This is an optimization exercise on Yosys and OpenROAD, whose aim is small area, a short achievable clock period and few clock cycles per item, not a production implementation.
RTL that was checked went through simulation tests only; none was proved equivalent to the original.
Some runs may be left out. An edit can pass the tests and still lose a function that they never use.
The RTL of run 3 was laid out without a check of its function.
Power figures rest on the tool's default switching activity, not on a simulated workload.

==> design.v <==
module mul_core (
    input  logic [31:0] an,
    input  logic [15:0] onen,
    input  logic [15:0] twon,
    input  logic [15:0] neg,
    output logic [97-1:0] mid_d,
    input  logic [97-1:0] mid_q,
    output logic [31:0] row0,
    output logic [31:0] row1
);
    logic [31:0] sel0;
    logic [31:0] pp0;
    logic [29:0] sel1;
    logic [29:0] pp1;
    logic [27:0] sel2;
    logic [27:0] pp2;
    logic [25:0] sel3;
    logic [25:0] pp3;
    logic [23:0] sel4;
    logic [23:0] pp4;
    logic [21:0] sel5;
    logic [21:0] pp5;
    logic [19:0] sel6;
    logic [19:0] pp6;
    logic [17:0] sel7;
    logic [17:0] pp7;
    logic [15:0] sel8;
    logic [15:0] pp8;
    logic [13:0] sel9;
    logic [13:0] pp9;
    logic [11:0] sel10;
    logic [11:0] pp10;
    logic [9:0] sel11;
    logic [9:0] pp11;
    logic [7:0] sel12;
    logic [7:0] pp12;
    logic [5:0] sel13;
    logic [5:0] pp13;
    logic [3:0] sel14;
    logic [3:0] pp14;
    logic [1:0] sel15;
    logic [1:0] pp15;
    logic s1;
    logic c1;
    logic s2;
    logic c2;
    logic s3;
    logic c3;
    logic s4;
    logic c4;
    logic s5;
    logic c5;
    logic s6;
    logic c6;
    logic s7;
    logic c7;
    logic s8;
    logic c8;
    logic s9;
    logic c9;
    logic s10;
    logic c10;
    logic s11;
    logic c11;
    logic s12;
    logic c12;
    logic s13;
    logic c13;
    logic s14;
    logic c14;
    logic s15;
    logic c15;
    logic s16;
    logic c16;
    logic s17;
    logic c17;
    logic s18;
    logic c18;
    logic s19;
    logic c19;
    logic s20;
    logic c20;
    logic s21;
    logic c21;
    logic s22;
    logic c22;
    logic s23;
    logic c23;
    logic s24;
    logic c24;
    logic s25;
    logic c25;
    logic s26;
    logic c26;
    logic s27;
    logic c27;
    logic s28;
    logic c28;
    logic s29;
    logic c29;
    logic s30;
    logic c30;
    logic s31;
    logic c31;
    logic s32;
    logic c32;
    logic s33;
    logic c33;
    logic s34;
    logic c34;
    logic s35;
    logic c35;
    logic s36;
    logic c36;
    logic s37;
    logic c37;
    logic s38;
    logic c38;
    logic s39;
    logic c39;
    logic s40;
    logic c40;
    logic s41;
    logic c41;
    logic s42;
    logic c42;
    logic s43;
    logic c43;
    logic s44;
    logic c44;
    logic s45;
    logic c45;
    logic s46;
    logic c46;
    logic s47;
    logic c47;
    logic s48;
    logic c48;
    logic s49;
    logic c49;
    logic s50;
    logic c50;
    logic s51;
    logic c51;
    logic s52;
    logic c52;
    logic s53;
    logic c53;
    logic s54;
    logic c54;
    logic s55;
    logic c55;
    logic s56;
    logic c56;
    logic s57;
    logic c57;
    logic s58;
    logic c58;
    logic s59;
    logic c59;
    logic s60;
    logic c60;
    logic s61;
    logic c61;
    logic s62;
    logic c62;
    logic s63;
    logic c63;
    logic s64;
    logic c64;
    logic s65;
    logic c65;
    logic s66;
    logic c66;
    logic s67;
    logic c67;
    logic s68;
    logic c68;
    logic s69;
    logic c69;
    logic s70;
    logic c70;
    logic s71;
    logic c71;
    logic s72;
    logic c72;
    logic s73;
    logic c73;
    logic s74;
    logic c74;
    logic s75;
    logic c75;
    logic s76;
    logic c76;
    logic s77;
    logic c77;
    logic s78;
    logic c78;
    logic s79;
    logic c79;
    logic s80;
    logic c80;
    logic s81;
    logic c81;
    logic s82;
    logic c82;
    logic s83;
    logic c83;
    logic s84;
    logic c84;
    logic s85;
    logic c85;
    logic s86;
    logic c86;
    logic s87;
    logic c87;
    logic s88;
    logic c88;
    logic s89;
    logic c89;
    logic s90;
    logic c90;
    logic s91;
    logic c91;
    logic s92;
    logic c92;
    logic s93;
    logic c93;
    logic s94;
    logic c94;
    logic s95;
    logic c95;
    logic s96;
    logic c96;
    logic s97;
    logic c97;
    logic s98;
    logic c98;
    logic s99;
    logic c99;
    logic s100;
    logic c100;
    logic s101;
    logic c101;
    logic s102;
    logic c102;
    logic s103;
    logic c103;
    logic s104;
    logic c104;
    logic s105;
    logic c105;
    logic s106;
    logic c106;
    logic s107;
    logic c107;
    logic s108;
    logic c108;
    logic s109;
    logic c109;
    logic s110;
    logic c110;
    logic s111;
    logic c111;
    logic s112;
    logic c112;
    logic s113;
    logic c113;
    logic s114;
    logic c114;
    logic s115;
    logic c115;
    logic s116;
    logic c116;
    logic s117;
    logic c117;
    logic s118;
    logic c118;
    logic s119;
    logic c119;
    logic s120;
    logic c120;
    logic s121;
    logic c121;
    logic s122;
    logic c122;
    logic s123;
    logic c123;
    logic s124;
    logic c124;
    logic s125;
    logic c125;
    logic s126;
    logic c126;
    logic s127;
    logic c127;
    logic s128;
    logic c128;
    logic s129;
    logic c129;
    logic s130;
    logic c130;
    logic s131;
    logic c131;
    logic s132;
    logic c132;
    logic s133;
    logic c133;
    logic s134;
    logic c134;
    logic s135;
    logic c135;
    logic s136;
    logic c136;
    logic s137;
    logic c137;
    logic s138;
    logic c138;
    logic s139;
    logic c139;
    logic s140;
    logic c140;
    logic s141;
    logic c141;
    logic s142;
    logic c142;
    logic s143;
    logic c143;
    logic s144;
    logic c144;
    logic s145;
    logic c145;
    logic s146;
    logic c146;
    logic s147;
    logic c147;
    logic s148;
    logic c148;
    logic s149;
    logic c149;
    logic s150;
    logic c150;
    logic s151;
    logic c151;
    logic s152;
    logic c152;
    logic s153;
    logic c153;
    logic s154;
    logic c154;
    logic s155;
    logic c155;
    logic s156;
    logic c156;
    logic s157;
    logic c157;
    logic s158;
    logic c158;
    logic s159;
    logic c159;
    logic s160;
    logic c160;
    logic s161;
    logic c161;
    logic s162;
    logic c162;
    logic s163;
    logic c163;
    logic s164;
    logic c164;
    logic s165;
    logic c165;
    logic s166;
    logic c166;
    logic s167;
    logic c167;
    logic s168;
    logic c168;
    logic s169;
    logic c169;
    logic s170;
    logic c170;
    logic s171;
    logic c171;
    logic s172;
    logic c172;
    logic s173;
    logic c173;
    logic s174;
    logic c174;
    logic s175;
    logic c175;
    logic s176;
    logic c176;
    logic s177;
    logic c177;
    logic s178;
    logic c178;
    logic s179;
    logic c179;
    logic s180;
    logic c180;
    logic s181;
    logic c181;
    logic s182;
    logic c182;
    logic s183;
    logic c183;
    logic s184;
    logic c184;
    logic s185;
    logic c185;
    logic s186;
    logic c186;
    logic s187;
    logic c187;
    logic s188;
    logic c188;
    logic s189;
    logic c189;
    logic s190;
    logic c190;
    logic s191;
    logic c191;
    logic s192;
    logic c192;
    logic s193;
    logic c193;
    logic s194;
    logic c194;
    logic s195;
    logic c195;
    logic s196;
    logic c196;
    logic s197;
    logic c197;
    logic s198;
    logic c198;
    logic s199;
    logic c199;
    logic s200;
    logic c200;
    logic s201;
    logic c201;
    logic s202;
    logic c202;
    logic s203;
    logic c203;
    logic s204;
    logic c204;
    logic s205;
    logic c205;
    logic s206;
    logic c206;
    logic s207;
    logic c207;
    logic s208;
    logic c208;
    logic s209;
    logic c209;
    logic s210;
    logic c210;
    logic s211;
    logic c211;
    logic s212;
    logic c212;
    logic s213;
    logic c213;
    logic s214;
    logic c214;
    logic s215;
    logic c215;
    logic s216;
    logic c216;
    logic s217;
    logic c217;
    logic s218;
    logic c218;
    logic s219;
    logic c219;
    logic s220;
    logic c220;
    logic s221;
    logic c221;
    logic s222;
    logic c222;
    logic s223;
    logic c223;
    logic s224;
    logic c224;
    logic s225;
    logic c225;
    logic s226;
    logic c226;
    logic s227;
    logic c227;
    logic s228;
    logic c228;
    logic s229;
    logic c229;
    logic s230;
    logic c230;
    logic s231;
    logic c231;
    logic s232;
    logic c232;
    logic s233;
    logic c233;
    logic s234;
    logic c234;
    logic s235;
    logic c235;
    logic s236;
    logic c236;
    logic s237;
    logic c237;
    logic s238;
    logic c238;
    logic s239;
    logic c239;
    logic s240;
    logic c240;
    logic s241;
    logic c241;
    assign sel0[0] = ~(onen[0] | an[0]);
    oai22 u_sel0_1 (.a(onen[0]), .b(an[1]), .c(twon[0]), .d(an[0]), .y(sel0[1]));
    oai22 u_sel0_2 (.a(onen[0]), .b(an[2]), .c(twon[0]), .d(an[1]), .y(sel0[2]));
    oai22 u_sel0_3 (.a(onen[0]), .b(an[3]), .c(twon[0]), .d(an[2]), .y(sel0[3]));
    oai22 u_sel0_4 (.a(onen[0]), .b(an[4]), .c(twon[0]), .d(an[3]), .y(sel0[4]));
    oai22 u_sel0_5 (.a(onen[0]), .b(an[5]), .c(twon[0]), .d(an[4]), .y(sel0[5]));
    oai22 u_sel0_6 (.a(onen[0]), .b(an[6]), .c(twon[0]), .d(an[5]), .y(sel0[6]));
    oai22 u_sel0_7 (.a(onen[0]), .b(an[7]), .c(twon[0]), .d(an[6]), .y(sel0[7]));
    oai22 u_sel0_8 (.a(onen[0]), .b(an[8]), .c(twon[0]), .d(an[7]), .y(sel0[8]));
    oai22 u_sel0_9 (.a(onen[0]), .b(an[9]), .c(twon[0]), .d(an[8]), .y(sel0[9]));
    oai22 u_sel0_10 (.a(onen[0]), .b(an[10]), .c(twon[0]), .d(an[9]), .y(sel0[10]));
    oai22 u_sel0_11 (.a(onen[0]), .b(an[11]), .c(twon[0]), .d(an[10]), .y(sel0[11]));
    oai22 u_sel0_12 (.a(onen[0]), .b(an[12]), .c(twon[0]), .d(an[11]), .y(sel0[12]));
    oai22 u_sel0_13 (.a(onen[0]), .b(an[13]), .c(twon[0]), .d(an[12]), .y(sel0[13]));
    oai22 u_sel0_14 (.a(onen[0]), .b(an[14]), .c(twon[0]), .d(an[13]), .y(sel0[14]));
    oai22 u_sel0_15 (.a(onen[0]), .b(an[15]), .c(twon[0]), .d(an[14]), .y(sel0[15]));
    oai22 u_sel0_16 (.a(onen[0]), .b(an[16]), .c(twon[0]), .d(an[15]), .y(sel0[16]));
    oai22 u_sel0_17 (.a(onen[0]), .b(an[17]), .c(twon[0]), .d(an[16]), .y(sel0[17]));
    oai22 u_sel0_18 (.a(onen[0]), .b(an[18]), .c(twon[0]), .d(an[17]), .y(sel0[18]));
    oai22 u_sel0_19 (.a(onen[0]), .b(an[19]), .c(twon[0]), .d(an[18]), .y(sel0[19]));
    oai22 u_sel0_20 (.a(onen[0]), .b(an[20]), .c(twon[0]), .d(an[19]), .y(sel0[20]));
    oai22 u_sel0_21 (.a(onen[0]), .b(an[21]), .c(twon[0]), .d(an[20]), .y(sel0[21]));
    oai22 u_sel0_22 (.a(onen[0]), .b(an[22]), .c(twon[0]), .d(an[21]), .y(sel0[22]));
    oai22 u_sel0_23 (.a(onen[0]), .b(an[23]), .c(twon[0]), .d(an[22]), .y(sel0[23]));
    oai22 u_sel0_24 (.a(onen[0]), .b(an[24]), .c(twon[0]), .d(an[23]), .y(sel0[24]));
    oai22 u_sel0_25 (.a(onen[0]), .b(an[25]), .c(twon[0]), .d(an[24]), .y(sel0[25]));
    oai22 u_sel0_26 (.a(onen[0]), .b(an[26]), .c(twon[0]), .d(an[25]), .y(sel0[26]));
    oai22 u_sel0_27 (.a(onen[0]), .b(an[27]), .c(twon[0]), .d(an[26]), .y(sel0[27]));
    oai22 u_sel0_28 (.a(onen[0]), .b(an[28]), .c(twon[0]), .d(an[27]), .y(sel0[28]));
    oai22 u_sel0_29 (.a(onen[0]), .b(an[29]), .c(twon[0]), .d(an[28]), .y(sel0[29]));
    oai22 u_sel0_30 (.a(onen[0]), .b(an[30]), .c(twon[0]), .d(an[29]), .y(sel0[30]));
    oai22 u_sel0_31 (.a(onen[0]), .b(an[31]), .c(twon[0]), .d(an[30]), .y(sel0[31]));
    xor2 u_neg0_0 (.a(sel0[0]), .b(neg[0]), .y(pp0[0]));
    xor2 u_neg0_1 (.a(sel0[1]), .b(neg[0]), .y(pp0[1]));
    xor2 u_neg0_2 (.a(sel0[2]), .b(neg[0]), .y(pp0[2]));
    xor2 u_neg0_3 (.a(sel0[3]), .b(neg[0]), .y(pp0[3]));
    xor2 u_neg0_4 (.a(sel0[4]), .b(neg[0]), .y(pp0[4]));
    xor2 u_neg0_5 (.a(sel0[5]), .b(neg[0]), .y(pp0[5]));
    xor2 u_neg0_6 (.a(sel0[6]), .b(neg[0]), .y(pp0[6]));
    xor2 u_neg0_7 (.a(sel0[7]), .b(neg[0]), .y(pp0[7]));
    xor2 u_neg0_8 (.a(sel0[8]), .b(neg[0]), .y(pp0[8]));
    xor2 u_neg0_9 (.a(sel0[9]), .b(neg[0]), .y(pp0[9]));
    xor2 u_neg0_10 (.a(sel0[10]), .b(neg[0]), .y(pp0[10]));
    xor2 u_neg0_11 (.a(sel0[11]), .b(neg[0]), .y(pp0[11]));
    xor2 u_neg0_12 (.a(sel0[12]), .b(neg[0]), .y(pp0[12]));
    xor2 u_neg0_13 (.a(sel0[13]), .b(neg[0]), .y(pp0[13]));
    xor2 u_neg0_14 (.a(sel0[14]), .b(neg[0]), .y(pp0[14]));
    xor2 u_neg0_15 (.a(sel0[15]), .b(neg[0]), .y(pp0[15]));
    xor2 u_neg0_16 (.a(sel0[16]), .b(neg[0]), .y(pp0[16]));
    xor2 u_neg0_17 (.a(sel0[17]), .b(neg[0]), .y(pp0[17]));
    xor2 u_neg0_18 (.a(sel0[18]), .b(neg[0]), .y(pp0[18]));
    xor2 u_neg0_19 (.a(sel0[19]), .b(neg[0]), .y(pp0[19]));
    xor2 u_neg0_20 (.a(sel0[20]), .b(neg[0]), .y(pp0[20]));
    xor2 u_neg0_21 (.a(sel0[21]), .b(neg[0]), .y(pp0[21]));
    xor2 u_neg0_22 (.a(sel0[22]), .b(neg[0]), .y(pp0[22]));
    xor2 u_neg0_23 (.a(sel0[23]), .b(neg[0]), .y(pp0[23]));
    xor2 u_neg0_24 (.a(sel0[24]), .b(neg[0]), .y(pp0[24]));
    xor2 u_neg0_25 (.a(sel0[25]), .b(neg[0]), .y(pp0[25]));
    xor2 u_neg0_26 (.a(sel0[26]), .b(neg[0]), .y(pp0[26]));
    xor2 u_neg0_27 (.a(sel0[27]), .b(neg[0]), .y(pp0[27]));
    xor2 u_neg0_28 (.a(sel0[28]), .b(neg[0]), .y(pp0[28]));
    xor2 u_neg0_29 (.a(sel0[29]), .b(neg[0]), .y(pp0[29]));
    xor2 u_neg0_30 (.a(sel0[30]), .b(neg[0]), .y(pp0[30]));
    xor2 u_neg0_31 (.a(sel0[31]), .b(neg[0]), .y(pp0[31]));
    assign sel1[0] = ~(onen[1] | an[0]);
    oai22 u_sel1_1 (.a(onen[1]), .b(an[1]), .c(twon[1]), .d(an[0]), .y(sel1[1]));
    oai22 u_sel1_2 (.a(onen[1]), .b(an[2]), .c(twon[1]), .d(an[1]), .y(sel1[2]));
    oai22 u_sel1_3 (.a(onen[1]), .b(an[3]), .c(twon[1]), .d(an[2]), .y(sel1[3]));
    oai22 u_sel1_4 (.a(onen[1]), .b(an[4]), .c(twon[1]), .d(an[3]), .y(sel1[4]));
    oai22 u_sel1_5 (.a(onen[1]), .b(an[5]), .c(twon[1]), .d(an[4]), .y(sel1[5]));
    oai22 u_sel1_6 (.a(onen[1]), .b(an[6]), .c(twon[1]), .d(an[5]), .y(sel1[6]));
    oai22 u_sel1_7 (.a(onen[1]), .b(an[7]), .c(twon[1]), .d(an[6]), .y(sel1[7]));
    oai22 u_sel1_8 (.a(onen[1]), .b(an[8]), .c(twon[1]), .d(an[7]), .y(sel1[8]));
    oai22 u_sel1_9 (.a(onen[1]), .b(an[9]), .c(twon[1]), .d(an[8]), .y(sel1[9]));
    oai22 u_sel1_10 (.a(onen[1]), .b(an[10]), .c(twon[1]), .d(an[9]), .y(sel1[10]));
    oai22 u_sel1_11 (.a(onen[1]), .b(an[11]), .c(twon[1]), .d(an[10]), .y(sel1[11]));
    oai22 u_sel1_12 (.a(onen[1]), .b(an[12]), .c(twon[1]), .d(an[11]), .y(sel1[12]));
    oai22 u_sel1_13 (.a(onen[1]), .b(an[13]), .c(twon[1]), .d(an[12]), .y(sel1[13]));
    oai22 u_sel1_14 (.a(onen[1]), .b(an[14]), .c(twon[1]), .d(an[13]), .y(sel1[14]));
    oai22 u_sel1_15 (.a(onen[1]), .b(an[15]), .c(twon[1]), .d(an[14]), .y(sel1[15]));
    oai22 u_sel1_16 (.a(onen[1]), .b(an[16]), .c(twon[1]), .d(an[15]), .y(sel1[16]));
    oai22 u_sel1_17 (.a(onen[1]), .b(an[17]), .c(twon[1]), .d(an[16]), .y(sel1[17]));
    oai22 u_sel1_18 (.a(onen[1]), .b(an[18]), .c(twon[1]), .d(an[17]), .y(sel1[18]));
    oai22 u_sel1_19 (.a(onen[1]), .b(an[19]), .c(twon[1]), .d(an[18]), .y(sel1[19]));
    oai22 u_sel1_20 (.a(onen[1]), .b(an[20]), .c(twon[1]), .d(an[19]), .y(sel1[20]));
    oai22 u_sel1_21 (.a(onen[1]), .b(an[21]), .c(twon[1]), .d(an[20]), .y(sel1[21]));
    oai22 u_sel1_22 (.a(onen[1]), .b(an[22]), .c(twon[1]), .d(an[21]), .y(sel1[22]));
    oai22 u_sel1_23 (.a(onen[1]), .b(an[23]), .c(twon[1]), .d(an[22]), .y(sel1[23]));
    oai22 u_sel1_24 (.a(onen[1]), .b(an[24]), .c(twon[1]), .d(an[23]), .y(sel1[24]));
    oai22 u_sel1_25 (.a(onen[1]), .b(an[25]), .c(twon[1]), .d(an[24]), .y(sel1[25]));
    oai22 u_sel1_26 (.a(onen[1]), .b(an[26]), .c(twon[1]), .d(an[25]), .y(sel1[26]));
    oai22 u_sel1_27 (.a(onen[1]), .b(an[27]), .c(twon[1]), .d(an[26]), .y(sel1[27]));
    oai22 u_sel1_28 (.a(onen[1]), .b(an[28]), .c(twon[1]), .d(an[27]), .y(sel1[28]));
    oai22 u_sel1_29 (.a(onen[1]), .b(an[29]), .c(twon[1]), .d(an[28]), .y(sel1[29]));
    xor2 u_neg1_0 (.a(sel1[0]), .b(neg[1]), .y(pp1[0]));
    xor2 u_neg1_1 (.a(sel1[1]), .b(neg[1]), .y(pp1[1]));
    xor2 u_neg1_2 (.a(sel1[2]), .b(neg[1]), .y(pp1[2]));
    xor2 u_neg1_3 (.a(sel1[3]), .b(neg[1]), .y(pp1[3]));
    xor2 u_neg1_4 (.a(sel1[4]), .b(neg[1]), .y(pp1[4]));
    xor2 u_neg1_5 (.a(sel1[5]), .b(neg[1]), .y(pp1[5]));
    xor2 u_neg1_6 (.a(sel1[6]), .b(neg[1]), .y(pp1[6]));
    xor2 u_neg1_7 (.a(sel1[7]), .b(neg[1]), .y(pp1[7]));
    xor2 u_neg1_8 (.a(sel1[8]), .b(neg[1]), .y(pp1[8]));
    xor2 u_neg1_9 (.a(sel1[9]), .b(neg[1]), .y(pp1[9]));
    xor2 u_neg1_10 (.a(sel1[10]), .b(neg[1]), .y(pp1[10]));
    xor2 u_neg1_11 (.a(sel1[11]), .b(neg[1]), .y(pp1[11]));
    xor2 u_neg1_12 (.a(sel1[12]), .b(neg[1]), .y(pp1[12]));
    xor2 u_neg1_13 (.a(sel1[13]), .b(neg[1]), .y(pp1[13]));
    xor2 u_neg1_14 (.a(sel1[14]), .b(neg[1]), .y(pp1[14]));
    xor2 u_neg1_15 (.a(sel1[15]), .b(neg[1]), .y(pp1[15]));
    xor2 u_neg1_16 (.a(sel1[16]), .b(neg[1]), .y(pp1[16]));
    xor2 u_neg1_17 (.a(sel1[17]), .b(neg[1]), .y(pp1[17]));
    xor2 u_neg1_18 (.a(sel1[18]), .b(neg[1]), .y(pp1[18]));
    xor2 u_neg1_19 (.a(sel1[19]), .b(neg[1]), .y(pp1[19]));
    xor2 u_neg1_20 (.a(sel1[20]), .b(neg[1]), .y(pp1[20]));
    xor2 u_neg1_21 (.a(sel1[21]), .b(neg[1]), .y(pp1[21]));
    xor2 u_neg1_22 (.a(sel1[22]), .b(neg[1]), .y(pp1[22]));
    xor2 u_neg1_23 (.a(sel1[23]), .b(neg[1]), .y(pp1[23]));
    xor2 u_neg1_24 (.a(sel1[24]), .b(neg[1]), .y(pp1[24]));
    xor2 u_neg1_25 (.a(sel1[25]), .b(neg[1]), .y(pp1[25]));
    xor2 u_neg1_26 (.a(sel1[26]), .b(neg[1]), .y(pp1[26]));
    xor2 u_neg1_27 (.a(sel1[27]), .b(neg[1]), .y(pp1[27]));
    xor2 u_neg1_28 (.a(sel1[28]), .b(neg[1]), .y(pp1[28]));
    xor2 u_neg1_29 (.a(sel1[29]), .b(neg[1]), .y(pp1[29]));
    assign sel2[0] = ~(onen[2] | an[0]);
    oai22 u_sel2_1 (.a(onen[2]), .b(an[1]), .c(twon[2]), .d(an[0]), .y(sel2[1]));
    oai22 u_sel2_2 (.a(onen[2]), .b(an[2]), .c(twon[2]), .d(an[1]), .y(sel2[2]));
    oai22 u_sel2_3 (.a(onen[2]), .b(an[3]), .c(twon[2]), .d(an[2]), .y(sel2[3]));
    oai22 u_sel2_4 (.a(onen[2]), .b(an[4]), .c(twon[2]), .d(an[3]), .y(sel2[4]));
    oai22 u_sel2_5 (.a(onen[2]), .b(an[5]), .c(twon[2]), .d(an[4]), .y(sel2[5]));
    oai22 u_sel2_6 (.a(onen[2]), .b(an[6]), .c(twon[2]), .d(an[5]), .y(sel2[6]));
    oai22 u_sel2_7 (.a(onen[2]), .b(an[7]), .c(twon[2]), .d(an[6]), .y(sel2[7]));
    oai22 u_sel2_8 (.a(onen[2]), .b(an[8]), .c(twon[2]), .d(an[7]), .y(sel2[8]));
    oai22 u_sel2_9 (.a(onen[2]), .b(an[9]), .c(twon[2]), .d(an[8]), .y(sel2[9]));
    oai22 u_sel2_10 (.a(onen[2]), .b(an[10]), .c(twon[2]), .d(an[9]), .y(sel2[10]));
    oai22 u_sel2_11 (.a(onen[2]), .b(an[11]), .c(twon[2]), .d(an[10]), .y(sel2[11]));
    oai22 u_sel2_12 (.a(onen[2]), .b(an[12]), .c(twon[2]), .d(an[11]), .y(sel2[12]));
    oai22 u_sel2_13 (.a(onen[2]), .b(an[13]), .c(twon[2]), .d(an[12]), .y(sel2[13]));
    oai22 u_sel2_14 (.a(onen[2]), .b(an[14]), .c(twon[2]), .d(an[13]), .y(sel2[14]));
    oai22 u_sel2_15 (.a(onen[2]), .b(an[15]), .c(twon[2]), .d(an[14]), .y(sel2[15]));
    oai22 u_sel2_16 (.a(onen[2]), .b(an[16]), .c(twon[2]), .d(an[15]), .y(sel2[16]));
    oai22 u_sel2_17 (.a(onen[2]), .b(an[17]), .c(twon[2]), .d(an[16]), .y(sel2[17]));
    oai22 u_sel2_18 (.a(onen[2]), .b(an[18]), .c(twon[2]), .d(an[17]), .y(sel2[18]));
    oai22 u_sel2_19 (.a(onen[2]), .b(an[19]), .c(twon[2]), .d(an[18]), .y(sel2[19]));
    oai22 u_sel2_20 (.a(onen[2]), .b(an[20]), .c(twon[2]), .d(an[19]), .y(sel2[20]));
    oai22 u_sel2_21 (.a(onen[2]), .b(an[21]), .c(twon[2]), .d(an[20]), .y(sel2[21]));
    oai22 u_sel2_22 (.a(onen[2]), .b(an[22]), .c(twon[2]), .d(an[21]), .y(sel2[22]));
    oai22 u_sel2_23 (.a(onen[2]), .b(an[23]), .c(twon[2]), .d(an[22]), .y(sel2[23]));
    oai22 u_sel2_24 (.a(onen[2]), .b(an[24]), .c(twon[2]), .d(an[23]), .y(sel2[24]));
    oai22 u_sel2_25 (.a(onen[2]), .b(an[25]), .c(twon[2]), .d(an[24]), .y(sel2[25]));
    oai22 u_sel2_26 (.a(onen[2]), .b(an[26]), .c(twon[2]), .d(an[25]), .y(sel2[26]));
    oai22 u_sel2_27 (.a(onen[2]), .b(an[27]), .c(twon[2]), .d(an[26]), .y(sel2[27]));
    xor2 u_neg2_0 (.a(sel2[0]), .b(neg[2]), .y(pp2[0]));
    xor2 u_neg2_1 (.a(sel2[1]), .b(neg[2]), .y(pp2[1]));
    xor2 u_neg2_2 (.a(sel2[2]), .b(neg[2]), .y(pp2[2]));
    xor2 u_neg2_3 (.a(sel2[3]), .b(neg[2]), .y(pp2[3]));
    xor2 u_neg2_4 (.a(sel2[4]), .b(neg[2]), .y(pp2[4]));
    xor2 u_neg2_5 (.a(sel2[5]), .b(neg[2]), .y(pp2[5]));
    xor2 u_neg2_6 (.a(sel2[6]), .b(neg[2]), .y(pp2[6]));
    xor2 u_neg2_7 (.a(sel2[7]), .b(neg[2]), .y(pp2[7]));
    xor2 u_neg2_8 (.a(sel2[8]), .b(neg[2]), .y(pp2[8]));
    xor2 u_neg2_9 (.a(sel2[9]), .b(neg[2]), .y(pp2[9]));
    xor2 u_neg2_10 (.a(sel2[10]), .b(neg[2]), .y(pp2[10]));
    xor2 u_neg2_11 (.a(sel2[11]), .b(neg[2]), .y(pp2[11]));
    xor2 u_neg2_12 (.a(sel2[12]), .b(neg[2]), .y(pp2[12]));
    xor2 u_neg2_13 (.a(sel2[13]), .b(neg[2]), .y(pp2[13]));
    xor2 u_neg2_14 (.a(sel2[14]), .b(neg[2]), .y(pp2[14]));
    xor2 u_neg2_15 (.a(sel2[15]), .b(neg[2]), .y(pp2[15]));
    xor2 u_neg2_16 (.a(sel2[16]), .b(neg[2]), .y(pp2[16]));
    xor2 u_neg2_17 (.a(sel2[17]), .b(neg[2]), .y(pp2[17]));
    xor2 u_neg2_18 (.a(sel2[18]), .b(neg[2]), .y(pp2[18]));
    xor2 u_neg2_19 (.a(sel2[19]), .b(neg[2]), .y(pp2[19]));
    xor2 u_neg2_20 (.a(sel2[20]), .b(neg[2]), .y(pp2[20]));
    xor2 u_neg2_21 (.a(sel2[21]), .b(neg[2]), .y(pp2[21]));
    xor2 u_neg2_22 (.a(sel2[22]), .b(neg[2]), .y(pp2[22]));
    xor2 u_neg2_23 (.a(sel2[23]), .b(neg[2]), .y(pp2[23]));
    xor2 u_neg2_24 (.a(sel2[24]), .b(neg[2]), .y(pp2[24]));
    xor2 u_neg2_25 (.a(sel2[25]), .b(neg[2]), .y(pp2[25]));
    xor2 u_neg2_26 (.a(sel2[26]), .b(neg[2]), .y(pp2[26]));
    xor2 u_neg2_27 (.a(sel2[27]), .b(neg[2]), .y(pp2[27]));
    assign sel3[0] = ~(onen[3] | an[0]);
    oai22 u_sel3_1 (.a(onen[3]), .b(an[1]), .c(twon[3]), .d(an[0]), .y(sel3[1]));
    oai22 u_sel3_2 (.a(onen[3]), .b(an[2]), .c(twon[3]), .d(an[1]), .y(sel3[2]));
    oai22 u_sel3_3 (.a(onen[3]), .b(an[3]), .c(twon[3]), .d(an[2]), .y(sel3[3]));
    oai22 u_sel3_4 (.a(onen[3]), .b(an[4]), .c(twon[3]), .d(an[3]), .y(sel3[4]));
    oai22 u_sel3_5 (.a(onen[3]), .b(an[5]), .c(twon[3]), .d(an[4]), .y(sel3[5]));
    oai22 u_sel3_6 (.a(onen[3]), .b(an[6]), .c(twon[3]), .d(an[5]), .y(sel3[6]));
    oai22 u_sel3_7 (.a(onen[3]), .b(an[7]), .c(twon[3]), .d(an[6]), .y(sel3[7]));
    oai22 u_sel3_8 (.a(onen[3]), .b(an[8]), .c(twon[3]), .d(an[7]), .y(sel3[8]));
    oai22 u_sel3_9 (.a(onen[3]), .b(an[9]), .c(twon[3]), .d(an[8]), .y(sel3[9]));
    oai22 u_sel3_10 (.a(onen[3]), .b(an[10]), .c(twon[3]), .d(an[9]), .y(sel3[10]));
    oai22 u_sel3_11 (.a(onen[3]), .b(an[11]), .c(twon[3]), .d(an[10]), .y(sel3[11]));
    oai22 u_sel3_12 (.a(onen[3]), .b(an[12]), .c(twon[3]), .d(an[11]), .y(sel3[12]));
    oai22 u_sel3_13 (.a(onen[3]), .b(an[13]), .c(twon[3]), .d(an[12]), .y(sel3[13]));
    oai22 u_sel3_14 (.a(onen[3]), .b(an[14]), .c(twon[3]), .d(an[13]), .y(sel3[14]));
    oai22 u_sel3_15 (.a(onen[3]), .b(an[15]), .c(twon[3]), .d(an[14]), .y(sel3[15]));
    oai22 u_sel3_16 (.a(onen[3]), .b(an[16]), .c(twon[3]), .d(an[15]), .y(sel3[16]));
    oai22 u_sel3_17 (.a(onen[3]), .b(an[17]), .c(twon[3]), .d(an[16]), .y(sel3[17]));
    oai22 u_sel3_18 (.a(onen[3]), .b(an[18]), .c(twon[3]), .d(an[17]), .y(sel3[18]));
    oai22 u_sel3_19 (.a(onen[3]), .b(an[19]), .c(twon[3]), .d(an[18]), .y(sel3[19]));
    oai22 u_sel3_20 (.a(onen[3]), .b(an[20]), .c(twon[3]), .d(an[19]), .y(sel3[20]));
    oai22 u_sel3_21 (.a(onen[3]), .b(an[21]), .c(twon[3]), .d(an[20]), .y(sel3[21]));
    oai22 u_sel3_22 (.a(onen[3]), .b(an[22]), .c(twon[3]), .d(an[21]), .y(sel3[22]));
    oai22 u_sel3_23 (.a(onen[3]), .b(an[23]), .c(twon[3]), .d(an[22]), .y(sel3[23]));
    oai22 u_sel3_24 (.a(onen[3]), .b(an[24]), .c(twon[3]), .d(an[23]), .y(sel3[24]));
    oai22 u_sel3_25 (.a(onen[3]), .b(an[25]), .c(twon[3]), .d(an[24]), .y(sel3[25]));
    xor2 u_neg3_0 (.a(sel3[0]), .b(neg[3]), .y(pp3[0]));
    xor2 u_neg3_1 (.a(sel3[1]), .b(neg[3]), .y(pp3[1]));
    xor2 u_neg3_2 (.a(sel3[2]), .b(neg[3]), .y(pp3[2]));
    xor2 u_neg3_3 (.a(sel3[3]), .b(neg[3]), .y(pp3[3]));
    xor2 u_neg3_4 (.a(sel3[4]), .b(neg[3]), .y(pp3[4]));
    xor2 u_neg3_5 (.a(sel3[5]), .b(neg[3]), .y(pp3[5]));
    xor2 u_neg3_6 (.a(sel3[6]), .b(neg[3]), .y(pp3[6]));
    xor2 u_neg3_7 (.a(sel3[7]), .b(neg[3]), .y(pp3[7]));
    xor2 u_neg3_8 (.a(sel3[8]), .b(neg[3]), .y(pp3[8]));
    xor2 u_neg3_9 (.a(sel3[9]), .b(neg[3]), .y(pp3[9]));
    xor2 u_neg3_10 (.a(sel3[10]), .b(neg[3]), .y(pp3[10]));
    xor2 u_neg3_11 (.a(sel3[11]), .b(neg[3]), .y(pp3[11]));
    xor2 u_neg3_12 (.a(sel3[12]), .b(neg[3]), .y(pp3[12]));
    xor2 u_neg3_13 (.a(sel3[13]), .b(neg[3]), .y(pp3[13]));
    xor2 u_neg3_14 (.a(sel3[14]), .b(neg[3]), .y(pp3[14]));
    xor2 u_neg3_15 (.a(sel3[15]), .b(neg[3]), .y(pp3[15]));
    xor2 u_neg3_16 (.a(sel3[16]), .b(neg[3]), .y(pp3[16]));
    xor2 u_neg3_17 (.a(sel3[17]), .b(neg[3]), .y(pp3[17]));
    xor2 u_neg3_18 (.a(sel3[18]), .b(neg[3]), .y(pp3[18]));
    xor2 u_neg3_19 (.a(sel3[19]), .b(neg[3]), .y(pp3[19]));
    xor2 u_neg3_20 (.a(sel3[20]), .b(neg[3]), .y(pp3[20]));
    xor2 u_neg3_21 (.a(sel3[21]), .b(neg[3]), .y(pp3[21]));
    xor2 u_neg3_22 (.a(sel3[22]), .b(neg[3]), .y(pp3[22]));
    xor2 u_neg3_23 (.a(sel3[23]), .b(neg[3]), .y(pp3[23]));
    xor2 u_neg3_24 (.a(sel3[24]), .b(neg[3]), .y(pp3[24]));
    xor2 u_neg3_25 (.a(sel3[25]), .b(neg[3]), .y(pp3[25]));
    assign sel4[0] = ~(onen[4] | an[0]);
    oai22 u_sel4_1 (.a(onen[4]), .b(an[1]), .c(twon[4]), .d(an[0]), .y(sel4[1]));
    oai22 u_sel4_2 (.a(onen[4]), .b(an[2]), .c(twon[4]), .d(an[1]), .y(sel4[2]));
    oai22 u_sel4_3 (.a(onen[4]), .b(an[3]), .c(twon[4]), .d(an[2]), .y(sel4[3]));
    oai22 u_sel4_4 (.a(onen[4]), .b(an[4]), .c(twon[4]), .d(an[3]), .y(sel4[4]));
    oai22 u_sel4_5 (.a(onen[4]), .b(an[5]), .c(twon[4]), .d(an[4]), .y(sel4[5]));
    oai22 u_sel4_6 (.a(onen[4]), .b(an[6]), .c(twon[4]), .d(an[5]), .y(sel4[6]));
    oai22 u_sel4_7 (.a(onen[4]), .b(an[7]), .c(twon[4]), .d(an[6]), .y(sel4[7]));
    oai22 u_sel4_8 (.a(onen[4]), .b(an[8]), .c(twon[4]), .d(an[7]), .y(sel4[8]));
    oai22 u_sel4_9 (.a(onen[4]), .b(an[9]), .c(twon[4]), .d(an[8]), .y(sel4[9]));
    oai22 u_sel4_10 (.a(onen[4]), .b(an[10]), .c(twon[4]), .d(an[9]), .y(sel4[10]));
    oai22 u_sel4_11 (.a(onen[4]), .b(an[11]), .c(twon[4]), .d(an[10]), .y(sel4[11]));
    oai22 u_sel4_12 (.a(onen[4]), .b(an[12]), .c(twon[4]), .d(an[11]), .y(sel4[12]));
    oai22 u_sel4_13 (.a(onen[4]), .b(an[13]), .c(twon[4]), .d(an[12]), .y(sel4[13]));
    oai22 u_sel4_14 (.a(onen[4]), .b(an[14]), .c(twon[4]), .d(an[13]), .y(sel4[14]));
    oai22 u_sel4_15 (.a(onen[4]), .b(an[15]), .c(twon[4]), .d(an[14]), .y(sel4[15]));
    oai22 u_sel4_16 (.a(onen[4]), .b(an[16]), .c(twon[4]), .d(an[15]), .y(sel4[16]));
    oai22 u_sel4_17 (.a(onen[4]), .b(an[17]), .c(twon[4]), .d(an[16]), .y(sel4[17]));
    oai22 u_sel4_18 (.a(onen[4]), .b(an[18]), .c(twon[4]), .d(an[17]), .y(sel4[18]));
    oai22 u_sel4_19 (.a(onen[4]), .b(an[19]), .c(twon[4]), .d(an[18]), .y(sel4[19]));
    oai22 u_sel4_20 (.a(onen[4]), .b(an[20]), .c(twon[4]), .d(an[19]), .y(sel4[20]));
    oai22 u_sel4_21 (.a(onen[4]), .b(an[21]), .c(twon[4]), .d(an[20]), .y(sel4[21]));
    oai22 u_sel4_22 (.a(onen[4]), .b(an[22]), .c(twon[4]), .d(an[21]), .y(sel4[22]));
    oai22 u_sel4_23 (.a(onen[4]), .b(an[23]), .c(twon[4]), .d(an[22]), .y(sel4[23]));
    xor2 u_neg4_0 (.a(sel4[0]), .b(neg[4]), .y(pp4[0]));
    xor2 u_neg4_1 (.a(sel4[1]), .b(neg[4]), .y(pp4[1]));
    xor2 u_neg4_2 (.a(sel4[2]), .b(neg[4]), .y(pp4[2]));
    xor2 u_neg4_3 (.a(sel4[3]), .b(neg[4]), .y(pp4[3]));
    xor2 u_neg4_4 (.a(sel4[4]), .b(neg[4]), .y(pp4[4]));
    xor2 u_neg4_5 (.a(sel4[5]), .b(neg[4]), .y(pp4[5]));
    xor2 u_neg4_6 (.a(sel4[6]), .b(neg[4]), .y(pp4[6]));
    xor2 u_neg4_7 (.a(sel4[7]), .b(neg[4]), .y(pp4[7]));
    xor2 u_neg4_8 (.a(sel4[8]), .b(neg[4]), .y(pp4[8]));
    xor2 u_neg4_9 (.a(sel4[9]), .b(neg[4]), .y(pp4[9]));
    xor2 u_neg4_10 (.a(sel4[10]), .b(neg[4]), .y(pp4[10]));
    xor2 u_neg4_11 (.a(sel4[11]), .b(neg[4]), .y(pp4[11]));
    xor2 u_neg4_12 (.a(sel4[12]), .b(neg[4]), .y(pp4[12]));
    xor2 u_neg4_13 (.a(sel4[13]), .b(neg[4]), .y(pp4[13]));
    xor2 u_neg4_14 (.a(sel4[14]), .b(neg[4]), .y(pp4[14]));
    xor2 u_neg4_15 (.a(sel4[15]), .b(neg[4]), .y(pp4[15]));
    xor2 u_neg4_16 (.a(sel4[16]), .b(neg[4]), .y(pp4[16]));
    xor2 u_neg4_17 (.a(sel4[17]), .b(neg[4]), .y(pp4[17]));
    xor2 u_neg4_18 (.a(sel4[18]), .b(neg[4]), .y(pp4[18]));
    xor2 u_neg4_19 (.a(sel4[19]), .b(neg[4]), .y(pp4[19]));
    xor2 u_neg4_20 (.a(sel4[20]), .b(neg[4]), .y(pp4[20]));
    xor2 u_neg4_21 (.a(sel4[21]), .b(neg[4]), .y(pp4[21]));
    xor2 u_neg4_22 (.a(sel4[22]), .b(neg[4]), .y(pp4[22]));
    xor2 u_neg4_23 (.a(sel4[23]), .b(neg[4]), .y(pp4[23]));
    assign sel5[0] = ~(onen[5] | an[0]);
    oai22 u_sel5_1 (.a(onen[5]), .b(an[1]), .c(twon[5]), .d(an[0]), .y(sel5[1]));
    oai22 u_sel5_2 (.a(onen[5]), .b(an[2]), .c(twon[5]), .d(an[1]), .y(sel5[2]));
    oai22 u_sel5_3 (.a(onen[5]), .b(an[3]), .c(twon[5]), .d(an[2]), .y(sel5[3]));
    oai22 u_sel5_4 (.a(onen[5]), .b(an[4]), .c(twon[5]), .d(an[3]), .y(sel5[4]));
    oai22 u_sel5_5 (.a(onen[5]), .b(an[5]), .c(twon[5]), .d(an[4]), .y(sel5[5]));
    oai22 u_sel5_6 (.a(onen[5]), .b(an[6]), .c(twon[5]), .d(an[5]), .y(sel5[6]));
    oai22 u_sel5_7 (.a(onen[5]), .b(an[7]), .c(twon[5]), .d(an[6]), .y(sel5[7]));
    oai22 u_sel5_8 (.a(onen[5]), .b(an[8]), .c(twon[5]), .d(an[7]), .y(sel5[8]));
    oai22 u_sel5_9 (.a(onen[5]), .b(an[9]), .c(twon[5]), .d(an[8]), .y(sel5[9]));
    oai22 u_sel5_10 (.a(onen[5]), .b(an[10]), .c(twon[5]), .d(an[9]), .y(sel5[10]));
    oai22 u_sel5_11 (.a(onen[5]), .b(an[11]), .c(twon[5]), .d(an[10]), .y(sel5[11]));
    oai22 u_sel5_12 (.a(onen[5]), .b(an[12]), .c(twon[5]), .d(an[11]), .y(sel5[12]));
    oai22 u_sel5_13 (.a(onen[5]), .b(an[13]), .c(twon[5]), .d(an[12]), .y(sel5[13]));
    oai22 u_sel5_14 (.a(onen[5]), .b(an[14]), .c(twon[5]), .d(an[13]), .y(sel5[14]));
    oai22 u_sel5_15 (.a(onen[5]), .b(an[15]), .c(twon[5]), .d(an[14]), .y(sel5[15]));
    oai22 u_sel5_16 (.a(onen[5]), .b(an[16]), .c(twon[5]), .d(an[15]), .y(sel5[16]));
    oai22 u_sel5_17 (.a(onen[5]), .b(an[17]), .c(twon[5]), .d(an[16]), .y(sel5[17]));
    oai22 u_sel5_18 (.a(onen[5]), .b(an[18]), .c(twon[5]), .d(an[17]), .y(sel5[18]));
    oai22 u_sel5_19 (.a(onen[5]), .b(an[19]), .c(twon[5]), .d(an[18]), .y(sel5[19]));
    oai22 u_sel5_20 (.a(onen[5]), .b(an[20]), .c(twon[5]), .d(an[19]), .y(sel5[20]));
    oai22 u_sel5_21 (.a(onen[5]), .b(an[21]), .c(twon[5]), .d(an[20]), .y(sel5[21]));
    xor2 u_neg5_0 (.a(sel5[0]), .b(neg[5]), .y(pp5[0]));
    xor2 u_neg5_1 (.a(sel5[1]), .b(neg[5]), .y(pp5[1]));
    xor2 u_neg5_2 (.a(sel5[2]), .b(neg[5]), .y(pp5[2]));
    xor2 u_neg5_3 (.a(sel5[3]), .b(neg[5]), .y(pp5[3]));
    xor2 u_neg5_4 (.a(sel5[4]), .b(neg[5]), .y(pp5[4]));
    xor2 u_neg5_5 (.a(sel5[5]), .b(neg[5]), .y(pp5[5]));
    xor2 u_neg5_6 (.a(sel5[6]), .b(neg[5]), .y(pp5[6]));
    xor2 u_neg5_7 (.a(sel5[7]), .b(neg[5]), .y(pp5[7]));
    xor2 u_neg5_8 (.a(sel5[8]), .b(neg[5]), .y(pp5[8]));
    xor2 u_neg5_9 (.a(sel5[9]), .b(neg[5]), .y(pp5[9]));
    xor2 u_neg5_10 (.a(sel5[10]), .b(neg[5]), .y(pp5[10]));
    xor2 u_neg5_11 (.a(sel5[11]), .b(neg[5]), .y(pp5[11]));
    xor2 u_neg5_12 (.a(sel5[12]), .b(neg[5]), .y(pp5[12]));
    xor2 u_neg5_13 (.a(sel5[13]), .b(neg[5]), .y(pp5[13]));
    xor2 u_neg5_14 (.a(sel5[14]), .b(neg[5]), .y(pp5[14]));
    xor2 u_neg5_15 (.a(sel5[15]), .b(neg[5]), .y(pp5[15]));
    xor2 u_neg5_16 (.a(sel5[16]), .b(neg[5]), .y(pp5[16]));
    xor2 u_neg5_17 (.a(sel5[17]), .b(neg[5]), .y(pp5[17]));
    xor2 u_neg5_18 (.a(sel5[18]), .b(neg[5]), .y(pp5[18]));
    xor2 u_neg5_19 (.a(sel5[19]), .b(neg[5]), .y(pp5[19]));
    xor2 u_neg5_20 (.a(sel5[20]), .b(neg[5]), .y(pp5[20]));
    xor2 u_neg5_21 (.a(sel5[21]), .b(neg[5]), .y(pp5[21]));
    assign sel6[0] = ~(onen[6] | an[0]);
    oai22 u_sel6_1 (.a(onen[6]), .b(an[1]), .c(twon[6]), .d(an[0]), .y(sel6[1]));
    oai22 u_sel6_2 (.a(onen[6]), .b(an[2]), .c(twon[6]), .d(an[1]), .y(sel6[2]));
    oai22 u_sel6_3 (.a(onen[6]), .b(an[3]), .c(twon[6]), .d(an[2]), .y(sel6[3]));
    oai22 u_sel6_4 (.a(onen[6]), .b(an[4]), .c(twon[6]), .d(an[3]), .y(sel6[4]));
    oai22 u_sel6_5 (.a(onen[6]), .b(an[5]), .c(twon[6]), .d(an[4]), .y(sel6[5]));
    oai22 u_sel6_6 (.a(onen[6]), .b(an[6]), .c(twon[6]), .d(an[5]), .y(sel6[6]));
    oai22 u_sel6_7 (.a(onen[6]), .b(an[7]), .c(twon[6]), .d(an[6]), .y(sel6[7]));
    oai22 u_sel6_8 (.a(onen[6]), .b(an[8]), .c(twon[6]), .d(an[7]), .y(sel6[8]));
    oai22 u_sel6_9 (.a(onen[6]), .b(an[9]), .c(twon[6]), .d(an[8]), .y(sel6[9]));
    oai22 u_sel6_10 (.a(onen[6]), .b(an[10]), .c(twon[6]), .d(an[9]), .y(sel6[10]));
    oai22 u_sel6_11 (.a(onen[6]), .b(an[11]), .c(twon[6]), .d(an[10]), .y(sel6[11]));
    oai22 u_sel6_12 (.a(onen[6]), .b(an[12]), .c(twon[6]), .d(an[11]), .y(sel6[12]));
    oai22 u_sel6_13 (.a(onen[6]), .b(an[13]), .c(twon[6]), .d(an[12]), .y(sel6[13]));
    oai22 u_sel6_14 (.a(onen[6]), .b(an[14]), .c(twon[6]), .d(an[13]), .y(sel6[14]));
    oai22 u_sel6_15 (.a(onen[6]), .b(an[15]), .c(twon[6]), .d(an[14]), .y(sel6[15]));
    oai22 u_sel6_16 (.a(onen[6]), .b(an[16]), .c(twon[6]), .d(an[15]), .y(sel6[16]));
    oai22 u_sel6_17 (.a(onen[6]), .b(an[17]), .c(twon[6]), .d(an[16]), .y(sel6[17]));
    oai22 u_sel6_18 (.a(onen[6]), .b(an[18]), .c(twon[6]), .d(an[17]), .y(sel6[18]));
    oai22 u_sel6_19 (.a(onen[6]), .b(an[19]), .c(twon[6]), .d(an[18]), .y(sel6[19]));
    xor2 u_neg6_0 (.a(sel6[0]), .b(neg[6]), .y(pp6[0]));
    xor2 u_neg6_1 (.a(sel6[1]), .b(neg[6]), .y(pp6[1]));
    xor2 u_neg6_2 (.a(sel6[2]), .b(neg[6]), .y(pp6[2]));
    xor2 u_neg6_3 (.a(sel6[3]), .b(neg[6]), .y(pp6[3]));
    xor2 u_neg6_4 (.a(sel6[4]), .b(neg[6]), .y(pp6[4]));
    xor2 u_neg6_5 (.a(sel6[5]), .b(neg[6]), .y(pp6[5]));
    xor2 u_neg6_6 (.a(sel6[6]), .b(neg[6]), .y(pp6[6]));
    xor2 u_neg6_7 (.a(sel6[7]), .b(neg[6]), .y(pp6[7]));
    xor2 u_neg6_8 (.a(sel6[8]), .b(neg[6]), .y(pp6[8]));
    xor2 u_neg6_9 (.a(sel6[9]), .b(neg[6]), .y(pp6[9]));
    xor2 u_neg6_10 (.a(sel6[10]), .b(neg[6]), .y(pp6[10]));
    xor2 u_neg6_11 (.a(sel6[11]), .b(neg[6]), .y(pp6[11]));
    xor2 u_neg6_12 (.a(sel6[12]), .b(neg[6]), .y(pp6[12]));
    xor2 u_neg6_13 (.a(sel6[13]), .b(neg[6]), .y(pp6[13]));
    xor2 u_neg6_14 (.a(sel6[14]), .b(neg[6]), .y(pp6[14]));
    xor2 u_neg6_15 (.a(sel6[15]), .b(neg[6]), .y(pp6[15]));
    xor2 u_neg6_16 (.a(sel6[16]), .b(neg[6]), .y(pp6[16]));
    xor2 u_neg6_17 (.a(sel6[17]), .b(neg[6]), .y(pp6[17]));
    xor2 u_neg6_18 (.a(sel6[18]), .b(neg[6]), .y(pp6[18]));
    xor2 u_neg6_19 (.a(sel6[19]), .b(neg[6]), .y(pp6[19]));
    assign sel7[0] = ~(onen[7] | an[0]);
    oai22 u_sel7_1 (.a(onen[7]), .b(an[1]), .c(twon[7]), .d(an[0]), .y(sel7[1]));
    oai22 u_sel7_2 (.a(onen[7]), .b(an[2]), .c(twon[7]), .d(an[1]), .y(sel7[2]));
    oai22 u_sel7_3 (.a(onen[7]), .b(an[3]), .c(twon[7]), .d(an[2]), .y(sel7[3]));
    oai22 u_sel7_4 (.a(onen[7]), .b(an[4]), .c(twon[7]), .d(an[3]), .y(sel7[4]));
    oai22 u_sel7_5 (.a(onen[7]), .b(an[5]), .c(twon[7]), .d(an[4]), .y(sel7[5]));
    oai22 u_sel7_6 (.a(onen[7]), .b(an[6]), .c(twon[7]), .d(an[5]), .y(sel7[6]));
    oai22 u_sel7_7 (.a(onen[7]), .b(an[7]), .c(twon[7]), .d(an[6]), .y(sel7[7]));
    oai22 u_sel7_8 (.a(onen[7]), .b(an[8]), .c(twon[7]), .d(an[7]), .y(sel7[8]));
    oai22 u_sel7_9 (.a(onen[7]), .b(an[9]), .c(twon[7]), .d(an[8]), .y(sel7[9]));
    oai22 u_sel7_10 (.a(onen[7]), .b(an[10]), .c(twon[7]), .d(an[9]), .y(sel7[10]));
    oai22 u_sel7_11 (.a(onen[7]), .b(an[11]), .c(twon[7]), .d(an[10]), .y(sel7[11]));
    oai22 u_sel7_12 (.a(onen[7]), .b(an[12]), .c(twon[7]), .d(an[11]), .y(sel7[12]));
    oai22 u_sel7_13 (.a(onen[7]), .b(an[13]), .c(twon[7]), .d(an[12]), .y(sel7[13]));
    oai22 u_sel7_14 (.a(onen[7]), .b(an[14]), .c(twon[7]), .d(an[13]), .y(sel7[14]));
    oai22 u_sel7_15 (.a(onen[7]), .b(an[15]), .c(twon[7]), .d(an[14]), .y(sel7[15]));
    oai22 u_sel7_16 (.a(onen[7]), .b(an[16]), .c(twon[7]), .d(an[15]), .y(sel7[16]));
    oai22 u_sel7_17 (.a(onen[7]), .b(an[17]), .c(twon[7]), .d(an[16]), .y(sel7[17]));
    xor2 u_neg7_0 (.a(sel7[0]), .b(neg[7]), .y(pp7[0]));
    xor2 u_neg7_1 (.a(sel7[1]), .b(neg[7]), .y(pp7[1]));
    xor2 u_neg7_2 (.a(sel7[2]), .b(neg[7]), .y(pp7[2]));
    xor2 u_neg7_3 (.a(sel7[3]), .b(neg[7]), .y(pp7[3]));
    xor2 u_neg7_4 (.a(sel7[4]), .b(neg[7]), .y(pp7[4]));
    xor2 u_neg7_5 (.a(sel7[5]), .b(neg[7]), .y(pp7[5]));
    xor2 u_neg7_6 (.a(sel7[6]), .b(neg[7]), .y(pp7[6]));
    xor2 u_neg7_7 (.a(sel7[7]), .b(neg[7]), .y(pp7[7]));
    xor2 u_neg7_8 (.a(sel7[8]), .b(neg[7]), .y(pp7[8]));
    xor2 u_neg7_9 (.a(sel7[9]), .b(neg[7]), .y(pp7[9]));
    xor2 u_neg7_10 (.a(sel7[10]), .b(neg[7]), .y(pp7[10]));
    xor2 u_neg7_11 (.a(sel7[11]), .b(neg[7]), .y(pp7[11]));
    xor2 u_neg7_12 (.a(sel7[12]), .b(neg[7]), .y(pp7[12]));
    xor2 u_neg7_13 (.a(sel7[13]), .b(neg[7]), .y(pp7[13]));
    xor2 u_neg7_14 (.a(sel7[14]), .b(neg[7]), .y(pp7[14]));
    xor2 u_neg7_15 (.a(sel7[15]), .b(neg[7]), .y(pp7[15]));
    xor2 u_neg7_16 (.a(sel7[16]), .b(neg[7]), .y(pp7[16]));
    xor2 u_neg7_17 (.a(sel7[17]), .b(neg[7]), .y(pp7[17]));
    assign sel8[0] = ~(onen[8] | an[0]);
    oai22 u_sel8_1 (.a(onen[8]), .b(an[1]), .c(twon[8]), .d(an[0]), .y(sel8[1]));
    oai22 u_sel8_2 (.a(onen[8]), .b(an[2]), .c(twon[8]), .d(an[1]), .y(sel8[2]));
    oai22 u_sel8_3 (.a(onen[8]), .b(an[3]), .c(twon[8]), .d(an[2]), .y(sel8[3]));
    oai22 u_sel8_4 (.a(onen[8]), .b(an[4]), .c(twon[8]), .d(an[3]), .y(sel8[4]));
    oai22 u_sel8_5 (.a(onen[8]), .b(an[5]), .c(twon[8]), .d(an[4]), .y(sel8[5]));
    oai22 u_sel8_6 (.a(onen[8]), .b(an[6]), .c(twon[8]), .d(an[5]), .y(sel8[6]));
    oai22 u_sel8_7 (.a(onen[8]), .b(an[7]), .c(twon[8]), .d(an[6]), .y(sel8[7]));
    oai22 u_sel8_8 (.a(onen[8]), .b(an[8]), .c(twon[8]), .d(an[7]), .y(sel8[8]));
    oai22 u_sel8_9 (.a(onen[8]), .b(an[9]), .c(twon[8]), .d(an[8]), .y(sel8[9]));
    oai22 u_sel8_10 (.a(onen[8]), .b(an[10]), .c(twon[8]), .d(an[9]), .y(sel8[10]));
    oai22 u_sel8_11 (.a(onen[8]), .b(an[11]), .c(twon[8]), .d(an[10]), .y(sel8[11]));
    oai22 u_sel8_12 (.a(onen[8]), .b(an[12]), .c(twon[8]), .d(an[11]), .y(sel8[12]));
    oai22 u_sel8_13 (.a(onen[8]), .b(an[13]), .c(twon[8]), .d(an[12]), .y(sel8[13]));
    oai22 u_sel8_14 (.a(onen[8]), .b(an[14]), .c(twon[8]), .d(an[13]), .y(sel8[14]));
    oai22 u_sel8_15 (.a(onen[8]), .b(an[15]), .c(twon[8]), .d(an[14]), .y(sel8[15]));
    xor2 u_neg8_0 (.a(sel8[0]), .b(neg[8]), .y(pp8[0]));
    xor2 u_neg8_1 (.a(sel8[1]), .b(neg[8]), .y(pp8[1]));
    xor2 u_neg8_2 (.a(sel8[2]), .b(neg[8]), .y(pp8[2]));
    xor2 u_neg8_3 (.a(sel8[3]), .b(neg[8]), .y(pp8[3]));
    xor2 u_neg8_4 (.a(sel8[4]), .b(neg[8]), .y(pp8[4]));
    xor2 u_neg8_5 (.a(sel8[5]), .b(neg[8]), .y(pp8[5]));
    xor2 u_neg8_6 (.a(sel8[6]), .b(neg[8]), .y(pp8[6]));
    xor2 u_neg8_7 (.a(sel8[7]), .b(neg[8]), .y(pp8[7]));
    xor2 u_neg8_8 (.a(sel8[8]), .b(neg[8]), .y(pp8[8]));
    xor2 u_neg8_9 (.a(sel8[9]), .b(neg[8]), .y(pp8[9]));
    xor2 u_neg8_10 (.a(sel8[10]), .b(neg[8]), .y(pp8[10]));
    xor2 u_neg8_11 (.a(sel8[11]), .b(neg[8]), .y(pp8[11]));
    xor2 u_neg8_12 (.a(sel8[12]), .b(neg[8]), .y(pp8[12]));
    xor2 u_neg8_13 (.a(sel8[13]), .b(neg[8]), .y(pp8[13]));
    xor2 u_neg8_14 (.a(sel8[14]), .b(neg[8]), .y(pp8[14]));
    xor2 u_neg8_15 (.a(sel8[15]), .b(neg[8]), .y(pp8[15]));
    assign sel9[0] = ~(onen[9] | an[0]);
    oai22 u_sel9_1 (.a(onen[9]), .b(an[1]), .c(twon[9]), .d(an[0]), .y(sel9[1]));
    oai22 u_sel9_2 (.a(onen[9]), .b(an[2]), .c(twon[9]), .d(an[1]), .y(sel9[2]));
    oai22 u_sel9_3 (.a(onen[9]), .b(an[3]), .c(twon[9]), .d(an[2]), .y(sel9[3]));
    oai22 u_sel9_4 (.a(onen[9]), .b(an[4]), .c(twon[9]), .d(an[3]), .y(sel9[4]));
    oai22 u_sel9_5 (.a(onen[9]), .b(an[5]), .c(twon[9]), .d(an[4]), .y(sel9[5]));
    oai22 u_sel9_6 (.a(onen[9]), .b(an[6]), .c(twon[9]), .d(an[5]), .y(sel9[6]));
    oai22 u_sel9_7 (.a(onen[9]), .b(an[7]), .c(twon[9]), .d(an[6]), .y(sel9[7]));
    oai22 u_sel9_8 (.a(onen[9]), .b(an[8]), .c(twon[9]), .d(an[7]), .y(sel9[8]));
    oai22 u_sel9_9 (.a(onen[9]), .b(an[9]), .c(twon[9]), .d(an[8]), .y(sel9[9]));
    oai22 u_sel9_10 (.a(onen[9]), .b(an[10]), .c(twon[9]), .d(an[9]), .y(sel9[10]));
    oai22 u_sel9_11 (.a(onen[9]), .b(an[11]), .c(twon[9]), .d(an[10]), .y(sel9[11]));
    oai22 u_sel9_12 (.a(onen[9]), .b(an[12]), .c(twon[9]), .d(an[11]), .y(sel9[12]));
    oai22 u_sel9_13 (.a(onen[9]), .b(an[13]), .c(twon[9]), .d(an[12]), .y(sel9[13]));
    xor2 u_neg9_0 (.a(sel9[0]), .b(neg[9]), .y(pp9[0]));
    xor2 u_neg9_1 (.a(sel9[1]), .b(neg[9]), .y(pp9[1]));
    xor2 u_neg9_2 (.a(sel9[2]), .b(neg[9]), .y(pp9[2]));
    xor2 u_neg9_3 (.a(sel9[3]), .b(neg[9]), .y(pp9[3]));
    xor2 u_neg9_4 (.a(sel9[4]), .b(neg[9]), .y(pp9[4]));
    xor2 u_neg9_5 (.a(sel9[5]), .b(neg[9]), .y(pp9[5]));
    xor2 u_neg9_6 (.a(sel9[6]), .b(neg[9]), .y(pp9[6]));
    xor2 u_neg9_7 (.a(sel9[7]), .b(neg[9]), .y(pp9[7]));
    xor2 u_neg9_8 (.a(sel9[8]), .b(neg[9]), .y(pp9[8]));
    xor2 u_neg9_9 (.a(sel9[9]), .b(neg[9]), .y(pp9[9]));
    xor2 u_neg9_10 (.a(sel9[10]), .b(neg[9]), .y(pp9[10]));
    xor2 u_neg9_11 (.a(sel9[11]), .b(neg[9]), .y(pp9[11]));
    xor2 u_neg9_12 (.a(sel9[12]), .b(neg[9]), .y(pp9[12]));
    xor2 u_neg9_13 (.a(sel9[13]), .b(neg[9]), .y(pp9[13]));
    assign sel10[0] = ~(onen[10] | an[0]);
    oai22 u_sel10_1 (.a(onen[10]), .b(an[1]), .c(twon[10]), .d(an[0]), .y(sel10[1]));
    oai22 u_sel10_2 (.a(onen[10]), .b(an[2]), .c(twon[10]), .d(an[1]), .y(sel10[2]));
    oai22 u_sel10_3 (.a(onen[10]), .b(an[3]), .c(twon[10]), .d(an[2]), .y(sel10[3]));
    oai22 u_sel10_4 (.a(onen[10]), .b(an[4]), .c(twon[10]), .d(an[3]), .y(sel10[4]));
    oai22 u_sel10_5 (.a(onen[10]), .b(an[5]), .c(twon[10]), .d(an[4]), .y(sel10[5]));
    oai22 u_sel10_6 (.a(onen[10]), .b(an[6]), .c(twon[10]), .d(an[5]), .y(sel10[6]));
    oai22 u_sel10_7 (.a(onen[10]), .b(an[7]), .c(twon[10]), .d(an[6]), .y(sel10[7]));
    oai22 u_sel10_8 (.a(onen[10]), .b(an[8]), .c(twon[10]), .d(an[7]), .y(sel10[8]));
    oai22 u_sel10_9 (.a(onen[10]), .b(an[9]), .c(twon[10]), .d(an[8]), .y(sel10[9]));
    oai22 u_sel10_10 (.a(onen[10]), .b(an[10]), .c(twon[10]), .d(an[9]), .y(sel10[10]));
    oai22 u_sel10_11 (.a(onen[10]), .b(an[11]), .c(twon[10]), .d(an[10]), .y(sel10[11]));
    xor2 u_neg10_0 (.a(sel10[0]), .b(neg[10]), .y(pp10[0]));
    xor2 u_neg10_1 (.a(sel10[1]), .b(neg[10]), .y(pp10[1]));
    xor2 u_neg10_2 (.a(sel10[2]), .b(neg[10]), .y(pp10[2]));
    xor2 u_neg10_3 (.a(sel10[3]), .b(neg[10]), .y(pp10[3]));
    xor2 u_neg10_4 (.a(sel10[4]), .b(neg[10]), .y(pp10[4]));
    xor2 u_neg10_5 (.a(sel10[5]), .b(neg[10]), .y(pp10[5]));
    xor2 u_neg10_6 (.a(sel10[6]), .b(neg[10]), .y(pp10[6]));
    xor2 u_neg10_7 (.a(sel10[7]), .b(neg[10]), .y(pp10[7]));
    xor2 u_neg10_8 (.a(sel10[8]), .b(neg[10]), .y(pp10[8]));
    xor2 u_neg10_9 (.a(sel10[9]), .b(neg[10]), .y(pp10[9]));
    xor2 u_neg10_10 (.a(sel10[10]), .b(neg[10]), .y(pp10[10]));
    xor2 u_neg10_11 (.a(sel10[11]), .b(neg[10]), .y(pp10[11]));
    assign sel11[0] = ~(onen[11] | an[0]);
    oai22 u_sel11_1 (.a(onen[11]), .b(an[1]), .c(twon[11]), .d(an[0]), .y(sel11[1]));
    oai22 u_sel11_2 (.a(onen[11]), .b(an[2]), .c(twon[11]), .d(an[1]), .y(sel11[2]));
    oai22 u_sel11_3 (.a(onen[11]), .b(an[3]), .c(twon[11]), .d(an[2]), .y(sel11[3]));
    oai22 u_sel11_4 (.a(onen[11]), .b(an[4]), .c(twon[11]), .d(an[3]), .y(sel11[4]));
    oai22 u_sel11_5 (.a(onen[11]), .b(an[5]), .c(twon[11]), .d(an[4]), .y(sel11[5]));
    oai22 u_sel11_6 (.a(onen[11]), .b(an[6]), .c(twon[11]), .d(an[5]), .y(sel11[6]));
    oai22 u_sel11_7 (.a(onen[11]), .b(an[7]), .c(twon[11]), .d(an[6]), .y(sel11[7]));
    oai22 u_sel11_8 (.a(onen[11]), .b(an[8]), .c(twon[11]), .d(an[7]), .y(sel11[8]));
    oai22 u_sel11_9 (.a(onen[11]), .b(an[9]), .c(twon[11]), .d(an[8]), .y(sel11[9]));
    xor2 u_neg11_0 (.a(sel11[0]), .b(neg[11]), .y(pp11[0]));
    xor2 u_neg11_1 (.a(sel11[1]), .b(neg[11]), .y(pp11[1]));
    xor2 u_neg11_2 (.a(sel11[2]), .b(neg[11]), .y(pp11[2]));
    xor2 u_neg11_3 (.a(sel11[3]), .b(neg[11]), .y(pp11[3]));
    xor2 u_neg11_4 (.a(sel11[4]), .b(neg[11]), .y(pp11[4]));
    xor2 u_neg11_5 (.a(sel11[5]), .b(neg[11]), .y(pp11[5]));
    xor2 u_neg11_6 (.a(sel11[6]), .b(neg[11]), .y(pp11[6]));
    xor2 u_neg11_7 (.a(sel11[7]), .b(neg[11]), .y(pp11[7]));
    xor2 u_neg11_8 (.a(sel11[8]), .b(neg[11]), .y(pp11[8]));
    xor2 u_neg11_9 (.a(sel11[9]), .b(neg[11]), .y(pp11[9]));
    assign sel12[0] = ~(onen[12] | an[0]);
    oai22 u_sel12_1 (.a(onen[12]), .b(an[1]), .c(twon[12]), .d(an[0]), .y(sel12[1]));
    oai22 u_sel12_2 (.a(onen[12]), .b(an[2]), .c(twon[12]), .d(an[1]), .y(sel12[2]));
    oai22 u_sel12_3 (.a(onen[12]), .b(an[3]), .c(twon[12]), .d(an[2]), .y(sel12[3]));
    oai22 u_sel12_4 (.a(onen[12]), .b(an[4]), .c(twon[12]), .d(an[3]), .y(sel12[4]));
    oai22 u_sel12_5 (.a(onen[12]), .b(an[5]), .c(twon[12]), .d(an[4]), .y(sel12[5]));
    oai22 u_sel12_6 (.a(onen[12]), .b(an[6]), .c(twon[12]), .d(an[5]), .y(sel12[6]));
    oai22 u_sel12_7 (.a(onen[12]), .b(an[7]), .c(twon[12]), .d(an[6]), .y(sel12[7]));
    xor2 u_neg12_0 (.a(sel12[0]), .b(neg[12]), .y(pp12[0]));
    xor2 u_neg12_1 (.a(sel12[1]), .b(neg[12]), .y(pp12[1]));
    xor2 u_neg12_2 (.a(sel12[2]), .b(neg[12]), .y(pp12[2]));
    xor2 u_neg12_3 (.a(sel12[3]), .b(neg[12]), .y(pp12[3]));
    xor2 u_neg12_4 (.a(sel12[4]), .b(neg[12]), .y(pp12[4]));
    xor2 u_neg12_5 (.a(sel12[5]), .b(neg[12]), .y(pp12[5]));
    xor2 u_neg12_6 (.a(sel12[6]), .b(neg[12]), .y(pp12[6]));
    xor2 u_neg12_7 (.a(sel12[7]), .b(neg[12]), .y(pp12[7]));
    assign sel13[0] = ~(onen[13] | an[0]);
    oai22 u_sel13_1 (.a(onen[13]), .b(an[1]), .c(twon[13]), .d(an[0]), .y(sel13[1]));
    oai22 u_sel13_2 (.a(onen[13]), .b(an[2]), .c(twon[13]), .d(an[1]), .y(sel13[2]));
    oai22 u_sel13_3 (.a(onen[13]), .b(an[3]), .c(twon[13]), .d(an[2]), .y(sel13[3]));
    oai22 u_sel13_4 (.a(onen[13]), .b(an[4]), .c(twon[13]), .d(an[3]), .y(sel13[4]));
    oai22 u_sel13_5 (.a(onen[13]), .b(an[5]), .c(twon[13]), .d(an[4]), .y(sel13[5]));
    xor2 u_neg13_0 (.a(sel13[0]), .b(neg[13]), .y(pp13[0]));
    xor2 u_neg13_1 (.a(sel13[1]), .b(neg[13]), .y(pp13[1]));
    xor2 u_neg13_2 (.a(sel13[2]), .b(neg[13]), .y(pp13[2]));
    xor2 u_neg13_3 (.a(sel13[3]), .b(neg[13]), .y(pp13[3]));
    xor2 u_neg13_4 (.a(sel13[4]), .b(neg[13]), .y(pp13[4]));
    xor2 u_neg13_5 (.a(sel13[5]), .b(neg[13]), .y(pp13[5]));
    assign sel14[0] = ~(onen[14] | an[0]);
    oai22 u_sel14_1 (.a(onen[14]), .b(an[1]), .c(twon[14]), .d(an[0]), .y(sel14[1]));
    oai22 u_sel14_2 (.a(onen[14]), .b(an[2]), .c(twon[14]), .d(an[1]), .y(sel14[2]));
    oai22 u_sel14_3 (.a(onen[14]), .b(an[3]), .c(twon[14]), .d(an[2]), .y(sel14[3]));
    xor2 u_neg14_0 (.a(sel14[0]), .b(neg[14]), .y(pp14[0]));
    xor2 u_neg14_1 (.a(sel14[1]), .b(neg[14]), .y(pp14[1]));
    xor2 u_neg14_2 (.a(sel14[2]), .b(neg[14]), .y(pp14[2]));
    xor2 u_neg14_3 (.a(sel14[3]), .b(neg[14]), .y(pp14[3]));
    assign sel15[0] = ~(onen[15] | an[0]);
    oai22 u_sel15_1 (.a(onen[15]), .b(an[1]), .c(twon[15]), .d(an[0]), .y(sel15[1]));
    xor2 u_neg15_0 (.a(sel15[0]), .b(neg[15]), .y(pp15[0]));
    xor2 u_neg15_1 (.a(sel15[1]), .b(neg[15]), .y(pp15[1]));
    fa_c u_fa1 (.x(neg[1]), .y(pp0[2]), .z(pp1[0]), .s(s1), .c(c1));
    fa_c u_fa2 (.x(pp0[3]), .y(pp1[1]), .z(c1), .s(s2), .c(c2));
    ha_c u_ha3 (.x(neg[2]), .y(pp0[4]), .s(s3), .c(c3));
    fa_c u_fa4 (.x(pp1[2]), .y(pp2[0]), .z(s3), .s(s4), .c(c4));
    ha_c u_ha5 (.x(pp0[5]), .y(pp1[3]), .s(s5), .c(c5));
    fa_c u_fa6 (.x(pp2[1]), .y(c3), .z(s5), .s(s6), .c(c6));
    fa_c u_fa7 (.x(neg[3]), .y(pp0[6]), .z(pp1[4]), .s(s7), .c(c7));
    ha_c u_ha8 (.x(pp2[2]), .y(pp3[0]), .s(s8), .c(c8));
    fa_c u_fa9 (.x(c5), .y(s8), .z(s7), .s(s9), .c(c9));
    fa_c u_fa10 (.x(pp0[7]), .y(pp1[5]), .z(pp2[3]), .s(s10), .c(c10));
    ha_c u_ha11 (.x(pp3[1]), .y(c8), .s(s11), .c(c11));
    fa_c u_fa12 (.x(c7), .y(s10), .z(s11), .s(s12), .c(c12));
    fa_c u_fa13 (.x(neg[4]), .y(pp0[8]), .z(pp1[6]), .s(s13), .c(c13));
    fa_c u_fa14 (.x(pp2[4]), .y(pp3[2]), .z(pp4[0]), .s(s14), .c(c14));
    ha_c u_ha15 (.x(c10), .y(c11), .s(s15), .c(c15));
    fa_c u_fa16 (.x(s13), .y(s14), .z(s15), .s(s16), .c(c16));
    fa_c u_fa17 (.x(pp0[9]), .y(pp1[7]), .z(pp2[5]), .s(s17), .c(c17));
    fa_c u_fa18 (.x(pp3[3]), .y(pp4[1]), .z(c13), .s(s18), .c(c18));
    ha_c u_ha19 (.x(c14), .y(s17), .s(s19), .c(c19));
    fa_c u_fa20 (.x(c15), .y(s19), .z(s18), .s(s20), .c(c20));
    fa_c u_fa21 (.x(neg[5]), .y(pp0[10]), .z(pp1[8]), .s(s21), .c(c21));
    fa_c u_fa22 (.x(pp2[6]), .y(pp3[4]), .z(pp4[2]), .s(s22), .c(c22));
    fa_c u_fa23 (.x(pp5[0]), .y(c17), .z(s21), .s(s23), .c(c23));
    ha_c u_ha24 (.x(s22), .y(c19), .s(s24), .c(c24));
    fa_c u_fa25 (.x(c18), .y(s23), .z(s24), .s(s25), .c(c25));
    fa_c u_fa26 (.x(pp0[11]), .y(pp1[9]), .z(pp2[7]), .s(s26), .c(c26));
    fa_c u_fa27 (.x(pp3[5]), .y(pp4[3]), .z(pp5[1]), .s(s27), .c(c27));
    fa_c u_fa28 (.x(c21), .y(c22), .z(s26), .s(s28), .c(c28));
    ha_c u_ha29 (.x(s27), .y(c23), .s(s29), .c(c29));
    fa_c u_fa30 (.x(neg[6]), .y(pp0[12]), .z(pp1[10]), .s(s30), .c(c30));
    fa_c u_fa31 (.x(pp2[8]), .y(pp3[6]), .z(pp4[4]), .s(s31), .c(c31));
    fa_c u_fa32 (.x(pp5[2]), .y(pp6[0]), .z(c26), .s(s32), .c(c32));
    fa_c u_fa33 (.x(c27), .y(s30), .z(s31), .s(s33), .c(c33));
    fa_c u_fa34 (.x(c28), .y(s32), .z(s33), .s(s34), .c(c34));
    fa_c u_fa35 (.x(pp0[13]), .y(pp1[11]), .z(pp2[9]), .s(s35), .c(c35));
    fa_c u_fa36 (.x(pp3[7]), .y(pp4[5]), .z(pp5[3]), .s(s36), .c(c36));
    fa_c u_fa37 (.x(pp6[1]), .y(c30), .z(c31), .s(s37), .c(c37));
    fa_c u_fa38 (.x(s35), .y(s36), .z(c32), .s(s38), .c(c38));
    fa_c u_fa39 (.x(neg[7]), .y(pp0[14]), .z(pp1[12]), .s(s39), .c(c39));
    fa_c u_fa40 (.x(pp2[10]), .y(pp3[8]), .z(pp4[6]), .s(s40), .c(c40));
    fa_c u_fa41 (.x(pp5[4]), .y(pp6[2]), .z(pp7[0]), .s(s41), .c(c41));
    fa_c u_fa42 (.x(c35), .y(c36), .z(s39), .s(s42), .c(c42));
    ha_c u_ha43 (.x(s40), .y(s41), .s(s43), .c(c43));
    fa_c u_fa44 (.x(s43), .y(c37), .z(s42), .s(s44), .c(c44));
    fa_c u_fa45 (.x(pp0[15]), .y(pp1[13]), .z(pp2[11]), .s(s45), .c(c45));
    fa_c u_fa46 (.x(pp3[9]), .y(pp4[7]), .z(pp5[5]), .s(s46), .c(c46));
    fa_c u_fa47 (.x(pp6[3]), .y(pp7[1]), .z(c39), .s(s47), .c(c47));
    fa_c u_fa48 (.x(c40), .y(c41), .z(s45), .s(s48), .c(c48));
    fa_c u_fa49 (.x(s46), .y(c43), .z(c42), .s(s49), .c(c49));
    fa_c u_fa50 (.x(neg[8]), .y(pp0[16]), .z(pp1[14]), .s(s50), .c(c50));
    fa_c u_fa51 (.x(pp2[12]), .y(pp3[10]), .z(pp4[8]), .s(s51), .c(c51));
    fa_c u_fa52 (.x(pp5[6]), .y(pp6[4]), .z(pp7[2]), .s(s52), .c(c52));
    fa_c u_fa53 (.x(pp8[0]), .y(c45), .z(c46), .s(s53), .c(c53));
    fa_c u_fa54 (.x(s50), .y(s51), .z(s52), .s(s54), .c(c54));
    ha_c u_ha55 (.x(c47), .y(c48), .s(s55), .c(c55));
    fa_c u_fa56 (.x(pp0[17]), .y(pp1[15]), .z(pp2[13]), .s(s56), .c(c56));
    fa_c u_fa57 (.x(pp3[11]), .y(pp4[9]), .z(pp5[7]), .s(s57), .c(c57));
    fa_c u_fa58 (.x(pp6[5]), .y(pp7[3]), .z(pp8[1]), .s(s58), .c(c58));
    fa_c u_fa59 (.x(c50), .y(c51), .z(c52), .s(s59), .c(c59));
    fa_c u_fa60 (.x(s56), .y(s57), .z(s58), .s(s60), .c(c60));
    ha_c u_ha61 (.x(c53), .y(c54), .s(s61), .c(c61));
    fa_c u_fa62 (.x(s59), .y(s60), .z(c55), .s(s62), .c(c62));
    fa_c u_fa63 (.x(neg[9]), .y(pp0[18]), .z(pp1[16]), .s(s63), .c(c63));
    fa_c u_fa64 (.x(pp2[14]), .y(pp3[12]), .z(pp4[10]), .s(s64), .c(c64));
    fa_c u_fa65 (.x(pp5[8]), .y(pp6[6]), .z(pp7[4]), .s(s65), .c(c65));
    fa_c u_fa66 (.x(pp8[2]), .y(pp9[0]), .z(c56), .s(s66), .c(c66));
    fa_c u_fa67 (.x(c57), .y(c58), .z(s63), .s(s67), .c(c67));
    fa_c u_fa68 (.x(s64), .y(s65), .z(c59), .s(s68), .c(c68));
    fa_c u_fa69 (.x(c60), .y(s66), .z(s67), .s(s69), .c(c69));
    fa_c u_fa70 (.x(pp0[19]), .y(pp1[17]), .z(pp2[15]), .s(s70), .c(c70));
    fa_c u_fa71 (.x(pp3[13]), .y(pp4[11]), .z(pp5[9]), .s(s71), .c(c71));
    fa_c u_fa72 (.x(pp6[7]), .y(pp7[5]), .z(pp8[3]), .s(s72), .c(c72));
    fa_c u_fa73 (.x(pp9[1]), .y(c63), .z(c64), .s(s73), .c(c73));
    fa_c u_fa74 (.x(c65), .y(s70), .z(s71), .s(s74), .c(c74));
    fa_c u_fa75 (.x(s72), .y(c66), .z(c67), .s(s75), .c(c75));
    ha_c u_ha76 (.x(s73), .y(s74), .s(s76), .c(c76));
    fa_c u_fa77 (.x(neg[10]), .y(pp0[20]), .z(pp1[18]), .s(s77), .c(c77));
    fa_c u_fa78 (.x(pp2[16]), .y(pp3[14]), .z(pp4[12]), .s(s78), .c(c78));
    fa_c u_fa79 (.x(pp5[10]), .y(pp6[8]), .z(pp7[6]), .s(s79), .c(c79));
    fa_c u_fa80 (.x(pp8[4]), .y(pp9[2]), .z(pp10[0]), .s(s80), .c(c80));
    fa_c u_fa81 (.x(c70), .y(c71), .z(c72), .s(s81), .c(c81));
    fa_c u_fa82 (.x(s77), .y(s78), .z(s79), .s(s82), .c(c82));
    fa_c u_fa83 (.x(s80), .y(c73), .z(c74), .s(s83), .c(c83));
    ha_c u_ha84 (.x(s81), .y(s82), .s(s84), .c(c84));
    fa_c u_fa85 (.x(pp0[21]), .y(pp1[19]), .z(pp2[17]), .s(s85), .c(c85));
    fa_c u_fa86 (.x(pp3[15]), .y(pp4[13]), .z(pp5[11]), .s(s86), .c(c86));
    fa_c u_fa87 (.x(pp6[9]), .y(pp7[7]), .z(pp8[5]), .s(s87), .c(c87));
    fa_c u_fa88 (.x(pp9[3]), .y(pp10[1]), .z(c77), .s(s88), .c(c88));
    fa_c u_fa89 (.x(c78), .y(c79), .z(c80), .s(s89), .c(c89));
    fa_c u_fa90 (.x(s85), .y(s86), .z(s87), .s(s90), .c(c90));
    fa_c u_fa91 (.x(c81), .y(c82), .z(s88), .s(s91), .c(c91));
    ha_c u_ha92 (.x(s89), .y(s90), .s(s92), .c(c92));
    fa_c u_fa93 (.x(neg[11]), .y(pp0[22]), .z(pp1[20]), .s(s93), .c(c93));
    fa_c u_fa94 (.x(pp2[18]), .y(pp3[16]), .z(pp4[14]), .s(s94), .c(c94));
    fa_c u_fa95 (.x(pp5[12]), .y(pp6[10]), .z(pp7[8]), .s(s95), .c(c95));
    fa_c u_fa96 (.x(pp8[6]), .y(pp9[4]), .z(pp10[2]), .s(s96), .c(c96));
    fa_c u_fa97 (.x(pp11[0]), .y(c85), .z(c86), .s(s97), .c(c97));
    fa_c u_fa98 (.x(c87), .y(s93), .z(s94), .s(s98), .c(c98));
    fa_c u_fa99 (.x(s95), .y(s96), .z(c88), .s(s99), .c(c99));
    fa_c u_fa100 (.x(c89), .y(c90), .z(s97), .s(s100), .c(c100));
    ha_c u_ha101 (.x(s98), .y(c92), .s(s101), .c(c101));
    fa_c u_fa102 (.x(pp0[23]), .y(pp1[21]), .z(pp2[19]), .s(s102), .c(c102));
    fa_c u_fa103 (.x(pp3[17]), .y(pp4[15]), .z(pp5[13]), .s(s103), .c(c103));
    fa_c u_fa104 (.x(pp6[11]), .y(pp7[9]), .z(pp8[7]), .s(s104), .c(c104));
    fa_c u_fa105 (.x(pp9[5]), .y(pp10[3]), .z(pp11[1]), .s(s105), .c(c105));
    fa_c u_fa106 (.x(c93), .y(c94), .z(c95), .s(s106), .c(c106));
    fa_c u_fa107 (.x(c96), .y(s102), .z(s103), .s(s107), .c(c107));
    fa_c u_fa108 (.x(s104), .y(s105), .z(c97), .s(s108), .c(c108));
    fa_c u_fa109 (.x(c98), .y(s106), .z(s107), .s(s109), .c(c109));
    ha_c u_ha110 (.x(c99), .y(c100), .s(s110), .c(c110));
    fa_c u_fa111 (.x(neg[12]), .y(pp0[24]), .z(pp1[22]), .s(s111), .c(c111));
    fa_c u_fa112 (.x(pp2[20]), .y(pp3[18]), .z(pp4[16]), .s(s112), .c(c112));
    fa_c u_fa113 (.x(pp5[14]), .y(pp6[12]), .z(pp7[10]), .s(s113), .c(c113));
    fa_c u_fa114 (.x(pp8[8]), .y(pp9[6]), .z(pp10[4]), .s(s114), .c(c114));
    fa_c u_fa115 (.x(pp11[2]), .y(pp12[0]), .z(c102), .s(s115), .c(c115));
    fa_c u_fa116 (.x(c103), .y(c104), .z(c105), .s(s116), .c(c116));
    fa_c u_fa117 (.x(s111), .y(s112), .z(s113), .s(s117), .c(c117));
    fa_c u_fa118 (.x(s114), .y(c106), .z(c107), .s(s118), .c(c118));
    fa_c u_fa119 (.x(s115), .y(s116), .z(s117), .s(s119), .c(c119));
    ha_c u_ha120 (.x(c108), .y(c109), .s(s120), .c(c120));
    fa_c u_fa121 (.x(pp0[25]), .y(pp1[23]), .z(pp2[21]), .s(s121), .c(c121));
    fa_c u_fa122 (.x(pp3[19]), .y(pp4[17]), .z(pp5[15]), .s(s122), .c(c122));
    fa_c u_fa123 (.x(pp6[13]), .y(pp7[11]), .z(pp8[9]), .s(s123), .c(c123));
    fa_c u_fa124 (.x(pp9[7]), .y(pp10[5]), .z(pp11[3]), .s(s124), .c(c124));
    fa_c u_fa125 (.x(pp12[1]), .y(c111), .z(c112), .s(s125), .c(c125));
    fa_c u_fa126 (.x(c113), .y(c114), .z(s121), .s(s126), .c(c126));
    fa_c u_fa127 (.x(s122), .y(s123), .z(s124), .s(s127), .c(c127));
    fa_c u_fa128 (.x(c115), .y(c116), .z(c117), .s(s128), .c(c128));
    fa_c u_fa129 (.x(s125), .y(s126), .z(s127), .s(s129), .c(c129));
    ha_c u_ha130 (.x(c118), .y(c119), .s(s130), .c(c130));
    fa_c u_fa131 (.x(neg[13]), .y(pp0[26]), .z(pp1[24]), .s(s131), .c(c131));
    fa_c u_fa132 (.x(pp2[22]), .y(pp3[20]), .z(pp4[18]), .s(s132), .c(c132));
    fa_c u_fa133 (.x(pp5[16]), .y(pp6[14]), .z(pp7[12]), .s(s133), .c(c133));
    fa_c u_fa134 (.x(pp8[10]), .y(pp9[8]), .z(pp10[6]), .s(s134), .c(c134));
    fa_c u_fa135 (.x(pp11[4]), .y(pp12[2]), .z(pp13[0]), .s(s135), .c(c135));
    fa_c u_fa136 (.x(c121), .y(c122), .z(c123), .s(s136), .c(c136));
    fa_c u_fa137 (.x(c124), .y(s131), .z(s132), .s(s137), .c(c137));
    fa_c u_fa138 (.x(s133), .y(s134), .z(s135), .s(s138), .c(c138));
    fa_c u_fa139 (.x(c125), .y(c126), .z(c127), .s(s139), .c(c139));
    fa_c u_fa140 (.x(s136), .y(s137), .z(s138), .s(s140), .c(c140));
    ha_c u_ha141 (.x(c128), .y(c129), .s(s141), .c(c141));
    fa_c u_fa142 (.x(pp0[27]), .y(pp1[25]), .z(pp2[23]), .s(s142), .c(c142));
    fa_c u_fa143 (.x(pp3[21]), .y(pp4[19]), .z(pp5[17]), .s(s143), .c(c143));
    fa_c u_fa144 (.x(pp6[15]), .y(pp7[13]), .z(pp8[11]), .s(s144), .c(c144));
    fa_c u_fa145 (.x(pp9[9]), .y(pp10[7]), .z(pp11[5]), .s(s145), .c(c145));
    fa_c u_fa146 (.x(pp12[3]), .y(pp13[1]), .z(c131), .s(s146), .c(c146));
    fa_c u_fa147 (.x(c132), .y(c133), .z(c134), .s(s147), .c(c147));
    fa_c u_fa148 (.x(c135), .y(s142), .z(s143), .s(s148), .c(c148));
    fa_c u_fa149 (.x(s144), .y(s145), .z(c136), .s(s149), .c(c149));
    fa_c u_fa150 (.x(c137), .y(c138), .z(s146), .s(s150), .c(c150));
    fa_c u_fa151 (.x(s147), .y(s148), .z(c139), .s(s151), .c(c151));
    ha_c u_ha152 (.x(s149), .y(c140), .s(s152), .c(c152));
    fa_c u_fa153 (.x(neg[14]), .y(pp0[28]), .z(pp1[26]), .s(s153), .c(c153));
    fa_c u_fa154 (.x(pp2[24]), .y(pp3[22]), .z(pp4[20]), .s(s154), .c(c154));
    fa_c u_fa155 (.x(pp5[18]), .y(pp6[16]), .z(pp7[14]), .s(s155), .c(c155));
    fa_c u_fa156 (.x(pp8[12]), .y(pp9[10]), .z(pp10[8]), .s(s156), .c(c156));
    fa_c u_fa157 (.x(pp11[6]), .y(pp12[4]), .z(pp13[2]), .s(s157), .c(c157));
    fa_c u_fa158 (.x(pp14[0]), .y(c142), .z(c143), .s(s158), .c(c158));
    fa_c u_fa159 (.x(c144), .y(c145), .z(s153), .s(s159), .c(c159));
    fa_c u_fa160 (.x(s154), .y(s155), .z(s156), .s(s160), .c(c160));
    fa_c u_fa161 (.x(s157), .y(c146), .z(c147), .s(s161), .c(c161));
    fa_c u_fa162 (.x(c148), .y(s158), .z(s159), .s(s162), .c(c162));
    fa_c u_fa163 (.x(s160), .y(c149), .z(c150), .s(s163), .c(c163));
    ha_c u_ha164 (.x(s161), .y(s162), .s(s164), .c(c164));
    fa_c u_fa165 (.x(pp0[29]), .y(pp1[27]), .z(pp2[25]), .s(s165), .c(c165));
    fa_c u_fa166 (.x(pp3[23]), .y(pp4[21]), .z(pp5[19]), .s(s166), .c(c166));
    fa_c u_fa167 (.x(pp6[17]), .y(pp7[15]), .z(pp8[13]), .s(s167), .c(c167));
    fa_c u_fa168 (.x(pp9[11]), .y(pp10[9]), .z(pp11[7]), .s(s168), .c(c168));
    fa_c u_fa169 (.x(pp12[5]), .y(pp13[3]), .z(pp14[1]), .s(s169), .c(c169));
    fa_c u_fa170 (.x(c153), .y(c154), .z(c155), .s(s170), .c(c170));
    fa_c u_fa171 (.x(c156), .y(c157), .z(s165), .s(s171), .c(c171));
    fa_c u_fa172 (.x(s166), .y(s167), .z(s168), .s(s172), .c(c172));
    fa_c u_fa173 (.x(s169), .y(c158), .z(c159), .s(s173), .c(c173));
    fa_c u_fa174 (.x(c160), .y(s170), .z(s171), .s(s174), .c(c174));
    fa_c u_fa175 (.x(s172), .y(c161), .z(c162), .s(s175), .c(c175));
    ha_c u_ha176 (.x(s173), .y(s174), .s(s176), .c(c176));
    fa_c u_fa177 (.x(neg[15]), .y(pp0[30]), .z(pp1[28]), .s(s177), .c(c177));
    fa_c u_fa178 (.x(pp2[26]), .y(pp3[24]), .z(pp4[22]), .s(s178), .c(c178));
    fa_c u_fa179 (.x(pp5[20]), .y(pp6[18]), .z(pp7[16]), .s(s179), .c(c179));
    fa_c u_fa180 (.x(pp8[14]), .y(pp9[12]), .z(pp10[10]), .s(s180), .c(c180));
    fa_c u_fa181 (.x(pp11[8]), .y(pp12[6]), .z(pp13[4]), .s(s181), .c(c181));
    fa_c u_fa182 (.x(pp14[2]), .y(pp15[0]), .z(c165), .s(s182), .c(c182));
    fa_c u_fa183 (.x(c166), .y(c167), .z(c168), .s(s183), .c(c183));
    fa_c u_fa184 (.x(c169), .y(s177), .z(s178), .s(s184), .c(c184));
    fa_c u_fa185 (.x(s179), .y(s180), .z(s181), .s(s185), .c(c185));
    fa_c u_fa186 (.x(c170), .y(c171), .z(c172), .s(s186), .c(c186));
    fa_c u_fa187 (.x(s182), .y(s183), .z(s184), .s(s187), .c(c187));
    fa_c u_fa188 (.x(s185), .y(c173), .z(c174), .s(s188), .c(c188));
    ha_c u_ha189 (.x(s186), .y(s187), .s(s189), .c(c189));
    fa_c u_fa190 (.x(pp0[31]), .y(pp1[29]), .z(pp2[27]), .s(s190), .c(c190));
    fa_c u_fa191 (.x(pp3[25]), .y(pp4[23]), .z(pp5[21]), .s(s191), .c(c191));
    fa_c u_fa192 (.x(pp6[19]), .y(pp7[17]), .z(pp8[15]), .s(s192), .c(c192));
    fa_c u_fa193 (.x(pp9[13]), .y(pp10[11]), .z(pp11[9]), .s(s193), .c(c193));
    fa_c u_fa194 (.x(pp12[7]), .y(pp13[5]), .z(pp14[3]), .s(s194), .c(c194));
    fa_c u_fa195 (.x(pp15[1]), .y(c177), .z(c178), .s(s195), .c(c195));
    fa_c u_fa196 (.x(c179), .y(c180), .z(c181), .s(s196), .c(c196));
    fa_c u_fa197 (.x(s190), .y(s191), .z(s192), .s(s197), .c(c197));
    fa_c u_fa198 (.x(s193), .y(s194), .z(c182), .s(s198), .c(c198));
    fa_c u_fa199 (.x(c183), .y(c184), .z(c185), .s(s199), .c(c199));
    fa_c u_fa200 (.x(s195), .y(s196), .z(s197), .s(s200), .c(c200));
    fa_c u_fa201 (.x(c186), .y(s198), .z(c187), .s(s201), .c(c201));
    ha_c u_ha202 (.x(s199), .y(s200), .s(s202), .c(c202));
    assign mid_d[0] = neg[0];
    assign mid_d[1] = pp0[0];
    assign mid_d[2] = pp0[1];
    assign mid_d[3] = s1;
    assign mid_d[4] = s2;
    assign mid_d[5] = s4;
    assign mid_d[6] = c2;
    assign mid_d[7] = c4;
    assign mid_d[8] = s6;
    assign mid_d[9] = c6;
    assign mid_d[10] = s9;
    assign mid_d[11] = c9;
    assign mid_d[12] = s12;
    assign mid_d[13] = c12;
    assign mid_d[14] = s16;
    assign mid_d[15] = c16;
    assign mid_d[16] = s20;
    assign mid_d[17] = c20;
    assign mid_d[18] = s25;
    assign mid_d[19] = c24;
    assign mid_d[20] = s28;
    assign mid_d[21] = s29;
    assign mid_d[22] = c25;
    assign mid_d[23] = c29;
    assign mid_d[24] = s34;
    assign mid_d[25] = c33;
    assign mid_d[26] = s37;
    assign mid_d[27] = s38;
    assign mid_d[28] = c34;
    assign mid_d[29] = c38;
    assign mid_d[30] = s44;
    assign mid_d[31] = s47;
    assign mid_d[32] = s48;
    assign mid_d[33] = c44;
    assign mid_d[34] = s49;
    assign mid_d[35] = s53;
    assign mid_d[36] = s54;
    assign mid_d[37] = s55;
    assign mid_d[38] = c49;
    assign mid_d[39] = s61;
    assign mid_d[40] = s62;
    assign mid_d[41] = c61;
    assign mid_d[42] = s68;
    assign mid_d[43] = s69;
    assign mid_d[44] = c62;
    assign mid_d[45] = s76;
    assign mid_d[46] = c68;
    assign mid_d[47] = c69;
    assign mid_d[48] = s75;
    assign mid_d[49] = c76;
    assign mid_d[50] = s84;
    assign mid_d[51] = c75;
    assign mid_d[52] = s83;
    assign mid_d[53] = c84;
    assign mid_d[54] = s92;
    assign mid_d[55] = c83;
    assign mid_d[56] = s91;
    assign mid_d[57] = c91;
    assign mid_d[58] = s99;
    assign mid_d[59] = s100;
    assign mid_d[60] = s101;
    assign mid_d[61] = s108;
    assign mid_d[62] = c101;
    assign mid_d[63] = s109;
    assign mid_d[64] = s110;
    assign mid_d[65] = s118;
    assign mid_d[66] = s119;
    assign mid_d[67] = c110;
    assign mid_d[68] = s120;
    assign mid_d[69] = s128;
    assign mid_d[70] = s129;
    assign mid_d[71] = c120;
    assign mid_d[72] = s130;
    assign mid_d[73] = s139;
    assign mid_d[74] = s140;
    assign mid_d[75] = c130;
    assign mid_d[76] = s141;
    assign mid_d[77] = s150;
    assign mid_d[78] = c141;
    assign mid_d[79] = s152;
    assign mid_d[80] = s151;
    assign mid_d[81] = c152;
    assign mid_d[82] = s164;
    assign mid_d[83] = c151;
    assign mid_d[84] = s163;
    assign mid_d[85] = c164;
    assign mid_d[86] = s176;
    assign mid_d[87] = c163;
    assign mid_d[88] = s175;
    assign mid_d[89] = c176;
    assign mid_d[90] = s189;
    assign mid_d[91] = c175;
    assign mid_d[92] = s188;
    assign mid_d[93] = c189;
    assign mid_d[94] = s202;
    assign mid_d[95] = c188;
    assign mid_d[96] = s201;
    ha_c u_ha203 (.x(mid_q[19]), .y(mid_q[20]), .s(s203), .c(c203));
    ha_c u_ha204 (.x(mid_q[25]), .y(mid_q[26]), .s(s204), .c(c204));
    ha_c u_ha205 (.x(mid_q[31]), .y(mid_q[32]), .s(s205), .c(c205));
    fa_c u_fa206 (.x(mid_q[35]), .y(mid_q[36]), .z(mid_q[37]), .s(s206), .c(c206));
    ha_c u_ha207 (.x(mid_q[41]), .y(mid_q[42]), .s(s207), .c(c207));
    fa_c u_fa208 (.x(mid_q[45]), .y(mid_q[46]), .z(mid_q[47]), .s(s208), .c(c208));
    fa_c u_fa209 (.x(mid_q[49]), .y(mid_q[50]), .z(mid_q[51]), .s(s209), .c(c209));
    fa_c u_fa210 (.x(mid_q[53]), .y(mid_q[54]), .z(mid_q[55]), .s(s210), .c(c210));
    fa_c u_fa211 (.x(mid_q[57]), .y(mid_q[58]), .z(mid_q[59]), .s(s211), .c(c211));
    fa_c u_fa212 (.x(mid_q[61]), .y(mid_q[62]), .z(mid_q[63]), .s(s212), .c(c212));
    fa_c u_fa213 (.x(mid_q[65]), .y(mid_q[66]), .z(mid_q[67]), .s(s213), .c(c213));
    fa_c u_fa214 (.x(mid_q[69]), .y(mid_q[70]), .z(mid_q[71]), .s(s214), .c(c214));
    fa_c u_fa215 (.x(mid_q[73]), .y(mid_q[74]), .z(mid_q[75]), .s(s215), .c(c215));
    fa_c u_fa216 (.x(mid_q[77]), .y(mid_q[78]), .z(mid_q[79]), .s(s216), .c(c216));
    fa_c u_fa217 (.x(mid_q[81]), .y(mid_q[82]), .z(mid_q[83]), .s(s217), .c(c217));
    fa_c u_fa218 (.x(mid_q[85]), .y(mid_q[86]), .z(mid_q[87]), .s(s218), .c(c218));
    fa_c u_fa219 (.x(mid_q[89]), .y(mid_q[90]), .z(mid_q[91]), .s(s219), .c(c219));
    fa_c u_fa220 (.x(mid_q[93]), .y(mid_q[94]), .z(mid_q[95]), .s(s220), .c(c220));
    ha_c u_ha221 (.x(mid_q[21]), .y(mid_q[22]), .s(s221), .c(c221));
    fa_c u_fa222 (.x(c203), .y(mid_q[23]), .z(mid_q[24]), .s(s222), .c(c222));
    fa_c u_fa223 (.x(mid_q[27]), .y(mid_q[28]), .z(s204), .s(s223), .c(c223));
    fa_c u_fa224 (.x(c204), .y(mid_q[29]), .z(mid_q[30]), .s(s224), .c(c224));
    fa_c u_fa225 (.x(mid_q[33]), .y(mid_q[34]), .z(s205), .s(s225), .c(c225));
    fa_c u_fa226 (.x(c205), .y(mid_q[38]), .z(s206), .s(s226), .c(c226));
    fa_c u_fa227 (.x(c206), .y(mid_q[39]), .z(mid_q[40]), .s(s227), .c(c227));
    fa_c u_fa228 (.x(mid_q[43]), .y(mid_q[44]), .z(s207), .s(s228), .c(c228));
    fa_c u_fa229 (.x(c207), .y(mid_q[48]), .z(s208), .s(s229), .c(c229));
    fa_c u_fa230 (.x(c208), .y(mid_q[52]), .z(s209), .s(s230), .c(c230));
    fa_c u_fa231 (.x(c209), .y(mid_q[56]), .z(s210), .s(s231), .c(c231));
    fa_c u_fa232 (.x(c210), .y(mid_q[60]), .z(s211), .s(s232), .c(c232));
    fa_c u_fa233 (.x(c211), .y(mid_q[64]), .z(s212), .s(s233), .c(c233));
    fa_c u_fa234 (.x(c212), .y(mid_q[68]), .z(s213), .s(s234), .c(c234));
    fa_c u_fa235 (.x(c213), .y(mid_q[72]), .z(s214), .s(s235), .c(c235));
    fa_c u_fa236 (.x(c214), .y(mid_q[76]), .z(s215), .s(s236), .c(c236));
    fa_c u_fa237 (.x(c215), .y(mid_q[80]), .z(s216), .s(s237), .c(c237));
    fa_c u_fa238 (.x(c216), .y(mid_q[84]), .z(s217), .s(s238), .c(c238));
    fa_c u_fa239 (.x(c217), .y(mid_q[88]), .z(s218), .s(s239), .c(c239));
    fa_c u_fa240 (.x(c218), .y(mid_q[92]), .z(s219), .s(s240), .c(c240));
    fa_c u_fa241 (.x(c219), .y(mid_q[96]), .z(s220), .s(s241), .c(c241));
    assign row0[0] = mid_q[0];
    assign row1[0] = mid_q[1];
    assign row0[1] = mid_q[2];
    assign row1[1] = 1'b0;
    assign row0[2] = mid_q[3];
    assign row1[2] = 1'b0;
    assign row0[3] = mid_q[4];
    assign row1[3] = 1'b0;
    assign row0[4] = mid_q[5];
    assign row1[4] = mid_q[6];
    assign row0[5] = mid_q[7];
    assign row1[5] = mid_q[8];
    assign row0[6] = mid_q[9];
    assign row1[6] = mid_q[10];
    assign row0[7] = mid_q[11];
    assign row1[7] = mid_q[12];
    assign row0[8] = mid_q[13];
    assign row1[8] = mid_q[14];
    assign row0[9] = mid_q[15];
    assign row1[9] = mid_q[16];
    assign row0[10] = mid_q[17];
    assign row1[10] = mid_q[18];
    assign row0[11] = s203;
    assign row1[11] = s221;
    assign row0[12] = c221;
    assign row1[12] = s222;
    assign row0[13] = c222;
    assign row1[13] = s223;
    assign row0[14] = c223;
    assign row1[14] = s224;
    assign row0[15] = c224;
    assign row1[15] = s225;
    assign row0[16] = c225;
    assign row1[16] = s226;
    assign row0[17] = c226;
    assign row1[17] = s227;
    assign row0[18] = c227;
    assign row1[18] = s228;
    assign row0[19] = c228;
    assign row1[19] = s229;
    assign row0[20] = c229;
    assign row1[20] = s230;
    assign row0[21] = c230;
    assign row1[21] = s231;
    assign row0[22] = c231;
    assign row1[22] = s232;
    assign row0[23] = c232;
    assign row1[23] = s233;
    assign row0[24] = c233;
    assign row1[24] = s234;
    assign row0[25] = c234;
    assign row1[25] = s235;
    assign row0[26] = c235;
    assign row1[26] = s236;
    assign row0[27] = c236;
    assign row1[27] = s237;
    assign row0[28] = c237;
    assign row1[28] = s238;
    assign row0[29] = c238;
    assign row1[29] = s239;
    assign row0[30] = c239;
    assign row1[30] = s240;
    assign row0[31] = c240;
    assign row1[31] = s241;
endmodule
module mul_fu (
    input  logic        clk,
    input  logic        rst_n,
    input  logic        in_valid,
    input  logic [3:0]  in_ctrl,
    input  logic [31:0] in_a,
    input  logic [31:0] in_b,
    input  logic [6:0]  in_tag,
    output logic        in_ready,
    output logic        out_req,
    output logic [6:0]  out_tag,
    output logic [31:0] out_data,
    input  logic        out_grant
);
    localparam logic [3:0] ALU_MUL = 4'd1;
    localparam int MIDW = 97;
    logic              s1_v, s2_v, q0_v, q1_v;
    logic [31:0]       s1_an;
    logic [15:0]       s1_onen, s1_twon, s1_neg;
    logic [6:0]        s1_tag, s2_tag, q0_tag, q1_tag;
    logic [MIDW-1:0]   s2_mid;
    logic [31:0]       q0_data, q1_data;
    logic [3:0]        occ;     
    logic              rdy;
    logic [MIDW-1:0]   mid_d;
    logic [31:0]       row0, row1, q0_d;
    logic [6:0]        q0_tag_d;
    mul_core u_core (
        .an(s1_an), .onen(s1_onen), .twon(s1_twon), .neg(s1_neg), .mid_d(mid_d), .mid_q(s2_mid), .row0(row0), .row1(row1)
    );
    add_or_hold u_add (.x(row0), .y(row1), .hold(q1_v), .h(q1_data), .s(q0_d));
    assign q0_tag_d = q1_v ? q1_tag : s2_tag;
    logic [15:0] enc_one, enc_two, enc_neg;
    logic [32:0] bx;
    assign bx = {in_b, 1'b0};
    always_comb begin
        for (int k = 0; k < 16; k++) begin
            enc_one[k] = bx[2*k+1] ^ bx[2*k];
            enc_two[k] = (bx[2*k+2] & ~bx[2*k+1] & ~bx[2*k]) | (~bx[2*k+2] & bx[2*k+1] & bx[2*k]);
            enc_neg[k] = bx[2*k+2];
        end
    end
    logic acc, del, s2_move, s1_en, s2_en, q0_en;
    assign acc     = in_valid & rdy;
    assign del     = q0_v & out_grant;
    assign s2_move = s2_v & ~q1_v;            
    assign s2_en   = ~s2_v | s2_move;
    assign s1_en   = ~s1_v | s2_en;
    assign q0_en   = ~q0_v | del;
    logic [3:0] occ_next;
    always_comb begin
        occ_next = occ;
        if (acc & ~del) occ_next = {occ[2:0], 1'b1};
        if (del & ~acc) occ_next = {1'b0, occ[3:1]};
    end
    always_ff @(posedge clk) begin
        if (!rst_n) begin
            s1_v <= 1'b0;
            s2_v <= 1'b0;
            q0_v <= 1'b0;
            q1_v <= 1'b0;
            occ  <= 4'd0;
            rdy  <= 1'b1;
        end else begin
            if (s1_en) s1_v <= acc;
            if (s2_en) s2_v <= s1_v;
            if (q0_en) q0_v <= q1_v | s2_v;
            q1_v <= q1_v ? ~del : (s2_move & q0_v & ~del);
            occ  <= occ_next;
            rdy  <= ~occ_next[3];
        end
    end
    always_ff @(posedge clk) begin
        if (s1_en) begin
            s1_an   <= ~((in_ctrl == ALU_MUL) ? in_a : 32'd0);
            s1_onen <= ~enc_one;
            s1_twon <= ~enc_two;
            s1_neg  <= enc_neg;
            s1_tag <= in_tag;
        end
        if (s2_en) begin
            s2_mid <= mid_d;
            s2_tag <= s1_tag;
        end
        q1_data <= q0_d;
        q1_tag  <= q0_tag_d;
        if (q0_en) begin
            q0_data <= q0_d;
            q0_tag  <= q0_tag_d;
        end
    end
    assign in_ready = rdy;
    assign out_req  = q0_v;
    assign out_tag  = q0_tag;
    assign out_data = q0_data;
endmodule
module add_or_hold (
    input  logic [31:0] x,
    input  logic [31:0] y,
    input  logic        hold,
    input  logic [31:0] h,
    output logic [31:0] s
);
    logic n1;
    logic n2;
    logic n3;
    logic n4;
    logic n5;
    logic n6;
    logic n7;
    logic n8;
    logic n9;
    logic n10;
    logic n11;
    logic n12;
    logic n13;
    logic n14;
    logic n15;
    logic n16;
    logic n17;
    logic n18;
    logic n19;
    logic n20;
    logic n21;
    logic n22;
    logic n23;
    logic n24;
    logic n25;
    logic n26;
    logic n27;
    logic n28;
    logic n29;
    logic n30;
    logic n31;
    logic n32;
    logic n33;
    logic n34;
    logic n35;
    logic n36;
    logic n37;
    logic n38;
    logic n39;
    logic n40;
    logic n41;
    logic n42;
    logic n43;
    logic n44;
    logic n45;
    logic n46;
    logic n47;
    logic n48;
    logic n49;
    logic n50;
    logic n51;
    logic n52;
    logic n53;
    logic n54;
    logic n55;
    logic n56;
    logic n57;
    logic n58;
    logic n59;
    logic n60;
    logic n61;
    logic n62;
    logic n63;
    logic n64;
    logic n65;
    logic n66;
    logic n67;
    logic n68;
    logic n69;
    logic n70;
    logic n71;
    logic n72;
    logic n73;
    logic n74;
    logic n75;
    logic n76;
    logic n77;
    logic n78;
    logic n79;
    logic n80;
    logic n81;
    logic n82;
    logic n83;
    logic n84;
    logic n85;
    logic n86;
    logic n87;
    logic n88;
    logic n89;
    logic n90;
    logic n91;
    logic n92;
    logic n93;
    logic n94;
    logic n95;
    logic n96;
    logic n97;
    logic n98;
    logic n99;
    logic n100;
    logic n101;
    logic n102;
    logic n103;
    logic n104;
    logic n105;
    logic n106;
    logic n107;
    logic n108;
    logic n109;
    logic n110;
    logic n111;
    logic n112;
    logic n113;
    logic n114;
    logic n115;
    logic n116;
    logic n117;
    logic n118;
    logic n119;
    logic n120;
    logic n121;
    logic n122;
    logic n123;
    logic n124;
    logic n125;
    logic n126;
    logic n127;
    logic n128;
    logic n129;
    logic n130;
    logic n131;
    logic n132;
    logic n133;
    logic n134;
    logic n135;
    logic n136;
    logic n137;
    logic n138;
    logic n139;
    logic n140;
    logic n141;
    logic n142;
    logic n143;
    logic n144;
    logic n145;
    logic n146;
    logic n147;
    logic n148;
    logic n149;
    logic n150;
    logic n151;
    logic n152;
    logic n153;
    logic n154;
    logic n155;
    logic n156;
    logic n157;
    logic n158;
    logic n159;
    logic n160;
    logic n161;
    logic n162;
    logic n163;
    logic n164;
    logic n165;
    logic n166;
    logic n167;
    logic n168;
    logic n169;
    logic n170;
    logic n171;
    logic n172;
    logic n173;
    logic n174;
    logic n175;
    logic n176;
    logic n177;
    logic n178;
    logic n179;
    logic n180;
    logic n181;
    logic n182;
    logic n183;
    logic n184;
    logic n185;
    logic n186;
    logic n187;
    logic n188;
    logic n189;
    logic n190;
    logic n191;
    logic n192;
    logic n193;
    logic n194;
    logic n195;
    logic n196;
    logic n197;
    logic n198;
    logic n199;
    logic n200;
    logic n201;
    logic n202;
    logic n203;
    logic n204;
    logic n205;
    logic n206;
    logic n207;
    logic n208;
    logic n209;
    logic n210;
    logic n211;
    logic n212;
    logic n213;
    logic n214;
    logic n215;
    logic n216;
    logic n217;
    logic n218;
    logic n219;
    logic n220;
    logic n221;
    logic n222;
    logic n223;
    logic n224;
    logic n225;
    logic n226;
    logic n227;
    logic n228;
    logic n229;
    logic n230;
    logic n231;
    logic n232;
    logic n233;
    logic n234;
    logic n235;
    logic n236;
    logic n237;
    logic n238;
    logic n239;
    logic n240;
    logic n241;
    logic n242;
    logic n243;
    logic n244;
    logic n245;
    logic n246;
    logic n247;
    logic n248;
    logic n249;
    logic n250;
    logic n251;
    logic n252;
    logic n253;
    logic n254;
    logic n255;
    logic n256;
    logic n257;
    logic n258;
    logic n259;
    logic n260;
    logic n261;
    logic n262;
    logic n263;
    logic n264;
    logic n265;
    logic n266;
    logic n267;
    logic n268;
    logic n269;
    logic n270;
    logic n271;
    logic n272;
    logic n273;
    logic n274;
    logic n275;
    logic n276;
    logic n277;
    logic n278;
    logic n279;
    logic n280;
    logic n281;
    logic n282;
    logic n283;
    logic n284;
    logic n285;
    logic n286;
    logic n287;
    logic n288;
    logic n289;
    logic n290;
    logic n291;
    logic n292;
    logic n293;
    logic n294;
    logic n295;
    logic n296;
    logic n297;
    logic n298;
    logic n299;
    logic n300;
    logic n301;
    logic n302;
    logic n303;
    logic n304;
    logic n305;
    logic n306;
    logic n307;
    logic n308;
    logic n309;
    logic n310;
    logic n311;
    logic n312;
    logic n313;
    logic n314;
    logic n315;
    logic n316;
    logic n317;
    logic n318;
    logic n319;
    logic n320;
    logic n321;
    gen_g u_g0 (.x(x[0]), .y(y[0]), .hold(hold), .g(n1));
    xor2 u_p0 (.a(x[0]), .b(y[0]), .y(n2));
    gen_g u_g1 (.x(x[1]), .y(y[1]), .hold(hold), .g(n3));
    xor2 u_p1 (.a(x[1]), .b(y[1]), .y(n4));
    gen_g u_g2 (.x(x[2]), .y(y[2]), .hold(hold), .g(n5));
    xor2 u_p2 (.a(x[2]), .b(y[2]), .y(n6));
    gen_g u_g3 (.x(x[3]), .y(y[3]), .hold(hold), .g(n7));
    xor2 u_p3 (.a(x[3]), .b(y[3]), .y(n8));
    gen_g u_g4 (.x(x[4]), .y(y[4]), .hold(hold), .g(n9));
    xor2 u_p4 (.a(x[4]), .b(y[4]), .y(n10));
    gen_g u_g5 (.x(x[5]), .y(y[5]), .hold(hold), .g(n11));
    xor2 u_p5 (.a(x[5]), .b(y[5]), .y(n12));
    gen_g u_g6 (.x(x[6]), .y(y[6]), .hold(hold), .g(n13));
    xor2 u_p6 (.a(x[6]), .b(y[6]), .y(n14));
    gen_g u_g7 (.x(x[7]), .y(y[7]), .hold(hold), .g(n15));
    xor2 u_p7 (.a(x[7]), .b(y[7]), .y(n16));
    gen_g u_g8 (.x(x[8]), .y(y[8]), .hold(hold), .g(n17));
    xor2 u_p8 (.a(x[8]), .b(y[8]), .y(n18));
    gen_g u_g9 (.x(x[9]), .y(y[9]), .hold(hold), .g(n19));
    xor2 u_p9 (.a(x[9]), .b(y[9]), .y(n20));
    gen_g u_g10 (.x(x[10]), .y(y[10]), .hold(hold), .g(n21));
    xor2 u_p10 (.a(x[10]), .b(y[10]), .y(n22));
    gen_g u_g11 (.x(x[11]), .y(y[11]), .hold(hold), .g(n23));
    xor2 u_p11 (.a(x[11]), .b(y[11]), .y(n24));
    gen_g u_g12 (.x(x[12]), .y(y[12]), .hold(hold), .g(n25));
    xor2 u_p12 (.a(x[12]), .b(y[12]), .y(n26));
    gen_g u_g13 (.x(x[13]), .y(y[13]), .hold(hold), .g(n27));
    xor2 u_p13 (.a(x[13]), .b(y[13]), .y(n28));
    gen_g u_g14 (.x(x[14]), .y(y[14]), .hold(hold), .g(n29));
    xor2 u_p14 (.a(x[14]), .b(y[14]), .y(n30));
    gen_g u_g15 (.x(x[15]), .y(y[15]), .hold(hold), .g(n31));
    xor2 u_p15 (.a(x[15]), .b(y[15]), .y(n32));
    gen_g u_g16 (.x(x[16]), .y(y[16]), .hold(hold), .g(n33));
    xor2 u_p16 (.a(x[16]), .b(y[16]), .y(n34));
    gen_g u_g17 (.x(x[17]), .y(y[17]), .hold(hold), .g(n35));
    xor2 u_p17 (.a(x[17]), .b(y[17]), .y(n36));
    gen_g u_g18 (.x(x[18]), .y(y[18]), .hold(hold), .g(n37));
    xor2 u_p18 (.a(x[18]), .b(y[18]), .y(n38));
    gen_g u_g19 (.x(x[19]), .y(y[19]), .hold(hold), .g(n39));
    xor2 u_p19 (.a(x[19]), .b(y[19]), .y(n40));
    gen_g u_g20 (.x(x[20]), .y(y[20]), .hold(hold), .g(n41));
    xor2 u_p20 (.a(x[20]), .b(y[20]), .y(n42));
    gen_g u_g21 (.x(x[21]), .y(y[21]), .hold(hold), .g(n43));
    xor2 u_p21 (.a(x[21]), .b(y[21]), .y(n44));
    gen_g u_g22 (.x(x[22]), .y(y[22]), .hold(hold), .g(n45));
    xor2 u_p22 (.a(x[22]), .b(y[22]), .y(n46));
    gen_g u_g23 (.x(x[23]), .y(y[23]), .hold(hold), .g(n47));
    xor2 u_p23 (.a(x[23]), .b(y[23]), .y(n48));
    gen_g u_g24 (.x(x[24]), .y(y[24]), .hold(hold), .g(n49));
    xor2 u_p24 (.a(x[24]), .b(y[24]), .y(n50));
    gen_g u_g25 (.x(x[25]), .y(y[25]), .hold(hold), .g(n51));
    xor2 u_p25 (.a(x[25]), .b(y[25]), .y(n52));
    gen_g u_g26 (.x(x[26]), .y(y[26]), .hold(hold), .g(n53));
    xor2 u_p26 (.a(x[26]), .b(y[26]), .y(n54));
    gen_g u_g27 (.x(x[27]), .y(y[27]), .hold(hold), .g(n55));
    xor2 u_p27 (.a(x[27]), .b(y[27]), .y(n56));
    gen_g u_g28 (.x(x[28]), .y(y[28]), .hold(hold), .g(n57));
    xor2 u_p28 (.a(x[28]), .b(y[28]), .y(n58));
    gen_g u_g29 (.x(x[29]), .y(y[29]), .hold(hold), .g(n59));
    xor2 u_p29 (.a(x[29]), .b(y[29]), .y(n60));
    gen_g u_g30 (.x(x[30]), .y(y[30]), .hold(hold), .g(n61));
    xor2 u_p30 (.a(x[30]), .b(y[30]), .y(n62));
    gen_g u_g31 (.x(x[31]), .y(y[31]), .hold(hold), .g(n63));
    xor2 u_p31 (.a(x[31]), .b(y[31]), .y(n64));
    aoi21 u_n65 (.a(n3), .b(n4), .c(n1), .y(n65));
    aoi21 u_n66 (.a(n5), .b(n6), .c(n3), .y(n66));
    nand2c u_n67 (.a(n6), .b(n4), .y(n67));
    aoi21 u_n68 (.a(n7), .b(n8), .c(n5), .y(n68));
    nand2c u_n69 (.a(n8), .b(n6), .y(n69));
    aoi21 u_n70 (.a(n9), .b(n10), .c(n7), .y(n70));
    nand2c u_n71 (.a(n10), .b(n8), .y(n71));
    aoi21 u_n72 (.a(n11), .b(n12), .c(n9), .y(n72));
    nand2c u_n73 (.a(n12), .b(n10), .y(n73));
    aoi21 u_n74 (.a(n13), .b(n14), .c(n11), .y(n74));
    nand2c u_n75 (.a(n14), .b(n12), .y(n75));
    aoi21 u_n76 (.a(n15), .b(n16), .c(n13), .y(n76));
    nand2c u_n77 (.a(n16), .b(n14), .y(n77));
    aoi21 u_n78 (.a(n17), .b(n18), .c(n15), .y(n78));
    nand2c u_n79 (.a(n18), .b(n16), .y(n79));
    aoi21 u_n80 (.a(n19), .b(n20), .c(n17), .y(n80));
    nand2c u_n81 (.a(n20), .b(n18), .y(n81));
    aoi21 u_n82 (.a(n21), .b(n22), .c(n19), .y(n82));
    nand2c u_n83 (.a(n22), .b(n20), .y(n83));
    aoi21 u_n84 (.a(n23), .b(n24), .c(n21), .y(n84));
    nand2c u_n85 (.a(n24), .b(n22), .y(n85));
    aoi21 u_n86 (.a(n25), .b(n26), .c(n23), .y(n86));
    nand2c u_n87 (.a(n26), .b(n24), .y(n87));
    aoi21 u_n88 (.a(n27), .b(n28), .c(n25), .y(n88));
    nand2c u_n89 (.a(n28), .b(n26), .y(n89));
    aoi21 u_n90 (.a(n29), .b(n30), .c(n27), .y(n90));
    nand2c u_n91 (.a(n30), .b(n28), .y(n91));
    aoi21 u_n92 (.a(n31), .b(n32), .c(n29), .y(n92));
    nand2c u_n93 (.a(n32), .b(n30), .y(n93));
    aoi21 u_n94 (.a(n33), .b(n34), .c(n31), .y(n94));
    nand2c u_n95 (.a(n34), .b(n32), .y(n95));
    aoi21 u_n96 (.a(n35), .b(n36), .c(n33), .y(n96));
    nand2c u_n97 (.a(n36), .b(n34), .y(n97));
    aoi21 u_n98 (.a(n37), .b(n38), .c(n35), .y(n98));
    nand2c u_n99 (.a(n38), .b(n36), .y(n99));
    aoi21 u_n100 (.a(n39), .b(n40), .c(n37), .y(n100));
    nand2c u_n101 (.a(n40), .b(n38), .y(n101));
    aoi21 u_n102 (.a(n41), .b(n42), .c(n39), .y(n102));
    nand2c u_n103 (.a(n42), .b(n40), .y(n103));
    aoi21 u_n104 (.a(n43), .b(n44), .c(n41), .y(n104));
    nand2c u_n105 (.a(n44), .b(n42), .y(n105));
    aoi21 u_n106 (.a(n45), .b(n46), .c(n43), .y(n106));
    nand2c u_n107 (.a(n46), .b(n44), .y(n107));
    aoi21 u_n108 (.a(n47), .b(n48), .c(n45), .y(n108));
    nand2c u_n109 (.a(n48), .b(n46), .y(n109));
    aoi21 u_n110 (.a(n49), .b(n50), .c(n47), .y(n110));
    nand2c u_n111 (.a(n50), .b(n48), .y(n111));
    aoi21 u_n112 (.a(n51), .b(n52), .c(n49), .y(n112));
    nand2c u_n113 (.a(n52), .b(n50), .y(n113));
    aoi21 u_n114 (.a(n53), .b(n54), .c(n51), .y(n114));
    nand2c u_n115 (.a(n54), .b(n52), .y(n115));
    aoi21 u_n116 (.a(n55), .b(n56), .c(n53), .y(n116));
    nand2c u_n117 (.a(n56), .b(n54), .y(n117));
    aoi21 u_n118 (.a(n57), .b(n58), .c(n55), .y(n118));
    nand2c u_n119 (.a(n58), .b(n56), .y(n119));
    aoi21 u_n120 (.a(n59), .b(n60), .c(n57), .y(n120));
    nand2c u_n121 (.a(n60), .b(n58), .y(n121));
    aoi21 u_n122 (.a(n61), .b(n62), .c(n59), .y(n122));
    nand2c u_n123 (.a(n62), .b(n60), .y(n123));
    inv1 u_n125 (.a(n1), .y(n125));
    oai21 u_n124 (.a(n66), .b(n67), .c(n125), .y(n124));
    oai21 u_n126 (.a(n68), .b(n69), .c(n65), .y(n126));
    oai21 u_n127 (.a(n70), .b(n71), .c(n66), .y(n127));
    nor2c u_n128 (.a(n71), .b(n67), .y(n128));
    oai21 u_n129 (.a(n72), .b(n73), .c(n68), .y(n129));
    nor2c u_n130 (.a(n73), .b(n69), .y(n130));
    oai21 u_n131 (.a(n74), .b(n75), .c(n70), .y(n131));
    nor2c u_n132 (.a(n75), .b(n71), .y(n132));
    oai21 u_n133 (.a(n76), .b(n77), .c(n72), .y(n133));
    nor2c u_n134 (.a(n77), .b(n73), .y(n134));
    oai21 u_n135 (.a(n78), .b(n79), .c(n74), .y(n135));
    nor2c u_n136 (.a(n79), .b(n75), .y(n136));
    oai21 u_n137 (.a(n80), .b(n81), .c(n76), .y(n137));
    nor2c u_n138 (.a(n81), .b(n77), .y(n138));
    oai21 u_n139 (.a(n82), .b(n83), .c(n78), .y(n139));
    nor2c u_n140 (.a(n83), .b(n79), .y(n140));
    oai21 u_n141 (.a(n84), .b(n85), .c(n80), .y(n141));
    nor2c u_n142 (.a(n85), .b(n81), .y(n142));
    oai21 u_n143 (.a(n86), .b(n87), .c(n82), .y(n143));
    nor2c u_n144 (.a(n87), .b(n83), .y(n144));
    oai21 u_n145 (.a(n88), .b(n89), .c(n84), .y(n145));
    nor2c u_n146 (.a(n89), .b(n85), .y(n146));
    oai21 u_n147 (.a(n90), .b(n91), .c(n86), .y(n147));
    nor2c u_n148 (.a(n91), .b(n87), .y(n148));
    oai21 u_n149 (.a(n92), .b(n93), .c(n88), .y(n149));
    nor2c u_n150 (.a(n93), .b(n89), .y(n150));
    oai21 u_n151 (.a(n94), .b(n95), .c(n90), .y(n151));
    nor2c u_n152 (.a(n95), .b(n91), .y(n152));
    oai21 u_n153 (.a(n96), .b(n97), .c(n92), .y(n153));
    nor2c u_n154 (.a(n97), .b(n93), .y(n154));
    oai21 u_n155 (.a(n98), .b(n99), .c(n94), .y(n155));
    nor2c u_n156 (.a(n99), .b(n95), .y(n156));
    oai21 u_n157 (.a(n100), .b(n101), .c(n96), .y(n157));
    nor2c u_n158 (.a(n101), .b(n97), .y(n158));
    oai21 u_n159 (.a(n102), .b(n103), .c(n98), .y(n159));
    nor2c u_n160 (.a(n103), .b(n99), .y(n160));
    oai21 u_n161 (.a(n104), .b(n105), .c(n100), .y(n161));
    nor2c u_n162 (.a(n105), .b(n101), .y(n162));
    oai21 u_n163 (.a(n106), .b(n107), .c(n102), .y(n163));
    nor2c u_n164 (.a(n107), .b(n103), .y(n164));
    oai21 u_n165 (.a(n108), .b(n109), .c(n104), .y(n165));
    nor2c u_n166 (.a(n109), .b(n105), .y(n166));
    oai21 u_n167 (.a(n110), .b(n111), .c(n106), .y(n167));
    nor2c u_n168 (.a(n111), .b(n107), .y(n168));
    oai21 u_n169 (.a(n112), .b(n113), .c(n108), .y(n169));
    nor2c u_n170 (.a(n113), .b(n109), .y(n170));
    oai21 u_n171 (.a(n114), .b(n115), .c(n110), .y(n171));
    nor2c u_n172 (.a(n115), .b(n111), .y(n172));
    oai21 u_n173 (.a(n116), .b(n117), .c(n112), .y(n173));
    nor2c u_n174 (.a(n117), .b(n113), .y(n174));
    oai21 u_n175 (.a(n118), .b(n119), .c(n114), .y(n175));
    nor2c u_n176 (.a(n119), .b(n115), .y(n176));
    oai21 u_n177 (.a(n120), .b(n121), .c(n116), .y(n177));
    nor2c u_n178 (.a(n121), .b(n117), .y(n178));
    oai21 u_n179 (.a(n122), .b(n123), .c(n118), .y(n179));
    nor2c u_n180 (.a(n123), .b(n119), .y(n180));
    aoi21 u_n181 (.a(n127), .b(n128), .c(n1), .y(n181));
    inv1 u_n183 (.a(n65), .y(n183));
    aoi21 u_n182 (.a(n129), .b(n130), .c(n183), .y(n182));
    aoi21 u_n184 (.a(n131), .b(n132), .c(n124), .y(n184));
    aoi21 u_n185 (.a(n133), .b(n134), .c(n126), .y(n185));
    aoi21 u_n186 (.a(n135), .b(n136), .c(n127), .y(n186));
    nand2c u_n187 (.a(n136), .b(n128), .y(n187));
    aoi21 u_n188 (.a(n137), .b(n138), .c(n129), .y(n188));
    nand2c u_n189 (.a(n138), .b(n130), .y(n189));
    aoi21 u_n190 (.a(n139), .b(n140), .c(n131), .y(n190));
    nand2c u_n191 (.a(n140), .b(n132), .y(n191));
    aoi21 u_n192 (.a(n141), .b(n142), .c(n133), .y(n192));
    nand2c u_n193 (.a(n142), .b(n134), .y(n193));
    aoi21 u_n194 (.a(n143), .b(n144), .c(n135), .y(n194));
    nand2c u_n195 (.a(n144), .b(n136), .y(n195));
    aoi21 u_n196 (.a(n145), .b(n146), .c(n137), .y(n196));
    nand2c u_n197 (.a(n146), .b(n138), .y(n197));
    aoi21 u_n198 (.a(n147), .b(n148), .c(n139), .y(n198));
    nand2c u_n199 (.a(n148), .b(n140), .y(n199));
    aoi21 u_n200 (.a(n149), .b(n150), .c(n141), .y(n200));
    nand2c u_n201 (.a(n150), .b(n142), .y(n201));
    aoi21 u_n202 (.a(n151), .b(n152), .c(n143), .y(n202));
    nand2c u_n203 (.a(n152), .b(n144), .y(n203));
    aoi21 u_n204 (.a(n153), .b(n154), .c(n145), .y(n204));
    nand2c u_n205 (.a(n154), .b(n146), .y(n205));
    aoi21 u_n206 (.a(n155), .b(n156), .c(n147), .y(n206));
    nand2c u_n207 (.a(n156), .b(n148), .y(n207));
    aoi21 u_n208 (.a(n157), .b(n158), .c(n149), .y(n208));
    nand2c u_n209 (.a(n158), .b(n150), .y(n209));
    aoi21 u_n210 (.a(n159), .b(n160), .c(n151), .y(n210));
    nand2c u_n211 (.a(n160), .b(n152), .y(n211));
    aoi21 u_n212 (.a(n161), .b(n162), .c(n153), .y(n212));
    nand2c u_n213 (.a(n162), .b(n154), .y(n213));
    aoi21 u_n214 (.a(n163), .b(n164), .c(n155), .y(n214));
    nand2c u_n215 (.a(n164), .b(n156), .y(n215));
    aoi21 u_n216 (.a(n165), .b(n166), .c(n157), .y(n216));
    nand2c u_n217 (.a(n166), .b(n158), .y(n217));
    aoi21 u_n218 (.a(n167), .b(n168), .c(n159), .y(n218));
    nand2c u_n219 (.a(n168), .b(n160), .y(n219));
    aoi21 u_n220 (.a(n169), .b(n170), .c(n161), .y(n220));
    nand2c u_n221 (.a(n170), .b(n162), .y(n221));
    aoi21 u_n222 (.a(n171), .b(n172), .c(n163), .y(n222));
    nand2c u_n223 (.a(n172), .b(n164), .y(n223));
    aoi21 u_n224 (.a(n173), .b(n174), .c(n165), .y(n224));
    nand2c u_n225 (.a(n174), .b(n166), .y(n225));
    aoi21 u_n226 (.a(n175), .b(n176), .c(n167), .y(n226));
    nand2c u_n227 (.a(n176), .b(n168), .y(n227));
    aoi21 u_n228 (.a(n177), .b(n178), .c(n169), .y(n228));
    nand2c u_n229 (.a(n178), .b(n170), .y(n229));
    aoi21 u_n230 (.a(n179), .b(n180), .c(n171), .y(n230));
    nand2c u_n231 (.a(n180), .b(n172), .y(n231));
    oai21 u_n232 (.a(n186), .b(n187), .c(n125), .y(n232));
    oai21 u_n233 (.a(n188), .b(n189), .c(n65), .y(n233));
    inv1 u_n235 (.a(n124), .y(n235));
    oai21 u_n234 (.a(n190), .b(n191), .c(n235), .y(n234));
    inv1 u_n237 (.a(n126), .y(n237));
    oai21 u_n236 (.a(n192), .b(n193), .c(n237), .y(n236));
    oai21 u_n238 (.a(n194), .b(n195), .c(n181), .y(n238));
    oai21 u_n239 (.a(n196), .b(n197), .c(n182), .y(n239));
    oai21 u_n240 (.a(n198), .b(n199), .c(n184), .y(n240));
    oai21 u_n241 (.a(n200), .b(n201), .c(n185), .y(n241));
    oai21 u_n242 (.a(n202), .b(n203), .c(n186), .y(n242));
    nor2c u_n243 (.a(n203), .b(n187), .y(n243));
    oai21 u_n244 (.a(n204), .b(n205), .c(n188), .y(n244));
    nor2c u_n245 (.a(n205), .b(n189), .y(n245));
    oai21 u_n246 (.a(n206), .b(n207), .c(n190), .y(n246));
    nor2c u_n247 (.a(n207), .b(n191), .y(n247));
    oai21 u_n248 (.a(n208), .b(n209), .c(n192), .y(n248));
    nor2c u_n249 (.a(n209), .b(n193), .y(n249));
    oai21 u_n250 (.a(n210), .b(n211), .c(n194), .y(n250));
    nor2c u_n251 (.a(n211), .b(n195), .y(n251));
    oai21 u_n252 (.a(n212), .b(n213), .c(n196), .y(n252));
    nor2c u_n253 (.a(n213), .b(n197), .y(n253));
    oai21 u_n254 (.a(n214), .b(n215), .c(n198), .y(n254));
    nor2c u_n255 (.a(n215), .b(n199), .y(n255));
    oai21 u_n256 (.a(n216), .b(n217), .c(n200), .y(n256));
    nor2c u_n257 (.a(n217), .b(n201), .y(n257));
    oai21 u_n258 (.a(n218), .b(n219), .c(n202), .y(n258));
    nor2c u_n259 (.a(n219), .b(n203), .y(n259));
    oai21 u_n260 (.a(n220), .b(n221), .c(n204), .y(n260));
    nor2c u_n261 (.a(n221), .b(n205), .y(n261));
    oai21 u_n262 (.a(n222), .b(n223), .c(n206), .y(n262));
    nor2c u_n263 (.a(n223), .b(n207), .y(n263));
    oai21 u_n264 (.a(n224), .b(n225), .c(n208), .y(n264));
    nor2c u_n265 (.a(n225), .b(n209), .y(n265));
    oai21 u_n266 (.a(n226), .b(n227), .c(n210), .y(n266));
    nor2c u_n267 (.a(n227), .b(n211), .y(n267));
    oai21 u_n268 (.a(n228), .b(n229), .c(n212), .y(n268));
    nor2c u_n269 (.a(n229), .b(n213), .y(n269));
    oai21 u_n270 (.a(n230), .b(n231), .c(n214), .y(n270));
    nor2c u_n271 (.a(n231), .b(n215), .y(n271));
    aoi21 u_n272 (.a(n242), .b(n243), .c(n1), .y(n272));
    aoi21 u_n273 (.a(n244), .b(n245), .c(n183), .y(n273));
    aoi21 u_n274 (.a(n246), .b(n247), .c(n124), .y(n274));
    aoi21 u_n275 (.a(n248), .b(n249), .c(n126), .y(n275));
    inv1 u_n277 (.a(n181), .y(n277));
    aoi21 u_n276 (.a(n250), .b(n251), .c(n277), .y(n276));
    inv1 u_n279 (.a(n182), .y(n279));
    aoi21 u_n278 (.a(n252), .b(n253), .c(n279), .y(n278));
    inv1 u_n281 (.a(n184), .y(n281));
    aoi21 u_n280 (.a(n254), .b(n255), .c(n281), .y(n280));
    inv1 u_n283 (.a(n185), .y(n283));
    aoi21 u_n282 (.a(n256), .b(n257), .c(n283), .y(n282));
    aoi21 u_n284 (.a(n258), .b(n259), .c(n232), .y(n284));
    aoi21 u_n285 (.a(n260), .b(n261), .c(n233), .y(n285));
    aoi21 u_n286 (.a(n262), .b(n263), .c(n234), .y(n286));
    aoi21 u_n287 (.a(n264), .b(n265), .c(n236), .y(n287));
    aoi21 u_n288 (.a(n266), .b(n267), .c(n238), .y(n288));
    aoi21 u_n289 (.a(n268), .b(n269), .c(n239), .y(n289));
    aoi21 u_n290 (.a(n270), .b(n271), .c(n240), .y(n290));
    mux2c u_x0 (.s(hold), .a(n2), .b(h[0]), .y(s[0]));
    mux2i u_x1 (.s(hold), .a(n4), .b(h[1]), .y(n291));
    xnor2 u_s1 (.a(n291), .b(n1), .y(s[1]));
    mux2i u_x2 (.s(hold), .a(n6), .b(h[2]), .y(n292));
    xor2 u_s2 (.a(n292), .b(n65), .y(s[2]));
    mux2i u_x3 (.s(hold), .a(n8), .b(h[3]), .y(n293));
    xnor2 u_s3 (.a(n293), .b(n124), .y(s[3]));
    mux2i u_x4 (.s(hold), .a(n10), .b(h[4]), .y(n294));
    xnor2 u_s4 (.a(n294), .b(n126), .y(s[4]));
    mux2i u_x5 (.s(hold), .a(n12), .b(h[5]), .y(n295));
    xor2 u_s5 (.a(n295), .b(n181), .y(s[5]));
    mux2i u_x6 (.s(hold), .a(n14), .b(h[6]), .y(n296));
    xor2 u_s6 (.a(n296), .b(n182), .y(s[6]));
    mux2i u_x7 (.s(hold), .a(n16), .b(h[7]), .y(n297));
    xor2 u_s7 (.a(n297), .b(n184), .y(s[7]));
    mux2i u_x8 (.s(hold), .a(n18), .b(h[8]), .y(n298));
    xor2 u_s8 (.a(n298), .b(n185), .y(s[8]));
    mux2i u_x9 (.s(hold), .a(n20), .b(h[9]), .y(n299));
    xnor2 u_s9 (.a(n299), .b(n232), .y(s[9]));
    mux2i u_x10 (.s(hold), .a(n22), .b(h[10]), .y(n300));
    xnor2 u_s10 (.a(n300), .b(n233), .y(s[10]));
    mux2i u_x11 (.s(hold), .a(n24), .b(h[11]), .y(n301));
    xnor2 u_s11 (.a(n301), .b(n234), .y(s[11]));
    mux2i u_x12 (.s(hold), .a(n26), .b(h[12]), .y(n302));
    xnor2 u_s12 (.a(n302), .b(n236), .y(s[12]));
    mux2i u_x13 (.s(hold), .a(n28), .b(h[13]), .y(n303));
    xnor2 u_s13 (.a(n303), .b(n238), .y(s[13]));
    mux2i u_x14 (.s(hold), .a(n30), .b(h[14]), .y(n304));
    xnor2 u_s14 (.a(n304), .b(n239), .y(s[14]));
    mux2i u_x15 (.s(hold), .a(n32), .b(h[15]), .y(n305));
    xnor2 u_s15 (.a(n305), .b(n240), .y(s[15]));
    mux2i u_x16 (.s(hold), .a(n34), .b(h[16]), .y(n306));
    xnor2 u_s16 (.a(n306), .b(n241), .y(s[16]));
    mux2i u_x17 (.s(hold), .a(n36), .b(h[17]), .y(n307));
    xor2 u_s17 (.a(n307), .b(n272), .y(s[17]));
    mux2i u_x18 (.s(hold), .a(n38), .b(h[18]), .y(n308));
    xor2 u_s18 (.a(n308), .b(n273), .y(s[18]));
    mux2i u_x19 (.s(hold), .a(n40), .b(h[19]), .y(n309));
    xor2 u_s19 (.a(n309), .b(n274), .y(s[19]));
    mux2i u_x20 (.s(hold), .a(n42), .b(h[20]), .y(n310));
    xor2 u_s20 (.a(n310), .b(n275), .y(s[20]));
    mux2i u_x21 (.s(hold), .a(n44), .b(h[21]), .y(n311));
    xor2 u_s21 (.a(n311), .b(n276), .y(s[21]));
    mux2i u_x22 (.s(hold), .a(n46), .b(h[22]), .y(n312));
    xor2 u_s22 (.a(n312), .b(n278), .y(s[22]));
    mux2i u_x23 (.s(hold), .a(n48), .b(h[23]), .y(n313));
    xor2 u_s23 (.a(n313), .b(n280), .y(s[23]));
    mux2i u_x24 (.s(hold), .a(n50), .b(h[24]), .y(n314));
    xor2 u_s24 (.a(n314), .b(n282), .y(s[24]));
    mux2i u_x25 (.s(hold), .a(n52), .b(h[25]), .y(n315));
    xor2 u_s25 (.a(n315), .b(n284), .y(s[25]));
    mux2i u_x26 (.s(hold), .a(n54), .b(h[26]), .y(n316));
    xor2 u_s26 (.a(n316), .b(n285), .y(s[26]));
    mux2i u_x27 (.s(hold), .a(n56), .b(h[27]), .y(n317));
    xor2 u_s27 (.a(n317), .b(n286), .y(s[27]));
    mux2i u_x28 (.s(hold), .a(n58), .b(h[28]), .y(n318));
    xor2 u_s28 (.a(n318), .b(n287), .y(s[28]));
    mux2i u_x29 (.s(hold), .a(n60), .b(h[29]), .y(n319));
    xor2 u_s29 (.a(n319), .b(n288), .y(s[29]));
    mux2i u_x30 (.s(hold), .a(n62), .b(h[30]), .y(n320));
    xor2 u_s30 (.a(n320), .b(n289), .y(s[30]));
    mux2i u_x31 (.s(hold), .a(n64), .b(h[31]), .y(n321));
    xor2 u_s31 (.a(n321), .b(n290), .y(s[31]));
endmodule
module fa_c (input logic x, y, z, output logic s, c);
    assign s = x ^ y ^ z;
    assign c = (x & y) | (x & z) | (y & z);
endmodule
module ha_c (input logic x, y, output logic s, c);
    assign s = x ^ y;
    assign c = x & y;
endmodule
module oai22 (input logic a, b, c, d, output logic y);
    assign y = ~((a | b) & (c | d));
endmodule
module xor2 (input logic a, b, output logic y);
    assign y = a ^ b;
endmodule
module xnor2 (input logic a, b, output logic y);
    assign y = ~(a ^ b);
endmodule
module inv1 (input logic a, output logic y);
    assign y = ~a;
endmodule
module nand2c (input logic a, b, output logic y);
    assign y = ~(a & b);
endmodule
module nor2c (input logic a, b, output logic y);
    assign y = ~(a | b);
endmodule
module aoi21 (input logic a, b, c, output logic y);
    assign y = ~(a | (b & c));
endmodule
module oai21 (input logic a, b, c, output logic y);
    assign y = ~(a & (b | c));
endmodule
module gen_g (input logic x, y, hold, output logic g);
    assign g = x & y & ~hold;
endmodule
module mux2c (input logic s, a, b, output logic y);
    assign y = s ? b : a;
endmodule
module mux2i (input logic s, a, b, output logic y);
    assign y = ~(s ? b : a);
endmodule
==> flow/run.sh <==
#!/bin/bash
# Standard ORFS layout (standard.sh), with the port buffers made plain
# buffers (buf_2) instead of the delay buffer buffer_ports picks by default.
set -euo pipefail
bash standard.sh synth > synth.log 2>&1
bash standard.sh BUFFER_PORTS_ARGS="-buffer_cell sky130_fd_sc_hd__buf_2" finish > layout.log 2>&1
==> standard.sh <==
#!/bin/bash
# synth_recipe.tcl (not shown) runs the flow's synth.tcl, then flattens the netlist and writes it again
# the make line also repeats each setting of config.mk as NAME=value (left out here)
make -C /OpenROAD-flow-scripts/flow DESIGN_CONFIG=/design/flow/config.mk WORK_HOME=/design/flow/orfs CLKGATE_MAP_FILE= SYNTH_SCRIPT=/design/flow/synth_recipe.tcl "${@:-finish}"
==> config.mk <==
export PLATFORM = sky130hd
export DESIGN_NAME = mul_fu
export DESIGN_NICKNAME = mul_fu
export VERILOG_FILES = /design/flow/design.v
export SDC_FILE = /design/flow/constraint.sdc
export NUM_CORES = 4
export LEC_CHECK = 0
export ABC_CLOCK_PERIOD_IN_PS = 2500
export CAP_MARGIN = 30
export CORE_MARGIN = 2
export CORE_UTILIZATION = 60
export CTS_BUF_LIST = sky130_fd_sc_hd__clkbuf_4 sky130_fd_sc_hd__clkbuf_8
export CTS_CLUSTER_DIAMETER = 50
export CTS_CLUSTER_SIZE = 16
export SLEW_MARGIN = 50
export SYNTH_HIERARCHICAL = 1
export SYNTH_MINIMUM_KEEP_SIZE = 0
==> constraint.sdc <==
create_clock -name core_clock -period 10.0 [get_ports {clk}]
set_input_delay 2.0000 -clock core_clock [delete_from_list [all_inputs] [get_ports {clk}]]
set_output_delay 2.0000 -clock core_clock [all_outputs]
set_load 0.01 [all_outputs]
==> out/metrics.yaml, run 1 <==
layout:
  seq_share: 0.354
  utilization: 0.643
  multi_input_area_um2: 11900
  dominant-cell-class: "multi-input gates"
  largest_reg_flops: 97
  regArea_um2: 7870
  regMostFlops: "s2_mid"
  n_all_buffers: 173
  area_share_nonclk_buffers: 0.0467
  multi_input_area_share: 0.536
  antenna-diode-count: 0
  syn_to_final_growth_pct: 5.45
  stdcell_count: 2243
  inv_count: 15
  flops_and_latches: 278
setup_path:
  crit_required_ns: 10.33
  path_delay_family: "adder cells"
  critPathCaptureType: "flip-flop"
  critPathCapture: "s2_mid[84]"
  cp_max_fo: 12
  critPathBufInv: 1
  critPathLaunchType: "flip-flop"
  path_common_cell: "fa_1"
  crit_type: "reg2reg"
  max_stage_delay_ns: 0.62
  crit_slowest_cell: "edfxtp_1"
synth:
  synth_flop_cell: "edfxtp_1"
  avgSynthCellArea_um2: 12.3
  synth-adder-area-share: 0.220
  yosysMostFrequentCell: "xor2_1"
  synth_warnings: 7
  synth_common_cells: "xor2_1, o22ai_1, edfxtp_1, fa_1, buf_4"
  mappedNetlistArea_um2: 21100
  yosysTopAreaCellShare: 0.328
  syn_inst: 1718
  synth-seq-cells: 278
  synth_edf_count: 230
  synth-simple-area-share: 0.0526
  yosysSeqAreaShare: 0.373
  synth.area.top_cells: "edfxtp_1, fa_1, xor2_1, o22ai_1, buf_4"
global_route:
  grt_pass1_vias: 14700
  grt_usage: 0.300
  antenna_found_initial: 0
drt:
  drt_first_pass_iters: 6
  drt-wirelength-per-cell_um: 23.7
  drc: 0
  viasPerCell: 6.30
  drt_iter0_markers: 1407
run:
  maxCapViolCount: 0
timing:
  min_period_ns: 3.51
  setup_ws_ns: 6.49
  slew_headroom: 0.524
  finalSetupViolations: 0
  hold_viol_final: 0
die:
  die_h_um: 191
  die_w_um: 191
  floorplan.initialDensity: 0.610
  rows: 68
min_path:
  holdPathStages: 0
  hold_start: "s1_tag[3]"
  hold-path-endpoint: "s2_tag[3]"
place:
  place_ws_ns: 6.48
  place_inst: 2176
  dp.final_hpwl_mm: 36.9
  globalplace.congestion: 0.912
power:
  internal_power_w: 0.00396
  power_density_nw_per_um2: 339
  p_leak_nw: 8.70
  p_comb_frac: 0.607
  ir_drop_uv: 328
  power.total_w: 0.00753
  seqPwrFrac: 0.274
cts:
  post_cts_buffers: 0
  cts-resized-gates: 0
  clockBufferDepth: 3
  cts_hold_buf: 0
  numClockSinks: 278
  cts-buffers-inserted: 34
  h-tree-depth: 2
run_status:
  status: "timing/DRC/antenna clean"
Testbench counts for the RTL of run 1, summed over its fixed seeds: cycles 2,374, items 2,048.
[run 1: per-module statistics from Yosys (local to each module, per instance), excerpt]
module,cells inside,times used,cell area (µm²),flops+latches
mul_fu,417,1,8750,278
mux2c,1,1,15.0,0
mux2i,1,31,10.0,0
gen_g,1,31,8.76,0
aoi21,1,72,8.76,0
xnor2,1,11,8.76,0
[run 1: power by group through the flow]
stage	Combinational (W)	Clock, W	Sequential, W
after global routing	0.00508	0.000968	0.00210
after floorplan	0.00386	0	0.00212
after global placement	0.00446	0	0.00210
final	0.00457	0.000899	0.00206
after detailed placement	0.00454	0	0.00210
after CTS	0.00456	0.000925	0.00207
[run 1: layer usage]
layer / up-vias / track usage / routed length, µm
li1: 6145 / - / -
met1: 6986 / 0.402 / 22100
met2: 837 / 0.466 / 24100
met3: 174 / 0.0696 / 4830
met4: 0 / 0.136 / 2090
met5: - / 0 / 0
[run 1: cell usage in the layout (no fill, tap or decap), types with 45 or more instances in the layout]
master,count
a21oi_2,72
and3b_1,45
buf_2,119
buf_4,45
dfxtp_1,47
edfxtp_1,230
fa_1,212
nand2_1,84
nor2_1,71
o21ai_1,52
o22ai_1,256
xor2_1,324
**Run 1: wiring by layer**

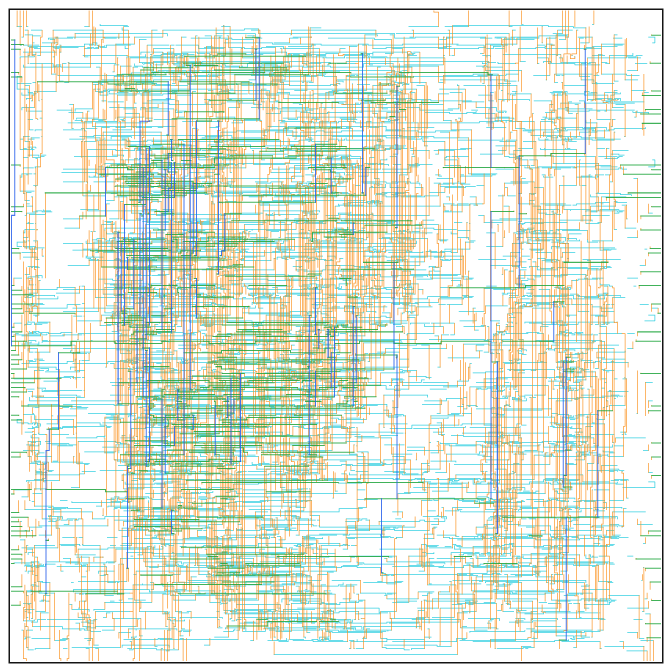
layer	colour	wire length
metal 4	blue	2090 µm
metal 2	orange	24.1 mm
metal 3	green	4830 µm
metal 1	cyan	22.1 mm

**Run 1: clock network drawn from the DEF**

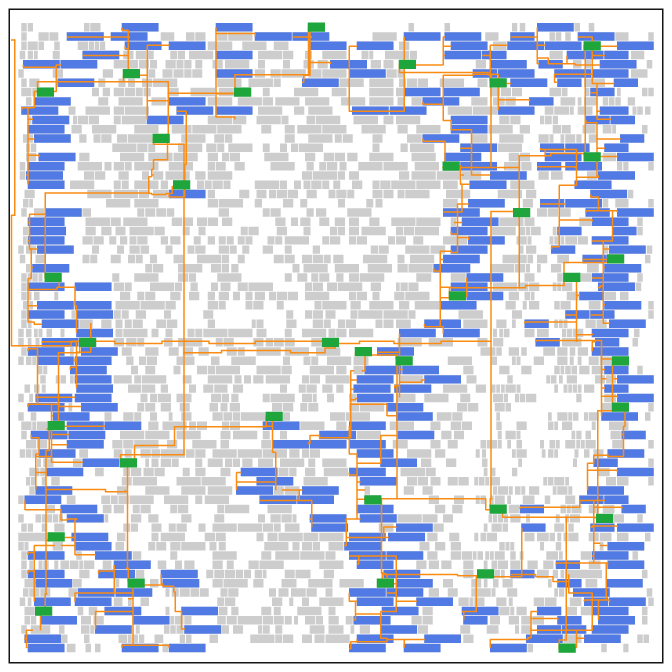
[flip-flops] blue | count: 278
[clock drivers] green | count: 34
[clock wires] orange | length: 3580 µm
flops lie	all over the die
routed clock nets	35
clock group share of total power: 0.119
Clk Latency, worst-skew pair: 0.61 ns
Fin Clk Skew: 0.0302 ns
Power Clock: 0.000899 W

**Run 1: signal wires on met3**

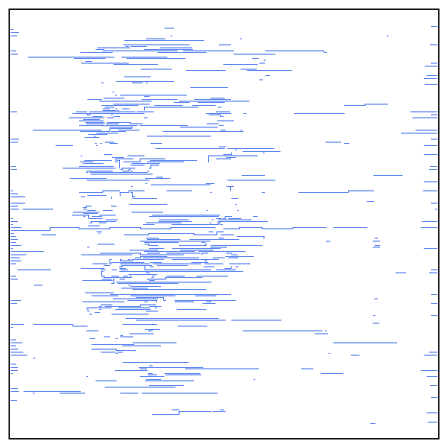
longest straight run	55.2 µm
main direction	horizontal
share of all routed wire	9.1%
wire length on this layer	4830 µm
nets with wire on the layer	271
final WL: 53.2 mm
vias: 14100
met3 Track Usage GR: 0.0696

**Run 1: wires at chosen ports, followed through buffers**

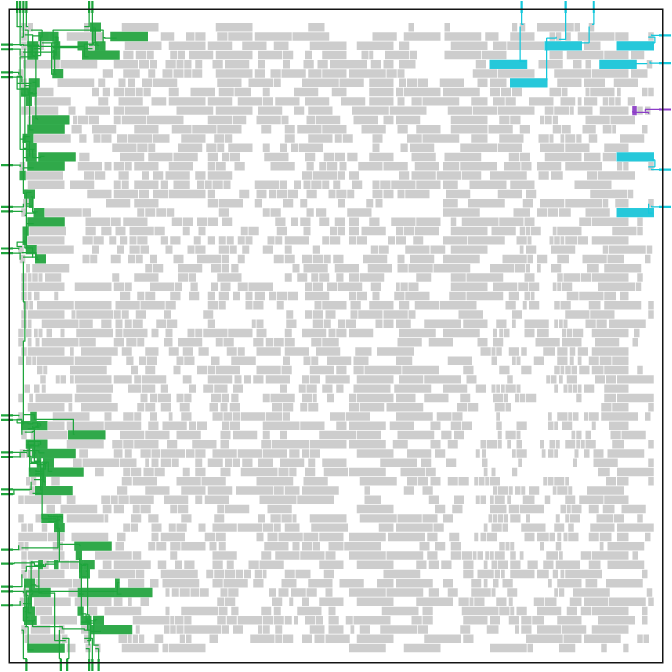
port	colour	bits	direction	end cells	wire
`out_tag`	cyan	7	output	7	81.5 µm
`in_valid`	purple	1	input	1	10.2 µm
`in_b`	green	32	input	78	1060 µm

--- run 2 (diff from run 1) ---
--- a/config.mk
+++ b/config.mk
@@ -12,4 +12,2 @@
 export CTS_BUF_LIST = sky130_fd_sc_hd__clkbuf_4 sky130_fd_sc_hd__clkbuf_8
-export CTS_CLUSTER_DIAMETER = 50
-export CTS_CLUSTER_SIZE = 16
 export SLEW_MARGIN = 50
**Run 2: clock network drawn from the DEF**

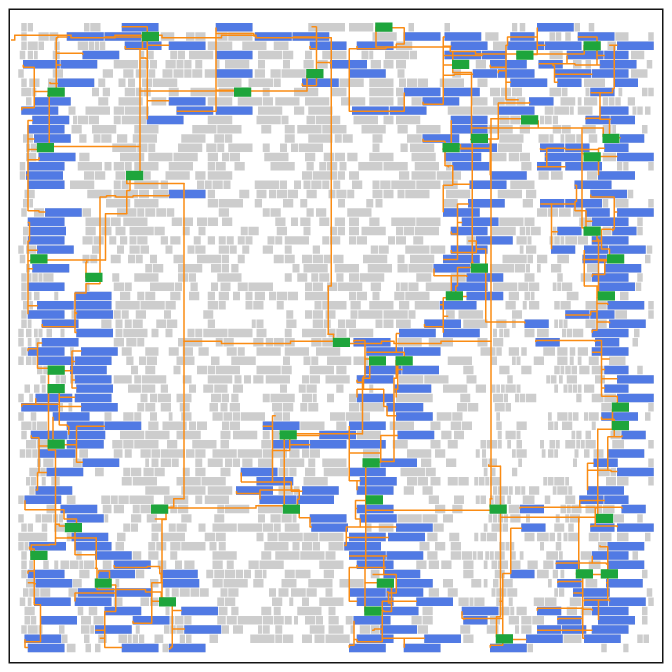
[flip-flops] blue | count: 278
[clock wires] orange | length: 3750 µm
[clock drivers] green | count: 46
routed clock nets	47

**Run 2: wiring by layer**

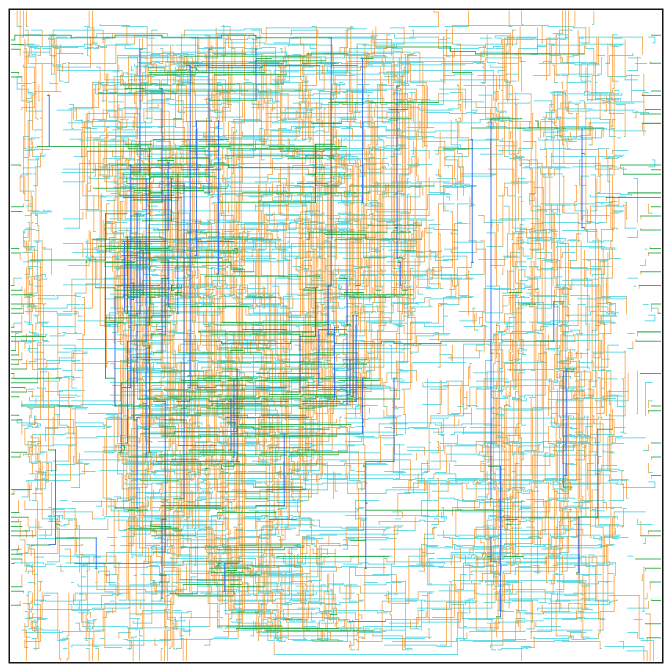
layer	colour	wire length
metal 3	green	4710 µm
metal 2	orange	24.2 mm
metal 4	blue	2070 µm
metal 1	cyan	22.4 mm
DR WL/cell: 23.6 µm
vias: 14100

==> run 2 against run 1 <==
Compared with the run above: still clean; utilization up 0.51 points; global-route usage up 0.13 points; clock skew down 0.0093 ns; critical path depth unchanged; non-clock buffer count down 1; maximum frequency up 0.57%; critical endpoint unchanged.
==> out/metrics.yaml, run 2 <==
run_status:
  status: "timing/DRC/antenna clean"  # unchanged
layout:
  antenna-diode-count: 0  # unchanged
  largest_reg_flops: 97  # unchanged
  final_cell_mix: "xor2_1, o22ai_1, edfxtp_1, fa_1, buf_2"  # unchanged
  layout_commonest_cell: "xor2_1"  # unchanged
  regMostFlops: "s2_mid"  # unchanged
  stdcell_count: 2264  # was 2243
power:
  seqPwrFrac: 0.269  # was 0.274
  ir_drop_uv: 334  # was 328 µV
  pg_seq_w: 0.00207  # was 0.00206 W
  pg_comb_w: 0.00457  # about the same
  power.total_w: 0.00769  # was 0.00753 W
  p_leak_nw: 8.81  # was 8.70 nW
  maxPowerGroup: "combinational logic"  # unchanged
  p_comb_frac: 0.595  # was 0.607
  internal_power_w: 0.00414  # was 0.00396 W
place:
  dp.final_hpwl_mm: 36.9  # unchanged
  place_inst: 2176  # unchanged
drt:
  viasPerCell: 6.24  # was 6.30
  drt_wl_total_mm: 53.4  # was 53.2 mm
  drt_iter0_markers: 1488  # was 1407
setup_path:
  crit_required_ns: 10.35  # was 10.33 ns
  max_stage_delay_ns: 0.61  # was 0.62 ns
  critPathCaptureType: "flip-flop"  # unchanged
  crit_slowest_cell: "edfxtp_1"  # unchanged
  path_common_cell: "fa_1"  # unchanged
  crit_type: "reg2reg"  # unchanged
  cp_max_fo: 12  # unchanged
  critPathLaunchType: "flip-flop"  # unchanged
cts:
  cts-resized-gates: 0  # unchanged
  post_cts_buffers: 0  # unchanged
  clock_latency_ns: 0.63  # was 0.61 ns
  cts-buffers-inserted: 46  # was 34
  numClockSinks: 278  # unchanged
  h-tree-depth: 2  # unchanged
global_route:
  grt_usage: 0.301  # was 0.300
synth:
  yosysSeqAreaShare: 0.373  # unchanged
  yosysTopAreaCellShare: 0.328  # unchanged
  synth_flop_cell: "edfxtp_1"  # unchanged
  yosysMostFrequentCell: "xor2_1"  # unchanged
die:
  die_w_um: 191  # unchanged
  rows: 68  # unchanged
  floorplan.initialDensity: 0.610  # unchanged
  die_h_um: 191  # unchanged
timing:
  finalSetupViolations: 0  # unchanged
  finalClockSkew_ns: 0.0209  # was 0.0302 ns
  min_period_ns: 3.49  # was 3.51 ns
run 2: cell counts after synthesis:
Identical to the previous run, type by type.
run 2: layout make-up:
type	count	area (µm²)
inverter	15	56.3
tap	455	569
multi-input combinational	1260	11900
fill	2744	12200
clock buffer	67	816
sequential	278	7870
clock inverter	17	145
timing repair buffer	172	1030
run 2: per-layer routing:
metal | GRT usage | vias up | share of wire
met1 | 0.403 | 7018 | 0.42
met4 | 0.140 | 0 | 0.039
met2 | 0.467 | 777 | 0.45
li1 | - | 6178 | -
met5 | 0 | - | 0
met3 | 0.0694 | 163 | 0.088
run 2: worst min-delay path by stage:
stage                   start  cells past startpoint  slack [ns]         to
finish              s1_tag[3]                      0        0.42  s2_tag[3]
global route        s1_tag[5]                      0        0.42  s2_tag[5]
CTS                 s1_tag[3]                      0        0.42  s2_tag[3]
detailed placement  s1_tag[5]                      0        0.41  s2_tag[5]
global placement    s1_tag[1]                      0        0.40  s2_tag[1]
floorplan           s1_tag[0]                      0        0.40  s2_tag[0]
run 2: critical path, delay by kind of cell (launching register included):
family	cells	cell delay [ns]
fa+ha+maj	4	1.88
buf+inv	1	0.30
compound gates	1	0.20
xor+xnor	1	0.21
flops	1	0.61
**Run 2: signal wires on met3**

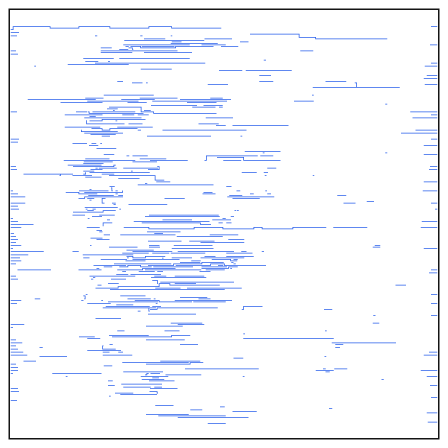

--- run 3: outline of the changes from run 2 ---
design.v: 2290 -> 2512 lines; modules unchanged: 15
  mul_core: edited, 1471 -> 1690 lines
  maj3: new, 3 lines
==> module maj3 as of run 3 <==
module maj3 (input logic a, b, c, output logic y);
    assign y = (a & b) | (a & c) | (b & c);
endmodule
**Run 3: signal wires on met3**

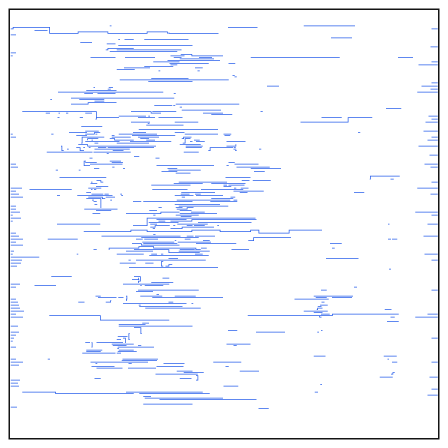
main direction	horizontal
nets with wire on the layer	282

==> run 3 against run 2 <==
Compared with the run above: combinational power increased by 5.7%; maximum frequency increased by 4.6%; highest routed layer unchanged; clock skew increased by 0.0092 ns; final area increased by 2.7%; setup slack improved by 0.15 ns.
==> out/metrics.yaml, run 3 <==
run_status:
  status: "timing/DRC/antenna clean"  # unchanged
die:
  die_h_um: 194  # was 191 µm
  rows: 69  # was 68
  floorplan.initialDensity: 0.608  # was 0.610
  tap_cells: 461  # was 455
  die_w_um: 194  # was 191 µm
setup_path:
  critPathLaunchType: "flip-flop"  # unchanged
  crit_type: "reg2reg"  # unchanged
  critPathCapture: "s2_mid[84]"  # unchanged
  critPathBufInv: 0  # was 1
  max_stage_delay_ns: 0.84  # was 0.61 ns
  path_delay_family: "adder cells"  # unchanged
  cp_max_fo: 14  # was 12
  crit_slowest_cell: "edfxtp_1"  # unchanged
  path_depth: 7  # unchanged
  crit_required_ns: 10.35  # about the same
  path_common_cell: "xor2_1"  # was fa_1
  critPathCaptureType: "flip-flop"  # unchanged
synth:
  synth_warnings: 7  # unchanged
  synth-seq-cells: 278  # unchanged
  avgSynthCellArea_um2: 11.6  # was 12.3 µm²
  synth_common_cells: "xor2_1, o22ai_1, edfxtp_1, buf_4, fa_1"  # was xor2_1, o22ai_1, edfxtp_1, fa_1, buf_4
  synth_edf_count: 230  # unchanged
  syn_inst: 1859  # was 1718
  yosysSeqAreaShare: 0.364  # was 0.373
  mappedNetlistArea_um2: 21600  # was 21100 µm²
  synth.area.top_cells: "edfxtp_1, xor2_1, fa_1, o22ai_1, buf_4"  # was edfxtp_1, fa_1, xor2_1, o22ai_1, buf_4
  yosysTopAreaCellShare: 0.319  # was 0.328
layout:
  inv_count: 15  # unchanged
  clk_share: 0.0421  # was 0.0429
  regMostFlops: "s2_mid"  # unchanged
  stdcell_count: 2413  # was 2264
  dominant-cell-class: "multi-input gates"  # unchanged
  largest_reg_flops: 97  # unchanged
  seq_share: 0.342  # was 0.352
  regArea_um2: 7870  # unchanged
  flops_and_latches: 278  # unchanged
  multi_input_gates: 1401  # was 1260
  area_share_nonclk_buffers: 0.0454  # was 0.0460
  multi_input_area_um2: 12500  # was 11900 µm²
  layout_commonest_cell: "xor2_1"  # unchanged
  n_all_buffers: 171  # was 172
  syn_to_final_growth_pct: 6.25  # was 6.29%
  num-fill-cells: 2817  # was 2744
global_route:
  grt_pass1_vias: 15400  # was 14700
  grt_usage: 0.294  # was 0.301
cts:
  h-tree-depth: 2  # unchanged
  cts_hold_buf: 0  # unchanged
  numClockSinks: 278  # unchanged
  cts-resized-gates: 0  # unchanged
  clockBufferDepth: 3  # unchanged
  clock_latency_ns: 0.63  # about the same
  post_cts_buffers: 0  # unchanged
power:
  power.total_w: 0.00798  # was 0.00769 W
  p_comb_frac: 0.605  # was 0.595
  pg_comb_w: 0.00483  # was 0.00457 W
  pg_seq_w: 0.00211  # was 0.00207 W
  clockPowerShare: 0.131  # was 0.136
  ir_drop_uv: 356  # was 334 µV
  power_density_nw_per_um2: 347  # was 343 nW/µm²
  power_clock_w: 0.00104  # about the same
  p_leak_nw: 9.13  # was 8.81 nW
  seqPwrFrac: 0.264  # was 0.269
drt:
  drt-wirelength-per-cell_um: 23.0  # was 23.6 µm
  drc: 0  # unchanged
  viasPerCell: 6.22  # was 6.24
  drt_first_pass_iters: 5  # was 6
  drt_iter0_markers: 1418  # was 1488
timing:
  min_period_ns: 3.33  # was 3.49 ns
  hold_viol_final: 0  # unchanged
  setup_ws_ns: 6.67  # was 6.51 ns
  finalClockSkew_ns: 0.0301  # was 0.0209 ns
run:
  maxCapViolCount: 0  # unchanged
place:
  place_ws_ns: 6.80  # was 6.48 ns
  place_inst: 2320  # was 2176
  globalplace.congestion: 0.903  # was 0.912
min_path:
  holdPathStages: 0  # unchanged
  hold-path-endpoint: "s2_tag[6]"  # was s2_tag[3]
**Run 3: wires at chosen ports, followed through buffers**

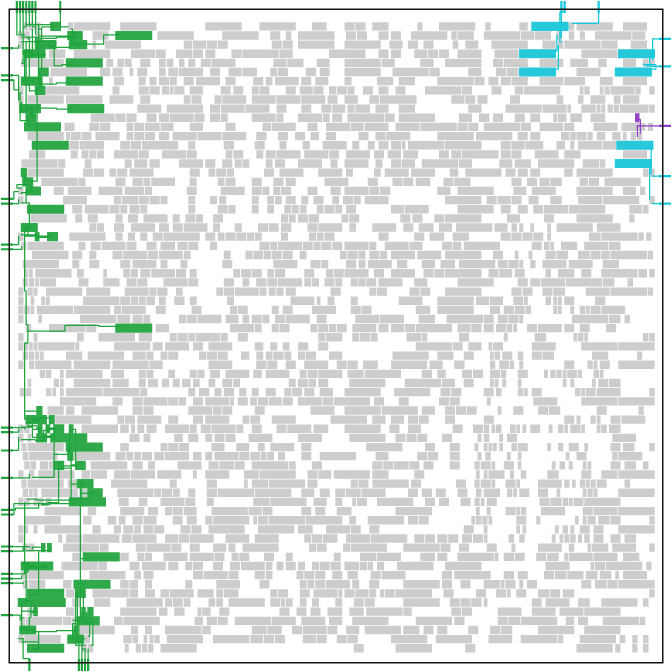
port	colour	bits	direction	end cells	wire
`out_tag`	cyan	7	output	7	92.0 µm
`in_b`	green	32	input	78	1140 µm
`in_valid`	purple	1	input	1	16.2 µm

-- run 3: cell count changes in the layout (fill, tap and decap cells not counted), sizes merged --
cell | before | now
clkinv | 12 | 20
maj3 | 0 | 68
ha | 32 | 31
fa | 212 | 138
clkbuf | 69 | 62
xor2 | 324 | 472
buf | 170 | 171
-- run 3: metal layers --
layer,up-vias,global-route usage,part of all wire
met5,-,0.00511,0
met4,0,0.132,0.041
met3,169,0.0524,0.079
met2,812,0.469,0.46
met1,7329,0.393,0.42
li1,6697,-,-
-- run 3: cells by family after synthesis --
logic type | count (synthesis) | synth area share
adder cells (fa/ha/maj) | 237 | 0.181
flip-flops | 278 | 0.364
AND/OR/NAND/NOR | 218 | 0.0512
multiplexers | 41 | 0.0197
XOR/XNOR | 498 | 0.202
buffers and inverters | 182 | 0.0615
other | 1 | 0.000173
AO/OA/AOI/OAI | 404 | 0.121
-- run 3: through the flow --
stage                     hold slack [ns]   util
after floorplan                     0.400      -
after global placement              0.400  0.613
after detailed placement            0.406  0.617
after CTS                           0.420  0.644
after global routing                0.433  0.646
final                               0.422  0.646
**Run 3: wiring by layer**

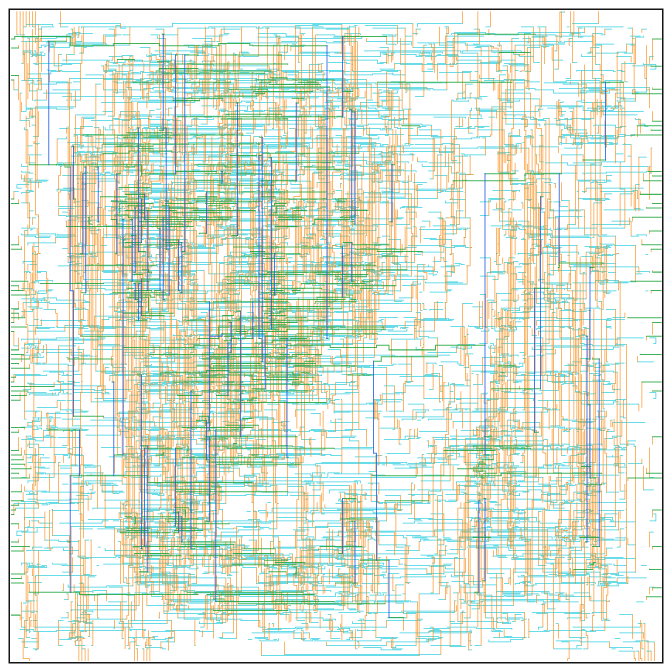

--- run 4: outline of the changes from run 3 ---
design.v: 2512 -> 2679 lines; modules unchanged: 15
  mul_core: edited, 1690 -> 1857 lines
  mul_fu: edited, 96 -> 96 lines
==> module mul_fu as of run 4 <==
module mul_fu (
    input  logic        clk,
    input  logic        rst_n,
    input  logic        in_valid,
    input  logic [3:0]  in_ctrl,
    input  logic [31:0] in_a,
    input  logic [31:0] in_b,
    input  logic [6:0]  in_tag,
    output logic        in_ready,
    output logic        out_req,
    output logic [6:0]  out_tag,
    output logic [31:0] out_data,
    input  logic        out_grant
);
    localparam logic [3:0] ALU_MUL = 4'd1;
    localparam int MIDW = 99;
    logic              s1_v, s2_v, q0_v, q1_v;
    logic [31:0]       s1_an;
    logic [15:0]       s1_onen, s1_twon, s1_neg;
    logic [6:0]        s1_tag, s2_tag, q0_tag, q1_tag;
    logic [MIDW-1:0]   s2_mid;
    logic [31:0]       q0_data, q1_data;
    logic [3:0]        occ;     
    logic              rdy;
    logic [MIDW-1:0]   mid_d;
    logic [31:0]       row0, row1, q0_d;
    logic [6:0]        q0_tag_d;
    mul_core u_core (
        .an(s1_an), .onen(s1_onen), .twon(s1_twon), .neg(s1_neg), .mid_d(mid_d), .mid_q(s2_mid), .row0(row0), .row1(row1)
    );
    add_or_hold u_add (.x(row0), .y(row1), .hold(q1_v), .h(q1_data), .s(q0_d));
    assign q0_tag_d = q1_v ? q1_tag : s2_tag;
    logic [15:0] enc_one, enc_two, enc_neg;
    logic [32:0] bx;
    assign bx = {in_b, 1'b0};
    always_comb begin
        for (int k = 0; k < 16; k++) begin
            enc_one[k] = bx[2*k+1] ^ bx[2*k];
            enc_two[k] = (bx[2*k+2] & ~bx[2*k+1] & ~bx[2*k]) | (~bx[2*k+2] & bx[2*k+1] & bx[2*k]);
            enc_neg[k] = bx[2*k+2];
        end
    end
    logic acc, del, s2_move, s1_en, s2_en, q0_en;
    assign acc     = in_valid & rdy;
    assign del     = q0_v & out_grant;
    assign s2_move = s2_v & ~q1_v;            
    assign s2_en   = ~s2_v | s2_move;
    assign s1_en   = ~s1_v | s2_en;
    assign q0_en   = ~q0_v | del;
    logic [3:0] occ_next;
    always_comb begin
        occ_next = occ;
        if (acc & ~del) occ_next = {occ[2:0], 1'b1};
        if (del & ~acc) occ_next = {1'b0, occ[3:1]};
    end
    always_ff @(posedge clk) begin
        if (!rst_n) begin
            s1_v <= 1'b0;
            s2_v <= 1'b0;
            q0_v <= 1'b0;
            q1_v <= 1'b0;
            occ  <= 4'd0;
            rdy  <= 1'b1;
        end else begin
            if (s1_en) s1_v <= acc;
            if (s2_en) s2_v <= s1_v;
            if (q0_en) q0_v <= q1_v | s2_v;
            q1_v <= q1_v ? ~del : (s2_move & q0_v & ~del);
            occ  <= occ_next;
            rdy  <= ~occ_next[3];
        end
    end
    always_ff @(posedge clk) begin
        if (s1_en) begin
            s1_an   <= ~((in_ctrl == ALU_MUL) ? in_a : 32'd0);
            s1_onen <= ~enc_one;
            s1_twon <= ~enc_two;
            s1_neg  <= enc_neg;
            s1_tag <= in_tag;
        end
        if (s2_en) begin
            s2_mid <= mid_d;
            s2_tag <= s1_tag;
        end
        q1_data <= q0_d;
        q1_tag  <= q0_tag_d;
        if (q0_en) begin
            q0_data <= q0_d;
            q0_tag  <= q0_tag_d;
        end
    end
    assign in_ready = rdy;
    assign out_req  = q0_v;
    assign out_tag  = q0_tag;
    assign out_data = q0_data;
endmodule
**Run 4: wiring by layer**

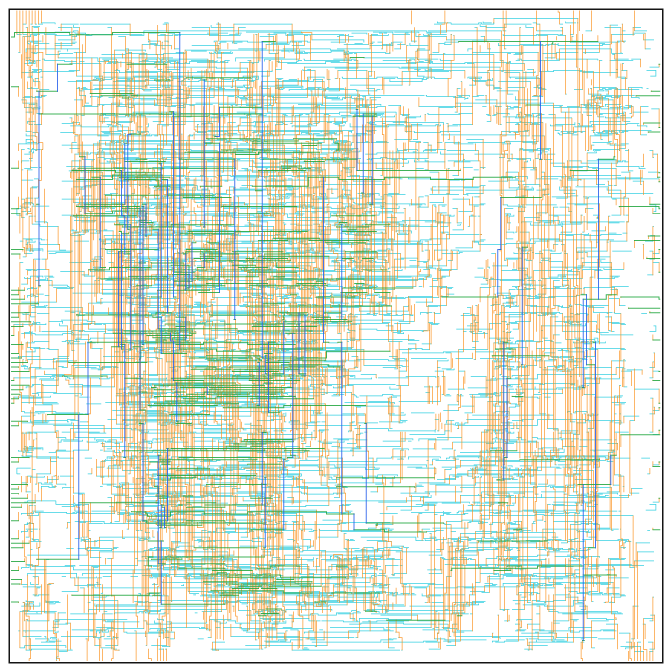
layer	colour	wire length
metal 4	blue	1990 µm
metal 1	cyan	23.8 mm
metal 2	orange	25.4 mm
metal 3	green	4410 µm

**Run 4: clock network drawn from the DEF**

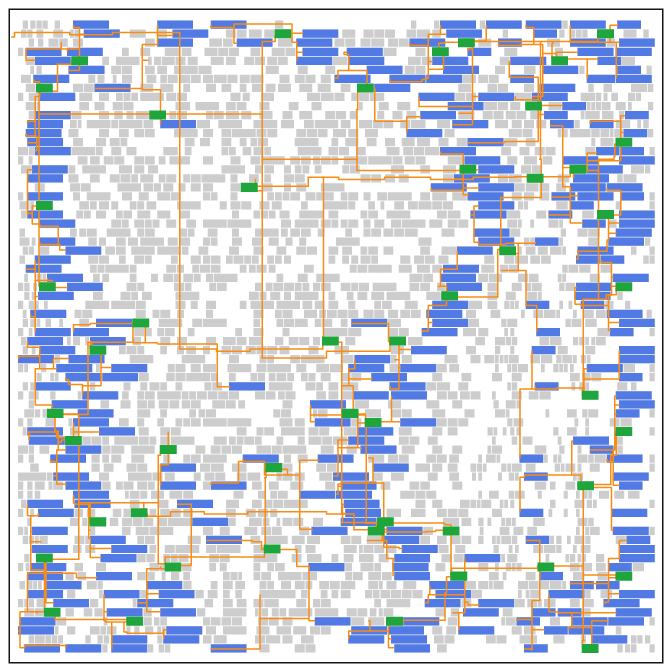
[flip-flops] blue | count: 280
[clock wires] orange | length: 4090 µm
[clock drivers] green | count: 49
routed clock nets	50
Clk Latency, worst-skew pair: 0.64 ns
Power Clock: 0.00108 W
clock group share of total power: 0.132
Fin Clk Skew: 0.0408 ns

==> run 4 against run 3 <==
Compared with the run above: combinational power up 3%; utilization down 0.37 points; still clean on timing, DRC and antenna; clock skew up 0.011 ns; count of clock-buffer cells in the layout up 10; die area up 2.4%; critical path type is now reg2out; critical path depth down 6; global-route usage about the same; sequential cell count up 2; cell count up 4.6%; critical endpoint is now out_req; register-to-register slack better by 0.19 ns; clock power up 4%.
==> out/metrics.yaml, run 4 <==
run_status:
  status: "timing/DRC/antenna clean"  # unchanged
drt:
  drt_iter0_markers: 1429  # was 1418
  vias: 15400  # was 15000
  drt_first_pass_iters: 8  # was 5
  drt-wirelength-per-cell_um: 22.1  # was 23.0 µm
  wl_met2_mm: 25.4  # was 25.5 mm
  wl_met1_mm: 23.8  # was 23.3 mm
  viasPerCell: 6.11  # was 6.22
  drc: 0  # unchanged
  routed.top_layer: "met4"  # unchanged
  drt_wl_total_mm: 55.7  # was 55.5 mm
  route.met3.wl_mm: 4.41  # was 4.39 mm
global_route:
  grt_busiest_layer: "met2"  # unchanged
  use_met1: 0.394  # was 0.393
  grt_use_met3: 0.0619  # was 0.0524
  antenna_found_initial: 0  # unchanged
  grt_max_degree: 80  # was 89
  grt.overflow.total: 0  # unchanged
  grt_usage: 0.294  # about the same
  use_met2: 0.464  # was 0.469
  grt_pass1_vias: 15500  # was 15400
layout:
  syn_to_final_growth_pct: 5.92  # was 6.25%
  layout-drive-gt1-share: 0.224  # was 0.208
  final_cell_mix: "xor2_1, o22ai_1, edfxtp_1, maj3_2, buf_2"  # was xor2_1, o22ai_1, edfxtp_1, fa_1, buf_2
  layout_commonest_cell: "xor2_1"  # unchanged
  largest_reg_flops: 99  # was 97
  regMostFlops: "s2_mid"  # unchanged
  fin_nets: 2215  # was 2162
  antenna-diode-count: 0  # unchanged
  num-fill-cells: 2982  # was 2817
synth:
  synth.mux.area_fraction: 0.0192  # was 0.0197
  synth_warnings: 7  # unchanged
  yosysMostFrequentCell: "xor2_1"  # unchanged
  synth.area.top_cells: "edfxtp_1, xor2_1, fa_1, o22ai_1, maj3_2"  # was edfxtp_1, xor2_1, fa_1, o22ai_1, buf_4
  synth_xor_area_frac: 0.240  # was 0.202
  synth_common_cells: "xor2_1, o22ai_1, edfxtp_1, buf_4, maj3_2"  # was xor2_1, o22ai_1, edfxtp_1, buf_4, fa_1
  synth_top_family_by_area: "XOR/XNOR gates"  # unchanged
  synth_edf_count: 232  # was 230
  avgSynthCellArea_um2: 11.2  # was 11.6 µm²
  syn_inst: 1970  # was 1859
  synth_flop_cell: "edfxtp_1"  # unchanged
  yosysSeqAreaShare: 0.358  # was 0.364
  synth-seq-cells: 280  # was 278
  yosysTopAreaCellShare: 0.314  # was 0.319
  synth_compound_area_frac: 0.118  # was 0.121
  mappedNetlistArea_um2: 22200  # was 21600 µm²
  synth-adder-area-share: 0.153  # was 0.181
  synth-simple-area-share: 0.0500  # was 0.0512
setup_path:
  crit_slowest_cell: "dfxtp_1"  # was edfxtp_1
  critPathBufInv: 1  # was 0
  cp_max_fo: 4  # was 14
  critPathCaptureType: "primary output"  # was flip-flop
  path_delay_family: "flip-flops"  # was adder cells
  max_stage_delay_ns: 0.41  # was 0.84 ns
  worstPathCellList: "buf_2"  # was o22ai_1 -> xor2_1 -> fa_1 -> fa_1 -> xor2_1 -> xor2_1 -> ha_1
  crit_type: "reg2out"  # was reg2reg
  critPathLaunchType: "flip-flop"  # unchanged
  crit_required_ns: 8.00  # was 10.35 ns
power:
  power_density_nw_per_um2: 347  # about the same
  p_comb_frac: 0.610  # was 0.605
  seqPwrFrac: 0.258  # was 0.264
  pg_comb_w: 0.00496  # was 0.00483 W
  p_leak_nw: 9.38  # was 9.13 nW
  maxPowerGroup: "combinational logic"  # unchanged
  internal_power_w: 0.00431  # was 0.00423 W
  ir_drop_uv: 206  # was 356 µV
  pg_seq_w: 0.00210  # was 0.00211 W
place:
  portBuffers: 119  # unchanged
  dp.final_hpwl_mm: 37.6  # was 37.7 mm
  globalplace.congestion: 0.896  # was 0.903
  placed_cell_area_um2: 22400  # was 21900 µm²
  place_ws_ns: 6.82  # was 6.80 ns
cts:
  cts-buffers-inserted: 49  # was 47
  post_cts_buffers: 0  # unchanged
  cts-resized-gates: 0  # unchanged
  numClockSinks: 280  # was 278
  h-tree-depth: 2  # unchanged
  cts_hold_buf: 0  # unchanged
  clockBufferDepth: 3  # unchanged
timing:
  drv_slew: 0  # unchanged
  tns_ns: 0  # unchanged
  fmax_mhz: 313  # was 300 MHz
  finalSetupViolations: 0  # unchanged
  min_period_ns: 3.19  # was 3.33 ns
  setup_ws_ns: 6.81  # was 6.67 ns
  worst_hold_slack_ns: 0.417  # was 0.422 ns
  worst_pin_slew_ns: 0.787  # was 0.774 ns
  slew_headroom: 0.475  # was 0.484
  hold_viol_final: 0  # unchanged
die:
  die_h_um: 196  # was 194 µm
  die_w_um: 196  # was 194 µm
  rows: 70  # was 69
  floorplan.initialDensity: 0.607  # was 0.608
  die-area_um2: 38500  # was 37600 µm²
run:
  maxCapViolCount: 0  # unchanged
min_path:
  worst_hold_path_type: "reg2reg"  # unchanged
Testbench counts for the RTL of run 4, summed over its fixed seeds: cycles 2,374, items 2,048.
[run 4: cell types whose count changed in the layout (fill, tap and decap cells not counted), moves of 4 or more]
cell / before / now
maj3_2: 68 / 120
fa_1: 138 / 83
clkbuf_8: 51 / 59
xor2_1: 472 / 582
clkbuf_4: 11 / 15
buf_6: 8 / 2
clkinv_1: 11 / 4
[run 4: per-stage QoR]
step                total power, W  utilization  instances
finish                     0.00814        0.643       2524
global route               0.00877        0.643       2524
CTS                        0.00818        0.641       2520
detailed placement         0.00707        0.614       2435
global placement           0.00700        0.613       2430
floorplan                  0.00649            -       1972
[run 4: area by class of cell]
type / count / area [µm²] / area share
inverter: 15 / 56.3 / 0.00240
tap: 468 / 586 / 0.0250
clock buffer: 72 / 897 / 0.0382
multi-input combinational: 1508 / 12900 / 0.551
sequential: 280 / 7930 / 0.338
clock inverter: 13 / 95.1 / 0.00405
timing repair buffer: 168 / 983 / 0.0419
[run 4: final timing paths]
| kind | from | to | cells after the start |
|---|---|---|---|
| min reg2reg | s1_tag[2] | s2_tag[2] | 0 |
| min | s1_tag[2] | s2_tag[2] | 0 |
| max | q0_v | out_req | 1 |
| max reg2reg | s1_twon[8] | s2_mid[94] | 8 |

[afterwards: timing with drivers on the ports]
The flow's constraints put no driver on any port. The routed layouts listed below were extracted and timed again, unchanged, in two steps. Step 1 assumes that a clkbuf_16 drives the clock port and a buf_2 every other input. Step 2 moves the port delays by t, midway between the first and last clock arrival at a register: inputs arrive t later, outputs are due t later. That takes back most of the time a late clock gives input paths. Slacks: no drivers / after step 1 / after step 2; pairs: no drivers / after step 1.
run	t, ns	slack for setup (ns)	worst setup path after step 2	worst data-port slew with drivers (ns)
run 1	0.649	6.493 / 6.493 / 6.493	register to register	0.03
run 2	0.675	6.513 / 6.513 / 6.513	register to register	0.03
run 3	0.670	6.667 / 6.667 / 6.667	register to register	0.04
run 4	0.672	6.808 / 6.754 / 6.800	input to register	0.03
After both steps setup and hold are still met in every run listed. The setup slack of run 4, which loses most, moves by -0.054 ns with the drivers and by -0.008 ns with both steps.
